From an optimization exercise on the open Yosys and OpenROAD flow, aimed at small area, a short achievable clock period and few clock cycles per item; shortcuts taken in it are not production practice. At most, simulation tests tie the RTL to the original design; equivalence was not proved. The series may have gaps, and a smaller design here may also do less where the tests do not look. Function not checked in runs 2, 3, 6 to 11 and 13: the RTL went through the layout flow alone.

==> design/flow/design.v <==
module PE (
    input  logic [15:0] a,
    input  logic [15:0] b,
    input  logic [31:0] s_in,
    input  logic [31:0] c_in,
    output logic [31:0] s_out,
    output logic [31:0] c_out
);
    logic [255:0] pp;
    genvar gi, gj;
    generate
        for (gi = 0; gi < 16; gi++) begin : g_row
            for (gj = 0; gj < 16; gj++) begin : g_col
                assign pp[gi*16+gj] = b[gi] & a[gj];
            end
        end
    endgenerate
    logic hs1, hc2, fs3, fc4, hs5, hc6, fs7, fc8, fs9, fc10, hs11, hc12, fs13, fc14, fs15, fc16, fs17, fc18, hs19, hc20, fs21, fc22, fs23, fc24, fs25, fc26, fs27, fc28, hs29, hc30, fs31, fc32, fs33, fc34, fs35, fc36, fs37, fc38, hs39, hc40, fs41, fc42, fs43, fc44, fs45, fc46, fs47, fc48, fs49, fc50, fs51, fc52, fs53, fc54, fs55, fc56, fs57, fc58, fs59, fc60, hs61, hc62, fs63, fc64, hs65, hc66, fs67, fc68, fs69, fc70, hs71, hc72, fs73, fc74, fs75, fc76, fs77, fc78, hs79, hc80, fs81, fc82, fs83, fc84, fs85, fc86, fs87, fc88, fs89, fc90, fs91, fc92, fs93, fc94, fs95, fc96, fs97, fc98, fs99, fc100, fs101, fc102, fs103, fc104, fs105, fc106, fs107, fc108, fs109, fc110, fs111, fc112, fs113, fc114, fs115, fc116, fs117, fc118, fs119, fc120, fs121, fc122, fs123, fc124, fs125, fc126, fs127, fc128, fs129, fc130, fs131, fc132, fs133, fc134, fs135, fc136, fs137, fc138, fs139, fc140, fs141, fc142, fs143, fc144, fs145, fc146, fs147, fc148, fs149, fc150, fs151, fc152, fs153, fc154, fs155, fc156, fs157, fc158, fs159, fc160, fs161, fc162, fs163, fc164, fs165, fc166, fs167, fc168, fs169, fc170, fs171, fc172, fs173, fc174, fs175, fc176, fs177, fc178, fs179, fc180, hs181, hc182, fs183, fc184, hs185, hc186, fs187, fc188, fs189, fc190, hs191, hc192, fs193, fc194, fs195, fc196, fs197, fc198, fs199, fc200, fs201, fc202, fs203, fc204, fs205, fc206, fs207, fc208, fs209, fc210, fs211, fc212, fs213, fc214, fs215, fc216, fs217, fc218, fs219, fc220, fs221, fc222, fs223, fc224, fs225, fc226, fs227, fc228, fs229, fc230, fs231, fc232, fs233, fc234, fs235, fc236, fs237, fc238, fs239, fc240, fs241, fc242, fs243, fc244, fs245, fc246, fs247, fc248, fs249, fc250, fs251, fc252, fs253, fc254, fs255, fc256, fs257, fc258, fs259, fc260, fs261, fc262, fs263, fc264, fs265, fc266, fs267, fc268, fs269, fc270, fs271, fc272, fs273, fc274, fs275, fc276, fs277, fc278, fs279, fc280, fs281, fc282, fs283, fc284, fs285, fc286, fs287, fc288, fs289, fc290, fs291, fc292, fs293, fc294, fs295, fc296, fs297, fc298, fs299, fc300, fs301, fc302, fs303, fc304, fs305, fc306, fs307, fc308, fs309, fc310, fs311, fc312, hs313, hc314, fs315, fc316, hs317, hc318, fs319, fc320, fs321, fc322, fs323, fc324, fs325, fc326, fs327, fc328, fs329, fc330, fs331, fc332, fs333, fc334, fs335, fc336, fs337, fc338, fs339, fc340, fs341, fc342, fs343, fc344, fs345, fc346, fs347, fc348, fs349, fc350, fs351, fc352, fs353, fc354, fs355, fc356, fs357, fc358, fs359, fc360, fs361, fc362, fs363, fc364, fs365, fc366, fs367, fc368, fs369, fc370, fs371, fc372, fs373, fc374, fs375, fc376, fs377, fc378, fs379, fc380, fs381, fc382, fs383, fc384, fs385, fc386, fs387, fc388, fs389, fc390, fs391, fc392, fs393, fc394, fs395, fc396, fs397, fc398, fs399, fc400, fs401, fc402, fs403, fc404, fs405, fc406, fs407, fc408, fs409, fc410, fs411, fc412, fs413, fc414, fs415, fc416, fs417, fc418, fs419, fc420, hs421, hc422, fs423, fc424, fs425, fc426, fs427, fc428, fs429, fc430, fs431, fc432, fs433, fc434, fs435, fc436, fs437, fc438, fs439, fc440, fs441, fc442, fs443, fc444, fs445, fc446, fs447, fc448, fs449, fc450, fs451, fc452, fs453, fc454, fs455, fc456, fs457, fc458, fs459, fc460, fs461, fc462, fs463, fc464, fs465, fc466, fs467, fc468, fs469, fc470, fs471, fc472, fs473, fc474, fs475, fc476, fs477, fc478, fs479, fc480, hs481, hc482, fs483, fc484, fs485, fc486, fs487, fc488, fs489, fc490, fs491, fc492, fs493, fc494, fs495, fc496, fs497, fc498, fs499, fc500, fs501, fc502, fs503, fc504, fs505, fc506, fs507, fc508, fs509, fc510, fs511, fc512, fs513, fc514, fs515, fc516, fs517, fc518, fs519, fc520, fs521, fc522, fs523, fc524, fs525, fc526, fs527, fc528, fs529, fc530, fs531, fc532, fs533, fc534, fs535, fc536, fs537, fc538, fs539, fc540, fs541, fc542, fs543, fc544;
    assign hs1 = pp[11] ^ pp[26];
    assign hc2 = pp[11] & pp[26];
    assign fs3 = pp[12] ^ pp[27] ^ pp[42];
    assign fc4 = (pp[12] & pp[27]) | (pp[12] & pp[42]) | (pp[27] & pp[42]);
    assign hs5 = pp[57] ^ pp[72];
    assign hc6 = pp[57] & pp[72];
    assign fs7 = pp[13] ^ pp[28] ^ pp[43];
    assign fc8 = (pp[13] & pp[28]) | (pp[13] & pp[43]) | (pp[28] & pp[43]);
    assign fs9 = pp[58] ^ pp[73] ^ pp[88];
    assign fc10 = (pp[58] & pp[73]) | (pp[58] & pp[88]) | (pp[73] & pp[88]);
    assign hs11 = pp[103] ^ pp[118];
    assign hc12 = pp[103] & pp[118];
    assign fs13 = pp[14] ^ pp[29] ^ pp[44];
    assign fc14 = (pp[14] & pp[29]) | (pp[14] & pp[44]) | (pp[29] & pp[44]);
    assign fs15 = pp[59] ^ pp[74] ^ pp[89];
    assign fc16 = (pp[59] & pp[74]) | (pp[59] & pp[89]) | (pp[74] & pp[89]);
    assign fs17 = pp[104] ^ pp[119] ^ pp[134];
    assign fc18 = (pp[104] & pp[119]) | (pp[104] & pp[134]) | (pp[119] & pp[134]);
    assign hs19 = pp[149] ^ pp[164];
    assign hc20 = pp[149] & pp[164];
    assign fs21 = pp[15] ^ pp[30] ^ pp[45];
    assign fc22 = (pp[15] & pp[30]) | (pp[15] & pp[45]) | (pp[30] & pp[45]);
    assign fs23 = pp[60] ^ pp[75] ^ pp[90];
    assign fc24 = (pp[60] & pp[75]) | (pp[60] & pp[90]) | (pp[75] & pp[90]);
    assign fs25 = pp[105] ^ pp[120] ^ pp[135];
    assign fc26 = (pp[105] & pp[120]) | (pp[105] & pp[135]) | (pp[120] & pp[135]);
    assign fs27 = pp[150] ^ pp[165] ^ pp[180];
    assign fc28 = (pp[150] & pp[165]) | (pp[150] & pp[180]) | (pp[165] & pp[180]);
    assign hs29 = pp[195] ^ pp[210];
    assign hc30 = pp[195] & pp[210];
    assign fs31 = pp[31] ^ pp[46] ^ pp[61];
    assign fc32 = (pp[31] & pp[46]) | (pp[31] & pp[61]) | (pp[46] & pp[61]);
    assign fs33 = pp[76] ^ pp[91] ^ pp[106];
    assign fc34 = (pp[76] & pp[91]) | (pp[76] & pp[106]) | (pp[91] & pp[106]);
    assign fs35 = pp[121] ^ pp[136] ^ pp[151];
    assign fc36 = (pp[121] & pp[136]) | (pp[121] & pp[151]) | (pp[136] & pp[151]);
    assign fs37 = pp[166] ^ pp[181] ^ pp[196];
    assign fc38 = (pp[166] & pp[181]) | (pp[166] & pp[196]) | (pp[181] & pp[196]);
    assign hs39 = pp[211] ^ pp[226];
    assign hc40 = pp[211] & pp[226];
    assign fs41 = pp[47] ^ pp[62] ^ pp[77];
    assign fc42 = (pp[47] & pp[62]) | (pp[47] & pp[77]) | (pp[62] & pp[77]);
    assign fs43 = pp[92] ^ pp[107] ^ pp[122];
    assign fc44 = (pp[92] & pp[107]) | (pp[92] & pp[122]) | (pp[107] & pp[122]);
    assign fs45 = pp[137] ^ pp[152] ^ pp[167];
    assign fc46 = (pp[137] & pp[152]) | (pp[137] & pp[167]) | (pp[152] & pp[167]);
    assign fs47 = pp[182] ^ pp[197] ^ pp[212];
    assign fc48 = (pp[182] & pp[197]) | (pp[182] & pp[212]) | (pp[197] & pp[212]);
    assign fs49 = pp[63] ^ pp[78] ^ pp[93];
    assign fc50 = (pp[63] & pp[78]) | (pp[63] & pp[93]) | (pp[78] & pp[93]);
    assign fs51 = pp[108] ^ pp[123] ^ pp[138];
    assign fc52 = (pp[108] & pp[123]) | (pp[108] & pp[138]) | (pp[123] & pp[138]);
    assign fs53 = pp[153] ^ pp[168] ^ pp[183];
    assign fc54 = (pp[153] & pp[168]) | (pp[153] & pp[183]) | (pp[168] & pp[183]);
    assign fs55 = pp[79] ^ pp[94] ^ pp[109];
    assign fc56 = (pp[79] & pp[94]) | (pp[79] & pp[109]) | (pp[94] & pp[109]);
    assign fs57 = pp[124] ^ pp[139] ^ pp[154];
    assign fc58 = (pp[124] & pp[139]) | (pp[124] & pp[154]) | (pp[139] & pp[154]);
    assign fs59 = pp[95] ^ pp[110] ^ pp[125];
    assign fc60 = (pp[95] & pp[110]) | (pp[95] & pp[125]) | (pp[110] & pp[125]);
    assign hs61 = pp[7] ^ pp[22];
    assign hc62 = pp[7] & pp[22];
    assign fs63 = pp[8] ^ pp[23] ^ pp[38];
    assign fc64 = (pp[8] & pp[23]) | (pp[8] & pp[38]) | (pp[23] & pp[38]);
    assign hs65 = pp[53] ^ pp[68];
    assign hc66 = pp[53] & pp[68];
    assign fs67 = pp[9] ^ pp[24] ^ pp[39];
    assign fc68 = (pp[9] & pp[24]) | (pp[9] & pp[39]) | (pp[24] & pp[39]);
    assign fs69 = pp[54] ^ pp[69] ^ pp[84];
    assign fc70 = (pp[54] & pp[69]) | (pp[54] & pp[84]) | (pp[69] & pp[84]);
    assign hs71 = pp[99] ^ pp[114];
    assign hc72 = pp[99] & pp[114];
    assign fs73 = pp[10] ^ pp[25] ^ pp[40];
    assign fc74 = (pp[10] & pp[25]) | (pp[10] & pp[40]) | (pp[25] & pp[40]);
    assign fs75 = pp[55] ^ pp[70] ^ pp[85];
    assign fc76 = (pp[55] & pp[70]) | (pp[55] & pp[85]) | (pp[70] & pp[85]);
    assign fs77 = pp[100] ^ pp[115] ^ pp[130];
    assign fc78 = (pp[100] & pp[115]) | (pp[100] & pp[130]) | (pp[115] & pp[130]);
    assign hs79 = pp[145] ^ pp[160];
    assign hc80 = pp[145] & pp[160];
    assign fs81 = hs1 ^ pp[41] ^ pp[56];
    assign fc82 = (hs1 & pp[41]) | (hs1 & pp[56]) | (pp[41] & pp[56]);
    assign fs83 = pp[71] ^ pp[86] ^ pp[101];
    assign fc84 = (pp[71] & pp[86]) | (pp[71] & pp[101]) | (pp[86] & pp[101]);
    assign fs85 = pp[116] ^ pp[131] ^ pp[146];
    assign fc86 = (pp[116] & pp[131]) | (pp[116] & pp[146]) | (pp[131] & pp[146]);
    assign fs87 = pp[161] ^ pp[176] ^ s_in[11];
    assign fc88 = (pp[161] & pp[176]) | (pp[161] & s_in[11]) | (pp[176] & s_in[11]);
    assign fs89 = fs3 ^ hs5 ^ pp[87];
    assign fc90 = (fs3 & hs5) | (fs3 & pp[87]) | (hs5 & pp[87]);
    assign fs91 = pp[102] ^ pp[117] ^ pp[132];
    assign fc92 = (pp[102] & pp[117]) | (pp[102] & pp[132]) | (pp[117] & pp[132]);
    assign fs93 = pp[147] ^ pp[162] ^ pp[177];
    assign fc94 = (pp[147] & pp[162]) | (pp[147] & pp[177]) | (pp[162] & pp[177]);
    assign fs95 = pp[192] ^ s_in[12] ^ c_in[12];
    assign fc96 = (pp[192] & s_in[12]) | (pp[192] & c_in[12]) | (s_in[12] & c_in[12]);
    assign fs97 = fs7 ^ fs9 ^ hs11;
    assign fc98 = (fs7 & fs9) | (fs7 & hs11) | (fs9 & hs11);
    assign fs99 = pp[133] ^ pp[148] ^ pp[163];
    assign fc100 = (pp[133] & pp[148]) | (pp[133] & pp[163]) | (pp[148] & pp[163]);
    assign fs101 = pp[178] ^ pp[193] ^ pp[208];
    assign fc102 = (pp[178] & pp[193]) | (pp[178] & pp[208]) | (pp[193] & pp[208]);
    assign fs103 = s_in[13] ^ c_in[13] ^ fc4;
    assign fc104 = (s_in[13] & c_in[13]) | (s_in[13] & fc4) | (c_in[13] & fc4);
    assign fs105 = fs13 ^ fs15 ^ fs17;
    assign fc106 = (fs13 & fs15) | (fs13 & fs17) | (fs15 & fs17);
    assign fs107 = hs19 ^ pp[179] ^ pp[194];
    assign fc108 = (hs19 & pp[179]) | (hs19 & pp[194]) | (pp[179] & pp[194]);
    assign fs109 = pp[209] ^ pp[224] ^ s_in[14];
    assign fc110 = (pp[209] & pp[224]) | (pp[209] & s_in[14]) | (pp[224] & s_in[14]);
    assign fs111 = c_in[14] ^ fc8 ^ fc10;
    assign fc112 = (c_in[14] & fc8) | (c_in[14] & fc10) | (fc8 & fc10);
    assign fs113 = fs21 ^ fs23 ^ fs25;
    assign fc114 = (fs21 & fs23) | (fs21 & fs25) | (fs23 & fs25);
    assign fs115 = fs27 ^ hs29 ^ pp[225];
    assign fc116 = (fs27 & hs29) | (fs27 & pp[225]) | (hs29 & pp[225]);
    assign fs117 = pp[240] ^ s_in[15] ^ c_in[15];
    assign fc118 = (pp[240] & s_in[15]) | (pp[240] & c_in[15]) | (s_in[15] & c_in[15]);
    assign fs119 = fc14 ^ fc16 ^ fc18;
    assign fc120 = (fc14 & fc16) | (fc14 & fc18) | (fc16 & fc18);
    assign fs121 = fs31 ^ fs33 ^ fs35;
    assign fc122 = (fs31 & fs33) | (fs31 & fs35) | (fs33 & fs35);
    assign fs123 = fs37 ^ hs39 ^ pp[241];
    assign fc124 = (fs37 & hs39) | (fs37 & pp[241]) | (hs39 & pp[241]);
    assign fs125 = s_in[16] ^ c_in[16] ^ fc22;
    assign fc126 = (s_in[16] & c_in[16]) | (s_in[16] & fc22) | (c_in[16] & fc22);
    assign fs127 = fc24 ^ fc26 ^ fc28;
    assign fc128 = (fc24 & fc26) | (fc24 & fc28) | (fc26 & fc28);
    assign fs129 = fs41 ^ fs43 ^ fs45;
    assign fc130 = (fs41 & fs43) | (fs41 & fs45) | (fs43 & fs45);
    assign fs131 = fs47 ^ pp[227] ^ pp[242];
    assign fc132 = (fs47 & pp[227]) | (fs47 & pp[242]) | (pp[227] & pp[242]);
    assign fs133 = s_in[17] ^ c_in[17] ^ fc32;
    assign fc134 = (s_in[17] & c_in[17]) | (s_in[17] & fc32) | (c_in[17] & fc32);
    assign fs135 = fc34 ^ fc36 ^ fc38;
    assign fc136 = (fc34 & fc36) | (fc34 & fc38) | (fc36 & fc38);
    assign fs137 = fs49 ^ fs51 ^ fs53;
    assign fc138 = (fs49 & fs51) | (fs49 & fs53) | (fs51 & fs53);
    assign fs139 = pp[198] ^ pp[213] ^ pp[228];
    assign fc140 = (pp[198] & pp[213]) | (pp[198] & pp[228]) | (pp[213] & pp[228]);
    assign fs141 = pp[243] ^ s_in[18] ^ c_in[18];
    assign fc142 = (pp[243] & s_in[18]) | (pp[243] & c_in[18]) | (s_in[18] & c_in[18]);
    assign fs143 = fc42 ^ fc44 ^ fc46;
    assign fc144 = (fc42 & fc44) | (fc42 & fc46) | (fc44 & fc46);
    assign fs145 = fs55 ^ fs57 ^ pp[169];
    assign fc146 = (fs55 & fs57) | (fs55 & pp[169]) | (fs57 & pp[169]);
    assign fs147 = pp[184] ^ pp[199] ^ pp[214];
    assign fc148 = (pp[184] & pp[199]) | (pp[184] & pp[214]) | (pp[199] & pp[214]);
    assign fs149 = pp[229] ^ pp[244] ^ s_in[19];
    assign fc150 = (pp[229] & pp[244]) | (pp[229] & s_in[19]) | (pp[244] & s_in[19]);
    assign fs151 = c_in[19] ^ fc50 ^ fc52;
    assign fc152 = (c_in[19] & fc50) | (c_in[19] & fc52) | (fc50 & fc52);
    assign fs153 = fs59 ^ pp[140] ^ pp[155];
    assign fc154 = (fs59 & pp[140]) | (fs59 & pp[155]) | (pp[140] & pp[155]);
    assign fs155 = pp[170] ^ pp[185] ^ pp[200];
    assign fc156 = (pp[170] & pp[185]) | (pp[170] & pp[200]) | (pp[185] & pp[200]);
    assign fs157 = pp[215] ^ pp[230] ^ pp[245];
    assign fc158 = (pp[215] & pp[230]) | (pp[215] & pp[245]) | (pp[230] & pp[245]);
    assign fs159 = s_in[20] ^ c_in[20] ^ fc56;
    assign fc160 = (s_in[20] & c_in[20]) | (s_in[20] & fc56) | (c_in[20] & fc56);
    assign fs161 = pp[111] ^ pp[126] ^ pp[141];
    assign fc162 = (pp[111] & pp[126]) | (pp[111] & pp[141]) | (pp[126] & pp[141]);
    assign fs163 = pp[156] ^ pp[171] ^ pp[186];
    assign fc164 = (pp[156] & pp[171]) | (pp[156] & pp[186]) | (pp[171] & pp[186]);
    assign fs165 = pp[201] ^ pp[216] ^ pp[231];
    assign fc166 = (pp[201] & pp[216]) | (pp[201] & pp[231]) | (pp[216] & pp[231]);
    assign fs167 = pp[246] ^ s_in[21] ^ c_in[21];
    assign fc168 = (pp[246] & s_in[21]) | (pp[246] & c_in[21]) | (s_in[21] & c_in[21]);
    assign fs169 = pp[127] ^ pp[142] ^ pp[157];
    assign fc170 = (pp[127] & pp[142]) | (pp[127] & pp[157]) | (pp[142] & pp[157]);
    assign fs171 = pp[172] ^ pp[187] ^ pp[202];
    assign fc172 = (pp[172] & pp[187]) | (pp[172] & pp[202]) | (pp[187] & pp[202]);
    assign fs173 = pp[217] ^ pp[232] ^ pp[247];
    assign fc174 = (pp[217] & pp[232]) | (pp[217] & pp[247]) | (pp[232] & pp[247]);
    assign fs175 = pp[143] ^ pp[158] ^ pp[173];
    assign fc176 = (pp[143] & pp[158]) | (pp[143] & pp[173]) | (pp[158] & pp[173]);
    assign fs177 = pp[188] ^ pp[203] ^ pp[218];
    assign fc178 = (pp[188] & pp[203]) | (pp[188] & pp[218]) | (pp[203] & pp[218]);
    assign fs179 = pp[159] ^ pp[174] ^ pp[189];
    assign fc180 = (pp[159] & pp[174]) | (pp[159] & pp[189]) | (pp[174] & pp[189]);
    assign hs181 = pp[4] ^ pp[19];
    assign hc182 = pp[4] & pp[19];
    assign fs183 = pp[5] ^ pp[20] ^ pp[35];
    assign fc184 = (pp[5] & pp[20]) | (pp[5] & pp[35]) | (pp[20] & pp[35]);
    assign hs185 = pp[50] ^ pp[65];
    assign hc186 = pp[50] & pp[65];
    assign fs187 = pp[6] ^ pp[21] ^ pp[36];
    assign fc188 = (pp[6] & pp[21]) | (pp[6] & pp[36]) | (pp[21] & pp[36]);
    assign fs189 = pp[51] ^ pp[66] ^ pp[81];
    assign fc190 = (pp[51] & pp[66]) | (pp[51] & pp[81]) | (pp[66] & pp[81]);
    assign hs191 = pp[96] ^ s_in[6];
    assign hc192 = pp[96] & s_in[6];
    assign fs193 = hs61 ^ pp[37] ^ pp[52];
    assign fc194 = (hs61 & pp[37]) | (hs61 & pp[52]) | (pp[37] & pp[52]);
    assign fs195 = pp[67] ^ pp[82] ^ pp[97];
    assign fc196 = (pp[67] & pp[82]) | (pp[67] & pp[97]) | (pp[82] & pp[97]);
    assign fs197 = pp[112] ^ s_in[7] ^ c_in[7];
    assign fc198 = (pp[112] & s_in[7]) | (pp[112] & c_in[7]) | (s_in[7] & c_in[7]);
    assign fs199 = fs63 ^ hs65 ^ pp[83];
    assign fc200 = (fs63 & hs65) | (fs63 & pp[83]) | (hs65 & pp[83]);
    assign fs201 = pp[98] ^ pp[113] ^ pp[128];
    assign fc202 = (pp[98] & pp[113]) | (pp[98] & pp[128]) | (pp[113] & pp[128]);
    assign fs203 = s_in[8] ^ c_in[8] ^ hc62;
    assign fc204 = (s_in[8] & c_in[8]) | (s_in[8] & hc62) | (c_in[8] & hc62);
    assign fs205 = fs67 ^ fs69 ^ hs71;
    assign fc206 = (fs67 & fs69) | (fs67 & hs71) | (fs69 & hs71);
    assign fs207 = pp[129] ^ pp[144] ^ s_in[9];
    assign fc208 = (pp[129] & pp[144]) | (pp[129] & s_in[9]) | (pp[144] & s_in[9]);
    assign fs209 = c_in[9] ^ fc64 ^ hc66;
    assign fc210 = (c_in[9] & fc64) | (c_in[9] & hc66) | (fc64 & hc66);
    assign fs211 = fs73 ^ fs75 ^ fs77;
    assign fc212 = (fs73 & fs75) | (fs73 & fs77) | (fs75 & fs77);
    assign fs213 = hs79 ^ s_in[10] ^ c_in[10];
    assign fc214 = (hs79 & s_in[10]) | (hs79 & c_in[10]) | (s_in[10] & c_in[10]);
    assign fs215 = fc68 ^ fc70 ^ hc72;
    assign fc216 = (fc68 & fc70) | (fc68 & hc72) | (fc70 & hc72);
    assign fs217 = fs81 ^ fs83 ^ fs85;
    assign fc218 = (fs81 & fs83) | (fs81 & fs85) | (fs83 & fs85);
    assign fs219 = fs87 ^ c_in[11] ^ fc74;
    assign fc220 = (fs87 & c_in[11]) | (fs87 & fc74) | (c_in[11] & fc74);
    assign fs221 = fc76 ^ fc78 ^ hc80;
    assign fc222 = (fc76 & fc78) | (fc76 & hc80) | (fc78 & hc80);
    assign fs223 = fs89 ^ fs91 ^ fs93;
    assign fc224 = (fs89 & fs91) | (fs89 & fs93) | (fs91 & fs93);
    assign fs225 = fs95 ^ hc2 ^ fc82;
    assign fc226 = (fs95 & hc2) | (fs95 & fc82) | (hc2 & fc82);
    assign fs227 = fc84 ^ fc86 ^ fc88;
    assign fc228 = (fc84 & fc86) | (fc84 & fc88) | (fc86 & fc88);
    assign fs229 = fs97 ^ fs99 ^ fs101;
    assign fc230 = (fs97 & fs99) | (fs97 & fs101) | (fs99 & fs101);
    assign fs231 = fs103 ^ hc6 ^ fc90;
    assign fc232 = (fs103 & hc6) | (fs103 & fc90) | (hc6 & fc90);
    assign fs233 = fc92 ^ fc94 ^ fc96;
    assign fc234 = (fc92 & fc94) | (fc92 & fc96) | (fc94 & fc96);
    assign fs235 = fs105 ^ fs107 ^ fs109;
    assign fc236 = (fs105 & fs107) | (fs105 & fs109) | (fs107 & fs109);
    assign fs237 = fs111 ^ hc12 ^ fc98;
    assign fc238 = (fs111 & hc12) | (fs111 & fc98) | (hc12 & fc98);
    assign fs239 = fc100 ^ fc102 ^ fc104;
    assign fc240 = (fc100 & fc102) | (fc100 & fc104) | (fc102 & fc104);
    assign fs241 = fs113 ^ fs115 ^ fs117;
    assign fc242 = (fs113 & fs115) | (fs113 & fs117) | (fs115 & fs117);
    assign fs243 = fs119 ^ hc20 ^ fc106;
    assign fc244 = (fs119 & hc20) | (fs119 & fc106) | (hc20 & fc106);
    assign fs245 = fc108 ^ fc110 ^ fc112;
    assign fc246 = (fc108 & fc110) | (fc108 & fc112) | (fc110 & fc112);
    assign fs247 = fs121 ^ fs123 ^ fs125;
    assign fc248 = (fs121 & fs123) | (fs121 & fs125) | (fs123 & fs125);
    assign fs249 = fs127 ^ hc30 ^ fc114;
    assign fc250 = (fs127 & hc30) | (fs127 & fc114) | (hc30 & fc114);
    assign fs251 = fc116 ^ fc118 ^ fc120;
    assign fc252 = (fc116 & fc118) | (fc116 & fc120) | (fc118 & fc120);
    assign fs253 = fs129 ^ fs131 ^ fs133;
    assign fc254 = (fs129 & fs131) | (fs129 & fs133) | (fs131 & fs133);
    assign fs255 = fs135 ^ hc40 ^ fc122;
    assign fc256 = (fs135 & hc40) | (fs135 & fc122) | (hc40 & fc122);
    assign fs257 = fc124 ^ fc126 ^ fc128;
    assign fc258 = (fc124 & fc126) | (fc124 & fc128) | (fc126 & fc128);
    assign fs259 = fs137 ^ fs139 ^ fs141;
    assign fc260 = (fs137 & fs139) | (fs137 & fs141) | (fs139 & fs141);
    assign fs261 = fs143 ^ fc48 ^ fc130;
    assign fc262 = (fs143 & fc48) | (fs143 & fc130) | (fc48 & fc130);
    assign fs263 = fc132 ^ fc134 ^ fc136;
    assign fc264 = (fc132 & fc134) | (fc132 & fc136) | (fc134 & fc136);
    assign fs265 = fs145 ^ fs147 ^ fs149;
    assign fc266 = (fs145 & fs147) | (fs145 & fs149) | (fs147 & fs149);
    assign fs267 = fs151 ^ fc54 ^ fc138;
    assign fc268 = (fs151 & fc54) | (fs151 & fc138) | (fc54 & fc138);
    assign fs269 = fc140 ^ fc142 ^ fc144;
    assign fc270 = (fc140 & fc142) | (fc140 & fc144) | (fc142 & fc144);
    assign fs271 = fs153 ^ fs155 ^ fs157;
    assign fc272 = (fs153 & fs155) | (fs153 & fs157) | (fs155 & fs157);
    assign fs273 = fs159 ^ fc58 ^ fc146;
    assign fc274 = (fs159 & fc58) | (fs159 & fc146) | (fc58 & fc146);
    assign fs275 = fc148 ^ fc150 ^ fc152;
    assign fc276 = (fc148 & fc150) | (fc148 & fc152) | (fc150 & fc152);
    assign fs277 = fs161 ^ fs163 ^ fs165;
    assign fc278 = (fs161 & fs163) | (fs161 & fs165) | (fs163 & fs165);
    assign fs279 = fs167 ^ fc60 ^ fc154;
    assign fc280 = (fs167 & fc60) | (fs167 & fc154) | (fc60 & fc154);
    assign fs281 = fc156 ^ fc158 ^ fc160;
    assign fc282 = (fc156 & fc158) | (fc156 & fc160) | (fc158 & fc160);
    assign fs283 = fs169 ^ fs171 ^ fs173;
    assign fc284 = (fs169 & fs171) | (fs169 & fs173) | (fs171 & fs173);
    assign fs285 = s_in[22] ^ c_in[22] ^ fc162;
    assign fc286 = (s_in[22] & c_in[22]) | (s_in[22] & fc162) | (c_in[22] & fc162);
    assign fs287 = fc164 ^ fc166 ^ fc168;
    assign fc288 = (fc164 & fc166) | (fc164 & fc168) | (fc166 & fc168);
    assign fs289 = fs175 ^ fs177 ^ pp[233];
    assign fc290 = (fs175 & fs177) | (fs175 & pp[233]) | (fs177 & pp[233]);
    assign fs291 = pp[248] ^ s_in[23] ^ c_in[23];
    assign fc292 = (pp[248] & s_in[23]) | (pp[248] & c_in[23]) | (s_in[23] & c_in[23]);
    assign fs293 = fc170 ^ fc172 ^ fc174;
    assign fc294 = (fc170 & fc172) | (fc170 & fc174) | (fc172 & fc174);
    assign fs295 = fs179 ^ pp[204] ^ pp[219];
    assign fc296 = (fs179 & pp[204]) | (fs179 & pp[219]) | (pp[204] & pp[219]);
    assign fs297 = pp[234] ^ pp[249] ^ s_in[24];
    assign fc298 = (pp[234] & pp[249]) | (pp[234] & s_in[24]) | (pp[249] & s_in[24]);
    assign fs299 = c_in[24] ^ fc176 ^ fc178;
    assign fc300 = (c_in[24] & fc176) | (c_in[24] & fc178) | (fc176 & fc178);
    assign fs301 = pp[175] ^ pp[190] ^ pp[205];
    assign fc302 = (pp[175] & pp[190]) | (pp[175] & pp[205]) | (pp[190] & pp[205]);
    assign fs303 = pp[220] ^ pp[235] ^ pp[250];
    assign fc304 = (pp[220] & pp[235]) | (pp[220] & pp[250]) | (pp[235] & pp[250]);
    assign fs305 = s_in[25] ^ c_in[25] ^ fc180;
    assign fc306 = (s_in[25] & c_in[25]) | (s_in[25] & fc180) | (c_in[25] & fc180);
    assign fs307 = pp[191] ^ pp[206] ^ pp[221];
    assign fc308 = (pp[191] & pp[206]) | (pp[191] & pp[221]) | (pp[206] & pp[221]);
    assign fs309 = pp[236] ^ pp[251] ^ s_in[26];
    assign fc310 = (pp[236] & pp[251]) | (pp[236] & s_in[26]) | (pp[251] & s_in[26]);
    assign fs311 = pp[207] ^ pp[222] ^ pp[237];
    assign fc312 = (pp[207] & pp[222]) | (pp[207] & pp[237]) | (pp[222] & pp[237]);
    assign hs313 = pp[2] ^ pp[17];
    assign hc314 = pp[2] & pp[17];
    assign fs315 = pp[3] ^ pp[18] ^ pp[33];
    assign fc316 = (pp[3] & pp[18]) | (pp[3] & pp[33]) | (pp[18] & pp[33]);
    assign hs317 = pp[48] ^ s_in[3];
    assign hc318 = pp[48] & s_in[3];
    assign fs319 = hs181 ^ pp[34] ^ pp[49];
    assign fc320 = (hs181 & pp[34]) | (hs181 & pp[49]) | (pp[34] & pp[49]);
    assign fs321 = pp[64] ^ s_in[4] ^ c_in[4];
    assign fc322 = (pp[64] & s_in[4]) | (pp[64] & c_in[4]) | (s_in[4] & c_in[4]);
    assign fs323 = fs183 ^ hs185 ^ pp[80];
    assign fc324 = (fs183 & hs185) | (fs183 & pp[80]) | (hs185 & pp[80]);
    assign fs325 = s_in[5] ^ c_in[5] ^ hc182;
    assign fc326 = (s_in[5] & c_in[5]) | (s_in[5] & hc182) | (c_in[5] & hc182);
    assign fs327 = fs187 ^ fs189 ^ hs191;
    assign fc328 = (fs187 & fs189) | (fs187 & hs191) | (fs189 & hs191);
    assign fs329 = c_in[6] ^ fc184 ^ hc186;
    assign fc330 = (c_in[6] & fc184) | (c_in[6] & hc186) | (fc184 & hc186);
    assign fs331 = fs193 ^ fs195 ^ fs197;
    assign fc332 = (fs193 & fs195) | (fs193 & fs197) | (fs195 & fs197);
    assign fs333 = fc188 ^ fc190 ^ hc192;
    assign fc334 = (fc188 & fc190) | (fc188 & hc192) | (fc190 & hc192);
    assign fs335 = fs199 ^ fs201 ^ fs203;
    assign fc336 = (fs199 & fs201) | (fs199 & fs203) | (fs201 & fs203);
    assign fs337 = fc194 ^ fc196 ^ fc198;
    assign fc338 = (fc194 & fc196) | (fc194 & fc198) | (fc196 & fc198);
    assign fs339 = fs205 ^ fs207 ^ fs209;
    assign fc340 = (fs205 & fs207) | (fs205 & fs209) | (fs207 & fs209);
    assign fs341 = fc200 ^ fc202 ^ fc204;
    assign fc342 = (fc200 & fc202) | (fc200 & fc204) | (fc202 & fc204);
    assign fs343 = fs211 ^ fs213 ^ fs215;
    assign fc344 = (fs211 & fs213) | (fs211 & fs215) | (fs213 & fs215);
    assign fs345 = fc206 ^ fc208 ^ fc210;
    assign fc346 = (fc206 & fc208) | (fc206 & fc210) | (fc208 & fc210);
    assign fs347 = fs217 ^ fs219 ^ fs221;
    assign fc348 = (fs217 & fs219) | (fs217 & fs221) | (fs219 & fs221);
    assign fs349 = fc212 ^ fc214 ^ fc216;
    assign fc350 = (fc212 & fc214) | (fc212 & fc216) | (fc214 & fc216);
    assign fs351 = fs223 ^ fs225 ^ fs227;
    assign fc352 = (fs223 & fs225) | (fs223 & fs227) | (fs225 & fs227);
    assign fs353 = fc218 ^ fc220 ^ fc222;
    assign fc354 = (fc218 & fc220) | (fc218 & fc222) | (fc220 & fc222);
    assign fs355 = fs229 ^ fs231 ^ fs233;
    assign fc356 = (fs229 & fs231) | (fs229 & fs233) | (fs231 & fs233);
    assign fs357 = fc224 ^ fc226 ^ fc228;
    assign fc358 = (fc224 & fc226) | (fc224 & fc228) | (fc226 & fc228);
    assign fs359 = fs235 ^ fs237 ^ fs239;
    assign fc360 = (fs235 & fs237) | (fs235 & fs239) | (fs237 & fs239);
    assign fs361 = fc230 ^ fc232 ^ fc234;
    assign fc362 = (fc230 & fc232) | (fc230 & fc234) | (fc232 & fc234);
    assign fs363 = fs241 ^ fs243 ^ fs245;
    assign fc364 = (fs241 & fs243) | (fs241 & fs245) | (fs243 & fs245);
    assign fs365 = fc236 ^ fc238 ^ fc240;
    assign fc366 = (fc236 & fc238) | (fc236 & fc240) | (fc238 & fc240);
    assign fs367 = fs247 ^ fs249 ^ fs251;
    assign fc368 = (fs247 & fs249) | (fs247 & fs251) | (fs249 & fs251);
    assign fs369 = fc242 ^ fc244 ^ fc246;
    assign fc370 = (fc242 & fc244) | (fc242 & fc246) | (fc244 & fc246);
    assign fs371 = fs253 ^ fs255 ^ fs257;
    assign fc372 = (fs253 & fs255) | (fs253 & fs257) | (fs255 & fs257);
    assign fs373 = fc248 ^ fc250 ^ fc252;
    assign fc374 = (fc248 & fc250) | (fc248 & fc252) | (fc250 & fc252);
    assign fs375 = fs259 ^ fs261 ^ fs263;
    assign fc376 = (fs259 & fs261) | (fs259 & fs263) | (fs261 & fs263);
    assign fs377 = fc254 ^ fc256 ^ fc258;
    assign fc378 = (fc254 & fc256) | (fc254 & fc258) | (fc256 & fc258);
    assign fs379 = fs265 ^ fs267 ^ fs269;
    assign fc380 = (fs265 & fs267) | (fs265 & fs269) | (fs267 & fs269);
    assign fs381 = fc260 ^ fc262 ^ fc264;
    assign fc382 = (fc260 & fc262) | (fc260 & fc264) | (fc262 & fc264);
    assign fs383 = fs271 ^ fs273 ^ fs275;
    assign fc384 = (fs271 & fs273) | (fs271 & fs275) | (fs273 & fs275);
    assign fs385 = fc266 ^ fc268 ^ fc270;
    assign fc386 = (fc266 & fc268) | (fc266 & fc270) | (fc268 & fc270);
    assign fs387 = fs277 ^ fs279 ^ fs281;
    assign fc388 = (fs277 & fs279) | (fs277 & fs281) | (fs279 & fs281);
    assign fs389 = fc272 ^ fc274 ^ fc276;
    assign fc390 = (fc272 & fc274) | (fc272 & fc276) | (fc274 & fc276);
    assign fs391 = fs283 ^ fs285 ^ fs287;
    assign fc392 = (fs283 & fs285) | (fs283 & fs287) | (fs285 & fs287);
    assign fs393 = fc278 ^ fc280 ^ fc282;
    assign fc394 = (fc278 & fc280) | (fc278 & fc282) | (fc280 & fc282);
    assign fs395 = fs289 ^ fs291 ^ fs293;
    assign fc396 = (fs289 & fs291) | (fs289 & fs293) | (fs291 & fs293);
    assign fs397 = fc284 ^ fc286 ^ fc288;
    assign fc398 = (fc284 & fc286) | (fc284 & fc288) | (fc286 & fc288);
    assign fs399 = fs295 ^ fs297 ^ fs299;
    assign fc400 = (fs295 & fs297) | (fs295 & fs299) | (fs297 & fs299);
    assign fs401 = fc290 ^ fc292 ^ fc294;
    assign fc402 = (fc290 & fc292) | (fc290 & fc294) | (fc292 & fc294);
    assign fs403 = fs301 ^ fs303 ^ fs305;
    assign fc404 = (fs301 & fs303) | (fs301 & fs305) | (fs303 & fs305);
    assign fs405 = fc296 ^ fc298 ^ fc300;
    assign fc406 = (fc296 & fc298) | (fc296 & fc300) | (fc298 & fc300);
    assign fs407 = fs307 ^ fs309 ^ c_in[26];
    assign fc408 = (fs307 & fs309) | (fs307 & c_in[26]) | (fs309 & c_in[26]);
    assign fs409 = fc302 ^ fc304 ^ fc306;
    assign fc410 = (fc302 & fc304) | (fc302 & fc306) | (fc304 & fc306);
    assign fs411 = fs311 ^ pp[252] ^ s_in[27];
    assign fc412 = (fs311 & pp[252]) | (fs311 & s_in[27]) | (pp[252] & s_in[27]);
    assign fs413 = c_in[27] ^ fc308 ^ fc310;
    assign fc414 = (c_in[27] & fc308) | (c_in[27] & fc310) | (fc308 & fc310);
    assign fs415 = pp[223] ^ pp[238] ^ pp[253];
    assign fc416 = (pp[223] & pp[238]) | (pp[223] & pp[253]) | (pp[238] & pp[253]);
    assign fs417 = s_in[28] ^ c_in[28] ^ fc312;
    assign fc418 = (s_in[28] & c_in[28]) | (s_in[28] & fc312) | (c_in[28] & fc312);
    assign fs419 = pp[239] ^ pp[254] ^ s_in[29];
    assign fc420 = (pp[239] & pp[254]) | (pp[239] & s_in[29]) | (pp[254] & s_in[29]);
    assign hs421 = pp[1] ^ pp[16];
    assign hc422 = pp[1] & pp[16];
    assign fs423 = hs313 ^ pp[32] ^ s_in[2];
    assign fc424 = (hs313 & pp[32]) | (hs313 & s_in[2]) | (pp[32] & s_in[2]);
    assign fs425 = fs315 ^ hs317 ^ c_in[3];
    assign fc426 = (fs315 & hs317) | (fs315 & c_in[3]) | (hs317 & c_in[3]);
    assign fs427 = fs319 ^ fs321 ^ fc316;
    assign fc428 = (fs319 & fs321) | (fs319 & fc316) | (fs321 & fc316);
    assign fs429 = fs323 ^ fs325 ^ fc320;
    assign fc430 = (fs323 & fs325) | (fs323 & fc320) | (fs325 & fc320);
    assign fs431 = fs327 ^ fs329 ^ fc324;
    assign fc432 = (fs327 & fs329) | (fs327 & fc324) | (fs329 & fc324);
    assign fs433 = fs331 ^ fs333 ^ fc328;
    assign fc434 = (fs331 & fs333) | (fs331 & fc328) | (fs333 & fc328);
    assign fs435 = fs335 ^ fs337 ^ fc332;
    assign fc436 = (fs335 & fs337) | (fs335 & fc332) | (fs337 & fc332);
    assign fs437 = fs339 ^ fs341 ^ fc336;
    assign fc438 = (fs339 & fs341) | (fs339 & fc336) | (fs341 & fc336);
    assign fs439 = fs343 ^ fs345 ^ fc340;
    assign fc440 = (fs343 & fs345) | (fs343 & fc340) | (fs345 & fc340);
    assign fs441 = fs347 ^ fs349 ^ fc344;
    assign fc442 = (fs347 & fs349) | (fs347 & fc344) | (fs349 & fc344);
    assign fs443 = fs351 ^ fs353 ^ fc348;
    assign fc444 = (fs351 & fs353) | (fs351 & fc348) | (fs353 & fc348);
    assign fs445 = fs355 ^ fs357 ^ fc352;
    assign fc446 = (fs355 & fs357) | (fs355 & fc352) | (fs357 & fc352);
    assign fs447 = fs359 ^ fs361 ^ fc356;
    assign fc448 = (fs359 & fs361) | (fs359 & fc356) | (fs361 & fc356);
    assign fs449 = fs363 ^ fs365 ^ fc360;
    assign fc450 = (fs363 & fs365) | (fs363 & fc360) | (fs365 & fc360);
    assign fs451 = fs367 ^ fs369 ^ fc364;
    assign fc452 = (fs367 & fs369) | (fs367 & fc364) | (fs369 & fc364);
    assign fs453 = fs371 ^ fs373 ^ fc368;
    assign fc454 = (fs371 & fs373) | (fs371 & fc368) | (fs373 & fc368);
    assign fs455 = fs375 ^ fs377 ^ fc372;
    assign fc456 = (fs375 & fs377) | (fs375 & fc372) | (fs377 & fc372);
    assign fs457 = fs379 ^ fs381 ^ fc376;
    assign fc458 = (fs379 & fs381) | (fs379 & fc376) | (fs381 & fc376);
    assign fs459 = fs383 ^ fs385 ^ fc380;
    assign fc460 = (fs383 & fs385) | (fs383 & fc380) | (fs385 & fc380);
    assign fs461 = fs387 ^ fs389 ^ fc384;
    assign fc462 = (fs387 & fs389) | (fs387 & fc384) | (fs389 & fc384);
    assign fs463 = fs391 ^ fs393 ^ fc388;
    assign fc464 = (fs391 & fs393) | (fs391 & fc388) | (fs393 & fc388);
    assign fs465 = fs395 ^ fs397 ^ fc392;
    assign fc466 = (fs395 & fs397) | (fs395 & fc392) | (fs397 & fc392);
    assign fs467 = fs399 ^ fs401 ^ fc396;
    assign fc468 = (fs399 & fs401) | (fs399 & fc396) | (fs401 & fc396);
    assign fs469 = fs403 ^ fs405 ^ fc400;
    assign fc470 = (fs403 & fs405) | (fs403 & fc400) | (fs405 & fc400);
    assign fs471 = fs407 ^ fs409 ^ fc404;
    assign fc472 = (fs407 & fs409) | (fs407 & fc404) | (fs409 & fc404);
    assign fs473 = fs411 ^ fs413 ^ fc408;
    assign fc474 = (fs411 & fs413) | (fs411 & fc408) | (fs413 & fc408);
    assign fs475 = fs415 ^ fs417 ^ fc412;
    assign fc476 = (fs415 & fs417) | (fs415 & fc412) | (fs417 & fc412);
    assign fs477 = fs419 ^ c_in[29] ^ fc416;
    assign fc478 = (fs419 & c_in[29]) | (fs419 & fc416) | (c_in[29] & fc416);
    assign fs479 = pp[255] ^ s_in[30] ^ c_in[30];
    assign fc480 = (pp[255] & s_in[30]) | (pp[255] & c_in[30]) | (s_in[30] & c_in[30]);
    assign hs481 = pp[0] ^ s_in[0];
    assign hc482 = pp[0] & s_in[0];
    assign fs483 = hs421 ^ s_in[1] ^ c_in[1];
    assign fc484 = (hs421 & s_in[1]) | (hs421 & c_in[1]) | (s_in[1] & c_in[1]);
    assign fs485 = fs423 ^ c_in[2] ^ hc422;
    assign fc486 = (fs423 & c_in[2]) | (fs423 & hc422) | (c_in[2] & hc422);
    assign fs487 = fs425 ^ hc314 ^ fc424;
    assign fc488 = (fs425 & hc314) | (fs425 & fc424) | (hc314 & fc424);
    assign fs489 = fs427 ^ hc318 ^ fc426;
    assign fc490 = (fs427 & hc318) | (fs427 & fc426) | (hc318 & fc426);
    assign fs491 = fs429 ^ fc322 ^ fc428;
    assign fc492 = (fs429 & fc322) | (fs429 & fc428) | (fc322 & fc428);
    assign fs493 = fs431 ^ fc326 ^ fc430;
    assign fc494 = (fs431 & fc326) | (fs431 & fc430) | (fc326 & fc430);
    assign fs495 = fs433 ^ fc330 ^ fc432;
    assign fc496 = (fs433 & fc330) | (fs433 & fc432) | (fc330 & fc432);
    assign fs497 = fs435 ^ fc334 ^ fc434;
    assign fc498 = (fs435 & fc334) | (fs435 & fc434) | (fc334 & fc434);
    assign fs499 = fs437 ^ fc338 ^ fc436;
    assign fc500 = (fs437 & fc338) | (fs437 & fc436) | (fc338 & fc436);
    assign fs501 = fs439 ^ fc342 ^ fc438;
    assign fc502 = (fs439 & fc342) | (fs439 & fc438) | (fc342 & fc438);
    assign fs503 = fs441 ^ fc346 ^ fc440;
    assign fc504 = (fs441 & fc346) | (fs441 & fc440) | (fc346 & fc440);
    assign fs505 = fs443 ^ fc350 ^ fc442;
    assign fc506 = (fs443 & fc350) | (fs443 & fc442) | (fc350 & fc442);
    assign fs507 = fs445 ^ fc354 ^ fc444;
    assign fc508 = (fs445 & fc354) | (fs445 & fc444) | (fc354 & fc444);
    assign fs509 = fs447 ^ fc358 ^ fc446;
    assign fc510 = (fs447 & fc358) | (fs447 & fc446) | (fc358 & fc446);
    assign fs511 = fs449 ^ fc362 ^ fc448;
    assign fc512 = (fs449 & fc362) | (fs449 & fc448) | (fc362 & fc448);
    assign fs513 = fs451 ^ fc366 ^ fc450;
    assign fc514 = (fs451 & fc366) | (fs451 & fc450) | (fc366 & fc450);
    assign fs515 = fs453 ^ fc370 ^ fc452;
    assign fc516 = (fs453 & fc370) | (fs453 & fc452) | (fc370 & fc452);
    assign fs517 = fs455 ^ fc374 ^ fc454;
    assign fc518 = (fs455 & fc374) | (fs455 & fc454) | (fc374 & fc454);
    assign fs519 = fs457 ^ fc378 ^ fc456;
    assign fc520 = (fs457 & fc378) | (fs457 & fc456) | (fc378 & fc456);
    assign fs521 = fs459 ^ fc382 ^ fc458;
    assign fc522 = (fs459 & fc382) | (fs459 & fc458) | (fc382 & fc458);
    assign fs523 = fs461 ^ fc386 ^ fc460;
    assign fc524 = (fs461 & fc386) | (fs461 & fc460) | (fc386 & fc460);
    assign fs525 = fs463 ^ fc390 ^ fc462;
    assign fc526 = (fs463 & fc390) | (fs463 & fc462) | (fc390 & fc462);
    assign fs527 = fs465 ^ fc394 ^ fc464;
    assign fc528 = (fs465 & fc394) | (fs465 & fc464) | (fc394 & fc464);
    assign fs529 = fs467 ^ fc398 ^ fc466;
    assign fc530 = (fs467 & fc398) | (fs467 & fc466) | (fc398 & fc466);
    assign fs531 = fs469 ^ fc402 ^ fc468;
    assign fc532 = (fs469 & fc402) | (fs469 & fc468) | (fc402 & fc468);
    assign fs533 = fs471 ^ fc406 ^ fc470;
    assign fc534 = (fs471 & fc406) | (fs471 & fc470) | (fc406 & fc470);
    assign fs535 = fs473 ^ fc410 ^ fc472;
    assign fc536 = (fs473 & fc410) | (fs473 & fc472) | (fc410 & fc472);
    assign fs537 = fs475 ^ fc414 ^ fc474;
    assign fc538 = (fs475 & fc414) | (fs475 & fc474) | (fc414 & fc474);
    assign fs539 = fs477 ^ fc418 ^ fc476;
    assign fc540 = (fs477 & fc418) | (fs477 & fc476) | (fc418 & fc476);
    assign fs541 = fs479 ^ fc420 ^ fc478;
    assign fc542 = (fs479 & fc420) | (fs479 & fc478) | (fc420 & fc478);
    assign fs543 = s_in[31] ^ c_in[31] ^ fc480;
    assign fc544 = (s_in[31] & c_in[31]) | (s_in[31] & fc480) | (c_in[31] & fc480);
    assign s_out = {fs543, fs541, fs539, fs537, fs535, fs533, fs531, fs529, fs527, fs525, fs523, fs521, fs519, fs517, fs515, fs513, fs511, fs509, fs507, fs505, fs503, fs501, fs499, fs497, fs495, fs493, fs491, fs489, fs487, fs485, fs483, hs481};
    assign c_out = {fc542, fc540, fc538, fc536, fc534, fc532, fc530, fc528, fc526, fc524, fc522, fc520, fc518, fc516, fc514, fc512, fc510, fc508, fc506, fc504, fc502, fc500, fc498, fc496, fc494, fc492, fc490, fc488, fc486, fc484, hc482, c_in[0]};
endmodule
module systolic_array (
    input  logic        clk,
    input  logic        first,
    input  logic [15:0] a,
    input  logic [47:0] b,
    output logic [95:0] sum
);
    logic [2:0][31:0] s_q, c_q, s_d, c_d;
    genvar j;
    generate
        for (j = 0; j < 3; j++) begin : g_col
            PE pe (
                .a    (a),
                .b    (b[16*j +: 16]),
                .s_in (first ? 32'd0 : s_q[j]),
                .c_in (first ? 32'd0 : c_q[j]),
                .s_out(s_d[j]),
                .c_out(c_d[j])
            );
            assign sum[32*j +: 32] = s_q[j] + c_q[j];
        end
    endgenerate
    always_ff @(posedge clk) begin
        s_q <= s_d;
        c_q <= c_d;
    end
endmodule
module systolic_array_top #(
    parameter DATAWIDTH = 16,
    parameter N_SIZE = 3
) (
    input  logic clk,
    input  logic rst_n,
    input  logic valid_in,
    input  logic [N_SIZE*DATAWIDTH-1:0] matrix_a_in,    
    input  logic [N_SIZE*DATAWIDTH-1:0] matrix_b_in,    
    output logic valid_out,
    output logic [N_SIZE*DATAWIDTH*2-1:0] matrix_c_out
);
    logic [3:0] cnt;
    logic       first;      
    always_ff @(posedge clk, negedge rst_n) begin
        if (!rst_n) begin
            cnt       <= 4'd0;
            first     <= 1'b0;
            valid_out <= 1'b0;
        end else begin
            if (cnt == 4'd0) begin
                if (valid_in) cnt <= 4'd1;
            end else if (cnt != 4'd11) begin
                cnt <= cnt + 4'd1;
            end
            first     <= (cnt == 4'd0 && valid_in) || cnt == 4'd3 || cnt == 4'd6;
            valid_out <= cnt == 4'd3 || cnt == 4'd6 || cnt == 4'd9;
        end
    end
    logic [15:0]      a_op;
    logic [2:0][15:0] a1, a2;
    logic [2:0][47:0] b;
    always_ff @(posedge clk) begin
        a_op  <= valid_in ? matrix_a_in[15:0] : a1[2];
        a1[0] <= valid_in ? matrix_a_in[31:16] : a2[2];
        a1[1] <= a1[0];
        a1[2] <= a1[1];
        a2[0] <= matrix_a_in[47:32];
        a2[1] <= a2[0];
        a2[2] <= a2[1];
        b[0]  <= valid_in ? matrix_b_in : b[2];
        b[1]  <= b[0];
        b[2]  <= b[1];
    end
    systolic_array u_array (
        .clk  (clk),
        .first(first),
        .a    (a_op),
        .b    (b[0]),
        .sum  (matrix_c_out)
    );
endmodule
==> design/flow/run.sh <==
#!/bin/bash
# synth_recipe.tcl (not shown) runs the flow's synth.tcl, then flattens the netlist and writes it again
# the make line also repeats each setting of config.mk as NAME=value (left out here)
make -C /OpenROAD-flow-scripts/flow DESIGN_CONFIG=/design/flow/config.mk WORK_HOME=/design/flow/orfs CLKGATE_MAP_FILE= SYNTH_SCRIPT=/design/flow/synth_recipe.tcl finish
==> design/flow/config.mk <==
export PLATFORM = sky130hd
export DESIGN_NAME = systolic_array_top
export DESIGN_NICKNAME = systolic_array_top
export VERILOG_FILES = /design/flow/design.v
export SDC_FILE = /design/flow/constraint.sdc
export NUM_CORES = 4
export LEC_CHECK = 0
export CAP_MARGIN = 20
export CORE_MARGIN = 2
export CORE_UTILIZATION = 40
export SLEW_MARGIN = 20
==> design/flow/constraint.sdc <==
create_clock -name core_clock -period 10.0 [get_ports {clk}]
set_input_delay 2.0000 -clock core_clock [delete_from_list [all_inputs] [get_ports {clk}]]
set_output_delay 2.0000 -clock core_clock [all_outputs]
set_load 0.01 [all_outputs]
Run 1, path with the least slack:
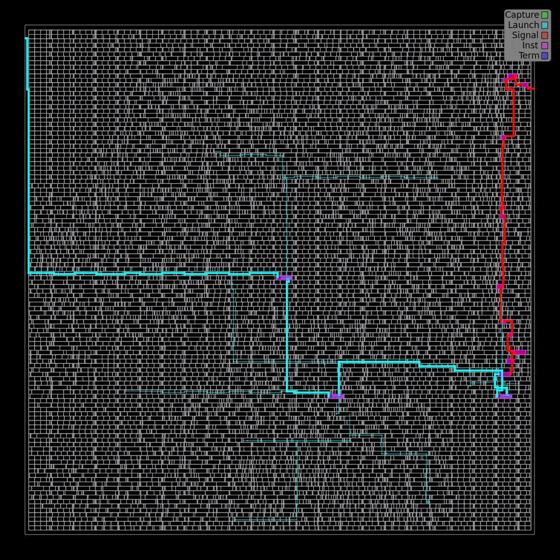
final non-filler cell total: 5251
final setup TNS: 0 ns

Run 1, clock wires, drivers and flops:
Drawn at 1 px/um.
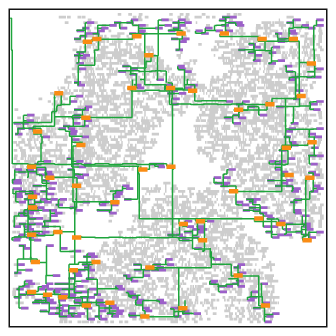
[orange] cells driving clock nets | count: 54
[green] clock wires | length: 7000 um
[purple] flip-flops | count: 451
routed clock nets: 55

Run 1, gate-type map:
Drawn at 2 px/um.
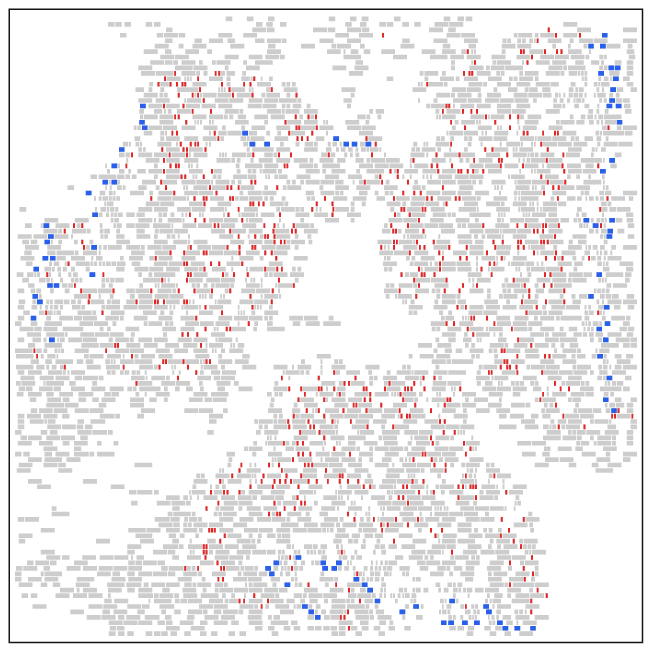
| color | family | cells |
|---|---|---|
| red | inverters | 662 |
| blue | XOR/XNOR gates | 88 |

Run 1, wiring heat map:
Drawn at 1 px/um. The die is cut into 32 by 32 equal tiles; white is low, dark blue is high, scaled to the fullest tile. Values are wire area over tile area, all layers added.
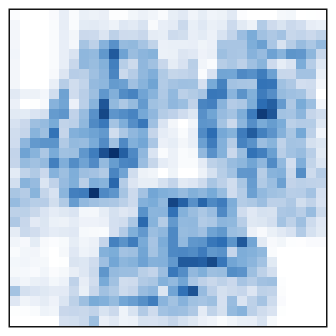
emptiest ninth of the die: lower left
tiles over half the peak: 17%
nearly empty tiles: 9.0%
fullest tile: 0.54
mean over tiles: 0.16
via count: 25800
drt wl/cell: 19.2 um
WL final: 101000 um
gr usage total: 21.2%

==> run 1: metrics by stage <==
step                hold slack (ns)  cells  instance area (um^2)  setup slack [ns]  utilization, %
floorplan                     0.310   3816                 38900              5.40               -
global placement              0.310   5150                 42100              4.45            43.6
detailed placement            0.312   5150                 42100              4.38            43.6
CTS                           0.307   5251                 44200              3.63            45.7
global route                  0.313   5251                 44200              3.46            45.7
finish                        0.305   5251                 44200              3.76            45.7
==> run 1: layout make-up <==
type | count | area [um^2]
fill | 9122 | 52400
multi-input combinational | 2516 | 26700
sequential | 451 | 9080
inverter | 662 | 2480
timing repair buffer | 245 | 2320
tap | 1276 | 1600
clock buffer | 68 | 1510
clock inverter | 33 | 523
==> run 1: per-layer routing <==
metal	wire length (um)	track usage, %	share of wire, %	up-vias
met1	44700	29.2	44	13200
li1	-	-	-	11600
met4	2250	5.00	2.2	2
met2	47500	34.5	47	790
met3	6530	4.02	6.5	164
met5	13	0	0.013	-
==> notes.md, run 1 <==
first-pass GRT wire length=162000 um; XOR/XNOR Fraction of Synth Area=1.98%; Num Clock Sinks=451; CTS Buf Count=54; largest stage delay on the critical path=0.57 ns; skew final=0.0608 ns; core footprint=96600 um^2; Fin. Hold Viols=0; leading area contributor after synthesis=fa_1; # Post-CTS Setup Buffers=0; Hold Crit Start=b[89]; hold crit path type=reg2reg; Initial Util=40.3%; Largest regs=b x144, u_array.s_q x96, u_array.c_q x93; Synth Instances=3816; hold-critical path endpoint=b[137]; Final period util=62.4%; Async SR Flop Fraction=1.33%; Remaining DRCs=0; largest family of logic cells by synthesized area=adder cells; syn_area_per_cell=10.2 um^2; CP Cell Sequence=ha_1, inv_1, fa_1, nand2b_1, a21oi_1, o221a_2, a21o_1, nand3_1, o31ai_1, a211oi_1, a311oi_2, clkdlybuf4s50_1; most common cell after layout, fill and taps aside=fa_1; Reg-to-Reg Start=a_op[8]; flop-to-flop setup slack=5.22 ns; DRT Pass-1 Iters=5; stages on the worst setup path=12; top-count cell post-synth=fa_1; mux contribution to synthesized area=2.37%; synth top area cells=fa_1, dfxtp_1, inv_1, and2_1, ha_1; outcome=finished clean; Final Max Slew Viols=0; WP data arrival=4.24 ns; top post-synthesis cells by count=fa_1, inv_1, dfxtp_1; Post-synth top flop=dfxtp_1; Placer Congestion=0.834; I/O Pins=196; final setup violation count=0; crit path kind=reg2out; Netlist cell types=68
Testbench counts for the RTL of run 1, summed over its fixed seeds: cycles 3,520, items 320.
Run 1, metal 3:
Drawn at 1 px/um. Cells faint in the background.
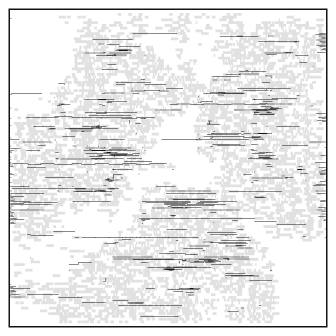

==> run 2: a larger rewrite; changed files in full <==
==> design/flow/design.v <==
module PE (
    input  logic [8:0]  one,
    input  logic [7:0]  two,
    input  logic [7:0]  neg,
    input  logic [15:0] b,
    input  logic        first,
    input  logic [31:0] s_q,
    input  logic [31:0] c_q,
    output logic [31:0] s_out,
    output logic [31:0] c_out
);
    localparam logic [31:0] START = 32'h00020000;
    logic [31:0] s_in, c_in;
    assign s_in = first ? START : s_q;
    assign c_in = first ? 32'd0 : c_q;
    logic y1, y2, y3, y4, y5, y6, y7, y8, y9, y10, y11, y12, y13, y14, y15, y16, y17, nn18, y19, y20, y21, y22, y23, y24, y25, y26, y27, y28, y29, y30, y31, y32, y33, y34, y35, nn36, y37, y38, y39, y40, y41, y42, y43, y44, y45, y46, y47, y48, y49, y50, y51, y52, y53, nn54, y55, y56, y57, y58, y59, y60, y61, y62, y63, y64, y65, y66, y67, y68, y69, y70, y71, nn72, y73, y74, y75, y76, y77, y78, y79, y80, y81, y82, y83, y84, y85, y86, y87, y88, y89, nn90, y91, y92, y93, y94, y95, y96, y97, y98, y99, y100, y101, y102, y103, y104, y105, y106, y107, nn108, y109, y110, y111, y112, y113, y114, y115, y116, y117, y118, y119, y120, y121, y122, y123, y124, y125, nn126, y127, y128, y129, y130, y131, y132, y133, y134, y135, y136, y137, y138, y139, y140, y141, y142, y143, nn144, y145, y146, y147, y148, y149, y150, y151, y152, y153, y154, y155, y156, y157, y158, y159, y160, hs161, hc162, hs163, hc164, fs165, fc166, hs167, hc168, fs169, fc170, hs171, hc172, fs173, fc174, fs175, fc176, fs177, fc178, fs179, fc180, fs181, fc182, hs183, hc184, fs185, fc186, hs187, hc188, fs189, fc190, hs191, hc192, hs193, hc194, hs195, hc196, fs197, fc198, hs199, hc200, fs201, fc202, hs203, hc204, fs205, fc206, fs207, fc208, hs209, hc210, fs211, fc212, fs213, fc214, hs215, hc216, fs217, fc218, fs219, fc220, fs221, fc222, fs223, fc224, fs225, fc226, fs227, fc228, fs229, fc230, fs231, fc232, fs233, fc234, fs235, fc236, fs237, fc238, fs239, fc240, fs241, fc242, fs243, fc244, fs245, fc246, fs247, fc248, fs249, fc250, fs251, fc252, fs253, fc254, fs255, fc256, fs257, fc258, fs259, fc260, fs261, fc262, fs263, fc264, fs265, fc266, fs267, fc268, fs269, fc270, fs271, fc272, fs273, fc274, fs275, fc276, fs277, fc278, fs279, fc280, fs281, fc282, fs283, fc284, fs285, fc286, hs287, hc288, fs289, fc290, fs291, fc292, fs293, fc294, hs295, hc296, fs297, fc298, hs299, hc300, hs301, hc302, hs303, hc304, fs305, fc306, hs307, hc308, fs309, fc310, hs311, hc312, fs313, fc314, fs315, fc316, fs317, fc318, fs319, fc320, fs321, fc322, fs323, fc324, fs325, fc326, fs327, fc328, fs329, fc330, fs331, fc332, fs333, fc334, fs335, fc336, fs337, fc338, fs339, fc340, fs341, fc342, fs343, fc344, fs345, fc346, fs347, fc348, fs349, fc350, fs351, fc352, fs353, fc354, fs355, fc356, fs357, fc358, fs359, fc360, fs361, fc362, fs363, fc364, fs365, fc366, fs367, fc368, fs369, fc370, fs371, fc372, fs373, fc374, fs375, fc376, fs377, fc378, fs379, fc380, fs381, fc382, fs383, fc384, fs385, fc386, fs387, fc388, fs389, fc390, fs391, fc392, fs393, fc394, fs395, fc396, fs397, fc398, fs399, fc400, fs401, fc402, fs403, fc404, fs405, fc406, hs407, hc408, fs409, fc410, hs411, hc412, hs413, hc414, hs415, hc416, fs417, fc418, fs419, fc420, fs421, fc422, fs423, fc424, fs425, fc426, fs427, fc428, fs429, fc430, fs431, fc432, fs433, fc434, fs435, fc436, fs437, fc438, fs439, fc440, fs441, fc442, fs443, fc444, fs445, fc446, fs447, fc448, fs449, fc450, fs451, fc452, fs453, fc454, fs455, fc456, fs457, fc458, fs459, fc460, fs461, fc462, fs463, fc464, fs465, fc466, fs467, fc468, fs469, fc470, fs471, fc472, fs473, fc474, fs475, fc476, hs477, hc478, fs479, fc480, fs481, fc482, fs483, fc484, fs485, fc486, fs487, fc488, fs489, fc490, fs491, fc492, fs493, fc494, fs495, fc496, fs497, fc498, fs499, fc500, fs501, fc502, fs503, fc504, fs505, fc506, fs507, fc508, fs509, fc510, fs511, fc512, fs513, fc514, fs515, fc516, fs517, fc518, fs519, fc520, fs521, fc522, fs523, fc524, fs525, fc526, fs527, fc528, fs529, fc530, fs531, fc532, fs533, fc534, fs535, fc536, fs537, fc538, fs539, fc540;
    assign y1 = (one[0] & b[0]) ^ neg[0];
    assign y2 = ((one[0] & b[1]) | (two[0] & b[0])) ^ neg[0];
    assign y3 = ((one[0] & b[2]) | (two[0] & b[1])) ^ neg[0];
    assign y4 = ((one[0] & b[3]) | (two[0] & b[2])) ^ neg[0];
    assign y5 = ((one[0] & b[4]) | (two[0] & b[3])) ^ neg[0];
    assign y6 = ((one[0] & b[5]) | (two[0] & b[4])) ^ neg[0];
    assign y7 = ((one[0] & b[6]) | (two[0] & b[5])) ^ neg[0];
    assign y8 = ((one[0] & b[7]) | (two[0] & b[6])) ^ neg[0];
    assign y9 = ((one[0] & b[8]) | (two[0] & b[7])) ^ neg[0];
    assign y10 = ((one[0] & b[9]) | (two[0] & b[8])) ^ neg[0];
    assign y11 = ((one[0] & b[10]) | (two[0] & b[9])) ^ neg[0];
    assign y12 = ((one[0] & b[11]) | (two[0] & b[10])) ^ neg[0];
    assign y13 = ((one[0] & b[12]) | (two[0] & b[11])) ^ neg[0];
    assign y14 = ((one[0] & b[13]) | (two[0] & b[12])) ^ neg[0];
    assign y15 = ((one[0] & b[14]) | (two[0] & b[13])) ^ neg[0];
    assign y16 = ((one[0] & b[15]) | (two[0] & b[14])) ^ neg[0];
    assign y17 = (two[0] & b[15]) ^ neg[0];
    assign nn18 = ~neg[0];
    assign y19 = (one[1] & b[0]) ^ neg[1];
    assign y20 = ((one[1] & b[1]) | (two[1] & b[0])) ^ neg[1];
    assign y21 = ((one[1] & b[2]) | (two[1] & b[1])) ^ neg[1];
    assign y22 = ((one[1] & b[3]) | (two[1] & b[2])) ^ neg[1];
    assign y23 = ((one[1] & b[4]) | (two[1] & b[3])) ^ neg[1];
    assign y24 = ((one[1] & b[5]) | (two[1] & b[4])) ^ neg[1];
    assign y25 = ((one[1] & b[6]) | (two[1] & b[5])) ^ neg[1];
    assign y26 = ((one[1] & b[7]) | (two[1] & b[6])) ^ neg[1];
    assign y27 = ((one[1] & b[8]) | (two[1] & b[7])) ^ neg[1];
    assign y28 = ((one[1] & b[9]) | (two[1] & b[8])) ^ neg[1];
    assign y29 = ((one[1] & b[10]) | (two[1] & b[9])) ^ neg[1];
    assign y30 = ((one[1] & b[11]) | (two[1] & b[10])) ^ neg[1];
    assign y31 = ((one[1] & b[12]) | (two[1] & b[11])) ^ neg[1];
    assign y32 = ((one[1] & b[13]) | (two[1] & b[12])) ^ neg[1];
    assign y33 = ((one[1] & b[14]) | (two[1] & b[13])) ^ neg[1];
    assign y34 = ((one[1] & b[15]) | (two[1] & b[14])) ^ neg[1];
    assign y35 = (two[1] & b[15]) ^ neg[1];
    assign nn36 = ~neg[1];
    assign y37 = (one[2] & b[0]) ^ neg[2];
    assign y38 = ((one[2] & b[1]) | (two[2] & b[0])) ^ neg[2];
    assign y39 = ((one[2] & b[2]) | (two[2] & b[1])) ^ neg[2];
    assign y40 = ((one[2] & b[3]) | (two[2] & b[2])) ^ neg[2];
    assign y41 = ((one[2] & b[4]) | (two[2] & b[3])) ^ neg[2];
    assign y42 = ((one[2] & b[5]) | (two[2] & b[4])) ^ neg[2];
    assign y43 = ((one[2] & b[6]) | (two[2] & b[5])) ^ neg[2];
    assign y44 = ((one[2] & b[7]) | (two[2] & b[6])) ^ neg[2];
    assign y45 = ((one[2] & b[8]) | (two[2] & b[7])) ^ neg[2];
    assign y46 = ((one[2] & b[9]) | (two[2] & b[8])) ^ neg[2];
    assign y47 = ((one[2] & b[10]) | (two[2] & b[9])) ^ neg[2];
    assign y48 = ((one[2] & b[11]) | (two[2] & b[10])) ^ neg[2];
    assign y49 = ((one[2] & b[12]) | (two[2] & b[11])) ^ neg[2];
    assign y50 = ((one[2] & b[13]) | (two[2] & b[12])) ^ neg[2];
    assign y51 = ((one[2] & b[14]) | (two[2] & b[13])) ^ neg[2];
    assign y52 = ((one[2] & b[15]) | (two[2] & b[14])) ^ neg[2];
    assign y53 = (two[2] & b[15]) ^ neg[2];
    assign nn54 = ~neg[2];
    assign y55 = (one[3] & b[0]) ^ neg[3];
    assign y56 = ((one[3] & b[1]) | (two[3] & b[0])) ^ neg[3];
    assign y57 = ((one[3] & b[2]) | (two[3] & b[1])) ^ neg[3];
    assign y58 = ((one[3] & b[3]) | (two[3] & b[2])) ^ neg[3];
    assign y59 = ((one[3] & b[4]) | (two[3] & b[3])) ^ neg[3];
    assign y60 = ((one[3] & b[5]) | (two[3] & b[4])) ^ neg[3];
    assign y61 = ((one[3] & b[6]) | (two[3] & b[5])) ^ neg[3];
    assign y62 = ((one[3] & b[7]) | (two[3] & b[6])) ^ neg[3];
    assign y63 = ((one[3] & b[8]) | (two[3] & b[7])) ^ neg[3];
    assign y64 = ((one[3] & b[9]) | (two[3] & b[8])) ^ neg[3];
    assign y65 = ((one[3] & b[10]) | (two[3] & b[9])) ^ neg[3];
    assign y66 = ((one[3] & b[11]) | (two[3] & b[10])) ^ neg[3];
    assign y67 = ((one[3] & b[12]) | (two[3] & b[11])) ^ neg[3];
    assign y68 = ((one[3] & b[13]) | (two[3] & b[12])) ^ neg[3];
    assign y69 = ((one[3] & b[14]) | (two[3] & b[13])) ^ neg[3];
    assign y70 = ((one[3] & b[15]) | (two[3] & b[14])) ^ neg[3];
    assign y71 = (two[3] & b[15]) ^ neg[3];
    assign nn72 = ~neg[3];
    assign y73 = (one[4] & b[0]) ^ neg[4];
    assign y74 = ((one[4] & b[1]) | (two[4] & b[0])) ^ neg[4];
    assign y75 = ((one[4] & b[2]) | (two[4] & b[1])) ^ neg[4];
    assign y76 = ((one[4] & b[3]) | (two[4] & b[2])) ^ neg[4];
    assign y77 = ((one[4] & b[4]) | (two[4] & b[3])) ^ neg[4];
    assign y78 = ((one[4] & b[5]) | (two[4] & b[4])) ^ neg[4];
    assign y79 = ((one[4] & b[6]) | (two[4] & b[5])) ^ neg[4];
    assign y80 = ((one[4] & b[7]) | (two[4] & b[6])) ^ neg[4];
    assign y81 = ((one[4] & b[8]) | (two[4] & b[7])) ^ neg[4];
    assign y82 = ((one[4] & b[9]) | (two[4] & b[8])) ^ neg[4];
    assign y83 = ((one[4] & b[10]) | (two[4] & b[9])) ^ neg[4];
    assign y84 = ((one[4] & b[11]) | (two[4] & b[10])) ^ neg[4];
    assign y85 = ((one[4] & b[12]) | (two[4] & b[11])) ^ neg[4];
    assign y86 = ((one[4] & b[13]) | (two[4] & b[12])) ^ neg[4];
    assign y87 = ((one[4] & b[14]) | (two[4] & b[13])) ^ neg[4];
    assign y88 = ((one[4] & b[15]) | (two[4] & b[14])) ^ neg[4];
    assign y89 = (two[4] & b[15]) ^ neg[4];
    assign nn90 = ~neg[4];
    assign y91 = (one[5] & b[0]) ^ neg[5];
    assign y92 = ((one[5] & b[1]) | (two[5] & b[0])) ^ neg[5];
    assign y93 = ((one[5] & b[2]) | (two[5] & b[1])) ^ neg[5];
    assign y94 = ((one[5] & b[3]) | (two[5] & b[2])) ^ neg[5];
    assign y95 = ((one[5] & b[4]) | (two[5] & b[3])) ^ neg[5];
    assign y96 = ((one[5] & b[5]) | (two[5] & b[4])) ^ neg[5];
    assign y97 = ((one[5] & b[6]) | (two[5] & b[5])) ^ neg[5];
    assign y98 = ((one[5] & b[7]) | (two[5] & b[6])) ^ neg[5];
    assign y99 = ((one[5] & b[8]) | (two[5] & b[7])) ^ neg[5];
    assign y100 = ((one[5] & b[9]) | (two[5] & b[8])) ^ neg[5];
    assign y101 = ((one[5] & b[10]) | (two[5] & b[9])) ^ neg[5];
    assign y102 = ((one[5] & b[11]) | (two[5] & b[10])) ^ neg[5];
    assign y103 = ((one[5] & b[12]) | (two[5] & b[11])) ^ neg[5];
    assign y104 = ((one[5] & b[13]) | (two[5] & b[12])) ^ neg[5];
    assign y105 = ((one[5] & b[14]) | (two[5] & b[13])) ^ neg[5];
    assign y106 = ((one[5] & b[15]) | (two[5] & b[14])) ^ neg[5];
    assign y107 = (two[5] & b[15]) ^ neg[5];
    assign nn108 = ~neg[5];
    assign y109 = (one[6] & b[0]) ^ neg[6];
    assign y110 = ((one[6] & b[1]) | (two[6] & b[0])) ^ neg[6];
    assign y111 = ((one[6] & b[2]) | (two[6] & b[1])) ^ neg[6];
    assign y112 = ((one[6] & b[3]) | (two[6] & b[2])) ^ neg[6];
    assign y113 = ((one[6] & b[4]) | (two[6] & b[3])) ^ neg[6];
    assign y114 = ((one[6] & b[5]) | (two[6] & b[4])) ^ neg[6];
    assign y115 = ((one[6] & b[6]) | (two[6] & b[5])) ^ neg[6];
    assign y116 = ((one[6] & b[7]) | (two[6] & b[6])) ^ neg[6];
    assign y117 = ((one[6] & b[8]) | (two[6] & b[7])) ^ neg[6];
    assign y118 = ((one[6] & b[9]) | (two[6] & b[8])) ^ neg[6];
    assign y119 = ((one[6] & b[10]) | (two[6] & b[9])) ^ neg[6];
    assign y120 = ((one[6] & b[11]) | (two[6] & b[10])) ^ neg[6];
    assign y121 = ((one[6] & b[12]) | (two[6] & b[11])) ^ neg[6];
    assign y122 = ((one[6] & b[13]) | (two[6] & b[12])) ^ neg[6];
    assign y123 = ((one[6] & b[14]) | (two[6] & b[13])) ^ neg[6];
    assign y124 = ((one[6] & b[15]) | (two[6] & b[14])) ^ neg[6];
    assign y125 = (two[6] & b[15]) ^ neg[6];
    assign nn126 = ~neg[6];
    assign y127 = (one[7] & b[0]) ^ neg[7];
    assign y128 = ((one[7] & b[1]) | (two[7] & b[0])) ^ neg[7];
    assign y129 = ((one[7] & b[2]) | (two[7] & b[1])) ^ neg[7];
    assign y130 = ((one[7] & b[3]) | (two[7] & b[2])) ^ neg[7];
    assign y131 = ((one[7] & b[4]) | (two[7] & b[3])) ^ neg[7];
    assign y132 = ((one[7] & b[5]) | (two[7] & b[4])) ^ neg[7];
    assign y133 = ((one[7] & b[6]) | (two[7] & b[5])) ^ neg[7];
    assign y134 = ((one[7] & b[7]) | (two[7] & b[6])) ^ neg[7];
    assign y135 = ((one[7] & b[8]) | (two[7] & b[7])) ^ neg[7];
    assign y136 = ((one[7] & b[9]) | (two[7] & b[8])) ^ neg[7];
    assign y137 = ((one[7] & b[10]) | (two[7] & b[9])) ^ neg[7];
    assign y138 = ((one[7] & b[11]) | (two[7] & b[10])) ^ neg[7];
    assign y139 = ((one[7] & b[12]) | (two[7] & b[11])) ^ neg[7];
    assign y140 = ((one[7] & b[13]) | (two[7] & b[12])) ^ neg[7];
    assign y141 = ((one[7] & b[14]) | (two[7] & b[13])) ^ neg[7];
    assign y142 = ((one[7] & b[15]) | (two[7] & b[14])) ^ neg[7];
    assign y143 = (two[7] & b[15]) ^ neg[7];
    assign nn144 = ~neg[7];
    assign y145 = one[8] & b[0];
    assign y146 = one[8] & b[1];
    assign y147 = one[8] & b[2];
    assign y148 = one[8] & b[3];
    assign y149 = one[8] & b[4];
    assign y150 = one[8] & b[5];
    assign y151 = one[8] & b[6];
    assign y152 = one[8] & b[7];
    assign y153 = one[8] & b[8];
    assign y154 = one[8] & b[9];
    assign y155 = one[8] & b[10];
    assign y156 = one[8] & b[11];
    assign y157 = one[8] & b[12];
    assign y158 = one[8] & b[13];
    assign y159 = one[8] & b[14];
    assign y160 = one[8] & b[15];
    assign hs161 = y13 ^ y29;
    assign hc162 = y13 & y29;
    assign hs163 = y14 ^ y30;
    assign hc164 = y14 & y30;
    assign fs165 = y15 ^ y31 ^ y47;
    assign fc166 = (y15 & y31) | (y15 & y47) | (y31 & y47);
    assign hs167 = y63 ^ y79;
    assign hc168 = y63 & y79;
    assign fs169 = y16 ^ y32 ^ y48;
    assign fc170 = (y16 & y32) | (y16 & y48) | (y32 & y48);
    assign hs171 = y64 ^ y80;
    assign hc172 = y64 & y80;
    assign fs173 = y17 ^ y33 ^ y49;
    assign fc174 = (y17 & y33) | (y17 & y49) | (y33 & y49);
    assign fs175 = y65 ^ y81 ^ y97;
    assign fc176 = (y65 & y81) | (y65 & y97) | (y81 & y97);
    assign fs177 = nn18 ^ y34 ^ y50;
    assign fc178 = (nn18 & y34) | (nn18 & y50) | (y34 & y50);
    assign fs179 = y66 ^ y82 ^ y98;
    assign fc180 = (y66 & y82) | (y66 & y98) | (y82 & y98);
    assign fs181 = y35 ^ y51 ^ y67;
    assign fc182 = (y35 & y51) | (y35 & y67) | (y51 & y67);
    assign hs183 = y83 ^ y99;
    assign hc184 = y83 & y99;
    assign fs185 = nn36 ^ y52 ^ y68;
    assign fc186 = (nn36 & y52) | (nn36 & y68) | (y52 & y68);
    assign hs187 = y84 ^ y100;
    assign hc188 = y84 & y100;
    assign fs189 = y53 ^ y69 ^ y85;
    assign fc190 = (y53 & y69) | (y53 & y85) | (y69 & y85);
    assign hs191 = nn54 ^ y70;
    assign hc192 = nn54 & y70;
    assign hs193 = y7 ^ y23;
    assign hc194 = y7 & y23;
    assign hs195 = y8 ^ y24;
    assign hc196 = y8 & y24;
    assign fs197 = y9 ^ y25 ^ y41;
    assign fc198 = (y9 & y25) | (y9 & y41) | (y25 & y41);
    assign hs199 = y57 ^ y73;
    assign hc200 = y57 & y73;
    assign fs201 = y10 ^ y26 ^ y42;
    assign fc202 = (y10 & y26) | (y10 & y42) | (y26 & y42);
    assign hs203 = y58 ^ y74;
    assign hc204 = y58 & y74;
    assign fs205 = y11 ^ y27 ^ y43;
    assign fc206 = (y11 & y27) | (y11 & y43) | (y27 & y43);
    assign fs207 = y59 ^ y75 ^ y91;
    assign fc208 = (y59 & y75) | (y59 & y91) | (y75 & y91);
    assign hs209 = neg[5] ^ s_in[10];
    assign hc210 = neg[5] & s_in[10];
    assign fs211 = y12 ^ y28 ^ y44;
    assign fc212 = (y12 & y28) | (y12 & y44) | (y28 & y44);
    assign fs213 = y60 ^ y76 ^ y92;
    assign fc214 = (y60 & y76) | (y60 & y92) | (y76 & y92);
    assign hs215 = s_in[11] ^ c_in[11];
    assign hc216 = s_in[11] & c_in[11];
    assign fs217 = hs161 ^ y45 ^ y61;
    assign fc218 = (hs161 & y45) | (hs161 & y61) | (y45 & y61);
    assign fs219 = y77 ^ y93 ^ y109;
    assign fc220 = (y77 & y93) | (y77 & y109) | (y93 & y109);
    assign fs221 = neg[6] ^ s_in[12] ^ c_in[12];
    assign fc222 = (neg[6] & s_in[12]) | (neg[6] & c_in[12]) | (s_in[12] & c_in[12]);
    assign fs223 = hs163 ^ y46 ^ y62;
    assign fc224 = (hs163 & y46) | (hs163 & y62) | (y46 & y62);
    assign fs225 = y78 ^ y94 ^ y110;
    assign fc226 = (y78 & y94) | (y78 & y110) | (y94 & y110);
    assign fs227 = s_in[13] ^ c_in[13] ^ hc162;
    assign fc228 = (s_in[13] & c_in[13]) | (s_in[13] & hc162) | (c_in[13] & hc162);
    assign fs229 = fs165 ^ hs167 ^ y95;
    assign fc230 = (fs165 & hs167) | (fs165 & y95) | (hs167 & y95);
    assign fs231 = y111 ^ y127 ^ neg[7];
    assign fc232 = (y111 & y127) | (y111 & neg[7]) | (y127 & neg[7]);
    assign fs233 = s_in[14] ^ c_in[14] ^ hc164;
    assign fc234 = (s_in[14] & c_in[14]) | (s_in[14] & hc164) | (c_in[14] & hc164);
    assign fs235 = fs169 ^ hs171 ^ y96;
    assign fc236 = (fs169 & hs171) | (fs169 & y96) | (hs171 & y96);
    assign fs237 = y112 ^ y128 ^ s_in[15];
    assign fc238 = (y112 & y128) | (y112 & s_in[15]) | (y128 & s_in[15]);
    assign fs239 = c_in[15] ^ fc166 ^ hc168;
    assign fc240 = (c_in[15] & fc166) | (c_in[15] & hc168) | (fc166 & hc168);
    assign fs241 = fs173 ^ fs175 ^ y113;
    assign fc242 = (fs173 & fs175) | (fs173 & y113) | (fs175 & y113);
    assign fs243 = y129 ^ y145 ^ s_in[16];
    assign fc244 = (y129 & y145) | (y129 & s_in[16]) | (y145 & s_in[16]);
    assign fs245 = c_in[16] ^ fc170 ^ hc172;
    assign fc246 = (c_in[16] & fc170) | (c_in[16] & hc172) | (fc170 & hc172);
    assign fs247 = fs177 ^ fs179 ^ y114;
    assign fc248 = (fs177 & fs179) | (fs177 & y114) | (fs179 & y114);
    assign fs249 = y130 ^ y146 ^ s_in[17];
    assign fc250 = (y130 & y146) | (y130 & s_in[17]) | (y146 & s_in[17]);
    assign fs251 = c_in[17] ^ fc174 ^ fc176;
    assign fc252 = (c_in[17] & fc174) | (c_in[17] & fc176) | (fc174 & fc176);
    assign fs253 = fs181 ^ hs183 ^ y115;
    assign fc254 = (fs181 & hs183) | (fs181 & y115) | (hs183 & y115);
    assign fs255 = y131 ^ y147 ^ s_in[18];
    assign fc256 = (y131 & y147) | (y131 & s_in[18]) | (y147 & s_in[18]);
    assign fs257 = c_in[18] ^ fc178 ^ fc180;
    assign fc258 = (c_in[18] & fc178) | (c_in[18] & fc180) | (fc178 & fc180);
    assign fs259 = fs185 ^ hs187 ^ y116;
    assign fc260 = (fs185 & hs187) | (fs185 & y116) | (hs187 & y116);
    assign fs261 = y132 ^ y148 ^ s_in[19];
    assign fc262 = (y132 & y148) | (y132 & s_in[19]) | (y148 & s_in[19]);
    assign fs263 = c_in[19] ^ fc182 ^ hc184;
    assign fc264 = (c_in[19] & fc182) | (c_in[19] & hc184) | (fc182 & hc184);
    assign fs265 = fs189 ^ y101 ^ y117;
    assign fc266 = (fs189 & y101) | (fs189 & y117) | (y101 & y117);
    assign fs267 = y133 ^ y149 ^ s_in[20];
    assign fc268 = (y133 & y149) | (y133 & s_in[20]) | (y149 & s_in[20]);
    assign fs269 = c_in[20] ^ fc186 ^ hc188;
    assign fc270 = (c_in[20] & fc186) | (c_in[20] & hc188) | (fc186 & hc188);
    assign fs271 = hs191 ^ y86 ^ y102;
    assign fc272 = (hs191 & y86) | (hs191 & y102) | (y86 & y102);
    assign fs273 = y118 ^ y134 ^ y150;
    assign fc274 = (y118 & y134) | (y118 & y150) | (y134 & y150);
    assign fs275 = s_in[21] ^ c_in[21] ^ fc190;
    assign fc276 = (s_in[21] & c_in[21]) | (s_in[21] & fc190) | (c_in[21] & fc190);
    assign fs277 = y71 ^ y87 ^ y103;
    assign fc278 = (y71 & y87) | (y71 & y103) | (y87 & y103);
    assign fs279 = y119 ^ y135 ^ y151;
    assign fc280 = (y119 & y135) | (y119 & y151) | (y135 & y151);
    assign fs281 = s_in[22] ^ c_in[22] ^ hc192;
    assign fc282 = (s_in[22] & c_in[22]) | (s_in[22] & hc192) | (c_in[22] & hc192);
    assign fs283 = nn72 ^ y88 ^ y104;
    assign fc284 = (nn72 & y88) | (nn72 & y104) | (y88 & y104);
    assign fs285 = y120 ^ y136 ^ y152;
    assign fc286 = (y120 & y136) | (y120 & y152) | (y136 & y152);
    assign hs287 = s_in[23] ^ c_in[23];
    assign hc288 = s_in[23] & c_in[23];
    assign fs289 = y89 ^ y105 ^ y121;
    assign fc290 = (y89 & y105) | (y89 & y121) | (y105 & y121);
    assign fs291 = y137 ^ y153 ^ s_in[24];
    assign fc292 = (y137 & y153) | (y137 & s_in[24]) | (y153 & s_in[24]);
    assign fs293 = nn90 ^ y106 ^ y122;
    assign fc294 = (nn90 & y106) | (nn90 & y122) | (y106 & y122);
    assign hs295 = y138 ^ y154;
    assign hc296 = y138 & y154;
    assign fs297 = y107 ^ y123 ^ y139;
    assign fc298 = (y107 & y123) | (y107 & y139) | (y123 & y139);
    assign hs299 = nn108 ^ y124;
    assign hc300 = nn108 & y124;
    assign hs301 = y3 ^ y19;
    assign hc302 = y3 & y19;
    assign hs303 = y4 ^ y20;
    assign hc304 = y4 & y20;
    assign fs305 = y5 ^ y21 ^ y37;
    assign fc306 = (y5 & y21) | (y5 & y37) | (y21 & y37);
    assign hs307 = neg[2] ^ s_in[4];
    assign hc308 = neg[2] & s_in[4];
    assign fs309 = y6 ^ y22 ^ y38;
    assign fc310 = (y6 & y22) | (y6 & y38) | (y22 & y38);
    assign hs311 = s_in[5] ^ c_in[5];
    assign hc312 = s_in[5] & c_in[5];
    assign fs313 = hs193 ^ y39 ^ y55;
    assign fc314 = (hs193 & y39) | (hs193 & y55) | (y39 & y55);
    assign fs315 = neg[3] ^ s_in[6] ^ c_in[6];
    assign fc316 = (neg[3] & s_in[6]) | (neg[3] & c_in[6]) | (s_in[6] & c_in[6]);
    assign fs317 = hs195 ^ y40 ^ y56;
    assign fc318 = (hs195 & y40) | (hs195 & y56) | (y40 & y56);
    assign fs319 = s_in[7] ^ c_in[7] ^ hc194;
    assign fc320 = (s_in[7] & c_in[7]) | (s_in[7] & hc194) | (c_in[7] & hc194);
    assign fs321 = fs197 ^ hs199 ^ neg[4];
    assign fc322 = (fs197 & hs199) | (fs197 & neg[4]) | (hs199 & neg[4]);
    assign fs323 = s_in[8] ^ c_in[8] ^ hc196;
    assign fc324 = (s_in[8] & c_in[8]) | (s_in[8] & hc196) | (c_in[8] & hc196);
    assign fs325 = fs201 ^ hs203 ^ s_in[9];
    assign fc326 = (fs201 & hs203) | (fs201 & s_in[9]) | (hs203 & s_in[9]);
    assign fs327 = c_in[9] ^ fc198 ^ hc200;
    assign fc328 = (c_in[9] & fc198) | (c_in[9] & hc200) | (fc198 & hc200);
    assign fs329 = fs205 ^ fs207 ^ hs209;
    assign fc330 = (fs205 & fs207) | (fs205 & hs209) | (fs207 & hs209);
    assign fs331 = c_in[10] ^ fc202 ^ hc204;
    assign fc332 = (c_in[10] & fc202) | (c_in[10] & hc204) | (fc202 & hc204);
    assign fs333 = fs211 ^ fs213 ^ hs215;
    assign fc334 = (fs211 & fs213) | (fs211 & hs215) | (fs213 & hs215);
    assign fs335 = fc206 ^ fc208 ^ hc210;
    assign fc336 = (fc206 & fc208) | (fc206 & hc210) | (fc208 & hc210);
    assign fs337 = fs217 ^ fs219 ^ fs221;
    assign fc338 = (fs217 & fs219) | (fs217 & fs221) | (fs219 & fs221);
    assign fs339 = fc212 ^ fc214 ^ hc216;
    assign fc340 = (fc212 & fc214) | (fc212 & hc216) | (fc214 & hc216);
    assign fs341 = fs223 ^ fs225 ^ fs227;
    assign fc342 = (fs223 & fs225) | (fs223 & fs227) | (fs225 & fs227);
    assign fs343 = fc218 ^ fc220 ^ fc222;
    assign fc344 = (fc218 & fc220) | (fc218 & fc222) | (fc220 & fc222);
    assign fs345 = fs229 ^ fs231 ^ fs233;
    assign fc346 = (fs229 & fs231) | (fs229 & fs233) | (fs231 & fs233);
    assign fs347 = fc224 ^ fc226 ^ fc228;
    assign fc348 = (fc224 & fc226) | (fc224 & fc228) | (fc226 & fc228);
    assign fs349 = fs235 ^ fs237 ^ fs239;
    assign fc350 = (fs235 & fs237) | (fs235 & fs239) | (fs237 & fs239);
    assign fs351 = fc230 ^ fc232 ^ fc234;
    assign fc352 = (fc230 & fc232) | (fc230 & fc234) | (fc232 & fc234);
    assign fs353 = fs241 ^ fs243 ^ fs245;
    assign fc354 = (fs241 & fs243) | (fs241 & fs245) | (fs243 & fs245);
    assign fs355 = fc236 ^ fc238 ^ fc240;
    assign fc356 = (fc236 & fc238) | (fc236 & fc240) | (fc238 & fc240);
    assign fs357 = fs247 ^ fs249 ^ fs251;
    assign fc358 = (fs247 & fs249) | (fs247 & fs251) | (fs249 & fs251);
    assign fs359 = fc242 ^ fc244 ^ fc246;
    assign fc360 = (fc242 & fc244) | (fc242 & fc246) | (fc244 & fc246);
    assign fs361 = fs253 ^ fs255 ^ fs257;
    assign fc362 = (fs253 & fs255) | (fs253 & fs257) | (fs255 & fs257);
    assign fs363 = fc248 ^ fc250 ^ fc252;
    assign fc364 = (fc248 & fc250) | (fc248 & fc252) | (fc250 & fc252);
    assign fs365 = fs259 ^ fs261 ^ fs263;
    assign fc366 = (fs259 & fs261) | (fs259 & fs263) | (fs261 & fs263);
    assign fs367 = fc254 ^ fc256 ^ fc258;
    assign fc368 = (fc254 & fc256) | (fc254 & fc258) | (fc256 & fc258);
    assign fs369 = fs265 ^ fs267 ^ fs269;
    assign fc370 = (fs265 & fs267) | (fs265 & fs269) | (fs267 & fs269);
    assign fs371 = fc260 ^ fc262 ^ fc264;
    assign fc372 = (fc260 & fc262) | (fc260 & fc264) | (fc262 & fc264);
    assign fs373 = fs271 ^ fs273 ^ fs275;
    assign fc374 = (fs271 & fs273) | (fs271 & fs275) | (fs273 & fs275);
    assign fs375 = fc266 ^ fc268 ^ fc270;
    assign fc376 = (fc266 & fc268) | (fc266 & fc270) | (fc268 & fc270);
    assign fs377 = fs277 ^ fs279 ^ fs281;
    assign fc378 = (fs277 & fs279) | (fs277 & fs281) | (fs279 & fs281);
    assign fs379 = fc272 ^ fc274 ^ fc276;
    assign fc380 = (fc272 & fc274) | (fc272 & fc276) | (fc274 & fc276);
    assign fs381 = fs283 ^ fs285 ^ hs287;
    assign fc382 = (fs283 & fs285) | (fs283 & hs287) | (fs285 & hs287);
    assign fs383 = fc278 ^ fc280 ^ fc282;
    assign fc384 = (fc278 & fc280) | (fc278 & fc282) | (fc280 & fc282);
    assign fs385 = fs289 ^ fs291 ^ c_in[24];
    assign fc386 = (fs289 & fs291) | (fs289 & c_in[24]) | (fs291 & c_in[24]);
    assign fs387 = fc284 ^ fc286 ^ hc288;
    assign fc388 = (fc284 & fc286) | (fc284 & hc288) | (fc286 & hc288);
    assign fs389 = fs293 ^ hs295 ^ s_in[25];
    assign fc390 = (fs293 & hs295) | (fs293 & s_in[25]) | (hs295 & s_in[25]);
    assign fs391 = c_in[25] ^ fc290 ^ fc292;
    assign fc392 = (c_in[25] & fc290) | (c_in[25] & fc292) | (fc290 & fc292);
    assign fs393 = fs297 ^ y155 ^ s_in[26];
    assign fc394 = (fs297 & y155) | (fs297 & s_in[26]) | (y155 & s_in[26]);
    assign fs395 = c_in[26] ^ fc294 ^ hc296;
    assign fc396 = (c_in[26] & fc294) | (c_in[26] & hc296) | (fc294 & hc296);
    assign fs397 = hs299 ^ y140 ^ y156;
    assign fc398 = (hs299 & y140) | (hs299 & y156) | (y140 & y156);
    assign fs399 = s_in[27] ^ c_in[27] ^ fc298;
    assign fc400 = (s_in[27] & c_in[27]) | (s_in[27] & fc298) | (c_in[27] & fc298);
    assign fs401 = y125 ^ y141 ^ y157;
    assign fc402 = (y125 & y141) | (y125 & y157) | (y141 & y157);
    assign fs403 = s_in[28] ^ c_in[28] ^ hc300;
    assign fc404 = (s_in[28] & c_in[28]) | (s_in[28] & hc300) | (c_in[28] & hc300);
    assign fs405 = nn126 ^ y142 ^ y158;
    assign fc406 = (nn126 & y142) | (nn126 & y158) | (y142 & y158);
    assign hs407 = s_in[29] ^ c_in[29];
    assign hc408 = s_in[29] & c_in[29];
    assign fs409 = y143 ^ y159 ^ s_in[30];
    assign fc410 = (y143 & y159) | (y143 & s_in[30]) | (y159 & s_in[30]);
    assign hs411 = nn144 ^ y160;
    assign hc412 = nn144 & y160;
    assign hs413 = y1 ^ neg[0];
    assign hc414 = y1 & neg[0];
    assign hs415 = y2 ^ s_in[1];
    assign hc416 = y2 & s_in[1];
    assign fs417 = hs301 ^ neg[1] ^ s_in[2];
    assign fc418 = (hs301 & neg[1]) | (hs301 & s_in[2]) | (neg[1] & s_in[2]);
    assign fs419 = hs303 ^ s_in[3] ^ c_in[3];
    assign fc420 = (hs303 & s_in[3]) | (hs303 & c_in[3]) | (s_in[3] & c_in[3]);
    assign fs421 = fs305 ^ hs307 ^ c_in[4];
    assign fc422 = (fs305 & hs307) | (fs305 & c_in[4]) | (hs307 & c_in[4]);
    assign fs423 = fs309 ^ hs311 ^ fc306;
    assign fc424 = (fs309 & hs311) | (fs309 & fc306) | (hs311 & fc306);
    assign fs425 = fs313 ^ fs315 ^ fc310;
    assign fc426 = (fs313 & fs315) | (fs313 & fc310) | (fs315 & fc310);
    assign fs427 = fs317 ^ fs319 ^ fc314;
    assign fc428 = (fs317 & fs319) | (fs317 & fc314) | (fs319 & fc314);
    assign fs429 = fs321 ^ fs323 ^ fc318;
    assign fc430 = (fs321 & fs323) | (fs321 & fc318) | (fs323 & fc318);
    assign fs431 = fs325 ^ fs327 ^ fc322;
    assign fc432 = (fs325 & fs327) | (fs325 & fc322) | (fs327 & fc322);
    assign fs433 = fs329 ^ fs331 ^ fc326;
    assign fc434 = (fs329 & fs331) | (fs329 & fc326) | (fs331 & fc326);
    assign fs435 = fs333 ^ fs335 ^ fc330;
    assign fc436 = (fs333 & fs335) | (fs333 & fc330) | (fs335 & fc330);
    assign fs437 = fs337 ^ fs339 ^ fc334;
    assign fc438 = (fs337 & fs339) | (fs337 & fc334) | (fs339 & fc334);
    assign fs439 = fs341 ^ fs343 ^ fc338;
    assign fc440 = (fs341 & fs343) | (fs341 & fc338) | (fs343 & fc338);
    assign fs441 = fs345 ^ fs347 ^ fc342;
    assign fc442 = (fs345 & fs347) | (fs345 & fc342) | (fs347 & fc342);
    assign fs443 = fs349 ^ fs351 ^ fc346;
    assign fc444 = (fs349 & fs351) | (fs349 & fc346) | (fs351 & fc346);
    assign fs445 = fs353 ^ fs355 ^ fc350;
    assign fc446 = (fs353 & fs355) | (fs353 & fc350) | (fs355 & fc350);
    assign fs447 = fs357 ^ fs359 ^ fc354;
    assign fc448 = (fs357 & fs359) | (fs357 & fc354) | (fs359 & fc354);
    assign fs449 = fs361 ^ fs363 ^ fc358;
    assign fc450 = (fs361 & fs363) | (fs361 & fc358) | (fs363 & fc358);
    assign fs451 = fs365 ^ fs367 ^ fc362;
    assign fc452 = (fs365 & fs367) | (fs365 & fc362) | (fs367 & fc362);
    assign fs453 = fs369 ^ fs371 ^ fc366;
    assign fc454 = (fs369 & fs371) | (fs369 & fc366) | (fs371 & fc366);
    assign fs455 = fs373 ^ fs375 ^ fc370;
    assign fc456 = (fs373 & fs375) | (fs373 & fc370) | (fs375 & fc370);
    assign fs457 = fs377 ^ fs379 ^ fc374;
    assign fc458 = (fs377 & fs379) | (fs377 & fc374) | (fs379 & fc374);
    assign fs459 = fs381 ^ fs383 ^ fc378;
    assign fc460 = (fs381 & fs383) | (fs381 & fc378) | (fs383 & fc378);
    assign fs461 = fs385 ^ fs387 ^ fc382;
    assign fc462 = (fs385 & fs387) | (fs385 & fc382) | (fs387 & fc382);
    assign fs463 = fs389 ^ fs391 ^ fc386;
    assign fc464 = (fs389 & fs391) | (fs389 & fc386) | (fs391 & fc386);
    assign fs465 = fs393 ^ fs395 ^ fc390;
    assign fc466 = (fs393 & fs395) | (fs393 & fc390) | (fs395 & fc390);
    assign fs467 = fs397 ^ fs399 ^ fc394;
    assign fc468 = (fs397 & fs399) | (fs397 & fc394) | (fs399 & fc394);
    assign fs469 = fs401 ^ fs403 ^ fc398;
    assign fc470 = (fs401 & fs403) | (fs401 & fc398) | (fs403 & fc398);
    assign fs471 = fs405 ^ hs407 ^ fc402;
    assign fc472 = (fs405 & hs407) | (fs405 & fc402) | (hs407 & fc402);
    assign fs473 = fs409 ^ c_in[30] ^ fc406;
    assign fc474 = (fs409 & c_in[30]) | (fs409 & fc406) | (c_in[30] & fc406);
    assign fs475 = hs411 ^ s_in[31] ^ c_in[31];
    assign fc476 = (hs411 & s_in[31]) | (hs411 & c_in[31]) | (s_in[31] & c_in[31]);
    assign hs477 = hs413 ^ s_in[0];
    assign hc478 = hs413 & s_in[0];
    assign fs479 = hs415 ^ c_in[1] ^ hc414;
    assign fc480 = (hs415 & c_in[1]) | (hs415 & hc414) | (c_in[1] & hc414);
    assign fs481 = fs417 ^ c_in[2] ^ hc416;
    assign fc482 = (fs417 & c_in[2]) | (fs417 & hc416) | (c_in[2] & hc416);
    assign fs483 = fs419 ^ hc302 ^ fc418;
    assign fc484 = (fs419 & hc302) | (fs419 & fc418) | (hc302 & fc418);
    assign fs485 = fs421 ^ hc304 ^ fc420;
    assign fc486 = (fs421 & hc304) | (fs421 & fc420) | (hc304 & fc420);
    assign fs487 = fs423 ^ hc308 ^ fc422;
    assign fc488 = (fs423 & hc308) | (fs423 & fc422) | (hc308 & fc422);
    assign fs489 = fs425 ^ hc312 ^ fc424;
    assign fc490 = (fs425 & hc312) | (fs425 & fc424) | (hc312 & fc424);
    assign fs491 = fs427 ^ fc316 ^ fc426;
    assign fc492 = (fs427 & fc316) | (fs427 & fc426) | (fc316 & fc426);
    assign fs493 = fs429 ^ fc320 ^ fc428;
    assign fc494 = (fs429 & fc320) | (fs429 & fc428) | (fc320 & fc428);
    assign fs495 = fs431 ^ fc324 ^ fc430;
    assign fc496 = (fs431 & fc324) | (fs431 & fc430) | (fc324 & fc430);
    assign fs497 = fs433 ^ fc328 ^ fc432;
    assign fc498 = (fs433 & fc328) | (fs433 & fc432) | (fc328 & fc432);
    assign fs499 = fs435 ^ fc332 ^ fc434;
    assign fc500 = (fs435 & fc332) | (fs435 & fc434) | (fc332 & fc434);
    assign fs501 = fs437 ^ fc336 ^ fc436;
    assign fc502 = (fs437 & fc336) | (fs437 & fc436) | (fc336 & fc436);
    assign fs503 = fs439 ^ fc340 ^ fc438;
    assign fc504 = (fs439 & fc340) | (fs439 & fc438) | (fc340 & fc438);
    assign fs505 = fs441 ^ fc344 ^ fc440;
    assign fc506 = (fs441 & fc344) | (fs441 & fc440) | (fc344 & fc440);
    assign fs507 = fs443 ^ fc348 ^ fc442;
    assign fc508 = (fs443 & fc348) | (fs443 & fc442) | (fc348 & fc442);
    assign fs509 = fs445 ^ fc352 ^ fc444;
    assign fc510 = (fs445 & fc352) | (fs445 & fc444) | (fc352 & fc444);
    assign fs511 = fs447 ^ fc356 ^ fc446;
    assign fc512 = (fs447 & fc356) | (fs447 & fc446) | (fc356 & fc446);
    assign fs513 = fs449 ^ fc360 ^ fc448;
    assign fc514 = (fs449 & fc360) | (fs449 & fc448) | (fc360 & fc448);
    assign fs515 = fs451 ^ fc364 ^ fc450;
    assign fc516 = (fs451 & fc364) | (fs451 & fc450) | (fc364 & fc450);
    assign fs517 = fs453 ^ fc368 ^ fc452;
    assign fc518 = (fs453 & fc368) | (fs453 & fc452) | (fc368 & fc452);
    assign fs519 = fs455 ^ fc372 ^ fc454;
    assign fc520 = (fs455 & fc372) | (fs455 & fc454) | (fc372 & fc454);
    assign fs521 = fs457 ^ fc376 ^ fc456;
    assign fc522 = (fs457 & fc376) | (fs457 & fc456) | (fc376 & fc456);
    assign fs523 = fs459 ^ fc380 ^ fc458;
    assign fc524 = (fs459 & fc380) | (fs459 & fc458) | (fc380 & fc458);
    assign fs525 = fs461 ^ fc384 ^ fc460;
    assign fc526 = (fs461 & fc384) | (fs461 & fc460) | (fc384 & fc460);
    assign fs527 = fs463 ^ fc388 ^ fc462;
    assign fc528 = (fs463 & fc388) | (fs463 & fc462) | (fc388 & fc462);
    assign fs529 = fs465 ^ fc392 ^ fc464;
    assign fc530 = (fs465 & fc392) | (fs465 & fc464) | (fc392 & fc464);
    assign fs531 = fs467 ^ fc396 ^ fc466;
    assign fc532 = (fs467 & fc396) | (fs467 & fc466) | (fc396 & fc466);
    assign fs533 = fs469 ^ fc400 ^ fc468;
    assign fc534 = (fs469 & fc400) | (fs469 & fc468) | (fc400 & fc468);
    assign fs535 = fs471 ^ fc404 ^ fc470;
    assign fc536 = (fs471 & fc404) | (fs471 & fc470) | (fc404 & fc470);
    assign fs537 = fs473 ^ hc408 ^ fc472;
    assign fc538 = (fs473 & hc408) | (fs473 & fc472) | (hc408 & fc472);
    assign fs539 = fs475 ^ fc410 ^ fc474;
    assign fc540 = (fs475 & fc410) | (fs475 & fc474) | (fc410 & fc474);
    assign s_out = {fs539, fs537, fs535, fs533, fs531, fs529, fs527, fs525, fs523, fs521, fs519, fs517, fs515, fs513, fs511, fs509, fs507, fs505, fs503, fs501, fs499, fs497, fs495, fs493, fs491, fs489, fs487, fs485, fs483, fs481, fs479, hs477};
    assign c_out = {fc538, fc536, fc534, fc532, fc530, fc528, fc526, fc524, fc522, fc520, fc518, fc516, fc514, fc512, fc510, fc508, fc506, fc504, fc502, fc500, fc498, fc496, fc494, fc492, fc490, fc488, fc486, fc484, fc482, fc480, hc478, c_in[0]};
endmodule
module systolic_array (
    input  logic        clk,
    input  logic        first,
    input  logic [8:0]  one,
    input  logic [7:0]  two,
    input  logic [7:0]  neg,
    input  logic [47:0] b,
    output logic [95:0] sum
);
    logic [2:0][31:0] s_q, c_q, s_d, c_d;
    genvar j;
    generate
        for (j = 0; j < 3; j++) begin : g_col
            PE pe (
                .one  (one),
                .two  (two),
                .neg  (neg),
                .b    (b[16*j +: 16]),
                .first(first),
                .s_q  (s_q[j]),
                .c_q  (c_q[j]),
                .s_out(s_d[j]),
                .c_out(c_d[j])
            );
            assign sum[32*j +: 32] = s_q[j] + c_q[j];
        end
    endgenerate
    always_ff @(posedge clk) begin
        s_q <= s_d;
        c_q <= c_d;
    end
endmodule
module systolic_array_top #(
    parameter DATAWIDTH = 16,
    parameter N_SIZE = 3
) (
    input  logic clk,
    input  logic rst_n,
    input  logic valid_in,
    input  logic [N_SIZE*DATAWIDTH-1:0] matrix_a_in,    
    input  logic [N_SIZE*DATAWIDTH-1:0] matrix_b_in,    
    output logic valid_out,
    output logic [N_SIZE*DATAWIDTH*2-1:0] matrix_c_out
);
    logic [3:0] cnt;
    logic       first;      
    always_ff @(posedge clk, negedge rst_n) begin
        if (!rst_n) begin
            cnt       <= 4'd0;
            first     <= 1'b0;
            valid_out <= 1'b0;
        end else begin
            if (cnt == 4'd0) begin
                if (valid_in) cnt <= 4'd1;
            end else if (cnt != 4'd11) begin
                cnt <= cnt + 4'd1;
            end
            first     <= (cnt == 4'd0 && valid_in) || cnt == 4'd3 || cnt == 4'd6;
            valid_out <= cnt == 4'd3 || cnt == 4'd6 || cnt == 4'd9;
        end
    end
    logic [15:0]      a_next;
    logic [16:0]      a_pad;
    logic [2:0][15:0] a1, a2;
    logic [2:0][47:0] b;
    logic [8:0]       one;
    logic [7:0]       two, neg;
    assign a_next = valid_in ? matrix_a_in[15:0] : a1[2];
    assign a_pad  = {a_next, 1'b0};
    always_ff @(posedge clk) begin
        for (int i = 0; i < 8; i++) begin
            one[i] <= a_pad[2*i+1] ^ a_pad[2*i];
            two[i] <= (a_pad[2*i+2] & ~a_pad[2*i+1] & ~a_pad[2*i])
                    | (~a_pad[2*i+2] & a_pad[2*i+1] & a_pad[2*i]);
            neg[i] <= a_pad[2*i+2];
        end
        one[8] <= a_next[15];
        a1[0] <= valid_in ? matrix_a_in[31:16] : a2[2];
        a1[1] <= a1[0];
        a1[2] <= a1[1];
        a2[0] <= matrix_a_in[47:32];
        a2[1] <= a2[0];
        a2[2] <= a2[1];
        b[0]  <= valid_in ? matrix_b_in : b[2];
        b[1]  <= b[0];
        b[2]  <= b[1];
    end
    systolic_array u_array (
        .clk  (clk),
        .first(first),
        .one  (one),
        .two  (two),
        .neg  (neg),
        .b    (b[0]),
        .sum  (matrix_c_out)
    );
endmodule
==> design/flow/config.mk <==
export PLATFORM = sky130hd
export DESIGN_NAME = systolic_array_top
export DESIGN_NICKNAME = systolic_array_top
export VERILOG_FILES = /design/flow/design.v
export SDC_FILE = /design/flow/constraint.sdc
export NUM_CORES = 4
export LEC_CHECK = 0
export ABC_CLOCK_PERIOD_IN_PS = 4000
export CAP_MARGIN = 20
export CORE_MARGIN = 2
export CORE_UTILIZATION = 40
export SETUP_SLACK_MARGIN = 5
export SLEW_MARGIN = 20
Run 2, metal 3:
Drawn at 1 px/um. Cells faint in the background.
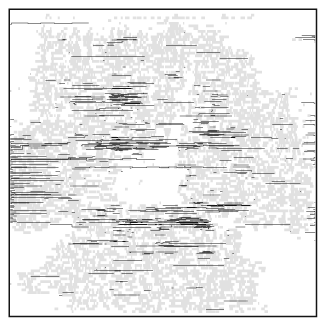
wire length on this layer: 7940 um
share of all routed wire: 7.9%
via count: 25800
M3 GR Usage: 5.30%
WL final: 100000 um

Run 2, gate-type map:
Drawn at 2 px/um.
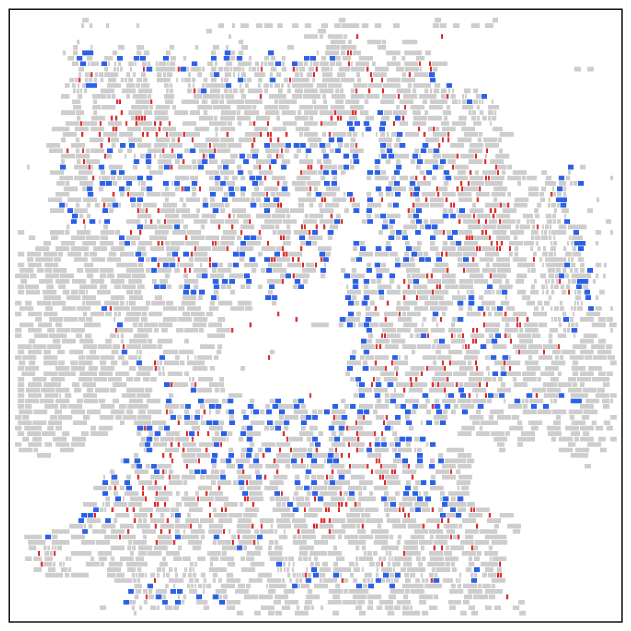
most common cell after layout, fill and taps aside: fa_1
multi-input logic portion of the cell area: 59.7%
final non-filler cell total: 4889

Run 2, clock wires, drivers and flops:
Drawn at 1 px/um.
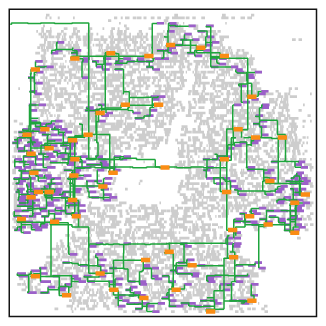
[orange] cells driving clock nets | count: 54
[purple] flip-flops | count: 459
[green] clock wires | length: 6740 um
routed clock nets: 55
flops lie: widely spread

==> run 2 against run 1 <==
- synthesized cell count decreased by 5.7%
- via count hardly changed
- worst setup slack improved by 1.1 ns
- sequential share of layout area rose by 1.4 points
- final area is 4.4% lower
- global-route usage up 0.47 points
- utilization grew 1.1 points
- highest routed layer unchanged
==> notes.md, run 2 <==
outcome=finished clean; nets=4420; Compound-Gate Fraction of Synth Area=12.5%; simple-gate share of the synthesized area=6.88%; I/O Pins=196 (unchanged); Placer Congestion=0.840 (+0.78%); gr usage total=21.6% (+0.47 points); initial drt markers=1761; CTS Buf Count=54 (unchanged); Post-Syn Area=36400 um^2; Ys Warns=2; Final Util=46.9% (+1.1 points); met1 WL=42000 um (-5.9%); remaining antenna violation count=0; fmax=0.194 GHz; DP Area=39200 um^2 (-7.1%); Root Buffer=clkbuf_16; Remaining DRCs=0 (unchanged); Final period util=51.5% (-11 points); crit path kind=reg2out; fin area=42300 um^2 (-4.4%); core footprint=90100 um^2 (-6.6%); placed cell count=4743 (-7.9%); hold depth=0; layout cells sized above 1=13.2%; met2 WL post-DR=47500 um (about the same); highest routed layer=met5; M1 GR Usage=28.0% (-1.2 points); drt wl/cell=20.5 um (+6.6%); XOR/XNOR Fraction of Synth Area=12.2% (+10 points); die height=306 um; DRT Pass-1 Iters=6 (+1); Final Max Slew Viols=0 (unchanged); leading area contributor after synthesis=fa_1; final setup TNS=0 ns (unchanged); top post-synthesis cells by count=fa_1, inv_1, dfxtp_1; post-detail-place hpwl=66800 um; startpoint types=register; register area share after synthesis=25.3%; mux contribution to synthesized area=2.66% (+0.29 points); Post-synth top flop=dfxtp_1; IO buf count=195; register area=9280 um^2 (+2.1%); Initial Util=40.4% (+0.077 points); R2R depth=8; H-Tree Depth=2; largest family of logic cells by synthesized area=adder cells; max cap viols=0; global-route met2 utilization=35.8% (+1.3 points); syn_area_per_cell=10.1 um^2 (-0.85%); Worst-path clk slew=0.06 ns; top cell type's share of synthesized area=26.9%; WP data arrival=3.15 ns (-1.09 ns); DP Worst Slack=4.54 ns (+0.157 ns); largest net degree at the start of global routing=86; latest clock arrival within the worst-skew pair=0.64 ns; RSZ-0062 raised after global routing=yes; post-synthesis register bit count=459; Tightest Pin Transition=1.04 ns; busiest layer in global routing=met2; fin worst setup slack=4.85 ns (+1.09 ns); top-count cell post-synth=fa_1; hold-critical path endpoint=b[115]; Netlist cell types=69 (+1.5%); initial antenna violation count=13; met3 wire len=7940 um (+22%); Synth Net Count=4353; max FFs per register=144; Synth Instances=3600 (-5.7%); Fin. Hold Viols=0 (unchanged); Req. time, crit path=8.00 ns; fillcell total=8401 (-7.9%); multi-input logic area=25200 um^2 (-5.4%); Reg-to-Reg Start=neg[0]; Largest regs=b x144, u_array.s_q x96, u_array.c_q x93; Hold Crit Start=b[67]; Num Clock Sinks=459 (+1.8%); Async SR Flop Fraction=1.31% (-0.023 points); Post-synth EDFFs=0; reg2reg end=u_array.s_q[17]; flop-to-flop setup slack=5.35 ns (+0.13 ns); GRT overflow=0; first-pass GRT wire length=158000 um (-2.5%); WHS=0.318 ns (+0.0133 ns); vias per cell=5.28; Reg with most FFs=b; endpoint class of the critical path=output pin; hold crit path type=reg2reg; Setup crit end=matrix_c_out[89]; synth top area cells=fa_1, dfxtp_1, xnor2_1, a22oi_1, ha_1; crit path launch=u_array.s_q[65]; skew final=0.0401 ns (-0.0207 ns); final setup violation count=0 (unchanged)
[run 2: worst max-delay path: stages (launching register included)]
cell and delay, ns:
dfxtp_2 0.33, ha_4 0.16, inv_2 0.05, fa_2 0.20, nor2b_2 0.05, o21ai_2 0.19
a21boi_4 0.11, buf_4 0.14, o31a_1 0.28, buf_4 0.15, o21ai_4 0.21, o31ai_2 0.08
buf_4 0.16, a31oi_2 0.15, xnor2_1 0.13, buf_2 0.15
[run 2: what timing repair did]
| action | 4_1_cts | 5_1_grt |
|---|---|---|
| setup endpoints to repair | 71 | 56 |
| hold buffers | 0 | 0 |
| pin swaps | 73 | 50 |
| buffers inserted | 32 | 12 |
| resized for setup | 266 | 99 |
[run 2: final cells by class]
class,count,share of cell area [%]
antenna,3,0.0178
clock buffer,71,3.64
clock inverter,28,1.04
inverter,480,4.26
multi-input combinational,2382,59.7
sequential,459,22.0
tap,1176,3.48
timing repair buffer,290,5.89
==> run 3: changes to the inputs <==
--- a/design/flow/config.mk
+++ b/design/flow/config.mk
@@ -5,7 +5,6 @@
 export SDC_FILE = /design/flow/constraint.sdc
 export NUM_CORES = 4
 export LEC_CHECK = 0
-export ABC_CLOCK_PERIOD_IN_PS = 4000
 export CAP_MARGIN = 20
 export CORE_MARGIN = 2
 export CORE_UTILIZATION = 40
Run 3, path with the least slack:
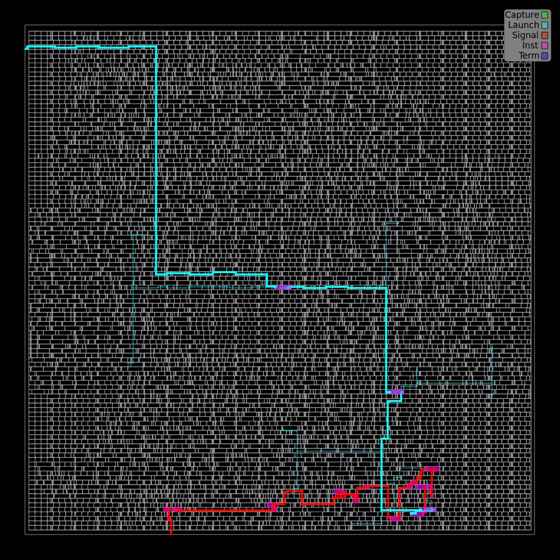
min Tclk post-route: 5.15 ns
Final Util: 46.9%
fin worst setup slack: 4.85 ns

==> run 3 against run 2 <==
- final area did not move
- clock skew is the same
- routed wire length unchanged
- register-to-register slack is essentially flat
==> notes.md, run 3 <==
outcome=finished clean; vias per cell=5.28 (unchanged); slowest CP cell=dfxtp_2; I/O Pins=196 (unchanged); nets=4420 (unchanged); Root Buffer=clkbuf_16; crit path kind=reg2out; synth top area cells=fa_1, dfxtp_1, xnor2_1, a22oi_1, ha_1; Final Max Slew Viols=0 (unchanged); flop-to-flop setup slack=5.35 ns (about the same); post-synthesis register bit count=459 (unchanged); mux contribution to synthesized area=2.66% (unchanged); WL final=100000 um (unchanged); first-pass GRT wire length=158000 um (unchanged); Synth Instances=3600 (unchanged); Post-synth EDFFs=0 (unchanged); Compound-Gate Fraction of Synth Area=12.5% (unchanged); IO buf count=195 (unchanged); syn_area_per_cell=10.1 um^2 (unchanged); Reg-to-Reg Start=neg[0]; Placer Congestion=0.840 (unchanged); max cap viols=0 (unchanged); skew final=0.0401 ns (unchanged); Largest regs=b x144, u_array.s_q x96, u_array.c_q x93; Tightest Pin Transition=1.04 ns (unchanged); WP data arrival=3.15 ns (about the same); Final period util=51.5% (unchanged); met2 WL post-DR=47500 um (unchanged); startpoint types=register; initial antenna violation count=13 (unchanged); remaining antenna violation count=0 (unchanged); final setup violation count=0 (unchanged); RSZ-0062 raised after global routing=yes; core footprint=90100 um^2 (unchanged); Async SR Flop Fraction=1.31% (unchanged)
Run 3, wiring heat map:
Drawn at 1 px/um. The die is cut into 31 by 31 equal tiles; white is low, dark blue is high, scaled to the fullest tile. Values are wire area over tile area, all layers added.
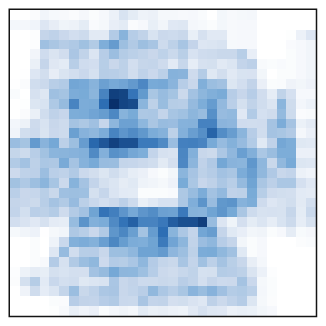
tiles over half the peak: 12%
nearly empty tiles: 10%
fullest tile: 0.68
mean over tiles: 0.18
gr usage total: 21.6%
drt wl/cell: 20.5 um

==> run 3: cell counts after synthesis <==
No cell type changed its count.
==> run 3: logic make-up (layout without fill, tap and decap cells) <==
logic type | Yosys count | in the layout
buffers and inverters | 759 | 869
adders and majority gates | 654 | 654
AOI/OAI and AO/OA | 649 | 649
xor gates and xnor gates | 507 | 507
and+or+nand+nor | 484 | 484
DFF | 459 | 459
muxes | 88 | 88
other | 0 | 3
==> run 3: cell type report <==
cell class / count / area, um^2
antenna: 3 / 7.51
clock buffer: 71 / 1540
clock inverter: 28 / 440
fill: 8401 / 47900
inverter: 480 / 1800
multi-input combinational: 2382 / 25200
sequential: 459 / 9280
tap: 1176 / 1470
timing repair buffer: 290 / 2490
==> run 3: per-stage QoR <==
step | cells | util, % | hold WS (ns) | instance area, um^2
global route | 4886 | 46.9 | 0.327 | 42200
detailed placement | 4743 | 43.4 | 0.312 | 39200
floorplan | 3600 | - | 0.310 | 36400
finish | 4889 | 46.9 | 0.318 | 42300
global placement | 4743 | 43.4 | 0.310 | 39200
CTS | 4874 | 46.5 | 0.322 | 41900
==> run 4: changes to the inputs <==
--- a/design/flow/design.v
+++ b/design/flow/design.v
@@ -1,7 +1,9 @@
-module PE (
-    input  logic [8:0]  one,
-    input  logic [7:0]  two,
-    input  logic [7:0]  neg,
+module PE #(
+    parameter logic [8:0] INV = 9'd0
+) (
+    input  logic [8:0]  one_in,
+    input  logic [7:0]  two_in,
+    input  logic [7:0]  neg_in,
     input  logic [15:0] b,
     input  logic        first,
     input  logic [31:0] s_q,
@@ -10,6 +12,11 @@
     output logic [31:0] c_out
 );
     localparam logic [31:0] START = 32'h00020000;
+    logic [8:0]  one;
+    logic [7:0]  two, neg;
+    assign one = one_in ^ INV;
+    assign two = two_in ^ INV[7:0];
+    assign neg = neg_in ^ INV[7:0];
     logic [31:0] s_in, c_in;
     assign s_in = first ? START : s_q;
     assign c_in = first ? 32'd0 : c_q;
@@ -560,33 +567,32 @@
 module systolic_array (
     input  logic        clk,
     input  logic        first,
-    input  logic [8:0]  one,
-    input  logic [7:0]  two,
-    input  logic [7:0]  neg,
+    input  logic [8:0]  one_p, one_n,
+    input  logic [7:0]  two_p, two_n,
+    input  logic [7:0]  neg_p, neg_n,
     input  logic [47:0] b,
     output logic [95:0] sum
 );
     logic [2:0][31:0] s_q, c_q, s_d, c_d;
-    genvar j;
-    generate
-        for (j = 0; j < 3; j++) begin : g_col
-            PE pe (
-                .one  (one),
-                .two  (two),
-                .neg  (neg),
-                .b    (b[16*j +: 16]),
-                .first(first),
-                .s_q  (s_q[j]),
-                .c_q  (c_q[j]),
-                .s_out(s_d[j]),
-                .c_out(c_d[j])
-            );
-            assign sum[32*j +: 32] = s_q[j] + c_q[j];
-        end
-    endgenerate
+    PE #(.INV(9'b000000000)) pe0 (
+        .one_in(one_p), .two_in(two_p), .neg_in(neg_p), .b(b[15:0]),
+        .first(first), .s_q(s_q[0]), .c_q(c_q[0]), .s_out(s_d[0]), .c_out(c_d[0])
+    );
+    PE #(.INV(9'b111111111)) pe1 (
+        .one_in(one_n), .two_in(two_n), .neg_in(neg_n), .b(b[31:16]),
+        .first(first), .s_q(s_q[1]), .c_q(c_q[1]), .s_out(s_d[1]), .c_out(c_d[1])
+    );
+    PE #(.INV(9'b010101010)) pe2 (
+        .one_in((one_p & 9'b101010101) | (one_n & 9'b010101010)),
+        .two_in((two_p & 8'b01010101) | (two_n & 8'b10101010)),
+        .neg_in((neg_p & 8'b01010101) | (neg_n & 8'b10101010)),
+        .b(b[47:32]),
+        .first(first), .s_q(s_q[2]), .c_q(c_q[2]), .s_out(s_d[2]), .c_out(c_d[2])
+    );
     always_ff @(posedge clk) begin
         s_q <= s_d;
         c_q <= c_d;
+        for (int j = 0; j < 3; j++) sum[32*j +: 32] <= s_q[j] + c_q[j];
     end
 endmodule
 module systolic_array_top #(
@@ -615,15 +621,15 @@
                 cnt <= cnt + 4'd1;
             end
             first     <= (cnt == 4'd0 && valid_in) || cnt == 4'd3 || cnt == 4'd6;
-            valid_out <= cnt == 4'd3 || cnt == 4'd6 || cnt == 4'd9;
+            valid_out <= cnt == 4'd4 || cnt == 4'd7 || cnt == 4'd10;
         end
     end
     logic [15:0]      a_next;
     logic [16:0]      a_pad;
     logic [2:0][15:0] a1, a2;
     logic [2:0][47:0] b;
-    logic [8:0]       one;
-    logic [7:0]       two, neg;
+    logic [8:0]       one, one_n;
+    logic [7:0]       two, neg, two_n, neg_n;
     assign a_next = valid_in ? matrix_a_in[15:0] : a1[2];
     assign a_pad  = {a_next, 1'b0};
     always_ff @(posedge clk) begin
@@ -634,6 +640,13 @@
             neg[i] <= a_pad[2*i+2];
         end
         one[8] <= a_next[15];
+        for (int i = 0; i < 8; i++) begin
+            one_n[i] <= ~(a_pad[2*i+1] ^ a_pad[2*i]);
+            two_n[i] <= ~((a_pad[2*i+2] & ~a_pad[2*i+1] & ~a_pad[2*i])
+                        | (~a_pad[2*i+2] & a_pad[2*i+1] & a_pad[2*i]));
+            neg_n[i] <= ~a_pad[2*i+2];
+        end
+        one_n[8] <= ~a_next[15];
         a1[0] <= valid_in ? matrix_a_in[31:16] : a2[2];
         a1[1] <= a1[0];
         a1[2] <= a1[1];
@@ -647,9 +660,12 @@
     systolic_array u_array (
         .clk  (clk),
         .first(first),
-        .one  (one),
-        .two  (two),
-        .neg  (neg),
+        .one_p(one),
+        .one_n(one_n),
+        .two_p(two),
+        .two_n(two_n),
+        .neg_p(neg),
+        .neg_n(neg_n),
         .b    (b[0]),
         .sum  (matrix_c_out)
     );
Run 4, wiring heat map:
Drawn at 1 px/um. The die is cut into 31 by 31 equal tiles; white is low, dark blue is high, scaled to the fullest tile. Values are wire area over tile area, all layers added.
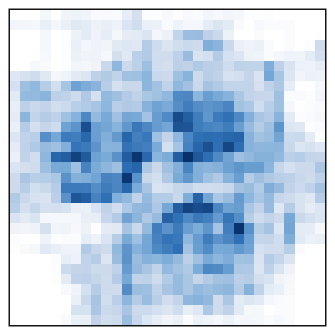
tiles over half the peak: 18%
densest ninth of the die: center
fullest tile: 0.59
emptiest ninth of the die: lower left
mean over tiles: 0.17
drt wl/cell: 20.3 um
WL final: 104000 um

Run 4, gate-type map:
Drawn at 2 px/um.
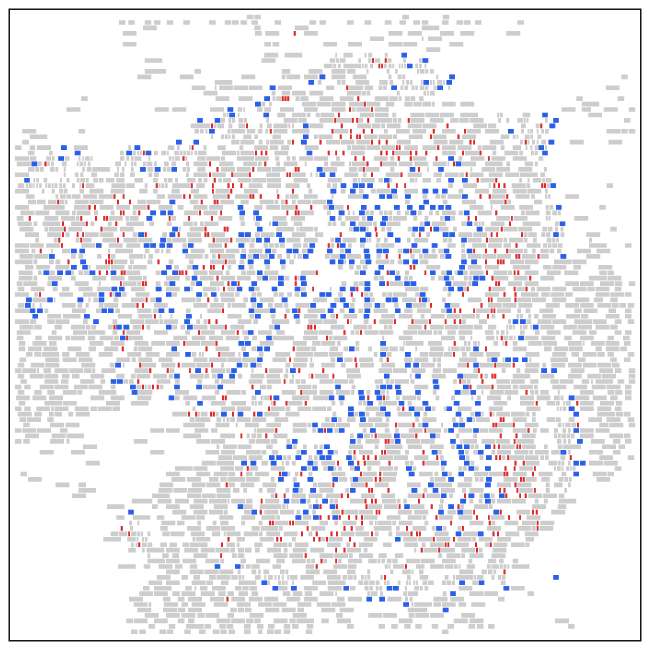
| color | family | cells |
|---|---|---|
| blue | XOR/XNOR gates | 503 |
| red | inverters | 541 |

==> run 4 against run 3 <==
- still clean
- via count up 2.4%
- worst setup slack better by 0.60 ns
- final cell count up 5.1%
- synthesized cell count up 3.9%
- largest cell class unchanged
==> notes.md, run 4 <==
multi-input logic portion of the cell area=54.9% (-4.8 points); Post-synth EDFFs=0 (unchanged); Placer Congestion=0.878 (+4.4%); I/O Pins=196 (unchanged); multi-input combinational cell count=2384 (+0.084%); placed cell count=5008 (+5.6%); Top class by area=multi-input combinational cells; fillcell total=9054 (+7.8%); post-synthesis register bit count=579 (+26%); Final Max Slew Viols=0 (unchanged); register area=11600 um^2 (+25%); Synth Instances=3742 (+3.9%); Non-Clock Inverter Count=541 (+13%); ClkCell Share=5.38% (+0.70 points); WHS=0.302 ns (-0.0154 ns); gr usage total=21.4% (-0.22 points); buffering overhead=5.00% (-0.89 points); vias per cell=5.14 (-2.5%); Compound-Gate Fraction of Synth Area=11.1% (-1.3 points); nets=4556 (+3.1%); RSZ-0062 raised after global routing=no; Inserted Diodes=0 (-3); startpoint types=register; IO buf count=195 (unchanged); Reg-to-Reg Start=first; Root Buffer=clkbuf_16; outcome=finished clean; Largest regs=b x144, u_array.s_q x96, u_array.sum x96; fin worst setup slack=5.46 ns (+0.603 ns); fin area=43900 um^2 (+4.0%); Seq area share=26.5% (+4.5 points); DP Area=41600 um^2 (+6.1%); crit path kind=reg2reg; syn_area_per_cell=10.3 um^2 (+2.2%); final non-filler cell total=5137 (+5.1%); FF+latch count=579 (+26%); skew final=0.0399 ns (-0.000206 ns); min Tclk post-route=4.54 ns (-0.603 ns); Final Util=45.6% (-1.2 points); # clk buffers=93 (+31%); bufs w/o clock=228 (-21%); WP data arrival=5.07 ns (+1.92 ns); first-pass GRT wire length=164000 um (+3.5%); synth top area cells=dfxtp_1, fa_1, xnor2_1, ha_1, inv_1; max cap viols=0 (unchanged); # Taps=1276 (+8.5%); Async SR Flop Fraction=1.04% (-0.27 points); multi-input logic area=24100 um^2 (-4.4%); core footprint=96300 um^2 (+6.8%)
Testbench counts for the RTL of run 4, summed over its fixed seeds: cycles 3,840, items 320.
Run 4, clock wires, drivers and flops:
Drawn at 1 px/um.
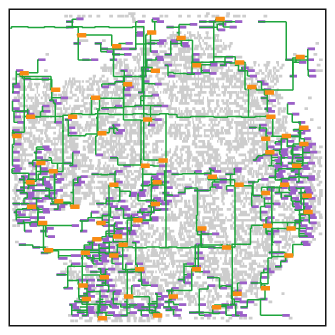
[orange] cells driving clock nets | count: 70
[green] clock wires | length: 8400 um
[purple] flip-flops | count: 579
routed clock nets: 71
flops lie: widely spread

run 4: cell count changes in the layout (fill, tap and decap cells not counted), sizes merged, moves of 28 or more:
cell           before  now
nor2               61   89
a22oi             361  183
buf               119   34
clkdlybuf4s50     127  194
o22ai               4  180
dfxtp             453  573
inv               485  547
nand2             144  110
run 4: cell families (layout without fill, tap and decap cells):
group                      Yosys count  after routing
AOI/OAI and AO/OA                  640            640
muxes                               85             85
buffers and inverters              779            898
and+or+nand+nor                    503            503
adders and majority gates          653            653
xor gates and xnor gates           503            503
DFF                                579            579
run 4: critical path, cell delays in order (launching register included):
cell and delay, ns:
dfrtp_4 1.03, buf_4 0.54, buf_4 0.54, nor2b_1 0.13, fa_1 0.49, fa_1 0.49, inv_1 0.06, fa_1 0.53
inv_1 0.05, fa_1 0.45
run 4: worst max path at each step:
stage / from / endpoint / cells past startpoint / slack, ns
2_1_floorplan: neg[0] / u_array.s_q[78] / 10 / 5.86
3_3_place_gp: valid_in / one_n[6] / 6 / 5.42
3_5_place_dp: first / u_array.s_q[12] / 9 / 5.38
4_1_cts: first / u_array.s_q[12] / 9 / 5.42
5_1_grt: first / u_array.s_q[12] / 9 / 5.18
6_report: first / u_array.s_q[12] / 9 / 5.46
Run 4, metal 3:
Drawn at 1 px/um. Cells faint in the background.
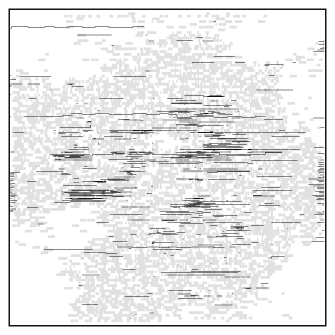

==> run 5: changes to the inputs <==
==> design/flow/flow/run.sh (new file) <==
#!/bin/bash
# The standard layout, with timing repair aiming at a 3.5 ns period (setup
# margin 6.5 ns on the 10 ns clock) instead of the 10 ns period itself.
set -euo pipefail
bash standard.sh finish SETUP_SLACK_MARGIN=6.5 > flow.log 2>&1
==> design/flow/standard.sh (new file) <==
#!/bin/bash
# synth_recipe.tcl (not shown) runs the flow's synth.tcl, then flattens the netlist and writes it again
# the make line also repeats each setting of config.mk as NAME=value (left out here)
make -C /OpenROAD-flow-scripts/flow DESIGN_CONFIG=/design/flow/config.mk WORK_HOME=/design/flow/orfs CLKGATE_MAP_FILE= SYNTH_SCRIPT=/design/flow/synth_recipe.tcl "${@:-finish}"
--- a/design/flow/config.mk
+++ b/design/flow/config.mk
@@ -8,5 +8,4 @@
 export CAP_MARGIN = 20
 export CORE_MARGIN = 2
 export CORE_UTILIZATION = 40
-export SETUP_SLACK_MARGIN = 5
 export SLEW_MARGIN = 20
removed: design/flow/run.sh
Run 5, metal 3:
Drawn at 1 px/um. Cells faint in the background.
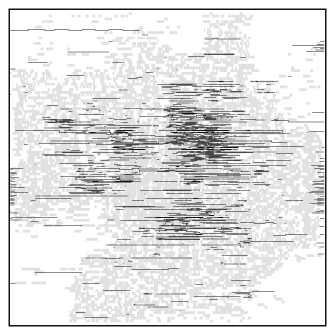
M3 GR Usage: 5.62%
WL final: 121000 um
via count: 28500

Run 5, gate-type map:
Drawn at 2 px/um.
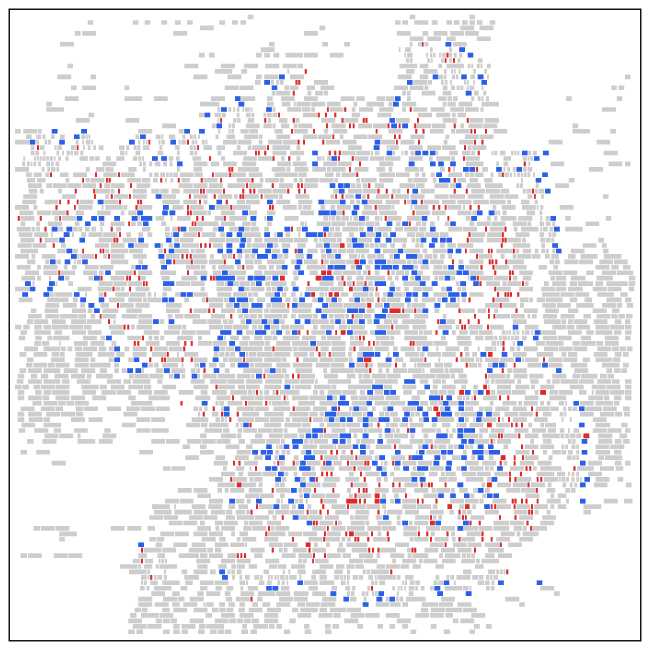
final non-filler cell total: 5367
most common cell after layout, fill and taps aside: dfxtp_1
multi-input logic portion of the cell area: 52.1%

==> run 5 against run 4 <==
- clock-buffer cell count shrank 7
- hold slack gained 0.011 ns
- sequential cell count is the same
- sequential share of layout area is 2.1 points lower
- clock skew down 0.0048 ns
- final area is 11% higher
- first-iteration DRC count up 31%
- global-route usage up 2.1 points
- maximum frequency increased by 20%
- non-clock buffer count rose by 228
- critical endpoint is now u_array.s_q[17]
==> notes.md, run 5 <==
CP most frequent cell=fa_2; Post-synth EDFFs=0 (unchanged); Async SR Flop Fraction=1.04% (unchanged); Synth Instances=3742 (unchanged); Root Buffer=clkbuf_16; Setup crit end=u_array.s_q[17]; CP Cell Sequence=buf_12, buf_16, buf_6, a22oi_2, xnor2_2, fa_2, fa_2, fa_1, fa_2, fa_2; DP Worst Slack=5.36 ns; Largest regs=b x144, u_array.s_q x96, u_array.sum x96; slowest CP cell=fa_2; Final Max Slew Viols=0 (unchanged); first-pass GRT wire length=177000 um (+8.3%); largest stage delay on the critical path=0.56 ns (-0.47 ns); initial drt markers=2485; multi-input logic area=25300 um^2 (+5.1%); WP data arrival=4.31 ns (-0.76 ns); met2 WL post-DR=54600 um; Placer Congestion=0.870 (-0.89%); min Tclk post-route=3.77 ns (-0.770 ns); family with the most delay on the worst path=adder cells; startpoint types=register; IO buf count=195 (unchanged); Reg-to-Reg Start=two[2]; synth top area cells=dfxtp_1, fa_1, xnor2_1, ha_1, inv_1; crit path launch=two[2]; post-synthesis register bit count=579 (unchanged); R2R depth=10; fin worst setup slack=6.23 ns (+0.770 ns); max cap viols=0 (unchanged); Final Util=50.5% (+4.9 points); drt wl/cell=22.5 um (+11%); I/O Pins=196 (unchanged); nets=4786 (+5.0%); syn_area_per_cell=10.3 um^2 (unchanged); placed cell count=5009 (+0.020%); crit path kind=reg2reg; fillcell total=8503 (-6.1%); RSZ-0062 raised after global routing=yes; register area=11900 um^2 (+2.1%); gr usage total=23.5% (+2.1 points); fin area=48600 um^2 (+11%); outcome=finished clean; Worst Path Buf+Inv=3 (-1); vias per cell=5.32 (+3.4%); core footprint=96300 um^2 (unchanged)
Run 5, clock wires, drivers and flops:
Drawn at 1 px/um.
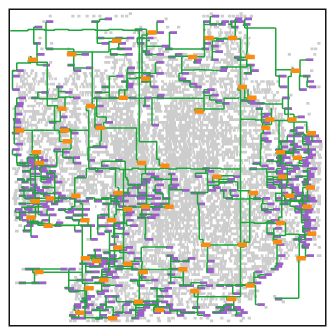
skew final: 0.0351 ns
latest clock arrival within the worst-skew pair: 0.66 ns

run 5: cells by family after synthesis:
logic type | count (synthesis) | synth area share, %
AOI/OAI and AO/OA | 640 | 11.1
and+or+nand+nor | 503 | 6.78
adders and majority gates | 653 | 30.6
buffers and inverters | 779 | 7.62
muxes | 85 | 2.43
DFF | 579 | 30.0
xor gates and xnor gates | 503 | 11.4
run 5: final cells by class:
class                      count  share of cell area [%]
clock inverter                40                    1.21
multi-input combinational   2384                    52.1
clock buffer                  86                    3.91
antenna                        2                  0.0103
sequential                   579                    24.4
inverter                     541                    4.45
tap                         1276                    3.28
timing repair inverter         3                  0.0437
timing repair buffer         456                    10.6
run 5: what timing repair did:
item,CTS,global route
resized for setup,396,261
endpoints found under the setup margin,263,117
setup buffers,137,68
cloned,19,6
pin swaps,140,213
run 5: routing by layer:
layer | vias up | global-route usage [%]
li1 | 12600 | -
met1 | 14100 | 30.9
met2 | 1445 | 37.5
met3 | 374 | 5.62
met4 | 4 | 8.94
met5 | - | 0
Run 5, wiring heat map:
Drawn at 1 px/um. The die is cut into 31 by 31 equal tiles; white is low, dark blue is high, scaled to the fullest tile. Values are wire area over tile area, all layers added.
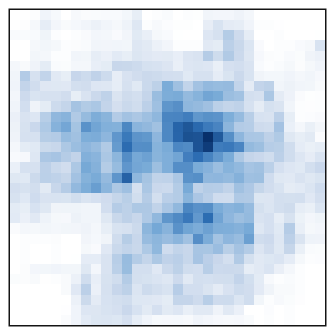

## Run 6: files that changed since run 5, shown whole
removed: design/flow/flow/run.sh
removed: design/flow/standard.sh
==> design/flow/design.v <==
module PE #(
    parameter logic [8:0] INV = 9'd0,
    parameter logic       FIRST_INV = 1'b0
) (
    input  logic [8:0]  one_in,
    input  logic [7:0]  two_in,
    input  logic [7:0]  neg_in,
    input  logic [15:0] b,
    input  logic        first_in,
    input  logic [31:0] s_q,
    input  logic [31:0] c_q,
    output logic [31:0] s_out,
    output logic [31:0] c_out
);
    localparam logic [31:0] START = 32'h00020000;
    logic [8:0]  one;
    logic [7:0]  two, neg;
    assign one = one_in ^ INV;
    assign two = two_in ^ INV[7:0];
    assign neg = neg_in ^ INV[7:0];
    logic        first;
    assign first = first_in ^ FIRST_INV;
    logic [31:0] s_in, c_in;
    assign s_in = first ? START : s_q;
    assign c_in = first ? 32'd0 : c_q;
    logic y1, y2, y3, y4, y5, y6, y7, y8, y9, y10, y11, y12, y13, y14, y15, y16, y17, nn18, y19, y20, y21, y22, y23, y24, y25, y26, y27, y28, y29, y30, y31, y32, y33, y34, y35, nn36, y37, y38, y39, y40, y41, y42, y43, y44, y45, y46, y47, y48, y49, y50, y51, y52, y53, nn54, y55, y56, y57, y58, y59, y60, y61, y62, y63, y64, y65, y66, y67, y68, y69, y70, y71, nn72, y73, y74, y75, y76, y77, y78, y79, y80, y81, y82, y83, y84, y85, y86, y87, y88, y89, nn90, y91, y92, y93, y94, y95, y96, y97, y98, y99, y100, y101, y102, y103, y104, y105, y106, y107, nn108, y109, y110, y111, y112, y113, y114, y115, y116, y117, y118, y119, y120, y121, y122, y123, y124, y125, nn126, y127, y128, y129, y130, y131, y132, y133, y134, y135, y136, y137, y138, y139, y140, y141, y142, y143, nn144, y145, y146, y147, y148, y149, y150, y151, y152, y153, y154, y155, y156, y157, y158, y159, y160, hs161, hc162, hs163, hc164, fs165, fc166, hs167, hc168, fs169, fc170, hs171, hc172, fs173, fc174, fs175, fc176, fs177, fc178, fs179, fc180, fs181, fc182, hs183, hc184, fs185, fc186, hs187, hc188, fs189, fc190, hs191, hc192, hs193, hc194, hs195, hc196, fs197, fc198, hs199, hc200, fs201, fc202, hs203, hc204, fs205, fc206, fs207, fc208, hs209, hc210, fs211, fc212, fs213, fc214, hs215, hc216, fs217, fc218, fs219, fc220, fs221, fc222, fs223, fc224, fs225, fc226, fs227, fc228, fs229, fc230, fs231, fc232, fs233, fc234, fs235, fc236, fs237, fc238, fs239, fc240, fs241, fc242, fs243, fc244, fs245, fc246, fs247, fc248, fs249, fc250, fs251, fc252, fs253, fc254, fs255, fc256, fs257, fc258, fs259, fc260, fs261, fc262, fs263, fc264, fs265, fc266, fs267, fc268, fs269, fc270, fs271, fc272, fs273, fc274, fs275, fc276, fs277, fc278, fs279, fc280, fs281, fc282, fs283, fc284, fs285, fc286, hs287, hc288, fs289, fc290, fs291, fc292, fs293, fc294, hs295, hc296, fs297, fc298, hs299, hc300, hs301, hc302, hs303, hc304, fs305, fc306, hs307, hc308, fs309, fc310, hs311, hc312, fs313, fc314, fs315, fc316, fs317, fc318, fs319, fc320, fs321, fc322, fs323, fc324, fs325, fc326, fs327, fc328, fs329, fc330, fs331, fc332, fs333, fc334, fs335, fc336, fs337, fc338, fs339, fc340, fs341, fc342, fs343, fc344, fs345, fc346, fs347, fc348, fs349, fc350, fs351, fc352, fs353, fc354, fs355, fc356, fs357, fc358, fs359, fc360, fs361, fc362, fs363, fc364, fs365, fc366, fs367, fc368, fs369, fc370, fs371, fc372, fs373, fc374, fs375, fc376, fs377, fc378, fs379, fc380, fs381, fc382, fs383, fc384, fs385, fc386, fs387, fc388, fs389, fc390, fs391, fc392, fs393, fc394, fs395, fc396, fs397, fc398, fs399, fc400, fs401, fc402, fs403, fc404, fs405, fc406, hs407, hc408, fs409, fc410, hs411, hc412, hs413, hc414, hs415, hc416, fs417, fc418, fs419, fc420, fs421, fc422, fs423, fc424, fs425, fc426, fs427, fc428, fs429, fc430, fs431, fc432, fs433, fc434, fs435, fc436, fs437, fc438, fs439, fc440, fs441, fc442, fs443, fc444, fs445, fc446, fs447, fc448, fs449, fc450, fs451, fc452, fs453, fc454, fs455, fc456, fs457, fc458, fs459, fc460, fs461, fc462, fs463, fc464, fs465, fc466, fs467, fc468, fs469, fc470, fs471, fc472, fs473, fc474, fs475, fc476, hs477, hc478, fs479, fc480, fs481, fc482, fs483, fc484, fs485, fc486, fs487, fc488, fs489, fc490, fs491, fc492, fs493, fc494, fs495, fc496, fs497, fc498, fs499, fc500, fs501, fc502, fs503, fc504, fs505, fc506, fs507, fc508, fs509, fc510, fs511, fc512, fs513, fc514, fs515, fc516, fs517, fc518, fs519, fc520, fs521, fc522, fs523, fc524, fs525, fc526, fs527, fc528, fs529, fc530, fs531, fc532, fs533, fc534, fs535, fc536, fs537, fc538, fs539, fc540;
    assign y1 = (one[0] & b[0]) ^ neg[0];
    assign y2 = ((one[0] & b[1]) | (two[0] & b[0])) ^ neg[0];
    assign y3 = ((one[0] & b[2]) | (two[0] & b[1])) ^ neg[0];
    assign y4 = ((one[0] & b[3]) | (two[0] & b[2])) ^ neg[0];
    assign y5 = ((one[0] & b[4]) | (two[0] & b[3])) ^ neg[0];
    assign y6 = ((one[0] & b[5]) | (two[0] & b[4])) ^ neg[0];
    assign y7 = ((one[0] & b[6]) | (two[0] & b[5])) ^ neg[0];
    assign y8 = ((one[0] & b[7]) | (two[0] & b[6])) ^ neg[0];
    assign y9 = ((one[0] & b[8]) | (two[0] & b[7])) ^ neg[0];
    assign y10 = ((one[0] & b[9]) | (two[0] & b[8])) ^ neg[0];
    assign y11 = ((one[0] & b[10]) | (two[0] & b[9])) ^ neg[0];
    assign y12 = ((one[0] & b[11]) | (two[0] & b[10])) ^ neg[0];
    assign y13 = ((one[0] & b[12]) | (two[0] & b[11])) ^ neg[0];
    assign y14 = ((one[0] & b[13]) | (two[0] & b[12])) ^ neg[0];
    assign y15 = ((one[0] & b[14]) | (two[0] & b[13])) ^ neg[0];
    assign y16 = ((one[0] & b[15]) | (two[0] & b[14])) ^ neg[0];
    assign y17 = (two[0] & b[15]) ^ neg[0];
    assign nn18 = ~neg[0];
    assign y19 = (one[1] & b[0]) ^ neg[1];
    assign y20 = ((one[1] & b[1]) | (two[1] & b[0])) ^ neg[1];
    assign y21 = ((one[1] & b[2]) | (two[1] & b[1])) ^ neg[1];
    assign y22 = ((one[1] & b[3]) | (two[1] & b[2])) ^ neg[1];
    assign y23 = ((one[1] & b[4]) | (two[1] & b[3])) ^ neg[1];
    assign y24 = ((one[1] & b[5]) | (two[1] & b[4])) ^ neg[1];
    assign y25 = ((one[1] & b[6]) | (two[1] & b[5])) ^ neg[1];
    assign y26 = ((one[1] & b[7]) | (two[1] & b[6])) ^ neg[1];
    assign y27 = ((one[1] & b[8]) | (two[1] & b[7])) ^ neg[1];
    assign y28 = ((one[1] & b[9]) | (two[1] & b[8])) ^ neg[1];
    assign y29 = ((one[1] & b[10]) | (two[1] & b[9])) ^ neg[1];
    assign y30 = ((one[1] & b[11]) | (two[1] & b[10])) ^ neg[1];
    assign y31 = ((one[1] & b[12]) | (two[1] & b[11])) ^ neg[1];
    assign y32 = ((one[1] & b[13]) | (two[1] & b[12])) ^ neg[1];
    assign y33 = ((one[1] & b[14]) | (two[1] & b[13])) ^ neg[1];
    assign y34 = ((one[1] & b[15]) | (two[1] & b[14])) ^ neg[1];
    assign y35 = (two[1] & b[15]) ^ neg[1];
    assign nn36 = ~neg[1];
    assign y37 = (one[2] & b[0]) ^ neg[2];
    assign y38 = ((one[2] & b[1]) | (two[2] & b[0])) ^ neg[2];
    assign y39 = ((one[2] & b[2]) | (two[2] & b[1])) ^ neg[2];
    assign y40 = ((one[2] & b[3]) | (two[2] & b[2])) ^ neg[2];
    assign y41 = ((one[2] & b[4]) | (two[2] & b[3])) ^ neg[2];
    assign y42 = ((one[2] & b[5]) | (two[2] & b[4])) ^ neg[2];
    assign y43 = ((one[2] & b[6]) | (two[2] & b[5])) ^ neg[2];
    assign y44 = ((one[2] & b[7]) | (two[2] & b[6])) ^ neg[2];
    assign y45 = ((one[2] & b[8]) | (two[2] & b[7])) ^ neg[2];
    assign y46 = ((one[2] & b[9]) | (two[2] & b[8])) ^ neg[2];
    assign y47 = ((one[2] & b[10]) | (two[2] & b[9])) ^ neg[2];
    assign y48 = ((one[2] & b[11]) | (two[2] & b[10])) ^ neg[2];
    assign y49 = ((one[2] & b[12]) | (two[2] & b[11])) ^ neg[2];
    assign y50 = ((one[2] & b[13]) | (two[2] & b[12])) ^ neg[2];
    assign y51 = ((one[2] & b[14]) | (two[2] & b[13])) ^ neg[2];
    assign y52 = ((one[2] & b[15]) | (two[2] & b[14])) ^ neg[2];
    assign y53 = (two[2] & b[15]) ^ neg[2];
    assign nn54 = ~neg[2];
    assign y55 = (one[3] & b[0]) ^ neg[3];
    assign y56 = ((one[3] & b[1]) | (two[3] & b[0])) ^ neg[3];
    assign y57 = ((one[3] & b[2]) | (two[3] & b[1])) ^ neg[3];
    assign y58 = ((one[3] & b[3]) | (two[3] & b[2])) ^ neg[3];
    assign y59 = ((one[3] & b[4]) | (two[3] & b[3])) ^ neg[3];
    assign y60 = ((one[3] & b[5]) | (two[3] & b[4])) ^ neg[3];
    assign y61 = ((one[3] & b[6]) | (two[3] & b[5])) ^ neg[3];
    assign y62 = ((one[3] & b[7]) | (two[3] & b[6])) ^ neg[3];
    assign y63 = ((one[3] & b[8]) | (two[3] & b[7])) ^ neg[3];
    assign y64 = ((one[3] & b[9]) | (two[3] & b[8])) ^ neg[3];
    assign y65 = ((one[3] & b[10]) | (two[3] & b[9])) ^ neg[3];
    assign y66 = ((one[3] & b[11]) | (two[3] & b[10])) ^ neg[3];
    assign y67 = ((one[3] & b[12]) | (two[3] & b[11])) ^ neg[3];
    assign y68 = ((one[3] & b[13]) | (two[3] & b[12])) ^ neg[3];
    assign y69 = ((one[3] & b[14]) | (two[3] & b[13])) ^ neg[3];
    assign y70 = ((one[3] & b[15]) | (two[3] & b[14])) ^ neg[3];
    assign y71 = (two[3] & b[15]) ^ neg[3];
    assign nn72 = ~neg[3];
    assign y73 = (one[4] & b[0]) ^ neg[4];
    assign y74 = ((one[4] & b[1]) | (two[4] & b[0])) ^ neg[4];
    assign y75 = ((one[4] & b[2]) | (two[4] & b[1])) ^ neg[4];
    assign y76 = ((one[4] & b[3]) | (two[4] & b[2])) ^ neg[4];
    assign y77 = ((one[4] & b[4]) | (two[4] & b[3])) ^ neg[4];
    assign y78 = ((one[4] & b[5]) | (two[4] & b[4])) ^ neg[4];
    assign y79 = ((one[4] & b[6]) | (two[4] & b[5])) ^ neg[4];
    assign y80 = ((one[4] & b[7]) | (two[4] & b[6])) ^ neg[4];
    assign y81 = ((one[4] & b[8]) | (two[4] & b[7])) ^ neg[4];
    assign y82 = ((one[4] & b[9]) | (two[4] & b[8])) ^ neg[4];
    assign y83 = ((one[4] & b[10]) | (two[4] & b[9])) ^ neg[4];
    assign y84 = ((one[4] & b[11]) | (two[4] & b[10])) ^ neg[4];
    assign y85 = ((one[4] & b[12]) | (two[4] & b[11])) ^ neg[4];
    assign y86 = ((one[4] & b[13]) | (two[4] & b[12])) ^ neg[4];
    assign y87 = ((one[4] & b[14]) | (two[4] & b[13])) ^ neg[4];
    assign y88 = ((one[4] & b[15]) | (two[4] & b[14])) ^ neg[4];
    assign y89 = (two[4] & b[15]) ^ neg[4];
    assign nn90 = ~neg[4];
    assign y91 = (one[5] & b[0]) ^ neg[5];
    assign y92 = ((one[5] & b[1]) | (two[5] & b[0])) ^ neg[5];
    assign y93 = ((one[5] & b[2]) | (two[5] & b[1])) ^ neg[5];
    assign y94 = ((one[5] & b[3]) | (two[5] & b[2])) ^ neg[5];
    assign y95 = ((one[5] & b[4]) | (two[5] & b[3])) ^ neg[5];
    assign y96 = ((one[5] & b[5]) | (two[5] & b[4])) ^ neg[5];
    assign y97 = ((one[5] & b[6]) | (two[5] & b[5])) ^ neg[5];
    assign y98 = ((one[5] & b[7]) | (two[5] & b[6])) ^ neg[5];
    assign y99 = ((one[5] & b[8]) | (two[5] & b[7])) ^ neg[5];
    assign y100 = ((one[5] & b[9]) | (two[5] & b[8])) ^ neg[5];
    assign y101 = ((one[5] & b[10]) | (two[5] & b[9])) ^ neg[5];
    assign y102 = ((one[5] & b[11]) | (two[5] & b[10])) ^ neg[5];
    assign y103 = ((one[5] & b[12]) | (two[5] & b[11])) ^ neg[5];
    assign y104 = ((one[5] & b[13]) | (two[5] & b[12])) ^ neg[5];
    assign y105 = ((one[5] & b[14]) | (two[5] & b[13])) ^ neg[5];
    assign y106 = ((one[5] & b[15]) | (two[5] & b[14])) ^ neg[5];
    assign y107 = (two[5] & b[15]) ^ neg[5];
    assign nn108 = ~neg[5];
    assign y109 = (one[6] & b[0]) ^ neg[6];
    assign y110 = ((one[6] & b[1]) | (two[6] & b[0])) ^ neg[6];
    assign y111 = ((one[6] & b[2]) | (two[6] & b[1])) ^ neg[6];
    assign y112 = ((one[6] & b[3]) | (two[6] & b[2])) ^ neg[6];
    assign y113 = ((one[6] & b[4]) | (two[6] & b[3])) ^ neg[6];
    assign y114 = ((one[6] & b[5]) | (two[6] & b[4])) ^ neg[6];
    assign y115 = ((one[6] & b[6]) | (two[6] & b[5])) ^ neg[6];
    assign y116 = ((one[6] & b[7]) | (two[6] & b[6])) ^ neg[6];
    assign y117 = ((one[6] & b[8]) | (two[6] & b[7])) ^ neg[6];
    assign y118 = ((one[6] & b[9]) | (two[6] & b[8])) ^ neg[6];
    assign y119 = ((one[6] & b[10]) | (two[6] & b[9])) ^ neg[6];
    assign y120 = ((one[6] & b[11]) | (two[6] & b[10])) ^ neg[6];
    assign y121 = ((one[6] & b[12]) | (two[6] & b[11])) ^ neg[6];
    assign y122 = ((one[6] & b[13]) | (two[6] & b[12])) ^ neg[6];
    assign y123 = ((one[6] & b[14]) | (two[6] & b[13])) ^ neg[6];
    assign y124 = ((one[6] & b[15]) | (two[6] & b[14])) ^ neg[6];
    assign y125 = (two[6] & b[15]) ^ neg[6];
    assign nn126 = ~neg[6];
    assign y127 = (one[7] & b[0]) ^ neg[7];
    assign y128 = ((one[7] & b[1]) | (two[7] & b[0])) ^ neg[7];
    assign y129 = ((one[7] & b[2]) | (two[7] & b[1])) ^ neg[7];
    assign y130 = ((one[7] & b[3]) | (two[7] & b[2])) ^ neg[7];
    assign y131 = ((one[7] & b[4]) | (two[7] & b[3])) ^ neg[7];
    assign y132 = ((one[7] & b[5]) | (two[7] & b[4])) ^ neg[7];
    assign y133 = ((one[7] & b[6]) | (two[7] & b[5])) ^ neg[7];
    assign y134 = ((one[7] & b[7]) | (two[7] & b[6])) ^ neg[7];
    assign y135 = ((one[7] & b[8]) | (two[7] & b[7])) ^ neg[7];
    assign y136 = ((one[7] & b[9]) | (two[7] & b[8])) ^ neg[7];
    assign y137 = ((one[7] & b[10]) | (two[7] & b[9])) ^ neg[7];
    assign y138 = ((one[7] & b[11]) | (two[7] & b[10])) ^ neg[7];
    assign y139 = ((one[7] & b[12]) | (two[7] & b[11])) ^ neg[7];
    assign y140 = ((one[7] & b[13]) | (two[7] & b[12])) ^ neg[7];
    assign y141 = ((one[7] & b[14]) | (two[7] & b[13])) ^ neg[7];
    assign y142 = ((one[7] & b[15]) | (two[7] & b[14])) ^ neg[7];
    assign y143 = (two[7] & b[15]) ^ neg[7];
    assign nn144 = ~neg[7];
    assign y145 = one[8] & b[0];
    assign y146 = one[8] & b[1];
    assign y147 = one[8] & b[2];
    assign y148 = one[8] & b[3];
    assign y149 = one[8] & b[4];
    assign y150 = one[8] & b[5];
    assign y151 = one[8] & b[6];
    assign y152 = one[8] & b[7];
    assign y153 = one[8] & b[8];
    assign y154 = one[8] & b[9];
    assign y155 = one[8] & b[10];
    assign y156 = one[8] & b[11];
    assign y157 = one[8] & b[12];
    assign y158 = one[8] & b[13];
    assign y159 = one[8] & b[14];
    assign y160 = one[8] & b[15];
    assign hs161 = neg[6] ^ y13;
    assign hc162 = neg[6] & y13;
    assign hs163 = y14 ^ y30;
    assign hc164 = y14 & y30;
    assign fs165 = neg[7] ^ y15 ^ y31;
    assign fc166 = (neg[7] & y15) | (neg[7] & y31) | (y15 & y31);
    assign hs167 = y47 ^ y63;
    assign hc168 = y47 & y63;
    assign fs169 = y16 ^ y32 ^ y48;
    assign fc170 = (y16 & y32) | (y16 & y48) | (y32 & y48);
    assign hs171 = y64 ^ y80;
    assign hc172 = y64 & y80;
    assign fs173 = y17 ^ y33 ^ y49;
    assign fc174 = (y17 & y33) | (y17 & y49) | (y33 & y49);
    assign fs175 = y65 ^ y81 ^ y97;
    assign fc176 = (y65 & y81) | (y65 & y97) | (y81 & y97);
    assign fs177 = nn18 ^ y34 ^ y50;
    assign fc178 = (nn18 & y34) | (nn18 & y50) | (y34 & y50);
    assign fs179 = y66 ^ y82 ^ y98;
    assign fc180 = (y66 & y82) | (y66 & y98) | (y82 & y98);
    assign fs181 = y35 ^ y51 ^ y67;
    assign fc182 = (y35 & y51) | (y35 & y67) | (y51 & y67);
    assign hs183 = y83 ^ y99;
    assign hc184 = y83 & y99;
    assign fs185 = nn36 ^ y52 ^ y68;
    assign fc186 = (nn36 & y52) | (nn36 & y68) | (y52 & y68);
    assign hs187 = y84 ^ y100;
    assign hc188 = y84 & y100;
    assign fs189 = y53 ^ y69 ^ y85;
    assign fc190 = (y53 & y69) | (y53 & y85) | (y69 & y85);
    assign hs191 = nn54 ^ y70;
    assign hc192 = nn54 & y70;
    assign hs193 = neg[3] ^ y7;
    assign hc194 = neg[3] & y7;
    assign hs195 = y8 ^ y24;
    assign hc196 = y8 & y24;
    assign fs197 = neg[4] ^ y9 ^ y25;
    assign fc198 = (neg[4] & y9) | (neg[4] & y25) | (y9 & y25);
    assign hs199 = y41 ^ y57;
    assign hc200 = y41 & y57;
    assign fs201 = y10 ^ y26 ^ y42;
    assign fc202 = (y10 & y26) | (y10 & y42) | (y26 & y42);
    assign hs203 = y58 ^ y74;
    assign hc204 = y58 & y74;
    assign fs205 = neg[5] ^ y11 ^ y27;
    assign fc206 = (neg[5] & y11) | (neg[5] & y27) | (y11 & y27);
    assign fs207 = y43 ^ y59 ^ y75;
    assign fc208 = (y43 & y59) | (y43 & y75) | (y59 & y75);
    assign hs209 = y91 ^ s_in[10];
    assign hc210 = y91 & s_in[10];
    assign fs211 = y12 ^ y28 ^ y44;
    assign fc212 = (y12 & y28) | (y12 & y44) | (y28 & y44);
    assign fs213 = y60 ^ y76 ^ y92;
    assign fc214 = (y60 & y76) | (y60 & y92) | (y76 & y92);
    assign hs215 = s_in[11] ^ c_in[11];
    assign hc216 = s_in[11] & c_in[11];
    assign fs217 = y29 ^ y45 ^ y61;
    assign fc218 = (y29 & y45) | (y29 & y61) | (y45 & y61);
    assign fs219 = y77 ^ y93 ^ y109;
    assign fc220 = (y77 & y93) | (y77 & y109) | (y93 & y109);
    assign fs221 = hs161 ^ s_in[12] ^ c_in[12];
    assign fc222 = (hs161 & s_in[12]) | (hs161 & c_in[12]) | (s_in[12] & c_in[12]);
    assign fs223 = y46 ^ y62 ^ y78;
    assign fc224 = (y46 & y62) | (y46 & y78) | (y62 & y78);
    assign fs225 = y94 ^ y110 ^ hc162;
    assign fc226 = (y94 & y110) | (y94 & hc162) | (y110 & hc162);
    assign fs227 = hs163 ^ s_in[13] ^ c_in[13];
    assign fc228 = (hs163 & s_in[13]) | (hs163 & c_in[13]) | (s_in[13] & c_in[13]);
    assign fs229 = y79 ^ y95 ^ y111;
    assign fc230 = (y79 & y95) | (y79 & y111) | (y95 & y111);
    assign fs231 = y127 ^ hc164 ^ hs167;
    assign fc232 = (y127 & hc164) | (y127 & hs167) | (hc164 & hs167);
    assign fs233 = fs165 ^ s_in[14] ^ c_in[14];
    assign fc234 = (fs165 & s_in[14]) | (fs165 & c_in[14]) | (s_in[14] & c_in[14]);
    assign fs235 = y96 ^ y112 ^ y128;
    assign fc236 = (y96 & y112) | (y96 & y128) | (y112 & y128);
    assign fs237 = hc168 ^ hs171 ^ fc166;
    assign fc238 = (hc168 & hs171) | (hc168 & fc166) | (hs171 & fc166);
    assign fs239 = fs169 ^ s_in[15] ^ c_in[15];
    assign fc240 = (fs169 & s_in[15]) | (fs169 & c_in[15]) | (s_in[15] & c_in[15]);
    assign fs241 = y113 ^ y129 ^ y145;
    assign fc242 = (y113 & y129) | (y113 & y145) | (y129 & y145);
    assign fs243 = hc172 ^ fc170 ^ fs173;
    assign fc244 = (hc172 & fc170) | (hc172 & fs173) | (fc170 & fs173);
    assign fs245 = fs175 ^ s_in[16] ^ c_in[16];
    assign fc246 = (fs175 & s_in[16]) | (fs175 & c_in[16]) | (s_in[16] & c_in[16]);
    assign fs247 = y114 ^ y130 ^ y146;
    assign fc248 = (y114 & y130) | (y114 & y146) | (y130 & y146);
    assign fs249 = fc174 ^ fc176 ^ fs177;
    assign fc250 = (fc174 & fc176) | (fc174 & fs177) | (fc176 & fs177);
    assign fs251 = fs179 ^ s_in[17] ^ c_in[17];
    assign fc252 = (fs179 & s_in[17]) | (fs179 & c_in[17]) | (s_in[17] & c_in[17]);
    assign fs253 = y115 ^ y131 ^ y147;
    assign fc254 = (y115 & y131) | (y115 & y147) | (y131 & y147);
    assign fs255 = hs183 ^ fc178 ^ fc180;
    assign fc256 = (hs183 & fc178) | (hs183 & fc180) | (fc178 & fc180);
    assign fs257 = fs181 ^ s_in[18] ^ c_in[18];
    assign fc258 = (fs181 & s_in[18]) | (fs181 & c_in[18]) | (s_in[18] & c_in[18]);
    assign fs259 = y116 ^ y132 ^ y148;
    assign fc260 = (y116 & y132) | (y116 & y148) | (y132 & y148);
    assign fs261 = hc184 ^ hs187 ^ fc182;
    assign fc262 = (hc184 & hs187) | (hc184 & fc182) | (hs187 & fc182);
    assign fs263 = fs185 ^ s_in[19] ^ c_in[19];
    assign fc264 = (fs185 & s_in[19]) | (fs185 & c_in[19]) | (s_in[19] & c_in[19]);
    assign fs265 = y101 ^ y117 ^ y133;
    assign fc266 = (y101 & y117) | (y101 & y133) | (y117 & y133);
    assign fs267 = y149 ^ hc188 ^ fc186;
    assign fc268 = (y149 & hc188) | (y149 & fc186) | (hc188 & fc186);
    assign fs269 = fs189 ^ s_in[20] ^ c_in[20];
    assign fc270 = (fs189 & s_in[20]) | (fs189 & c_in[20]) | (s_in[20] & c_in[20]);
    assign fs271 = y86 ^ y102 ^ y118;
    assign fc272 = (y86 & y102) | (y86 & y118) | (y102 & y118);
    assign fs273 = y134 ^ y150 ^ hs191;
    assign fc274 = (y134 & y150) | (y134 & hs191) | (y150 & hs191);
    assign fs275 = fc190 ^ s_in[21] ^ c_in[21];
    assign fc276 = (fc190 & s_in[21]) | (fc190 & c_in[21]) | (s_in[21] & c_in[21]);
    assign fs277 = y71 ^ y87 ^ y103;
    assign fc278 = (y71 & y87) | (y71 & y103) | (y87 & y103);
    assign fs279 = y119 ^ y135 ^ y151;
    assign fc280 = (y119 & y135) | (y119 & y151) | (y135 & y151);
    assign fs281 = hc192 ^ s_in[22] ^ c_in[22];
    assign fc282 = (hc192 & s_in[22]) | (hc192 & c_in[22]) | (s_in[22] & c_in[22]);
    assign fs283 = nn72 ^ y88 ^ y104;
    assign fc284 = (nn72 & y88) | (nn72 & y104) | (y88 & y104);
    assign fs285 = y120 ^ y136 ^ y152;
    assign fc286 = (y120 & y136) | (y120 & y152) | (y136 & y152);
    assign hs287 = s_in[23] ^ c_in[23];
    assign hc288 = s_in[23] & c_in[23];
    assign fs289 = y89 ^ y105 ^ y121;
    assign fc290 = (y89 & y105) | (y89 & y121) | (y105 & y121);
    assign fs291 = y137 ^ y153 ^ s_in[24];
    assign fc292 = (y137 & y153) | (y137 & s_in[24]) | (y153 & s_in[24]);
    assign fs293 = nn90 ^ y106 ^ y122;
    assign fc294 = (nn90 & y106) | (nn90 & y122) | (y106 & y122);
    assign hs295 = y138 ^ y154;
    assign hc296 = y138 & y154;
    assign fs297 = y107 ^ y123 ^ y139;
    assign fc298 = (y107 & y123) | (y107 & y139) | (y123 & y139);
    assign hs299 = nn108 ^ y124;
    assign hc300 = nn108 & y124;
    assign hs301 = neg[1] ^ y3;
    assign hc302 = neg[1] & y3;
    assign hs303 = y4 ^ y20;
    assign hc304 = y4 & y20;
    assign fs305 = neg[2] ^ y5 ^ y21;
    assign fc306 = (neg[2] & y5) | (neg[2] & y21) | (y5 & y21);
    assign hs307 = y37 ^ s_in[4];
    assign hc308 = y37 & s_in[4];
    assign fs309 = y6 ^ y22 ^ y38;
    assign fc310 = (y6 & y22) | (y6 & y38) | (y22 & y38);
    assign hs311 = s_in[5] ^ c_in[5];
    assign hc312 = s_in[5] & c_in[5];
    assign fs313 = y23 ^ y39 ^ y55;
    assign fc314 = (y23 & y39) | (y23 & y55) | (y39 & y55);
    assign fs315 = hs193 ^ s_in[6] ^ c_in[6];
    assign fc316 = (hs193 & s_in[6]) | (hs193 & c_in[6]) | (s_in[6] & c_in[6]);
    assign fs317 = y40 ^ y56 ^ hc194;
    assign fc318 = (y40 & y56) | (y40 & hc194) | (y56 & hc194);
    assign fs319 = hs195 ^ s_in[7] ^ c_in[7];
    assign fc320 = (hs195 & s_in[7]) | (hs195 & c_in[7]) | (s_in[7] & c_in[7]);
    assign fs321 = y73 ^ hc196 ^ hs199;
    assign fc322 = (y73 & hc196) | (y73 & hs199) | (hc196 & hs199);
    assign fs323 = fs197 ^ s_in[8] ^ c_in[8];
    assign fc324 = (fs197 & s_in[8]) | (fs197 & c_in[8]) | (s_in[8] & c_in[8]);
    assign fs325 = hc200 ^ hs203 ^ fc198;
    assign fc326 = (hc200 & hs203) | (hc200 & fc198) | (hs203 & fc198);
    assign fs327 = fs201 ^ s_in[9] ^ c_in[9];
    assign fc328 = (fs201 & s_in[9]) | (fs201 & c_in[9]) | (s_in[9] & c_in[9]);
    assign fs329 = hc204 ^ fc202 ^ fs205;
    assign fc330 = (hc204 & fc202) | (hc204 & fs205) | (fc202 & fs205);
    assign fs331 = fs207 ^ c_in[10] ^ hs209;
    assign fc332 = (fs207 & c_in[10]) | (fs207 & hs209) | (c_in[10] & hs209);
    assign fs333 = fc206 ^ fc208 ^ fs211;
    assign fc334 = (fc206 & fc208) | (fc206 & fs211) | (fc208 & fs211);
    assign fs335 = fs213 ^ hc210 ^ hs215;
    assign fc336 = (fs213 & hc210) | (fs213 & hs215) | (hc210 & hs215);
    assign fs337 = fc212 ^ fc214 ^ fs217;
    assign fc338 = (fc212 & fc214) | (fc212 & fs217) | (fc214 & fs217);
    assign fs339 = fs219 ^ hc216 ^ fs221;
    assign fc340 = (fs219 & hc216) | (fs219 & fs221) | (hc216 & fs221);
    assign fs341 = fc218 ^ fc220 ^ fs223;
    assign fc342 = (fc218 & fc220) | (fc218 & fs223) | (fc220 & fs223);
    assign fs343 = fs225 ^ fc222 ^ fs227;
    assign fc344 = (fs225 & fc222) | (fs225 & fs227) | (fc222 & fs227);
    assign fs345 = fc224 ^ fs229 ^ fc226;
    assign fc346 = (fc224 & fs229) | (fc224 & fc226) | (fs229 & fc226);
    assign fs347 = fs231 ^ fc228 ^ fs233;
    assign fc348 = (fs231 & fc228) | (fs231 & fs233) | (fc228 & fs233);
    assign fs349 = fc230 ^ fs235 ^ fc232;
    assign fc350 = (fc230 & fs235) | (fc230 & fc232) | (fs235 & fc232);
    assign fs351 = fs237 ^ fc234 ^ fs239;
    assign fc352 = (fs237 & fc234) | (fs237 & fs239) | (fc234 & fs239);
    assign fs353 = fc236 ^ fs241 ^ fc238;
    assign fc354 = (fc236 & fs241) | (fc236 & fc238) | (fs241 & fc238);
    assign fs355 = fs243 ^ fc240 ^ fs245;
    assign fc356 = (fs243 & fc240) | (fs243 & fs245) | (fc240 & fs245);
    assign fs357 = fc242 ^ fs247 ^ fc244;
    assign fc358 = (fc242 & fs247) | (fc242 & fc244) | (fs247 & fc244);
    assign fs359 = fs249 ^ fc246 ^ fs251;
    assign fc360 = (fs249 & fc246) | (fs249 & fs251) | (fc246 & fs251);
    assign fs361 = fc248 ^ fs253 ^ fs255;
    assign fc362 = (fc248 & fs253) | (fc248 & fs255) | (fs253 & fs255);
    assign fs363 = fc250 ^ fc252 ^ fs257;
    assign fc364 = (fc250 & fc252) | (fc250 & fs257) | (fc252 & fs257);
    assign fs365 = fc254 ^ fs259 ^ fc256;
    assign fc366 = (fc254 & fs259) | (fc254 & fc256) | (fs259 & fc256);
    assign fs367 = fs261 ^ fc258 ^ fs263;
    assign fc368 = (fs261 & fc258) | (fs261 & fs263) | (fc258 & fs263);
    assign fs369 = fc260 ^ fs265 ^ fc262;
    assign fc370 = (fc260 & fs265) | (fc260 & fc262) | (fs265 & fc262);
    assign fs371 = fs267 ^ fc264 ^ fs269;
    assign fc372 = (fs267 & fc264) | (fs267 & fs269) | (fc264 & fs269);
    assign fs373 = fc266 ^ fs271 ^ fs273;
    assign fc374 = (fc266 & fs271) | (fc266 & fs273) | (fs271 & fs273);
    assign fs375 = fc268 ^ fc270 ^ fs275;
    assign fc376 = (fc268 & fc270) | (fc268 & fs275) | (fc270 & fs275);
    assign fs377 = fc272 ^ fs277 ^ fs279;
    assign fc378 = (fc272 & fs277) | (fc272 & fs279) | (fs277 & fs279);
    assign fs379 = fc274 ^ fc276 ^ fs281;
    assign fc380 = (fc274 & fc276) | (fc274 & fs281) | (fc276 & fs281);
    assign fs381 = fc278 ^ fc280 ^ fs283;
    assign fc382 = (fc278 & fc280) | (fc278 & fs283) | (fc280 & fs283);
    assign fs383 = fs285 ^ hs287 ^ fc282;
    assign fc384 = (fs285 & hs287) | (fs285 & fc282) | (hs287 & fc282);
    assign fs385 = fc284 ^ fc286 ^ fs289;
    assign fc386 = (fc284 & fc286) | (fc284 & fs289) | (fc286 & fs289);
    assign fs387 = c_in[24] ^ hc288 ^ fs291;
    assign fc388 = (c_in[24] & hc288) | (c_in[24] & fs291) | (hc288 & fs291);
    assign fs389 = hs295 ^ fc290 ^ fs293;
    assign fc390 = (hs295 & fc290) | (hs295 & fs293) | (fc290 & fs293);
    assign fs391 = s_in[25] ^ c_in[25] ^ fc292;
    assign fc392 = (s_in[25] & c_in[25]) | (s_in[25] & fc292) | (c_in[25] & fc292);
    assign fs393 = y155 ^ hc296 ^ fc294;
    assign fc394 = (y155 & hc296) | (y155 & fc294) | (hc296 & fc294);
    assign fs395 = fs297 ^ s_in[26] ^ c_in[26];
    assign fc396 = (fs297 & s_in[26]) | (fs297 & c_in[26]) | (s_in[26] & c_in[26]);
    assign fs397 = y140 ^ y156 ^ hs299;
    assign fc398 = (y140 & y156) | (y140 & hs299) | (y156 & hs299);
    assign fs399 = fc298 ^ s_in[27] ^ c_in[27];
    assign fc400 = (fc298 & s_in[27]) | (fc298 & c_in[27]) | (s_in[27] & c_in[27]);
    assign fs401 = y125 ^ y141 ^ y157;
    assign fc402 = (y125 & y141) | (y125 & y157) | (y141 & y157);
    assign fs403 = hc300 ^ s_in[28] ^ c_in[28];
    assign fc404 = (hc300 & s_in[28]) | (hc300 & c_in[28]) | (s_in[28] & c_in[28]);
    assign fs405 = nn126 ^ y142 ^ y158;
    assign fc406 = (nn126 & y142) | (nn126 & y158) | (y142 & y158);
    assign hs407 = s_in[29] ^ c_in[29];
    assign hc408 = s_in[29] & c_in[29];
    assign fs409 = y143 ^ y159 ^ s_in[30];
    assign fc410 = (y143 & y159) | (y143 & s_in[30]) | (y159 & s_in[30]);
    assign hs411 = nn144 ^ y160;
    assign hc412 = nn144 & y160;
    assign hs413 = neg[0] ^ y1;
    assign hc414 = neg[0] & y1;
    assign hs415 = y2 ^ s_in[1];
    assign hc416 = y2 & s_in[1];
    assign fs417 = y19 ^ hs301 ^ s_in[2];
    assign fc418 = (y19 & hs301) | (y19 & s_in[2]) | (hs301 & s_in[2]);
    assign fs419 = hc302 ^ hs303 ^ s_in[3];
    assign fc420 = (hc302 & hs303) | (hc302 & s_in[3]) | (hs303 & s_in[3]);
    assign fs421 = hc304 ^ fs305 ^ c_in[4];
    assign fc422 = (hc304 & fs305) | (hc304 & c_in[4]) | (fs305 & c_in[4]);
    assign fs423 = fc306 ^ fs309 ^ hc308;
    assign fc424 = (fc306 & fs309) | (fc306 & hc308) | (fs309 & hc308);
    assign fs425 = fc310 ^ fs313 ^ hc312;
    assign fc426 = (fc310 & fs313) | (fc310 & hc312) | (fs313 & hc312);
    assign fs427 = fc314 ^ fs317 ^ fc316;
    assign fc428 = (fc314 & fs317) | (fc314 & fc316) | (fs317 & fc316);
    assign fs429 = fc318 ^ fs321 ^ fc320;
    assign fc430 = (fc318 & fs321) | (fc318 & fc320) | (fs321 & fc320);
    assign fs431 = fc322 ^ fs325 ^ fc324;
    assign fc432 = (fc322 & fs325) | (fc322 & fc324) | (fs325 & fc324);
    assign fs433 = fc326 ^ fs329 ^ fc328;
    assign fc434 = (fc326 & fs329) | (fc326 & fc328) | (fs329 & fc328);
    assign fs435 = fc330 ^ fs333 ^ fc332;
    assign fc436 = (fc330 & fs333) | (fc330 & fc332) | (fs333 & fc332);
    assign fs437 = fc334 ^ fs337 ^ fc336;
    assign fc438 = (fc334 & fs337) | (fc334 & fc336) | (fs337 & fc336);
    assign fs439 = fc338 ^ fs341 ^ fc340;
    assign fc440 = (fc338 & fs341) | (fc338 & fc340) | (fs341 & fc340);
    assign fs441 = fc342 ^ fs345 ^ fc344;
    assign fc442 = (fc342 & fs345) | (fc342 & fc344) | (fs345 & fc344);
    assign fs443 = fc346 ^ fs349 ^ fc348;
    assign fc444 = (fc346 & fs349) | (fc346 & fc348) | (fs349 & fc348);
    assign fs445 = fc350 ^ fs353 ^ fc352;
    assign fc446 = (fc350 & fs353) | (fc350 & fc352) | (fs353 & fc352);
    assign fs447 = fc354 ^ fs357 ^ fc356;
    assign fc448 = (fc354 & fs357) | (fc354 & fc356) | (fs357 & fc356);
    assign fs449 = fc358 ^ fs361 ^ fc360;
    assign fc450 = (fc358 & fs361) | (fc358 & fc360) | (fs361 & fc360);
    assign fs451 = fs365 ^ fc362 ^ fc364;
    assign fc452 = (fs365 & fc362) | (fs365 & fc364) | (fc362 & fc364);
    assign fs453 = fc366 ^ fs369 ^ fc368;
    assign fc454 = (fc366 & fs369) | (fc366 & fc368) | (fs369 & fc368);
    assign fs455 = fc370 ^ fs373 ^ fc372;
    assign fc456 = (fc370 & fs373) | (fc370 & fc372) | (fs373 & fc372);
    assign fs457 = fs377 ^ fc374 ^ fc376;
    assign fc458 = (fs377 & fc374) | (fs377 & fc376) | (fc374 & fc376);
    assign fs459 = fc378 ^ fs381 ^ fs383;
    assign fc460 = (fc378 & fs381) | (fc378 & fs383) | (fs381 & fs383);
    assign fs461 = fc382 ^ fs385 ^ fc384;
    assign fc462 = (fc382 & fs385) | (fc382 & fc384) | (fs385 & fc384);
    assign fs463 = fc386 ^ fs389 ^ fs391;
    assign fc464 = (fc386 & fs389) | (fc386 & fs391) | (fs389 & fs391);
    assign fs465 = fs393 ^ fc390 ^ fs395;
    assign fc466 = (fs393 & fc390) | (fs393 & fs395) | (fc390 & fs395);
    assign fs467 = fs397 ^ fc394 ^ fc396;
    assign fc468 = (fs397 & fc394) | (fs397 & fc396) | (fc394 & fc396);
    assign fs469 = fs401 ^ fc398 ^ fc400;
    assign fc470 = (fs401 & fc398) | (fs401 & fc400) | (fc398 & fc400);
    assign fs471 = fc402 ^ fs405 ^ hs407;
    assign fc472 = (fc402 & fs405) | (fc402 & hs407) | (fs405 & hs407);
    assign fs473 = fc406 ^ c_in[30] ^ hc408;
    assign fc474 = (fc406 & c_in[30]) | (fc406 & hc408) | (c_in[30] & hc408);
    assign fs475 = hs411 ^ s_in[31] ^ c_in[31];
    assign fc476 = (hs411 & s_in[31]) | (hs411 & c_in[31]) | (s_in[31] & c_in[31]);
    assign hs477 = hs413 ^ s_in[0];
    assign hc478 = hs413 & s_in[0];
    assign fs479 = hc414 ^ c_in[1] ^ hs415;
    assign fc480 = (hc414 & c_in[1]) | (hc414 & hs415) | (c_in[1] & hs415);
    assign fs481 = c_in[2] ^ hc416 ^ fs417;
    assign fc482 = (c_in[2] & hc416) | (c_in[2] & fs417) | (hc416 & fs417);
    assign fs483 = c_in[3] ^ fc418 ^ fs419;
    assign fc484 = (c_in[3] & fc418) | (c_in[3] & fs419) | (fc418 & fs419);
    assign fs485 = hs307 ^ fc420 ^ fs421;
    assign fc486 = (hs307 & fc420) | (hs307 & fs421) | (fc420 & fs421);
    assign fs487 = hs311 ^ fc422 ^ fs423;
    assign fc488 = (hs311 & fc422) | (hs311 & fs423) | (fc422 & fs423);
    assign fs489 = fs315 ^ fc424 ^ fs425;
    assign fc490 = (fs315 & fc424) | (fs315 & fs425) | (fc424 & fs425);
    assign fs491 = fs319 ^ fc426 ^ fs427;
    assign fc492 = (fs319 & fc426) | (fs319 & fs427) | (fc426 & fs427);
    assign fs493 = fs323 ^ fc428 ^ fs429;
    assign fc494 = (fs323 & fc428) | (fs323 & fs429) | (fc428 & fs429);
    assign fs495 = fs327 ^ fc430 ^ fs431;
    assign fc496 = (fs327 & fc430) | (fs327 & fs431) | (fc430 & fs431);
    assign fs497 = fs331 ^ fc432 ^ fs433;
    assign fc498 = (fs331 & fc432) | (fs331 & fs433) | (fc432 & fs433);
    assign fs499 = fs335 ^ fc434 ^ fs435;
    assign fc500 = (fs335 & fc434) | (fs335 & fs435) | (fc434 & fs435);
    assign fs501 = fs339 ^ fc436 ^ fs437;
    assign fc502 = (fs339 & fc436) | (fs339 & fs437) | (fc436 & fs437);
    assign fs503 = fs343 ^ fc438 ^ fs439;
    assign fc504 = (fs343 & fc438) | (fs343 & fs439) | (fc438 & fs439);
    assign fs505 = fs347 ^ fc440 ^ fs441;
    assign fc506 = (fs347 & fc440) | (fs347 & fs441) | (fc440 & fs441);
    assign fs507 = fs351 ^ fc442 ^ fs443;
    assign fc508 = (fs351 & fc442) | (fs351 & fs443) | (fc442 & fs443);
    assign fs509 = fs355 ^ fc444 ^ fs445;
    assign fc510 = (fs355 & fc444) | (fs355 & fs445) | (fc444 & fs445);
    assign fs511 = fs359 ^ fc446 ^ fs447;
    assign fc512 = (fs359 & fc446) | (fs359 & fs447) | (fc446 & fs447);
    assign fs513 = fs363 ^ fc448 ^ fs449;
    assign fc514 = (fs363 & fc448) | (fs363 & fs449) | (fc448 & fs449);
    assign fs515 = fs367 ^ fc450 ^ fs451;
    assign fc516 = (fs367 & fc450) | (fs367 & fs451) | (fc450 & fs451);
    assign fs517 = fs371 ^ fc452 ^ fs453;
    assign fc518 = (fs371 & fc452) | (fs371 & fs453) | (fc452 & fs453);
    assign fs519 = fs375 ^ fc454 ^ fs455;
    assign fc520 = (fs375 & fc454) | (fs375 & fs455) | (fc454 & fs455);
    assign fs521 = fs379 ^ fc456 ^ fs457;
    assign fc522 = (fs379 & fc456) | (fs379 & fs457) | (fc456 & fs457);
    assign fs523 = fc380 ^ fc458 ^ fs459;
    assign fc524 = (fc380 & fc458) | (fc380 & fs459) | (fc458 & fs459);
    assign fs525 = fs387 ^ fs461 ^ fc460;
    assign fc526 = (fs387 & fs461) | (fs387 & fc460) | (fs461 & fc460);
    assign fs527 = fc388 ^ fc462 ^ fs463;
    assign fc528 = (fc388 & fc462) | (fc388 & fs463) | (fc462 & fs463);
    assign fs529 = fc392 ^ fs465 ^ fc464;
    assign fc530 = (fc392 & fs465) | (fc392 & fc464) | (fs465 & fc464);
    assign fs531 = fs399 ^ fs467 ^ fc466;
    assign fc532 = (fs399 & fs467) | (fs399 & fc466) | (fs467 & fc466);
    assign fs533 = fs403 ^ fc468 ^ fs469;
    assign fc534 = (fs403 & fc468) | (fs403 & fs469) | (fc468 & fs469);
    assign fs535 = fc404 ^ fs471 ^ fc470;
    assign fc536 = (fc404 & fs471) | (fc404 & fc470) | (fs471 & fc470);
    assign fs537 = fs409 ^ fs473 ^ fc472;
    assign fc538 = (fs409 & fs473) | (fs409 & fc472) | (fs473 & fc472);
    assign fs539 = fc410 ^ fs475 ^ fc474;
    assign fc540 = (fc410 & fs475) | (fc410 & fc474) | (fs475 & fc474);
    assign s_out = {fs539, fs537, fs535, fs533, fs531, fs529, fs527, fs525, fs523, fs521, fs519, fs517, fs515, fs513, fs511, fs509, fs507, fs505, fs503, fs501, fs499, fs497, fs495, fs493, fs491, fs489, fs487, fs485, fs483, fs481, fs479, hs477};
    assign c_out = {fc538, fc536, fc534, fc532, fc530, fc528, fc526, fc524, fc522, fc520, fc518, fc516, fc514, fc512, fc510, fc508, fc506, fc504, fc502, fc500, fc498, fc496, fc494, fc492, fc490, fc488, fc486, fc484, fc482, fc480, hc478, c_in[0]};
endmodule
module systolic_array (
    input  logic        clk,
    input  logic [2:0]  first,     
    input  logic [8:0]  one_p, one_n,
    input  logic [7:0]  two_p, two_n,
    input  logic [7:0]  neg_p, neg_n,
    input  logic [47:0] b,
    output logic [95:0] sum
);
    logic [2:0][31:0] s_q, c_q, s_d, c_d;
    PE #(.INV(9'b000000000), .FIRST_INV(1'b0)) pe0 (
        .one_in(one_p), .two_in(two_p), .neg_in(neg_p), .b(b[15:0]),
        .first_in(first[0]), .s_q(s_q[0]), .c_q(c_q[0]), .s_out(s_d[0]), .c_out(c_d[0])
    );
    PE #(.INV(9'b111111111), .FIRST_INV(1'b1)) pe1 (
        .one_in(one_n), .two_in(two_n), .neg_in(neg_n), .b(b[31:16]),
        .first_in(first[1]), .s_q(s_q[1]), .c_q(c_q[1]), .s_out(s_d[1]), .c_out(c_d[1])
    );
    PE #(.INV(9'b010101010), .FIRST_INV(1'b0)) pe2 (
        .one_in((one_p & 9'b101010101) | (one_n & 9'b010101010)),
        .two_in((two_p & 8'b01010101) | (two_n & 8'b10101010)),
        .neg_in((neg_p & 8'b01010101) | (neg_n & 8'b10101010)),
        .b(b[47:32]),
        .first_in(first[2]), .s_q(s_q[2]), .c_q(c_q[2]), .s_out(s_d[2]), .c_out(c_d[2])
    );
    always_ff @(posedge clk) begin
        s_q <= s_d;
        c_q <= c_d;
        for (int j = 0; j < 3; j++) sum[32*j +: 32] <= s_q[j] + c_q[j];
    end
endmodule
module systolic_array_top #(
    parameter DATAWIDTH = 16,
    parameter N_SIZE = 3
) (
    input  logic clk,
    input  logic rst_n,
    input  logic valid_in,
    input  logic [N_SIZE*DATAWIDTH-1:0] matrix_a_in,    
    input  logic [N_SIZE*DATAWIDTH-1:0] matrix_b_in,    
    output logic valid_out,
    output logic [N_SIZE*DATAWIDTH*2-1:0] matrix_c_out
);
    logic [3:0] cnt;
    logic       first_c, first_n, first_k;
    logic [2:0] k;
    always_ff @(posedge clk) begin
        first_c <= (cnt == 4'd0 && valid_in) || cnt == 4'd3 || cnt == 4'd6;
        first_n <= !((cnt == 4'd0 && valid_in) || cnt == 4'd3 || cnt == 4'd6);
        k       <= cnt == 4'd0 ? 3'b001 : {k[1:0], k[2]};
    end
    assign first_k = k[0];
    always_ff @(posedge clk, negedge rst_n) begin
        if (!rst_n) begin
            cnt       <= 4'd0;
            valid_out <= 1'b0;
        end else begin
            if (cnt == 4'd0) begin
                if (valid_in) cnt <= 4'd1;
            end else if (cnt != 4'd11) begin
                cnt <= cnt + 4'd1;
            end
            valid_out <= cnt == 4'd4 || cnt == 4'd7 || cnt == 4'd10;
        end
    end
    logic [15:0]      a_next;
    logic [16:0]      a_pad;
    logic [2:0][15:0] a1, a2;
    logic [2:0][47:0] b;
    logic [8:0]       one, one_n;
    logic [7:0]       two, neg, two_n, neg_n;
    assign a_next = valid_in ? matrix_a_in[15:0] : a1[2];
    assign a_pad  = {a_next, 1'b0};
    always_ff @(posedge clk) begin
        for (int i = 0; i < 8; i++) begin
            one[i] <= a_pad[2*i+1] ^ a_pad[2*i];
            two[i] <= (a_pad[2*i+2] & ~a_pad[2*i+1] & ~a_pad[2*i])
                    | (~a_pad[2*i+2] & a_pad[2*i+1] & a_pad[2*i]);
            neg[i] <= a_pad[2*i+2];
        end
        one[8] <= a_next[15];
        for (int i = 0; i < 8; i++) begin
            one_n[i] <= ~(a_pad[2*i+1] ^ a_pad[2*i]);
            two_n[i] <= ~((a_pad[2*i+2] & ~a_pad[2*i+1] & ~a_pad[2*i])
                        | (~a_pad[2*i+2] & a_pad[2*i+1] & a_pad[2*i]));
            neg_n[i] <= ~a_pad[2*i+2];
        end
        one_n[8] <= ~a_next[15];
        a1[0] <= valid_in ? matrix_a_in[31:16] : a2[2];
        a1[1] <= a1[0];
        a1[2] <= a1[1];
        a2[0] <= matrix_a_in[47:32];
        a2[1] <= a2[0];
        a2[2] <= a2[1];
        b[0]  <= valid_in ? matrix_b_in : b[2];
        b[1]  <= b[0];
        b[2]  <= b[1];
    end
    systolic_array u_array (
        .clk  (clk),
        .first({first_k, first_n, first_c}),
        .one_p(one),
        .one_n(one_n),
        .two_p(two),
        .two_n(two_n),
        .neg_p(neg),
        .neg_n(neg_n),
        .b    (b[0]),
        .sum  (matrix_c_out)
    );
endmodule
==> design/flow/run.sh <==
#!/bin/bash
# synth_recipe.tcl (not shown) runs the flow's synth.tcl, then flattens the netlist and writes it again
# the make line also repeats each setting of config.mk as NAME=value (left out here)
make -C /OpenROAD-flow-scripts/flow DESIGN_CONFIG=/design/flow/config.mk WORK_HOME=/design/flow/orfs CLKGATE_MAP_FILE= SYNTH_SCRIPT=/design/flow/synth_recipe.tcl finish
==> design/flow/config.mk <==
export PLATFORM = sky130hd
export DESIGN_NAME = systolic_array_top
export DESIGN_NICKNAME = systolic_array_top
export VERILOG_FILES = /design/flow/design.v
export SDC_FILE = /design/flow/constraint.sdc
export NUM_CORES = 4
export LEC_CHECK = 0
export CAP_MARGIN = 20
export CORE_MARGIN = 2
export CORE_UTILIZATION = 40
export SETUP_SLACK_MARGIN = 5
export SLEW_MARGIN = 20
Run 6, wiring heat map:
Drawn at 1 px/um. The die is cut into 32 by 32 equal tiles; white is low, dark blue is high, scaled to the fullest tile. Values are wire area over tile area, all layers added.
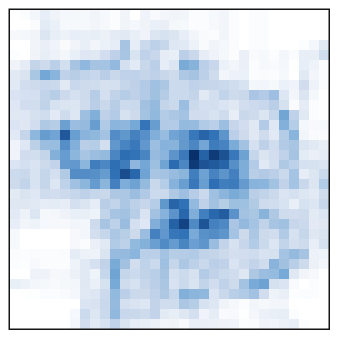
drt wl/cell: 19.7 um
WL final: 105000 um
gr usage total: 21.0%
via count: 27500

Run 6, metal 3:
Drawn at 1 px/um. Cells faint in the background.
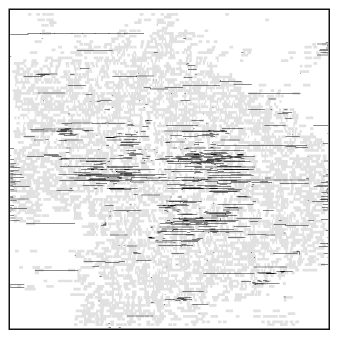
M3 GR Usage: 3.90%

==> run 6 against run 5 <==
- still clean
- critical path depth up 2
- global-route usage shrank 2.5 points
- hold slack better by 0.0047 ns
- routed wire length decreased by 13%
- clock-buffer cell count decreased by 2
- final cell count down 0.80%
- die area is 2.3% higher
- critical endpoint is now u_array.s_q[19]
==> notes.md, run 6 <==
Placer Congestion=0.903 (+3.9%); nets=4740 (-0.96%); # rows=115; largest stage delay on the critical path=0.60 ns (+0.04 ns); vias per cell=5.17 (-2.8%); multi-input combinational cell count=2437 (+2.2%); Worst Path Buf+Inv=6 (+3); register area=11700 um^2 (-1.4%); core footprint=98300 um^2 (+2.1%); Hold Crit Start=b[49]; initial antenna violation count=1; M1 GR Usage=26.7% (-4.2 points); startpoint types=register; family with the most delay on the worst path=adder cells; min Tclk post-route=4.59 ns (+0.814 ns); Seq area share=26.2% (+1.7 points); met1 WL=42900 um; post-detail-place hpwl=78600 um; commonest non-fill, non-tap cells in the layout=inv_1, dfxtp_1, fa_1; GRT overflow=0; initial drt markers=2024 (-19%); multi-input logic portion of the cell area=54.6% (+2.5 points); Non-Clock Inverter Count=659 (+21%); met3 wire len=7060 um; Final period util=45.9%; DP Worst Slack=5.49 ns (+0.131 ns); crit path launch=neg[2]; # Post-CTS Setup Buffers=0 (-100%); Setup crit end=u_array.s_q[19]; most common cell after layout, fill and taps aside=inv_1; top-count cell post-synth=inv_1; ClkCell Share=5.06% (-0.058 points); Synth Instances=3936 (+5.2%); # clk buffers=84 (-2.3%); fin area=44800 um^2 (-8.0%); Post-synth EDFFs=0 (unchanged); first-pass GRT wire length=167000 um (-5.7%); synth top area cells=dfxtp_1, fa_1, xnor2_1, inv_1, ha_1; bufs w/o clock=236 (-48%); IO buf count=195 (unchanged); global-route met2 utilization=35.2% (-2.3 points); DRT Pass-1 Iters=6; layout cells sized above 1=6.10%; Async SR Flop Fraction=0.858% (-0.18 points); post-synthesis register bit count=583 (+0.69%); highest routed layer=met4; R2R depth=12 (+2); Worst-path clk slew=0.06 ns; Final Util=45.5% (-5.0 points); CTS tree=built; multi-input logic area=24400 um^2 (-3.5%); outcome=finished clean; FF+latch count=583 (+0.69%); WHS=0.318 ns; final setup TNS=0 ns; max FFs per register=144; final setup violation count=0; final non-filler cell total=5324 (-0.80%); stages on the worst setup path=12; P&R area growth vs syn=13.1%; CTS Buf Count=68; Resized cells post-CTS=0 (-100%); hold-critical path endpoint=b[97]; syn_area_per_cell=10.1 um^2 (-2.7%); top post-synthesis cells by count=inv_1, dfxtp_1, fa_1; DP Area=42500 um^2; fillcell total=9258 (+8.9%); Inserted Diodes=1 (-1); # Taps=1287 (+0.86%); Largest regs=b x144, u_array.s_q x96, u_array.sum x96; I/O Pins=196 (unchanged); hold crit path type=reg2reg; Top class by area=multi-input combinational cells; reg2reg end=u_array.s_q[19]; Final Max Slew Viols=0 (unchanged); CP most frequent cell=fa_1; Post-synth top flop=dfxtp_1; max cap viols=0 (unchanged); met2 WL post-DR=50600 um (-7.3%); RSZ-0062 raised after global routing=no; endpoint class of the critical path=register; Root Buffer=clkbuf_16; slowest CP cell=clkinv_1; WP data arrival=5.10 ns (+0.79 ns); Post-Syn Area=39600 um^2; busiest layer in global routing=met2; max_slew headroom=33.9%; Fin. Hold Viols=0; Netlist cell types=69; CP Cell Sequence=buf_4, clkinv_1, buf_4, xnor2_1, fa_1, inv_1, fa_1, inv_1, fa_1, fa_1, inv_1, fa_1; remaining antenna violation count=0; fin worst setup slack=5.41 ns (-0.814 ns); crit path kind=reg2reg; buffering overhead=5.04% (-5.5 points); placed cell count=5202 (+3.9%); Ys Warns=2; Reg-to-Reg Start=neg[2]
Run 6, clock wires, drivers and flops:
Drawn at 1 px/um.
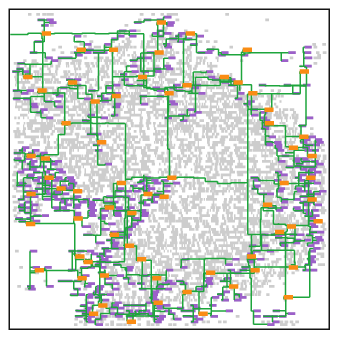
[orange] cells driving clock nets | count: 68
[purple] flip-flops | count: 583
[green] clock wires | length: 8290 um
routed clock nets: 69
flops lie: widely spread
latest clock arrival within the worst-skew pair: 0.65 ns
skew final: 0.0295 ns

-- run 6: cell types whose count changed after synthesis, sizes merged, moves of 6 or more --
cell,change
nor3,+10
a211oi,+6
nor2,+15
inv,+110
clkinv,+8
nand2,+19
and2,+44
nand2b,-25
a21oi,-23
a21o,+10
o211ai,+7
clkbuf,+16
nor2b,-31
-- run 6: logic make-up after synthesis --
logic type                 after synthesis  synth area share, %
xor gates and xnor gates               503                 11.1
DFF                                    583                 29.5
muxes                                   83                 2.31
AOI/OAI and AO/OA                      658                 11.3
adders and majority gates              656                 30.1
and+or+nand+nor                        537                 6.92
buffers and inverters                  916                 8.72
Run 6, path with the least slack:
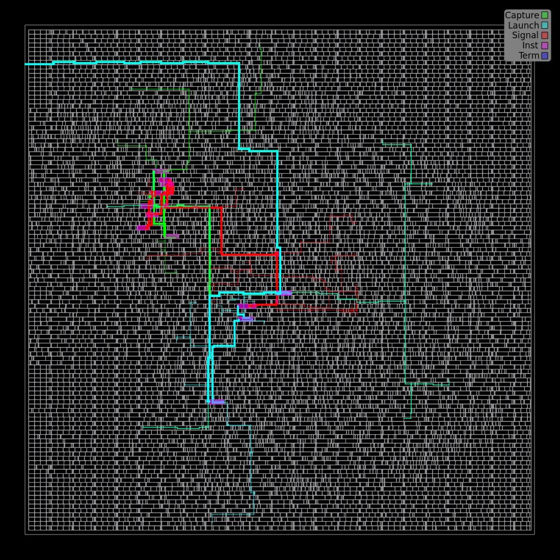

==> run 7: changes to the inputs <==
==> design/flow/flow/run.sh (new file) <==
#!/bin/bash
# The standard layout, with timing repair aiming at a 3.5 ns period (setup
# margin 6.5 ns on the 10 ns clock) instead of the 10 ns period itself.
set -euo pipefail
bash standard.sh finish SETUP_SLACK_MARGIN=6.5 > flow.log 2>&1
==> design/flow/standard.sh (new file) <==
#!/bin/bash
# synth_recipe.tcl (not shown) runs the flow's synth.tcl, then flattens the netlist and writes it again
# the make line also repeats each setting of config.mk as NAME=value (left out here)
make -C /OpenROAD-flow-scripts/flow DESIGN_CONFIG=/design/flow/config.mk WORK_HOME=/design/flow/orfs CLKGATE_MAP_FILE= SYNTH_SCRIPT=/design/flow/synth_recipe.tcl "${@:-finish}"
--- a/design/flow/config.mk
+++ b/design/flow/config.mk
@@ -8,5 +8,4 @@
 export CAP_MARGIN = 20
 export CORE_MARGIN = 2
 export CORE_UTILIZATION = 40
-export SETUP_SLACK_MARGIN = 5
 export SLEW_MARGIN = 20
removed: design/flow/run.sh
Run 7, path with the least slack:
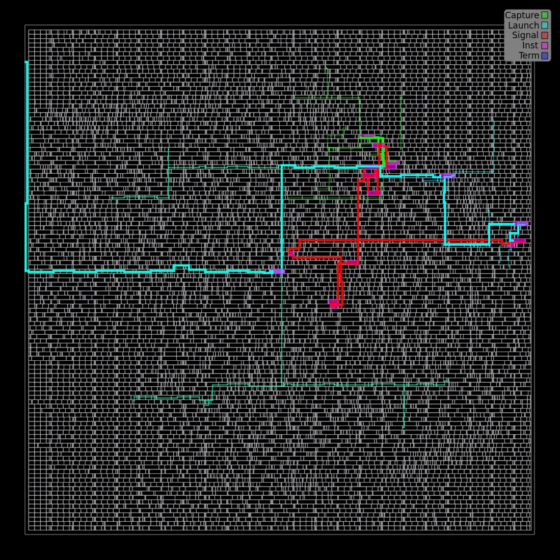
fin worst setup slack: 6.38 ns
min Tclk post-route: 3.62 ns

Run 7, clock wires, drivers and flops:
Drawn at 1 px/um.
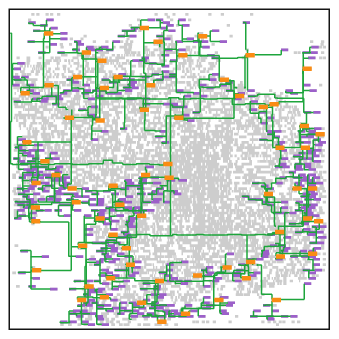
[orange] cells driving clock nets | count: 69
[purple] flip-flops | count: 583
[green] clock wires | length: 8660 um
flops lie: widely spread
routed clock nets: 70
latest clock arrival within the worst-skew pair: 0.66 ns
skew final: 0.0346 ns

Run 7, gate-type map:
Drawn at 2 px/um.
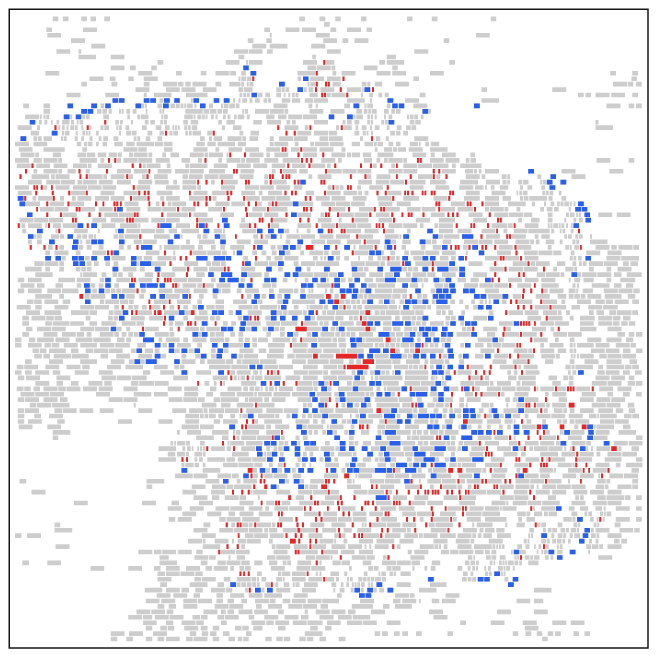
| color | family | cells |
|---|---|---|
| red | inverters | 660 |
| blue | XOR/XNOR gates | 503 |

==> run 7 against run 6 <==
- global-route usage grew 1.1 points
- sequential share of layout area fell by 1.6 points
- clock skew increased by 0.0051 ns
- final cell count up 3.9%
- largest cell class unchanged
==> notes.md, run 7 <==
register area=11900 um^2 (+1.8%); vias per cell=5.29 (+2.3%); drt wl/cell=20.6 um (+5.0%); Final Util=49.4% (+3.8 points); met2 WL post-DR=54300 um (+7.2%); buffering overhead=9.48% (+4.4 points); DRT Pass-1 Iters=6 (unchanged); placed cell count=5199 (-0.058%); leading area contributor after synthesis=dfxtp_1; met1 WL=45300 um (+5.7%); top post-synthesis cells by count=inv_1, dfxtp_1, fa_1; M1 GR Usage=27.7% (+1.1 points); Async SR Flop Fraction=0.858% (unchanged); commonest non-fill, non-tap cells in the layout=inv_1, dfxtp_1, fa_1; Placer Congestion=0.895 (-0.89%); Largest regs=b x144, u_array.s_q x96, u_array.sum x96; initial antenna violation count=0 (-1); hold-critical path endpoint=a1[34]; Post-synth EDFFs=0 (unchanged); # clk buffers=88 (+4.8%); core footprint=98300 um^2 (unchanged); top-count cell post-synth=inv_1; Final period util=36.2% (-9.7 points); max_slew headroom=49.7% (+16 points); CTS tree=built; # Taps=1287 (unchanged); DP Area=42500 um^2 (about the same); I/O Pins=196 (unchanged); IO buf count=195 (unchanged); outcome=finished clean; syn_area_per_cell=10.1 um^2 (unchanged); fmax=0.276 GHz; most common cell after layout, fill and taps aside=inv_1; gr usage total=22.1% (+1.1 points); WL final=114000 um (+9.1%); Worst-path clk slew=0.06 ns (about the same); ClkCell Share=4.89% (-0.17 points); Initial Util=40.3%; WP data arrival=4.13 ns (-0.97 ns); synth top area cells=dfxtp_1, fa_1, xnor2_1, inv_1, ha_1; nets=4945 (+4.3%); Inserted Diodes=0 (-1); Hold Crit Start=a1[18]; M3 GR Usage=5.06% (+1.2 points); bufs w/o clock=439 (+86%); fillcell total=8910 (-3.8%); met3 wire len=9210 um (+31%); layout cells sized above 1=17.4% (+11 points); initial drt markers=2649 (+31%); max FFs per register=144 (unchanged); Post-synth top flop=dfxtp_1; busiest layer in global routing=met2; fin area=48500 um^2 (+8.4%); top cell type's share of synthesized area=29.2%; Setup crit end=u_array.s_q[82]; crit path launch=b[43]; GRT overflow=0 (unchanged); endpoint class of the critical path=register; final setup TNS=0 ns (unchanged); Die ar.=102000 um^2; Root Buffer=clkbuf_16; Reg with most FFs=b; WHS=0.308 ns (-0.0105 ns); reg2reg end=u_array.s_q[82]; multi-input logic portion of the cell area=52.2% (-2.4 points); post-synthesis register bit count=583 (unchanged); first-pass GRT wire length=174000 um (+4.2%); final non-filler cell total=5529 (+3.9%); Seq area share=24.6% (-1.6 points); crit path kind=reg2reg; FF+latch count=583 (unchanged); multi-input logic area=25300 um^2 (+3.7%); Reg-to-Reg Start=b[43]; via count=29200 (+6.2%); Netlist cell types=69 (unchanged); Synth Instances=3936 (unchanged); Non-Clock Inverter Count=660 (+0.15%); multi-input combinational cell count=2437 (unchanged); CTS Buf Count=69 (+1.5%); Top class by area=multi-input combinational cells; remaining antenna violation count=0 (unchanged); startpoint types=register; Ys Warns=2 (unchanged); final setup violation count=0 (unchanged); highest routed layer=met4; Fin. Hold Viols=0 (unchanged); P&R area growth vs syn=22.5%; global-route met2 utilization=36.6% (+1.5 points); # rows=115 (unchanged); hold crit path type=reg2reg; post-detail-place hpwl=77900 um (-0.84%); Final Max Slew Viols=0 (unchanged); max cap viols=0 (unchanged); R2R depth=13 (+1); DP Worst Slack=5.65 ns (+0.164 ns); RSZ-0062 raised after global routing=yes
run 7: cell count changes in the layout (fill, tap and decap cells not counted), moves of 52 or more:
cell	before	now
clkdlybuf4s50_1	194	97
inv_1	642	590
dfxtp_1	571	493
buf_4	42	170
dlygate4sd2_1	0	97
run 7: critical path: stages (launching register included):
cell and delay [ns]:
dfxtp_2 0.32, buf_6 0.13, clkinvlp_4 0.21, o22ai_2 0.21
xnor2_2 0.12, fa_1 0.58, inv_2 0.06, fa_1 0.53
inv_1 0.05, fa_2 0.33, inv_2 0.06, fa_1 0.39
inv_1 0.09, fa_1 0.41
run 7: repair_timing:
action | CTS | global route
pin swaps | 33 | 81
gates resized for setup | 373 | 188
gates cloned | 14 | 7
setup buffers | 89 | 97
setup endpoints to repair | 216 | 66
run 7: cells by family after synthesis:
group,Yosys count,synth area share [%]
multiplexers,83,2.31
adder cells (fa/ha/maj),656,30.1
flip-flops,583,29.5
buffers and inverters,916,8.72
AND/OR/NAND/NOR,537,6.92
XOR/XNOR,503,11.1
AO/OA/AOI/OAI,658,11.3
Run 7, metal 3:
Drawn at 1 px/um. Cells faint in the background.
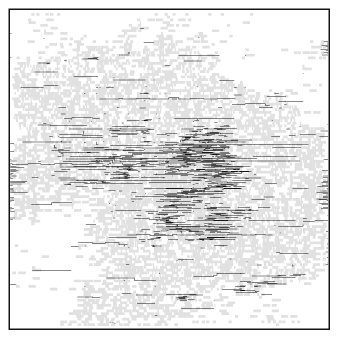

==> run 8: changes to the inputs <==
--- a/design/flow/design.v
+++ b/design/flow/design.v
@@ -1,28 +1,19 @@
-module PE #(
-    parameter logic [8:0] INV = 9'd0,
-    parameter logic       FIRST_INV = 1'b0
-) (
-    input  logic [8:0]  one_in,
-    input  logic [7:0]  two_in,
-    input  logic [7:0]  neg_in,
+module PE (
+    input  logic [8:0]  one,
+    input  logic [7:0]  two,
+    input  logic [7:0]  neg,
     input  logic [15:0] b,
-    input  logic        first_in,
+    input  logic        first_s,    
+    input  logic        first_c,    
     input  logic [31:0] s_q,
     input  logic [31:0] c_q,
     output logic [31:0] s_out,
     output logic [31:0] c_out
 );
     localparam logic [31:0] START = 32'h00020000;
-    logic [8:0]  one;
-    logic [7:0]  two, neg;
-    assign one = one_in ^ INV;
-    assign two = two_in ^ INV[7:0];
-    assign neg = neg_in ^ INV[7:0];
-    logic        first;
-    assign first = first_in ^ FIRST_INV;
     logic [31:0] s_in, c_in;
-    assign s_in = first ? START : s_q;
-    assign c_in = first ? 32'd0 : c_q;
+    assign s_in = first_s ? START : s_q;
+    assign c_in = first_c ? 32'd0 : c_q;
     logic y1, y2, y3, y4, y5, y6, y7, y8, y9, y10, y11, y12, y13, y14, y15, y16, y17, nn18, y19, y20, y21, y22, y23, y24, y25, y26, y27, y28, y29, y30, y31, y32, y33, y34, y35, nn36, y37, y38, y39, y40, y41, y42, y43, y44, y45, y46, y47, y48, y49, y50, y51, y52, y53, nn54, y55, y56, y57, y58, y59, y60, y61, y62, y63, y64, y65, y66, y67, y68, y69, y70, y71, nn72, y73, y74, y75, y76, y77, y78, y79, y80, y81, y82, y83, y84, y85, y86, y87, y88, y89, nn90, y91, y92, y93, y94, y95, y96, y97, y98, y99, y100, y101, y102, y103, y104, y105, y106, y107, nn108, y109, y110, y111, y112, y113, y114, y115, y116, y117, y118, y119, y120, y121, y122, y123, y124, y125, nn126, y127, y128, y129, y130, y131, y132, y133, y134, y135, y136, y137, y138, y139, y140, y141, y142, y143, nn144, y145, y146, y147, y148, y149, y150, y151, y152, y153, y154, y155, y156, y157, y158, y159, y160, hs161, hc162, hs163, hc164, fs165, fc166, hs167, hc168, fs169, fc170, hs171, hc172, fs173, fc174, fs175, fc176, fs177, fc178, fs179, fc180, fs181, fc182, hs183, hc184, fs185, fc186, hs187, hc188, fs189, fc190, hs191, hc192, hs193, hc194, hs195, hc196, fs197, fc198, hs199, hc200, fs201, fc202, hs203, hc204, fs205, fc206, fs207, fc208, hs209, hc210, fs211, fc212, fs213, fc214, hs215, hc216, fs217, fc218, fs219, fc220, fs221, fc222, fs223, fc224, fs225, fc226, fs227, fc228, fs229, fc230, fs231, fc232, fs233, fc234, fs235, fc236, fs237, fc238, fs239, fc240, fs241, fc242, fs243, fc244, fs245, fc246, fs247, fc248, fs249, fc250, fs251, fc252, fs253, fc254, fs255, fc256, fs257, fc258, fs259, fc260, fs261, fc262, fs263, fc264, fs265, fc266, fs267, fc268, fs269, fc270, fs271, fc272, fs273, fc274, fs275, fc276, fs277, fc278, fs279, fc280, fs281, fc282, fs283, fc284, fs285, fc286, hs287, hc288, fs289, fc290, fs291, fc292, fs293, fc294, hs295, hc296, fs297, fc298, hs299, hc300, hs301, hc302, hs303, hc304, fs305, fc306, hs307, hc308, fs309, fc310, hs311, hc312, fs313, fc314, fs315, fc316, fs317, fc318, fs319, fc320, fs321, fc322, fs323, fc324, fs325, fc326, fs327, fc328, fs329, fc330, fs331, fc332, fs333, fc334, fs335, fc336, fs337, fc338, fs339, fc340, fs341, fc342, fs343, fc344, fs345, fc346, fs347, fc348, fs349, fc350, fs351, fc352, fs353, fc354, fs355, fc356, fs357, fc358, fs359, fc360, fs361, fc362, fs363, fc364, fs365, fc366, fs367, fc368, fs369, fc370, fs371, fc372, fs373, fc374, fs375, fc376, fs377, fc378, fs379, fc380, fs381, fc382, fs383, fc384, fs385, fc386, fs387, fc388, fs389, fc390, fs391, fc392, fs393, fc394, fs395, fc396, fs397, fc398, fs399, fc400, fs401, fc402, fs403, fc404, fs405, fc406, hs407, hc408, fs409, fc410, hs411, hc412, hs413, hc414, hs415, hc416, fs417, fc418, fs419, fc420, fs421, fc422, fs423, fc424, fs425, fc426, fs427, fc428, fs429, fc430, fs431, fc432, fs433, fc434, fs435, fc436, fs437, fc438, fs439, fc440, fs441, fc442, fs443, fc444, fs445, fc446, fs447, fc448, fs449, fc450, fs451, fc452, fs453, fc454, fs455, fc456, fs457, fc458, fs459, fc460, fs461, fc462, fs463, fc464, fs465, fc466, fs467, fc468, fs469, fc470, fs471, fc472, fs473, fc474, fs475, fc476, hs477, hc478, fs479, fc480, fs481, fc482, fs483, fc484, fs485, fc486, fs487, fc488, fs489, fc490, fs491, fc492, fs493, fc494, fs495, fc496, fs497, fc498, fs499, fc500, fs501, fc502, fs503, fc504, fs505, fc506, fs507, fc508, fs509, fc510, fs511, fc512, fs513, fc514, fs515, fc516, fs517, fc518, fs519, fc520, fs521, fc522, fs523, fc524, fs525, fc526, fs527, fc528, fs529, fc530, fs531, fc532, fs533, fc534, fs535, fc536, fs537, fc538, fs539, fc540;
     assign y1 = (one[0] & b[0]) ^ neg[0];
     assign y2 = ((one[0] & b[1]) | (two[0] & b[0])) ^ neg[0];
@@ -569,28 +560,28 @@
 endmodule
 module systolic_array (
     input  logic        clk,
-    input  logic [2:0]  first,     
-    input  logic [8:0]  one_p, one_n,
-    input  logic [7:0]  two_p, two_n,
-    input  logic [7:0]  neg_p, neg_n,
+    input  logic [1:0]  first,     
+    input  logic [8:0]  one,
+    input  logic [7:0]  two,
+    input  logic [7:0]  neg,
     input  logic [47:0] b,
     output logic [95:0] sum
 );
     logic [2:0][31:0] s_q, c_q, s_d, c_d;
-    PE #(.INV(9'b000000000), .FIRST_INV(1'b0)) pe0 (
-        .one_in(one_p), .two_in(two_p), .neg_in(neg_p), .b(b[15:0]),
-        .first_in(first[0]), .s_q(s_q[0]), .c_q(c_q[0]), .s_out(s_d[0]), .c_out(c_d[0])
+    PE pe0 (
+        .one(one), .two(two), .neg(neg), .b(b[15:0]),
+        .first_s(first[0]), .first_c(first[0]),
+        .s_q(s_q[0]), .c_q(c_q[0]), .s_out(s_d[0]), .c_out(c_d[0])
     );
-    PE #(.INV(9'b111111111), .FIRST_INV(1'b1)) pe1 (
-        .one_in(one_n), .two_in(two_n), .neg_in(neg_n), .b(b[31:16]),
-        .first_in(first[1]), .s_q(s_q[1]), .c_q(c_q[1]), .s_out(s_d[1]), .c_out(c_d[1])
+    PE pe1 (
+        .one(one), .two(two), .neg(neg), .b(b[31:16]),
+        .first_s(first[1]), .first_c(first[1]),
+        .s_q(s_q[1]), .c_q(c_q[1]), .s_out(s_d[1]), .c_out(c_d[1])
     );
-    PE #(.INV(9'b010101010), .FIRST_INV(1'b0)) pe2 (
-        .one_in((one_p & 9'b101010101) | (one_n & 9'b010101010)),
-        .two_in((two_p & 8'b01010101) | (two_n & 8'b10101010)),
-        .neg_in((neg_p & 8'b01010101) | (neg_n & 8'b10101010)),
-        .b(b[47:32]),
-        .first_in(first[2]), .s_q(s_q[2]), .c_q(c_q[2]), .s_out(s_d[2]), .c_out(c_d[2])
+    PE pe2 (
+        .one(one), .two(two), .neg(neg), .b(b[47:32]),
+        .first_s(first[0]), .first_c(first[1]),
+        .s_q(s_q[2]), .c_q(c_q[2]), .s_out(s_d[2]), .c_out(c_d[2])
     );
     always_ff @(posedge clk) begin
         s_q <= s_d;
@@ -611,11 +602,10 @@
     output logic [N_SIZE*DATAWIDTH*2-1:0] matrix_c_out
 );
     logic [3:0] cnt;
-    logic       first_c, first_n, first_k;
+    logic       first_c, first_k;
     logic [2:0] k;
     always_ff @(posedge clk) begin
         first_c <= (cnt == 4'd0 && valid_in) || cnt == 4'd3 || cnt == 4'd6;
-        first_n <= !((cnt == 4'd0 && valid_in) || cnt == 4'd3 || cnt == 4'd6);
         k       <= cnt == 4'd0 ? 3'b001 : {k[1:0], k[2]};
     end
     assign first_k = k[0];
@@ -636,8 +626,8 @@
     logic [16:0]      a_pad;
     logic [2:0][15:0] a1, a2;
     logic [2:0][47:0] b;
-    logic [8:0]       one, one_n;
-    logic [7:0]       two, neg, two_n, neg_n;
+    logic [8:0]       one;
+    logic [7:0]       two, neg;
     assign a_next = valid_in ? matrix_a_in[15:0] : a1[2];
     assign a_pad  = {a_next, 1'b0};
     always_ff @(posedge clk) begin
@@ -648,13 +638,6 @@
             neg[i] <= a_pad[2*i+2];
         end
         one[8] <= a_next[15];
-        for (int i = 0; i < 8; i++) begin
-            one_n[i] <= ~(a_pad[2*i+1] ^ a_pad[2*i]);
-            two_n[i] <= ~((a_pad[2*i+2] & ~a_pad[2*i+1] & ~a_pad[2*i])
-                        | (~a_pad[2*i+2] & a_pad[2*i+1] & a_pad[2*i]));
-            neg_n[i] <= ~a_pad[2*i+2];
-        end
-        one_n[8] <= ~a_next[15];
         a1[0] <= valid_in ? matrix_a_in[31:16] : a2[2];
         a1[1] <= a1[0];
         a1[2] <= a1[1];
@@ -667,13 +650,10 @@
     end
     systolic_array u_array (
         .clk  (clk),
-        .first({first_k, first_n, first_c}),
-        .one_p(one),
-        .one_n(one_n),
-        .two_p(two),
-        .two_n(two_n),
-        .neg_p(neg),
-        .neg_n(neg_n),
+        .first({first_k, first_c}),
+        .one  (one),
+        .two  (two),
+        .neg  (neg),
         .b    (b[0]),
         .sum  (matrix_c_out)
     );
Run 8, metal 3:
Drawn at 1 px/um. Cells faint in the background.
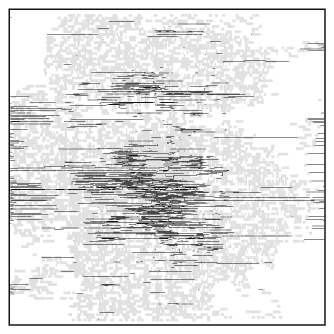
M3 GR Usage: 7.15%
via count: 27800

Run 8, path with the least slack:
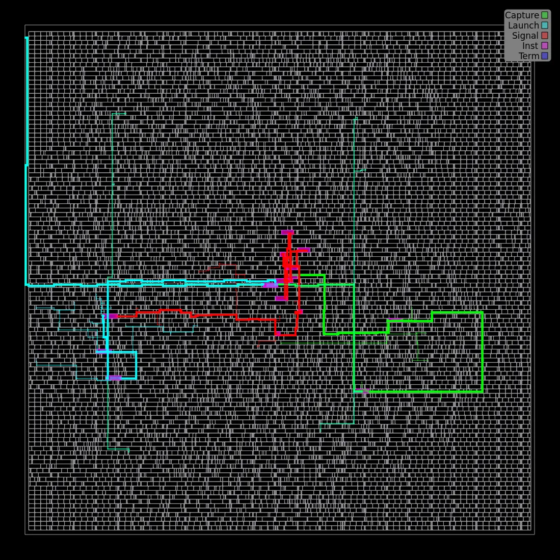
Final Util: 49.6%
min Tclk post-route: 3.70 ns
fin worst setup slack: 6.30 ns

Run 8, wiring heat map:
Drawn at 1 px/um. The die is cut into 31 by 31 equal tiles; white is low, dark blue is high, scaled to the fullest tile. Values are wire area over tile area, all layers added.
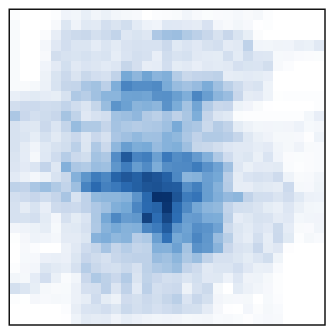
drt wl/cell: 22.1 um
WL final: 116000 um

==> run 8 against run 7 <==
- still clean
- hold slack better by 0.0055 ns
- clock skew up 0.0057 ns
- final cell count down 4.8%
- die area down 2.8%
- synthesized cell count down 5.1%
- clock-buffer cell count up 6
- sequential share of layout area down 0.49 points
- register-to-register slack worse by 0.08 ns
- synthesized area down 2.8%
- critical endpoint is now u_array.s_q[48]
==> notes.md, run 8 <==
WP data arrival=4.23 ns (+0.10 ns); Compound-Gate Fraction of Synth Area=11.2% (-0.17 points); synth top area cells=dfxtp_1, fa_1, xnor2_1, a22oi_1, inv_1; latest clock arrival within the worst-skew pair=0.66 ns (about the same); fillcell total=8584 (-3.7%); multi-input logic portion of the cell area=52.2% (about the same); Netlist cell types=67 (-2.9%); initial drt markers=2391 (-9.7%); CP Cell Sequence=buf_4, a22oi_1, xor2_1, fa_1, inv_1, fa_1, fa_1, inv_1, fa_1, inv_1, fa_1; crit path kind=reg2reg; FF+latch count=558 (-4.3%); register area=11400 um^2 (-4.7%); Post-synth EDFFs=0 (unchanged); CP most frequent cell=fa_1; RSZ-0062 raised after global routing=yes; layout cells sized above 1=15.7% (-1.7 points); post-synthesis register bit count=558 (-4.3%); remaining antenna violation count=0 (unchanged); highest routed layer=met5; P&R area growth vs syn=22.7%; leading area contributor after synthesis=dfxtp_1; # clk buffers=94 (+6.8%); bufs w/o clock=401 (-8.7%); outcome=finished clean; I/O Pins=196 (unchanged); slowest CP cell=fa_1; final setup violation count=0 (unchanged); initial antenna violation count=7 (+7); top cell type's share of synthesized area=28.8% (-0.45 points); commonest non-fill, non-tap cells in the layout=inv_1, dfxtp_1, fa_1; gr usage total=23.1% (+1.0 points); global-route met2 utilization=35.8% (-0.81 points); Ys Warns=2 (unchanged); Top class by area=multi-input combinational cells; endpoint class of the critical path=register; largest stage delay on the critical path=0.54 ns (-0.04 ns); core footprint=95200 um^2 (-3.2%); met3 wire len=12500 um (+35%); skew final=0.0403 ns (+0.00574 ns); final setup TNS=0 ns (unchanged); Worst Path Buf+Inv=4 (-2); nets=4702 (-4.9%); Reg with most FFs=b; Root Buffer=clkbuf_16
[run 8: what timing repair did]
item | in CTS | in global routing
endpoints found under the setup margin | 234 | 58
pin swaps | 15 | 90
buffers inserted | 61 | 62
cloned | 31 | 7
resized for setup | 291 | 159
[run 8: path summary, 6_finish.rpt]
kind / start / slack (ns) / end / cells after the start
setup reg to reg: b[29] / 6.30 / u_array.s_q[48] / 11
setup / recovery: b[29] / 6.30 / u_array.s_q[48] / 11
min in group asynchronous: rst_n / 1.59 / cnt[1] / 1
max in group asynchronous: rst_n / 8.21 / cnt[2] / 1
hold / removal: b[67] / 0.31 / b[115] / 0
hold reg to reg: b[67] / 0.31 / b[115] / 0
[run 8: metrics by stage]
| step | area, um^2 | worst slack (ns) | std cells | util (%) |
|---|---|---|---|---|
| 5_1_grt | 47200 | 6.24 | 5264 | 49.6 |
| 4_1_cts | 46000 | 6.44 | 5195 | 48.3 |
| 6_report | 47200 | 6.30 | 5265 | 49.6 |
| 3_3_place_gp | 41400 | 4.94 | 4980 | 43.5 |
| 2_1_floorplan | 38700 | 6.42 | 3734 | - |
| 3_5_place_dp | 41400 | 4.84 | 4980 | 43.5 |
Run 8, clock wires, drivers and flops:
Drawn at 1 px/um.
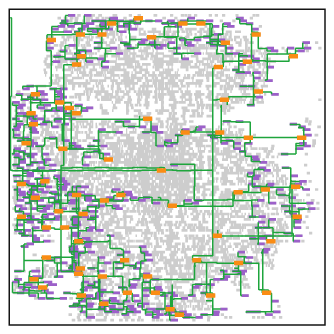

==> run 9: changes to the inputs <==
==> design/flow/flow/run.sh (replaced) <==
#!/bin/bash
# The standard layout, with timing repair aiming at a 3.5 ns period (setup
# margin 6.5 ns on the 10 ns clock) and denser placement.
set -euo pipefail
bash standard.sh finish SETUP_SLACK_MARGIN=6.5 PLACE_DENSITY=0.75 CORE_UTILIZATION=55 > flow.log 2>&1
Run 9, clock wires, drivers and flops:
Drawn at 1.5 px/um.
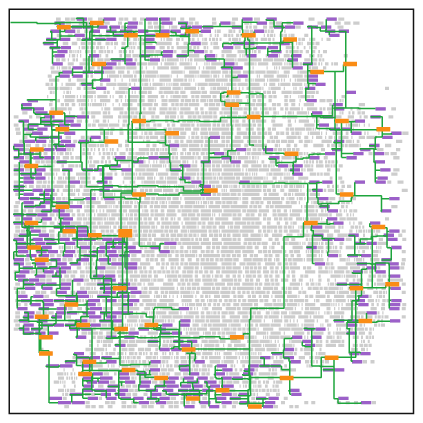
latest clock arrival within the worst-skew pair: 0.69 ns
skew final: 0.0503 ns

Run 9, metal 3:
Drawn at 1.5 px/um. Cells faint in the background.
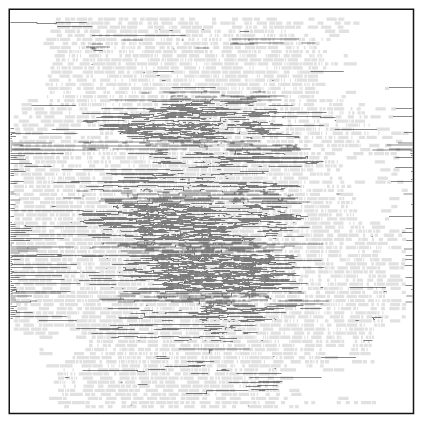
via count: 28800
M3 GR Usage: 11.5%
WL final: 115000 um

==> run 9 against run 8 <==
- critical endpoint is now u_array.s_q[47]
- still clean on timing, DRC and antenna
- die area is 27% lower
- critical path type unchanged
- highest routed layer unchanged
- clock skew grew 0.010 ns
==> notes.md, run 9 <==
placed cell count=4640 (-6.8%); family with the most delay on the worst path=adder cells; syn_area_per_cell=10.3 um^2; stages on the worst setup path=9 (-2); GRT overflow=0; min Tclk post-route=3.97 ns (+0.266 ns); global-route met2 utilization=46.4% (+11 points); gr usage total=30.4% (+7.2 points); slowest CP cell=xnor2_1; Worst Path Buf+Inv=3 (-1); fin area=46400 um^2 (-1.7%); Max Root-Sink Buffers=3; hold crit path type=reg2reg; Fin. Hold Viols=0; max_slew headroom=43.2%; Initial Util=55.8%; R2R depth=9 (-2); CP most frequent cell=fa_1; crit path kind=reg2reg; final setup TNS=0 ns (unchanged); DP Worst Slack=5.25 ns (+0.416 ns); Netlist cell types=67 (unchanged); outcome=finished clean; Final Util=67.3% (+18 points); P&R area growth vs syn=20.6%; layout cells sized above 1=16.0% (+0.31 points); top cell type's share of synthesized area=28.8% (unchanged); startpoint types=register; CTS tree=built; post-detail-place hpwl=63200 um; synth top area cells=dfxtp_1, fa_1, xnor2_1, a22oi_1, inv_1; Post-synth EDFFs=0 (unchanged); met1 WL=40800 um; Die ar.=72100 um^2; Root Buffer=clkbuf_16; largest stage delay on the critical path=0.72 ns (+0.18 ns); WP data arrival=4.49 ns (+0.26 ns); leading area contributor after synthesis=dfxtp_1; initial drt markers=3669 (+53%); CTS Buf Count=58; Hold Crit Start=a1[8]; nets=4658 (-0.94%); DP Area=40900 um^2 (-1.1%); fin worst setup slack=6.03 ns (-0.266 ns); Resized cells post-CTS=268 (-7.9%); initial antenna violation count=8 (+1); RSZ-0062 raised after global routing=yes; hold depth=0 (unchanged); fillcell total=4949 (-42%); met3 wire len=15600 um (+25%); # rows=96; Ys Warns=2 (unchanged); most common cell after layout, fill and taps aside=inv_1; final setup violation count=0 (unchanged); Reg-to-Reg Start=one[5]; first-pass GRT wire length=167000 um; endpoint class of the critical path=register; vias in the first global route=29600; die width=268 um; remaining antenna violation count=0 (unchanged); post-synthesis register bit count=558 (unchanged); top-count cell post-synth=inv_1; # Post-CTS Setup Buffers=25 (-59%); M1 GR Usage=37.1%; crit path launch=one[5]; reg2reg end=u_array.s_q[47]; CP Cell Sequence=bufbuf_16, a22oi_1, xnor2_1, fa_1, fa_1, inv_1, fa_1, inv_1, fa_2; Tightest Pin Transition=0.846 ns; hold-critical path endpoint=a1[24]; largest net degree at the start of global routing=64; drt wl/cell=23.5 um (+6.6%); Reg with most FFs=b; Setup crit end=u_array.s_q[47]; Remaining DRCs=0; H-Tree Depth=2; commonest non-fill, non-tap cells in the layout=inv_1, dfxtp_1, fa_1; flop-to-flop setup slack=6.03 ns (-0.27 ns); core footprint=68900 um^2 (-28%); WHS=0.324 ns; I/O Pins=196 (unchanged); top post-synthesis cells by count=inv_1, dfxtp_1, fa_1; highest routed layer=met5
Run 9, gate-type map:
Drawn at 2 px/um.
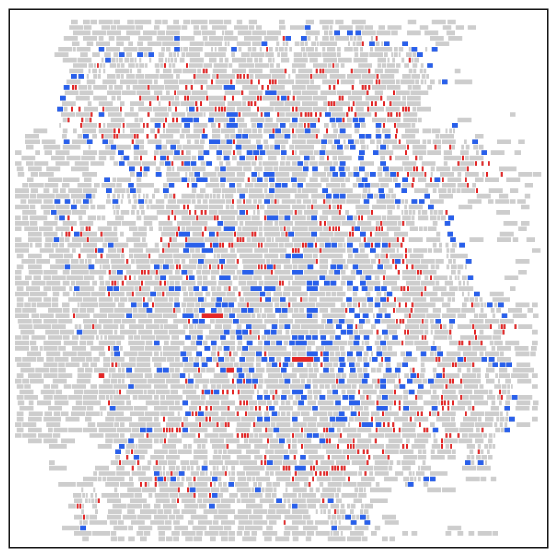
| color | family | cells |
|---|---|---|
| blue | XOR/XNOR gates | 508 |
| red | inverters | 608 |
final non-filler cell total: 4884
multi-input logic portion of the cell area: 53.4%

run 9: cell families (layout without fill, tap and decap cells):
group | count (synthesis) | count (layout) | share of synthesized area, %
and+or+nand+nor | 462 | 462 | 6.40
muxes | 83 | 83 | 2.38
AOI/OAI and AO/OA | 599 | 599 | 11.2
buffers and inverters | 868 | 1087 | 8.48
adders and majority gates | 656 | 656 | 30.9
DFF | 558 | 558 | 29.1
xor gates and xnor gates | 508 | 508 | 11.6
run 9: layout make-up:
type | count | area [um^2] | area share [%]
Clock buffer | 69 | 1580 | 3.41
Clock inverter | 41 | 493 | 1.06
Inverter | 608 | 2350 | 5.06
Multi-Input combinational cell | 2308 | 24800 | 53.4
Sequential cell | 558 | 11400 | 24.5
Tap cell | 931 | 1160 | 2.51
Timing Repair Buffer | 369 | 4670 | 10.1
run 9: worst register-to-register path, stage by stage, from the launching register on:
cell and delay [ns]:
dfxtp_4 0.45, bufbuf_16 0.36, a22oi_1 0.12, xnor2_1 0.72, fa_1 0.60, fa_1 0.52
inv_1 0.05, fa_1 0.41, inv_1 0.14, fa_2 0.46
Run 9, wiring heat map:
Drawn at 1.5 px/um. The die is cut into 27 by 27 equal tiles; white is low, dark blue is high, scaled to the fullest tile. Values are wire area over tile area, all layers added.
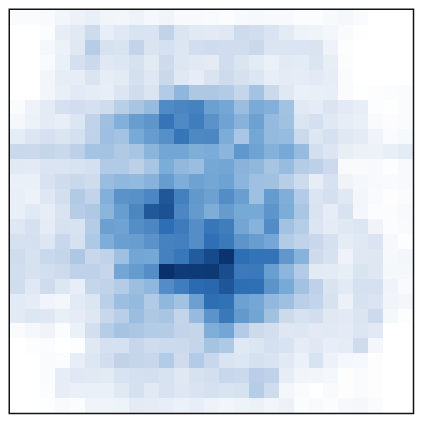

==> run 10: changes to the inputs <==
==> design/flow/flow/run.sh (replaced) <==
#!/bin/bash
# The standard layout, with timing repair aiming at a 3.0 ns period (setup
# margin 7 ns on the 10 ns clock) instead of the 10 ns period itself.
set -euo pipefail
bash standard.sh finish SETUP_SLACK_MARGIN=7 > flow.log 2>&1
Run 10, wiring heat map:
Drawn at 1 px/um. The die is cut into 31 by 31 equal tiles; white is low, dark blue is high, scaled to the fullest tile. Values are wire area over tile area, all layers added.
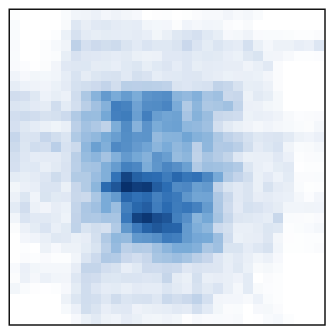
fullest tile: 1.2
tiles over half the peak: 11%
densest ninth of the die: center
drt wl/cell: 24.0 um
via count: 28900
WL final: 128000 um

Run 10, metal 3:
Drawn at 1 px/um. Cells faint in the background.
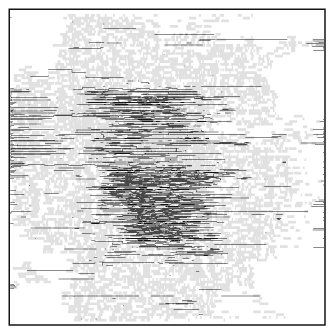
nets with wire on the layer: 455
main direction: horizontal
share of all routed wire: 13%
M3 GR Usage: 10.3%

Run 10, clock wires, drivers and flops:
Drawn at 1 px/um.
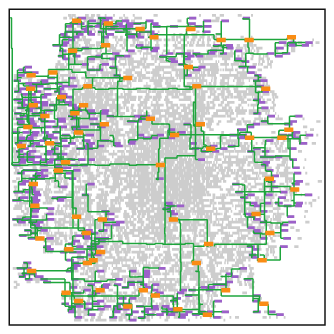
[green] clock wires | length: 8210 um
[orange] cells driving clock nets | count: 67
[purple] flip-flops | count: 558
flops lie: widely spread

==> run 10 against run 9 <==
- synthesized cell count unchanged
- clock skew down 0.019 ns
- maximum frequency rose by 2.1%
- worst setup slack better by 0.082 ns
- critical path depth rose by 2
- sequential cell count unchanged
- via count up 0.34%
- final area is 7.4% higher
- largest cell class unchanged
==> notes.md, run 10 <==
outcome=finished clean; Max Root-Sink Buffers=3 (unchanged); gr usage total=25.1% (-5.3 points); mux contribution to synthesized area=2.38% (unchanged); final setup violation count=0 (unchanged); min Tclk post-route=3.89 ns (-0.0818 ns); startpoint types=register; final non-filler cell total=5319 (+8.9%); I/O Pins=196 (unchanged); buffering overhead=12.0% (+2.0 points); fillcell total=8209 (+66%); Tightest Pin Transition=0.683 ns (-0.163 ns); stages on the worst setup path=11 (+2); P&R area growth vs syn=29.6%; vias in the first global route=29700 (+0.15%); hold-critical path endpoint=a1[19]; latest clock arrival within the worst-skew pair=0.64 ns (-0.05 ns); leading area contributor after synthesis=dfxtp_1; crit path launch=two[0]; final setup TNS=0 ns (unchanged); multi-input logic area=26100 um^2 (+5.3%); M1 GR Usage=31.4% (-5.7 points); post-synthesis register bit count=558 (unchanged); Adder-Cell Fraction of Synth Area=30.9% (unchanged); synth top area cells=dfxtp_1, fa_1, xnor2_1, a22oi_1, inv_1; initial drt markers=2809 (-23%); top post-synthesis cells by count=inv_1, dfxtp_1, fa_1; top cell type's share of synthesized area=28.8% (unchanged); core footprint=95200 um^2 (+38%); CP most frequent cell=fa_2; # Taps=1265 (+36%); Remaining DRCs=0 (unchanged); highest routed layer=met5; Netlist cell types=67 (unchanged); # clk buffers=89 (+29%); CP Cell Sequence=buf_12, a22oi_2, xor2_2, fa_2, inv_1, fa_1, fa_2, inv_2, fa_1, inv_2, fa_2; Compound-Gate Fraction of Synth Area=11.2% (unchanged); register area=11400 um^2 (+0.49%); bufs w/o clock=451 (+22%); Ys Warns=2 (unchanged); most common cell after layout, fill and taps aside=inv_1; endpoint class of the critical path=register; met1 WL=48500 um (+19%); Root Buffer=clkbuf_16
[run 10: cell counts after synthesis]
No cell type changed its count.
[run 10: cell families (layout without fill, tap and decap cells)]
kind of cell | count (synthesis) | count (layout)
muxes | 83 | 83
other | 0 | 8
and+or+nand+nor | 462 | 462
adders and majority gates | 656 | 656
AOI/OAI and AO/OA | 599 | 599
xor gates and xnor gates | 508 | 508
DFF | 558 | 558
buffers and inverters | 868 | 1180
[run 10: stage by stage]
stage	setup slack (ns)	cell area [um^2]
finish	6.11	49900
global placement	5.66	42000
detailed placement	5.59	42000
floorplan	6.62	40400
CTS	6.51	48100
global route	6.08	49800
Run 10, path with the least slack:
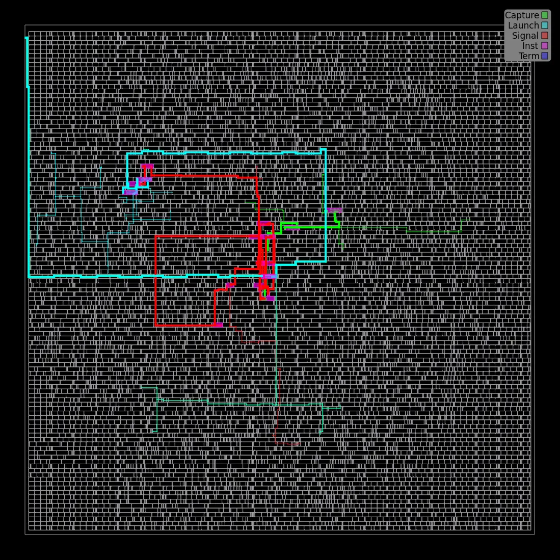

==> run 11: changes to the inputs <==
==> design/flow/flow/run.sh (replaced) <==
#!/bin/bash
# The standard layout, with timing repair aiming at a 3.5 ns period (setup
# margin 6.5 ns on the 10 ns clock) instead of the 10 ns period itself, and
# the port buffers made with buf_2 cells.
set -euo pipefail
bash standard.sh finish SETUP_SLACK_MARGIN=6.5 "BUFFER_PORTS_ARGS=-buffer_cell sky130_fd_sc_hd__buf_2" > flow.log 2>&1
Run 11, path with the least slack:
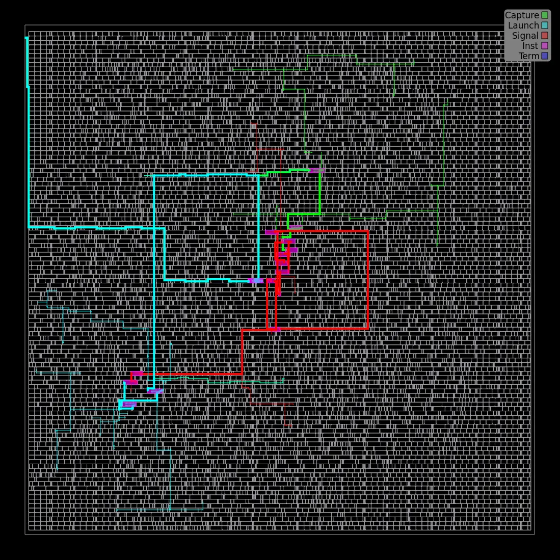
Final Util: 48.2%
fin worst setup slack: 6.26 ns
final non-filler cell total: 5213
min Tclk post-route: 3.74 ns

Run 11, wiring heat map:
Drawn at 1 px/um. The die is cut into 31 by 31 equal tiles; white is low, dark blue is high, scaled to the fullest tile. Values are wire area over tile area, all layers added.
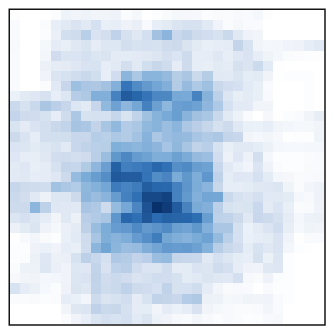
nearly empty tiles: 14%
tiles over half the peak: 11%
densest ninth of the die: center
emptiest ninth of the die: upper right

==> run 11 against run 10 <==
- still clean on timing, DRC and antenna
- sequential cell count did not move
- final area fell by 8.0%
- first-iteration DRC count fell by 22%
- routed wire length fell by 10%
- worst setup slack improved by 0.15 ns
- via count fell by 4.6%
- clock-buffer cell count fell by 6
- sequential share of layout area rose by 1.8 points
- hold slack got worse by 0.0013 ns
==> notes.md, run 11 <==
Ys Warns=2 (unchanged); Remaining DRCs=0 (unchanged); synth top area cells=dfxtp_1, fa_1, xnor2_1, a22oi_1, inv_1; max FFs per register=144; WL final=114000 um (-10%); Root Buffer=clkbuf_16; placed cell count=4981; die width=314 um; core footprint=95200 um^2 (unchanged); top post-synthesis cells by count=inv_1, dfxtp_1, fa_1; mux contribution to synthesized area=2.38% (unchanged); CP most frequent cell=fa_2; final setup TNS=0 ns (unchanged); gr usage total=23.1% (-2.1 points); M1 GR Usage=29.7% (-1.8 points); leading area contributor after synthesis=dfxtp_1; outcome=finished clean; Tightest Pin Transition=0.745 ns (+0.0627 ns); post-synthesis register bit count=558 (unchanged); remaining antenna violation count=0; I/O Pins=196 (unchanged); top cell type's share of synthesized area=28.8% (unchanged); P&R area growth vs syn=19.2%; Netlist cell types=67 (unchanged); Compound-Gate Fraction of Synth Area=11.2% (unchanged); die height=314 um; most common cell after layout, fill and taps aside=inv_1; met1 WL=46000 um (-5.1%); M3 GR Usage=6.50% (-3.8 points); endpoint class of the critical path=register; DP Area=40400 um^2 (-3.7%); via count=27500 (-4.6%); initial antenna violation count=9; global-route met2 utilization=35.1%; fin area=45900 um^2 (-8.0%); Adder-Cell Fraction of Synth Area=30.9% (unchanged); CP Cell Sequence=buf_12, a22oi_2, xor2_2, fa_2, inv_2, fa_2, fa_2, inv_2, fa_1, inv_1, fa_1; vias in the first global route=29000 (-2.3%); startpoint types=register; final setup violation count=0 (unchanged); register area share after synthesis=29.1%; initial drt markers=2201 (-22%); Post-synth EDFFs=0
Run 11, clock wires, drivers and flops:
Drawn at 1 px/um.
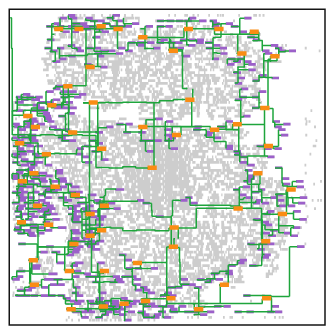
[green] clock wires | length: 7930 um
[purple] flip-flops | count: 558
[orange] cells driving clock nets | count: 61
routed clock nets: 62
flops lie: widely spread

[run 11: cell counts after synthesis]
No cell type changed its count.
[run 11: final timing paths]
path | startpoint | to | slack [ns] | cells past startpoint
setup reg to reg | two[0] | u_array.s_q[48] | 6.26 | 11
hold reg to reg | b[58] | b[106] | 0.32 | 0
min in group asynchronous | rst_n | cnt[1] | 1.12 | 1
max in group asynchronous | rst_n | cnt[3] | 8.74 | 1
hold / removal | b[58] | b[106] | 0.32 | 0
setup / recovery | two[0] | u_array.s_q[48] | 6.26 | 11
[run 11: area by class of cell]
cell class | instances | area (um^2)
Fill cell | 8685 | 49300
Multi-Input combinational cell | 2308 | 24700
Sequential cell | 558 | 11400
Timing Repair Buffer | 355 | 3570
Inverter | 608 | 2340
Clock buffer | 83 | 1740
Tap cell | 1265 | 1580
Clock inverter | 30 | 504
Antenna cell | 5 | 12.5
Timing Repair inverter | 1 | 11.3
Run 11, gate-type map:
Drawn at 2 px/um.
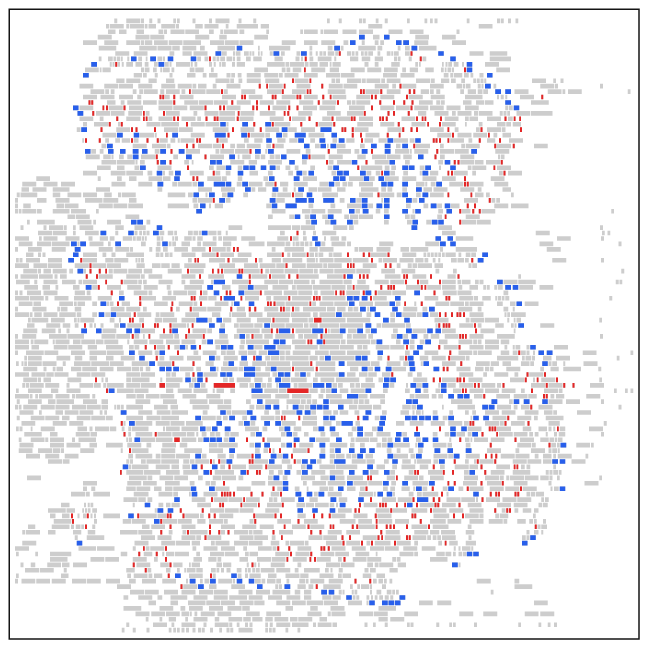

## Run 12: large edit since run 11, in outline
design/flow/design.v: 660 -> 721 lines; modules unchanged: 2
  PE: edited, 560 -> 621 lines
==> design/flow/flow/run.sh (replaced) <==
#!/bin/bash
# The standard layout, with timing repair aiming at a 3.5 ns period (setup
# margin 6.5 ns on the 10 ns clock) instead of the 10 ns period itself.
set -euo pipefail
bash standard.sh finish SETUP_SLACK_MARGIN=6.5 > flow.log 2>&1
Run 12, gate-type map:
Drawn at 2 px/um.
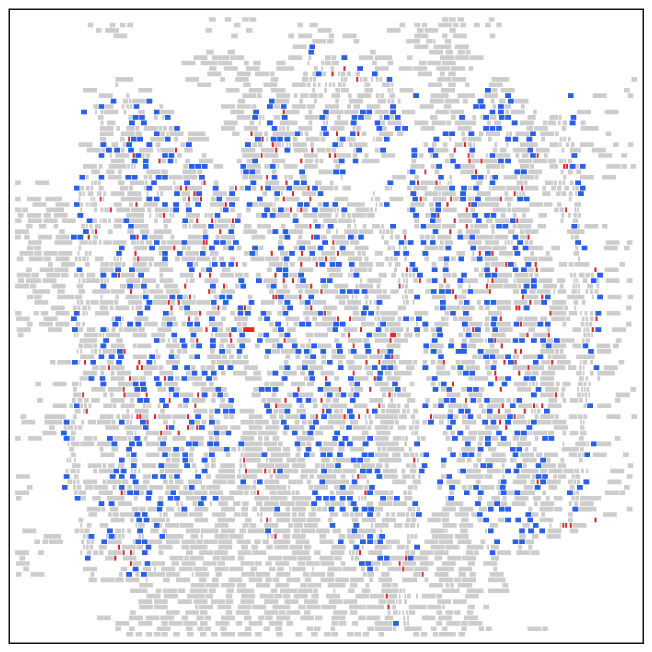
| color | family | cells |
|---|---|---|
| red | inverters | 256 |
| blue | XOR/XNOR gates | 856 |

Run 12, path with the least slack:
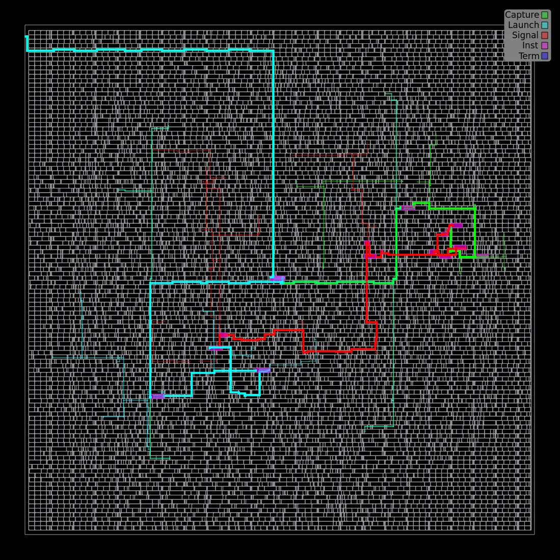
final non-filler cell total: 5323
fin worst setup slack: 6.53 ns
min Tclk post-route: 3.47 ns
Final Util: 46.5%

Run 12, wiring heat map:
Drawn at 1 px/um. The die is cut into 32 by 32 equal tiles; white is low, dark blue is high, scaled to the fullest tile. Values are wire area over tile area, all layers added.
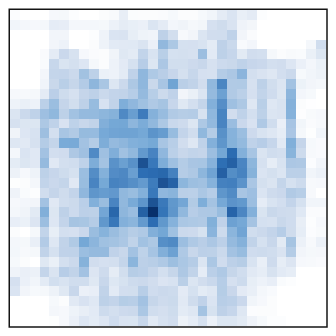
fullest tile: 0.71
tiles over half the peak: 9.2%
mean over tiles: 0.17
densest ninth of the die: center
nearly empty tiles: 13%
emptiest ninth of the die: upper left
WL final: 104000 um
via count: 27600
gr usage total: 20.9%
drt wl/cell: 19.5 um

==> run 12 against run 11 <==
- still clean
- routed wire length shrank 9.1%
- clock-buffer cell count is 8 higher
- critical path depth fell by 2
- first-iteration DRC count decreased by 15%
- hold slack got worse by 0.0050 ns
- non-clock buffer count decreased by 76
- synthesized area grew 1.3%
- clock skew increased by 0.045 ns
- largest cell class unchanged
- highest routed layer is now met4
==> notes.md, run 12 <==
most common cell after layout, fill and taps aside=xnor2_1; commonest non-fill, non-tap cells in the layout=xnor2_1, dfxtp_1, a22oi_1; simple-gate share of the synthesized area=7.44%; crit path kind=reg2reg; core footprint=96700 um^2 (+1.6%); Adder-Cell Fraction of Synth Area=24.3% (-6.6 points); post-synthesis register bit count=558 (unchanged); reg2reg end=u_array.c_q[84]; flop-to-flop setup slack=6.53 ns (+0.27 ns); final setup TNS=0 ns (unchanged); initial antenna violation count=4 (-5); Post-synth EDFFs=0 (unchanged); initial drt markers=1879 (-15%); P&R area growth vs syn=15.4%; I/O Pins=196 (unchanged); fin area=45000 um^2 (-1.9%); top cell type's share of synthesized area=28.4% (-0.38 points); Netlist cell types=74 (+10%); vias in the first global route=28700 (-1.3%); DP Area=41900 um^2 (+3.7%); Setup crit end=u_array.c_q[84]; skew final=0.0686 ns; vias per cell=5.19; Worst Path Buf+Inv=3; Reg-to-Reg Start=neg[5]; startpoint types=register; register area share after synthesis=28.7% (-0.38 points); die height=316 um (+0.65%); top post-synthesis cells by count=xnor2_1, dfxtp_1, a22oi_1; Hold Crit Start=b[73]; CP most frequent cell=fa_1; endpoint class of the critical path=register; stages on the worst setup path=9 (-2); die width=316 um (+0.65%); # rows=114; top-count cell post-synth=xnor2_1; mux contribution to synthesized area=2.32% (-0.060 points); Remaining DRCs=0 (unchanged); max FFs per register=144 (unchanged); multi-input logic area=25800 um^2 (+4.4%); Tightest Pin Transition=1.05 ns (+0.301 ns); outcome=finished clean; CP Cell Sequence=clkbuf_8, xnor2_1, fa_1, inv_1, fa_1, fa_1, maj3_1, maj3_1, inv_1; Root Buffer=clkbuf_16; synth top area cells=dfxtp_1, fa_1, xnor2_1, a22oi_1, ha_1; Ys Warns=2 (unchanged); family with the most delay on the worst path=adder cells; crit path launch=neg[5]; register area=11300 um^2 (-0.75%); final setup violation count=0 (unchanged); remaining antenna violation count=0 (unchanged); leading area contributor after synthesis=dfxtp_1; fillcell total=9078 (+4.5%); R2R depth=9 (-2); Compound-Gate Fraction of Synth Area=12.9% (+1.7 points)
Testbench counts for the RTL of run 12, summed over its fixed seeds: cycles 3,840, items 320.
-- run 12: area by class of cell --
class,instances,area share (%)
Timing Repair Buffer,279,6.67
Clock inverter,29,1.04
Clock buffer,91,4.12
Sequential cell,558,25.1
Inverter,256,2.17
Tap cell,1276,3.55
Multi-Input combinational cell,2832,57.4
Antenna cell,2,0.0111
-- run 12: per-stage QoR --
stage | setup WS, ns | std cells
after CTS | 6.45 | 5305
final | 6.53 | 5323
after global routing | 6.43 | 5322
after floorplan | 6.48 | 3920
after detailed placement | 5.50 | 5169
after global placement | 5.47 | 5169
-- run 12: worst min-delay path by stage --
stage                     endpoint  cells past startpoint
after floorplan             a1[16]                      0
after global placement      b[121]                      0
after detailed placement    a1[24]                      0
after CTS                   b[121]                      0
after global routing        b[121]                      0
final                       b[121]                      0
-- run 12: routing by layer --
layer	vias to the layer above	global-route usage, %	routed length (um)
li1	13100	-	-
met1	13400	26.6	44400
met2	884	35.5	49700
met3	207	3.26	6450
met4	0	8.16	3400
met5	-	0	0
Run 12, metal 3:
Drawn at 1 px/um. Cells faint in the background.
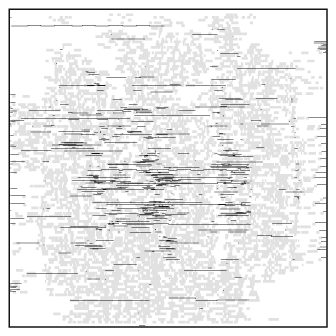

==> run 13: changes to the inputs <==
--- a/design/flow/design.v
+++ b/design/flow/design.v
@@ -629,6 +629,13 @@
     output logic [95:0] sum
 );
     logic [2:0][31:0] s_q, c_q, s_d, c_d;
+    logic [95:0]      sum_d;
+    genvar j;
+    generate
+        for (j = 0; j < 3; j++) begin : g_add
+            adder32 add (.a(s_q[j]), .b(c_q[j]), .y(sum_d[32*j +: 32]));
+        end
+    endgenerate
     PE pe0 (
         .one(one), .two(two), .neg(neg), .b(b[15:0]),
         .first_s(first[0]), .first_c(first[0]),
@@ -647,9 +654,221 @@
     always_ff @(posedge clk) begin
         s_q <= s_d;
         c_q <= c_d;
-        for (int j = 0; j < 3; j++) sum[32*j +: 32] <= s_q[j] + c_q[j];
+        sum <= sum_d;
     end
 endmodule
+module adder32 (
+    input  logic [31:0] a,
+    input  logic [31:0] b,
+    output logic [31:0] y
+);
+    logic [31:0] g0, p0;
+    assign g0 = a & b;
+    assign p0 = a ^ b;
+    logic g1, p1;
+    assign g1 = g0[1] | (p0[1] & g0[0]);
+    assign p1 = p0[1] & p0[0];
+    logic g2, p2;
+    assign g2 = g0[3] | (p0[3] & g0[2]);
+    assign p2 = p0[3] & p0[2];
+    logic g3, p3;
+    assign g3 = g0[5] | (p0[5] & g0[4]);
+    assign p3 = p0[5] & p0[4];
+    logic g4, p4;
+    assign g4 = g0[7] | (p0[7] & g0[6]);
+    assign p4 = p0[7] & p0[6];
+    logic g5, p5;
+    assign g5 = g0[9] | (p0[9] & g0[8]);
+    assign p5 = p0[9] & p0[8];
+    logic g6, p6;
+    assign g6 = g0[11] | (p0[11] & g0[10]);
+    assign p6 = p0[11] & p0[10];
+    logic g7, p7;
+    assign g7 = g0[13] | (p0[13] & g0[12]);
+    assign p7 = p0[13] & p0[12];
+    logic g8, p8;
+    assign g8 = g0[15] | (p0[15] & g0[14]);
+    assign p8 = p0[15] & p0[14];
+    logic g9, p9;
+    assign g9 = g0[17] | (p0[17] & g0[16]);
+    assign p9 = p0[17] & p0[16];
+    logic g10, p10;
+    assign g10 = g0[19] | (p0[19] & g0[18]);
+    assign p10 = p0[19] & p0[18];
+    logic g11, p11;
+    assign g11 = g0[21] | (p0[21] & g0[20]);
+    assign p11 = p0[21] & p0[20];
+    logic g12, p12;
+    assign g12 = g0[23] | (p0[23] & g0[22]);
+    assign p12 = p0[23] & p0[22];
+    logic g13, p13;
+    assign g13 = g0[25] | (p0[25] & g0[24]);
+    assign p13 = p0[25] & p0[24];
+    logic g14, p14;
+    assign g14 = g0[27] | (p0[27] & g0[26]);
+    assign p14 = p0[27] & p0[26];
+    logic g15, p15;
+    assign g15 = g0[29] | (p0[29] & g0[28]);
+    assign p15 = p0[29] & p0[28];
+    logic g16, p16;
+    assign g16 = g0[31] | (p0[31] & g0[30]);
+    assign p16 = p0[31] & p0[30];
+    logic g17, p17;
+    assign g17 = g2 | (p2 & g1);
+    assign p17 = p2 & p1;
+    logic g18, p18;
+    assign g18 = g4 | (p4 & g3);
+    assign p18 = p4 & p3;
+    logic g19, p19;
+    assign g19 = g6 | (p6 & g5);
+    assign p19 = p6 & p5;
+    logic g20, p20;
+    assign g20 = g8 | (p8 & g7);
+    assign p20 = p8 & p7;
+    logic g21, p21;
+    assign g21 = g10 | (p10 & g9);
+    assign p21 = p10 & p9;
+    logic g22, p22;
+    assign g22 = g12 | (p12 & g11);
+    assign p22 = p12 & p11;
+    logic g23, p23;
+    assign g23 = g14 | (p14 & g13);
+    assign p23 = p14 & p13;
+    logic g24, p24;
+    assign g24 = g16 | (p16 & g15);
+    assign p24 = p16 & p15;
+    logic g25, p25;
+    assign g25 = g18 | (p18 & g17);
+    assign p25 = p18 & p17;
+    logic g26, p26;
+    assign g26 = g20 | (p20 & g19);
+    assign p26 = p20 & p19;
+    logic g27, p27;
+    assign g27 = g22 | (p22 & g21);
+    assign p27 = p22 & p21;
+    logic g28, p28;
+    assign g28 = g24 | (p24 & g23);
+    assign p28 = p24 & p23;
+    logic g29, p29;
+    assign g29 = g26 | (p26 & g25);
+    assign p29 = p26 & p25;
+    logic g30, p30;
+    assign g30 = g28 | (p28 & g27);
+    assign p30 = p28 & p27;
+    logic g31, p31;
+    assign g31 = g30 | (p30 & g29);
+    assign p31 = p30 & p29;
+    logic g32, p32;
+    assign g32 = g27 | (p27 & g29);
+    assign p32 = p27 & p29;
+    logic g33, p33;
+    assign g33 = g19 | (p19 & g25);
+    assign p33 = p19 & p25;
+    logic g34, p34;
+    assign g34 = g21 | (p21 & g29);
+    assign p34 = p21 & p29;
+    logic g35, p35;
+    assign g35 = g23 | (p23 & g32);
+    assign p35 = p23 & p32;
+    logic g36, p36;
+    assign g36 = g3 | (p3 & g17);
+    assign p36 = p3 & p17;
+    logic g37, p37;
+    assign g37 = g5 | (p5 & g25);
+    assign p37 = p5 & p25;
+    logic g38, p38;
+    assign g38 = g7 | (p7 & g33);
+    assign p38 = p7 & p33;
+    logic g39, p39;
+    assign g39 = g9 | (p9 & g29);
+    assign p39 = p9 & p29;
+    logic g40, p40;
+    assign g40 = g11 | (p11 & g34);
+    assign p40 = p11 & p34;
+    logic g41, p41;
+    assign g41 = g13 | (p13 & g32);
+    assign p41 = p13 & p32;
+    logic g42, p42;
+    assign g42 = g15 | (p15 & g35);
+    assign p42 = p15 & p35;
+    logic g43, p43;
+    assign g43 = g0[2] | (p0[2] & g1);
+    assign p43 = p0[2] & p1;
+    logic g44, p44;
+    assign g44 = g0[4] | (p0[4] & g17);
+    assign p44 = p0[4] & p17;
+    logic g45, p45;
+    assign g45 = g0[6] | (p0[6] & g36);
+    assign p45 = p0[6] & p36;
+    logic g46, p46;
+    assign g46 = g0[8] | (p0[8] & g25);
+    assign p46 = p0[8] & p25;
+    logic g47, p47;
+    assign g47 = g0[10] | (p0[10] & g37);
+    assign p47 = p0[10] & p37;
+    logic g48, p48;
+    assign g48 = g0[12] | (p0[12] & g33);
+    assign p48 = p0[12] & p33;
+    logic g49, p49;
+    assign g49 = g0[14] | (p0[14] & g38);
+    assign p49 = p0[14] & p38;
+    logic g50, p50;
+    assign g50 = g0[16] | (p0[16] & g29);
+    assign p50 = p0[16] & p29;
+    logic g51, p51;
+    assign g51 = g0[18] | (p0[18] & g39);
+    assign p51 = p0[18] & p39;
+    logic g52, p52;
+    assign g52 = g0[20] | (p0[20] & g34);
+    assign p52 = p0[20] & p34;
+    logic g53, p53;
+    assign g53 = g0[22] | (p0[22] & g40);
+    assign p53 = p0[22] & p40;
+    logic g54, p54;
+    assign g54 = g0[24] | (p0[24] & g32);
+    assign p54 = p0[24] & p32;
+    logic g55, p55;
+    assign g55 = g0[26] | (p0[26] & g41);
+    assign p55 = p0[26] & p41;
+    logic g56, p56;
+    assign g56 = g0[28] | (p0[28] & g35);
+    assign p56 = p0[28] & p35;
+    logic g57, p57;
+    assign g57 = g0[30] | (p0[30] & g42);
+    assign p57 = p0[30] & p42;
+    assign y[0] = p0[0];
+    assign y[1] = p0[1] ^ g0[0];
+    assign y[2] = p0[2] ^ g1;
+    assign y[3] = p0[3] ^ g43;
+    assign y[4] = p0[4] ^ g17;
+    assign y[5] = p0[5] ^ g44;
+    assign y[6] = p0[6] ^ g36;
+    assign y[7] = p0[7] ^ g45;
+    assign y[8] = p0[8] ^ g25;
+    assign y[9] = p0[9] ^ g46;
+    assign y[10] = p0[10] ^ g37;
+    assign y[11] = p0[11] ^ g47;
+    assign y[12] = p0[12] ^ g33;
+    assign y[13] = p0[13] ^ g48;
+    assign y[14] = p0[14] ^ g38;
+    assign y[15] = p0[15] ^ g49;
+    assign y[16] = p0[16] ^ g29;
+    assign y[17] = p0[17] ^ g50;
+    assign y[18] = p0[18] ^ g39;
+    assign y[19] = p0[19] ^ g51;
+    assign y[20] = p0[20] ^ g34;
+    assign y[21] = p0[21] ^ g52;
+    assign y[22] = p0[22] ^ g40;
+    assign y[23] = p0[23] ^ g53;
+    assign y[24] = p0[24] ^ g32;
+    assign y[25] = p0[25] ^ g54;
+    assign y[26] = p0[26] ^ g41;
+    assign y[27] = p0[27] ^ g55;
+    assign y[28] = p0[28] ^ g35;
+    assign y[29] = p0[29] ^ g56;
+    assign y[30] = p0[30] ^ g42;
+    assign y[31] = p0[31] ^ g57;
+endmodule
 module systolic_array_top #(
     parameter DATAWIDTH = 16,
     parameter N_SIZE = 3
==> design/flow/flow/run.sh (replaced) <==
#!/bin/bash
# The standard layout, with timing repair aiming at a 3.5 ns period (setup
# margin 6.5 ns on the 10 ns clock) instead of the 10 ns period itself, and
# the port buffers made with buf_2 cells.
set -euo pipefail
bash standard.sh finish SETUP_SLACK_MARGIN=6.5 "BUFFER_PORTS_ARGS=-buffer_cell sky130_fd_sc_hd__buf_2" > flow.log 2>&1
Run 13, metal 3:
Drawn at 1 px/um. Cells faint in the background.
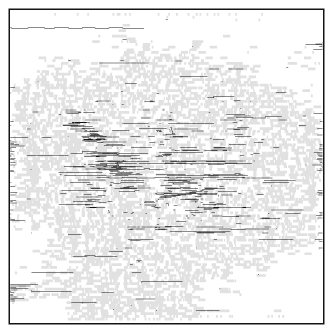
longest straight run: 113 um
share of all routed wire: 5.7%
via count: 26300
WL final: 98900 um

Run 13, gate-type map:
Drawn at 2 px/um.
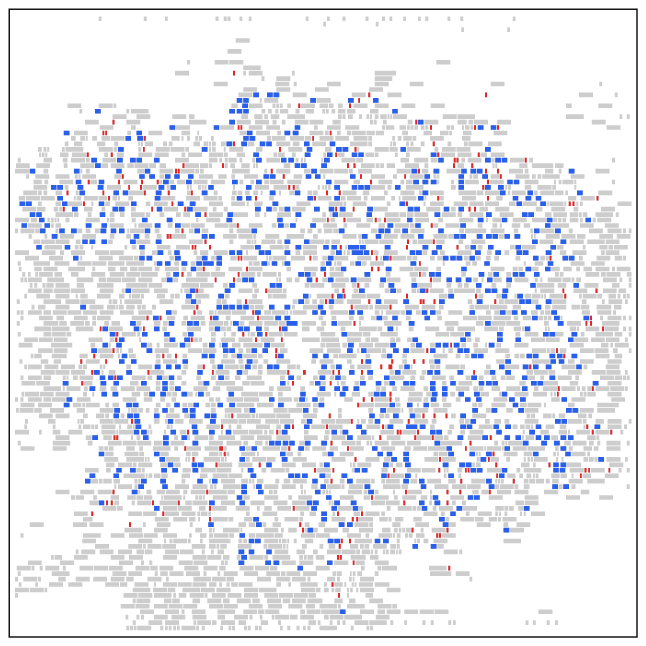
| color | family | cells |
|---|---|---|
| blue | XOR/XNOR gates | 826 |
| red | inverters | 303 |

==> run 13 against run 12 <==
- die area is 2.0% lower
- via count fell by 4.9%
- register-to-register slack improved by 0.02 ns
- hold slack improved by 0.0030 ns
- utilization shrank 0.79 points
- critical path type unchanged
- first-iteration DRC count down 4.7%
- clock skew shrank 0.042 ns
- still clean
- highest routed layer is now met5
==> notes.md, run 13 <==
outcome=finished clean; die height=313 um (-0.98%); min Tclk post-route=3.44 ns (-0.0247 ns); Post-synth EDFFs=0 (unchanged); top cell type's share of synthesized area=29.0% (+0.57 points); max FFs per register=144 (unchanged); remaining antenna violation count=0 (unchanged); leading area contributor after synthesis=dfxtp_1; final setup violation count=0 (unchanged); P&R area growth vs syn=13.5%; final non-filler cell total=5120 (-3.8%); ClkCell Share=5.39% (+0.22 points); initial drt markers=1791 (-4.7%); stages on the worst setup path=9 (unchanged); M1 GR Usage=25.5% (-1.1 points); fin worst setup slack=6.56 ns (+0.0247 ns); Ys Warns=2 (unchanged); Remaining DRCs=0 (unchanged); multi-input combinational cell count=2598 (-8.3%); Inserted Diodes=1 (-1); hold depth=0 (unchanged); reg2reg end=u_array.c_q[20]; highest routed layer=met5; Tightest Pin Transition=1.03 ns (-0.0189 ns); top-count cell post-synth=xnor2_1; busiest layer in global routing=met2; I/O Pins=196 (unchanged); crit path launch=b[9]; # rows=113 (-0.88%); Non-Clock Inverter Count=303 (+18%); vias in the first global route=27300 (-4.6%); hold-critical path endpoint=a1[34]; Die ar.=98000 um^2; crit path kind=reg2reg; placed cell count=4964 (-4.0%); multi-input logic portion of the cell area=57.5% (+0.090 points); Final Util=45.7% (-0.79 points); commonest non-fill, non-tap cells in the layout=xnor2_1, dfxtp_1, a22oi_1; R2R depth=9 (unchanged); vias per cell=5.13 (-1.2%); FF+latch count=558 (unchanged); Netlist cell types=60 (-19%); # Taps=1265 (-0.86%); Hold Crit Start=a1[18]; Reg-to-Reg Start=b[9]; Seq area share=26.1% (+0.99 points); most common cell after layout, fill and taps aside=xnor2_1; Setup crit end=u_array.c_q[20]; DP Area=40200 um^2 (-4.2%); Top class by area=multi-input combinational cells; DP Worst Slack=5.92 ns (+0.425 ns); met3 wire len=5640 um (-12%); bufs w/o clock=278 (-0.36%); hold_buf cts=0; WP data arrival=4.02 ns; register area share after synthesis=29.3% (+0.58 points); core footprint=94900 um^2 (-1.9%); met2 WL post-DR=48100 um (-3.2%); global-route met2 utilization=34.6% (-0.88 points); # clk buffers=77 (-15%); register area=11300 um^2 (+0.24%); Worst Path Buf+Inv=2 (-1); Root Buffer=clkbuf_16; initial antenna violation count=1 (-3); CP most frequent cell=fa_1; post-synthesis register bit count=558 (unchanged); fin area=43400 um^2 (-3.6%); top post-synthesis cells by count=xnor2_1, dfxtp_1, a22oi_1; met1 WL=41700 um (-6.1%)
Run 13, wiring heat map:
Drawn at 1 px/um. The die is cut into 31 by 31 equal tiles; white is low, dark blue is high, scaled to the fullest tile. Values are wire area over tile area, all layers added.
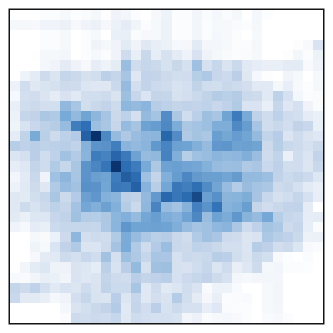
emptiest ninth of the die: upper right
fullest tile: 0.70
tiles over half the peak: 11%
gr usage total: 20.0%
drt wl/cell: 19.3 um

[run 13: cell types whose count changed in the layout (fill, tap and decap cells not counted), moves of 10 or more]
cell / previous run / this run
nor2_1: 100 / 83
fa_1: 315 / 357
o21ai_0: 103 / 65
dlygate4sd2_1: 95 / 0
xnor2_1: 674 / 636
a21o_1: 47 / 23
inv_1: 253 / 300
buf_2: 0 / 194
nand2_1: 184 / 148
a21oi_1: 99 / 71
dfxtp_1: 519 / 505
nor2b_1: 103 / 86
dfxtp_2: 19 / 29
clkdlybuf4s50_1: 98 / 0
[run 13: timing repair]
item / 4_1_cts / 5_1_grt
cloned: 0 / 6
setup buffers: 2 / 30
resized for setup: 69 / 50
endpoints found under the setup margin: 94 / 61
[run 13: cells by family after synthesis]
group | synth area share (%)
and+or+nand+nor | 6.18
AOI/OAI and AO/OA | 10.7
xor gates and xnor gates | 18.9
muxes | 2.34
buffers and inverters | 5.56
adders and majority gates | 27.0
DFF | 29.3

==> gallery <==
Gate-type map.
Drawn at 2 px/um.
(a)
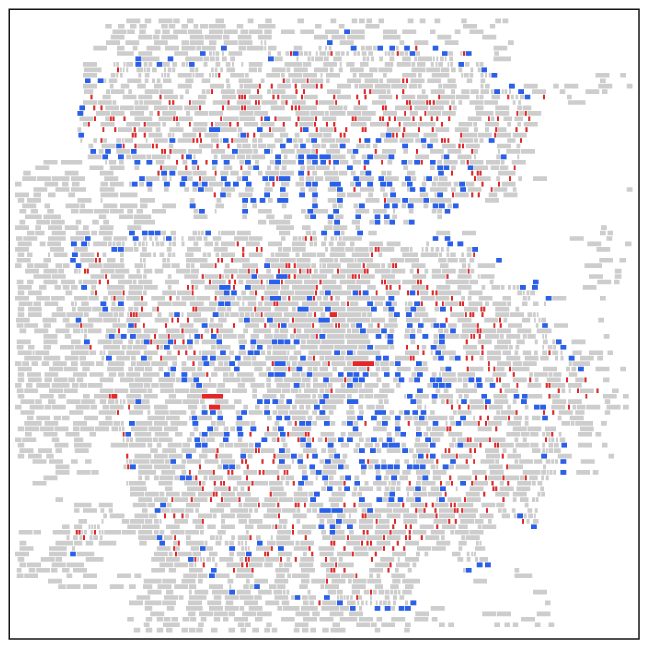
(b)
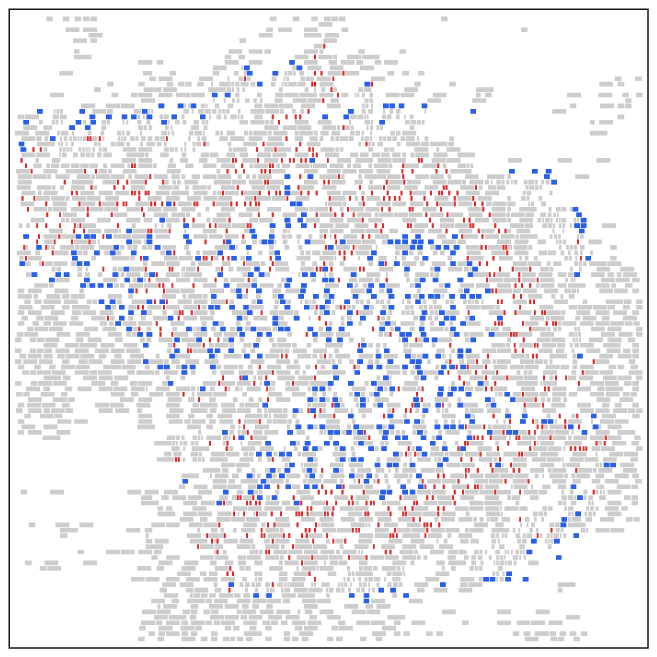
- run 6 = (b)
- run 8 = (a)

Key to (a):
| color | family | cells |
|---|---|---|
| blue | XOR/XNOR gates | 508 |
| red | inverters | 609 |

afterwards: timing with drivers on the ports:
The flow's constraints put no driver on any port. The routed layouts listed below were extracted and timed again, unchanged, in two steps.
Step 1, drivers: a clkbuf_16 drives clk and a buf_2 each remaining input, both assumed.
Step 2 also shifts input and output timing later by t, the mid clock arrival at the registers, as if the neighbouring blocks saw the same clock.
Slacks: no drivers / after step 1 / after step 2; pairs: no drivers / after step 1.
run	shift t [ns]	setup WS [ns]	latest minus earliest clock arrival (ns)	worst data-port slew with drivers (ns)
run 1	0.724	3.759 / 3.692 / 4.416	0.064 / 0.063	0.12
run 2	0.695	4.854 / 4.783 / 5.354	0.045 / 0.045	0.12
run 3	0.695	4.854 / 4.783 / 5.354	0.045 / 0.045	0.12
run 4	0.697	5.456 / 5.456 / 5.456	0.041 / 0.040	0.10
run 5	0.707	6.226 / 6.226 / 5.914	0.036 / 0.036	0.08
run 6	0.707	5.412 / 5.412 / 5.412	0.029 / 0.030	0.13
run 7	0.715	6.381 / 6.381 / 5.989	0.035 / 0.036	0.06
run 8	0.701	6.296 / 6.296 / 6.056	0.045 / 0.045	0.12
run 9	0.730	6.030 / 6.030 / 6.030	0.052 / 0.051	0.10
run 10	0.700	6.111 / 6.111 / 6.111	0.032 / 0.031	0.15
run 11	0.741	6.262 / 6.262 / 6.075	0.026 / 0.026	0.07
run 12	0.716	6.535 / 6.486 / 6.159	0.070 / 0.070	0.12
run 13	0.698	6.559 / 6.559 / 6.103	0.029 / 0.029	0.06
After both steps every run listed still meets setup and hold. The setup slack of run 13, which loses most, moves by 0.000 ns with the drivers and by -0.456 ns with both steps.
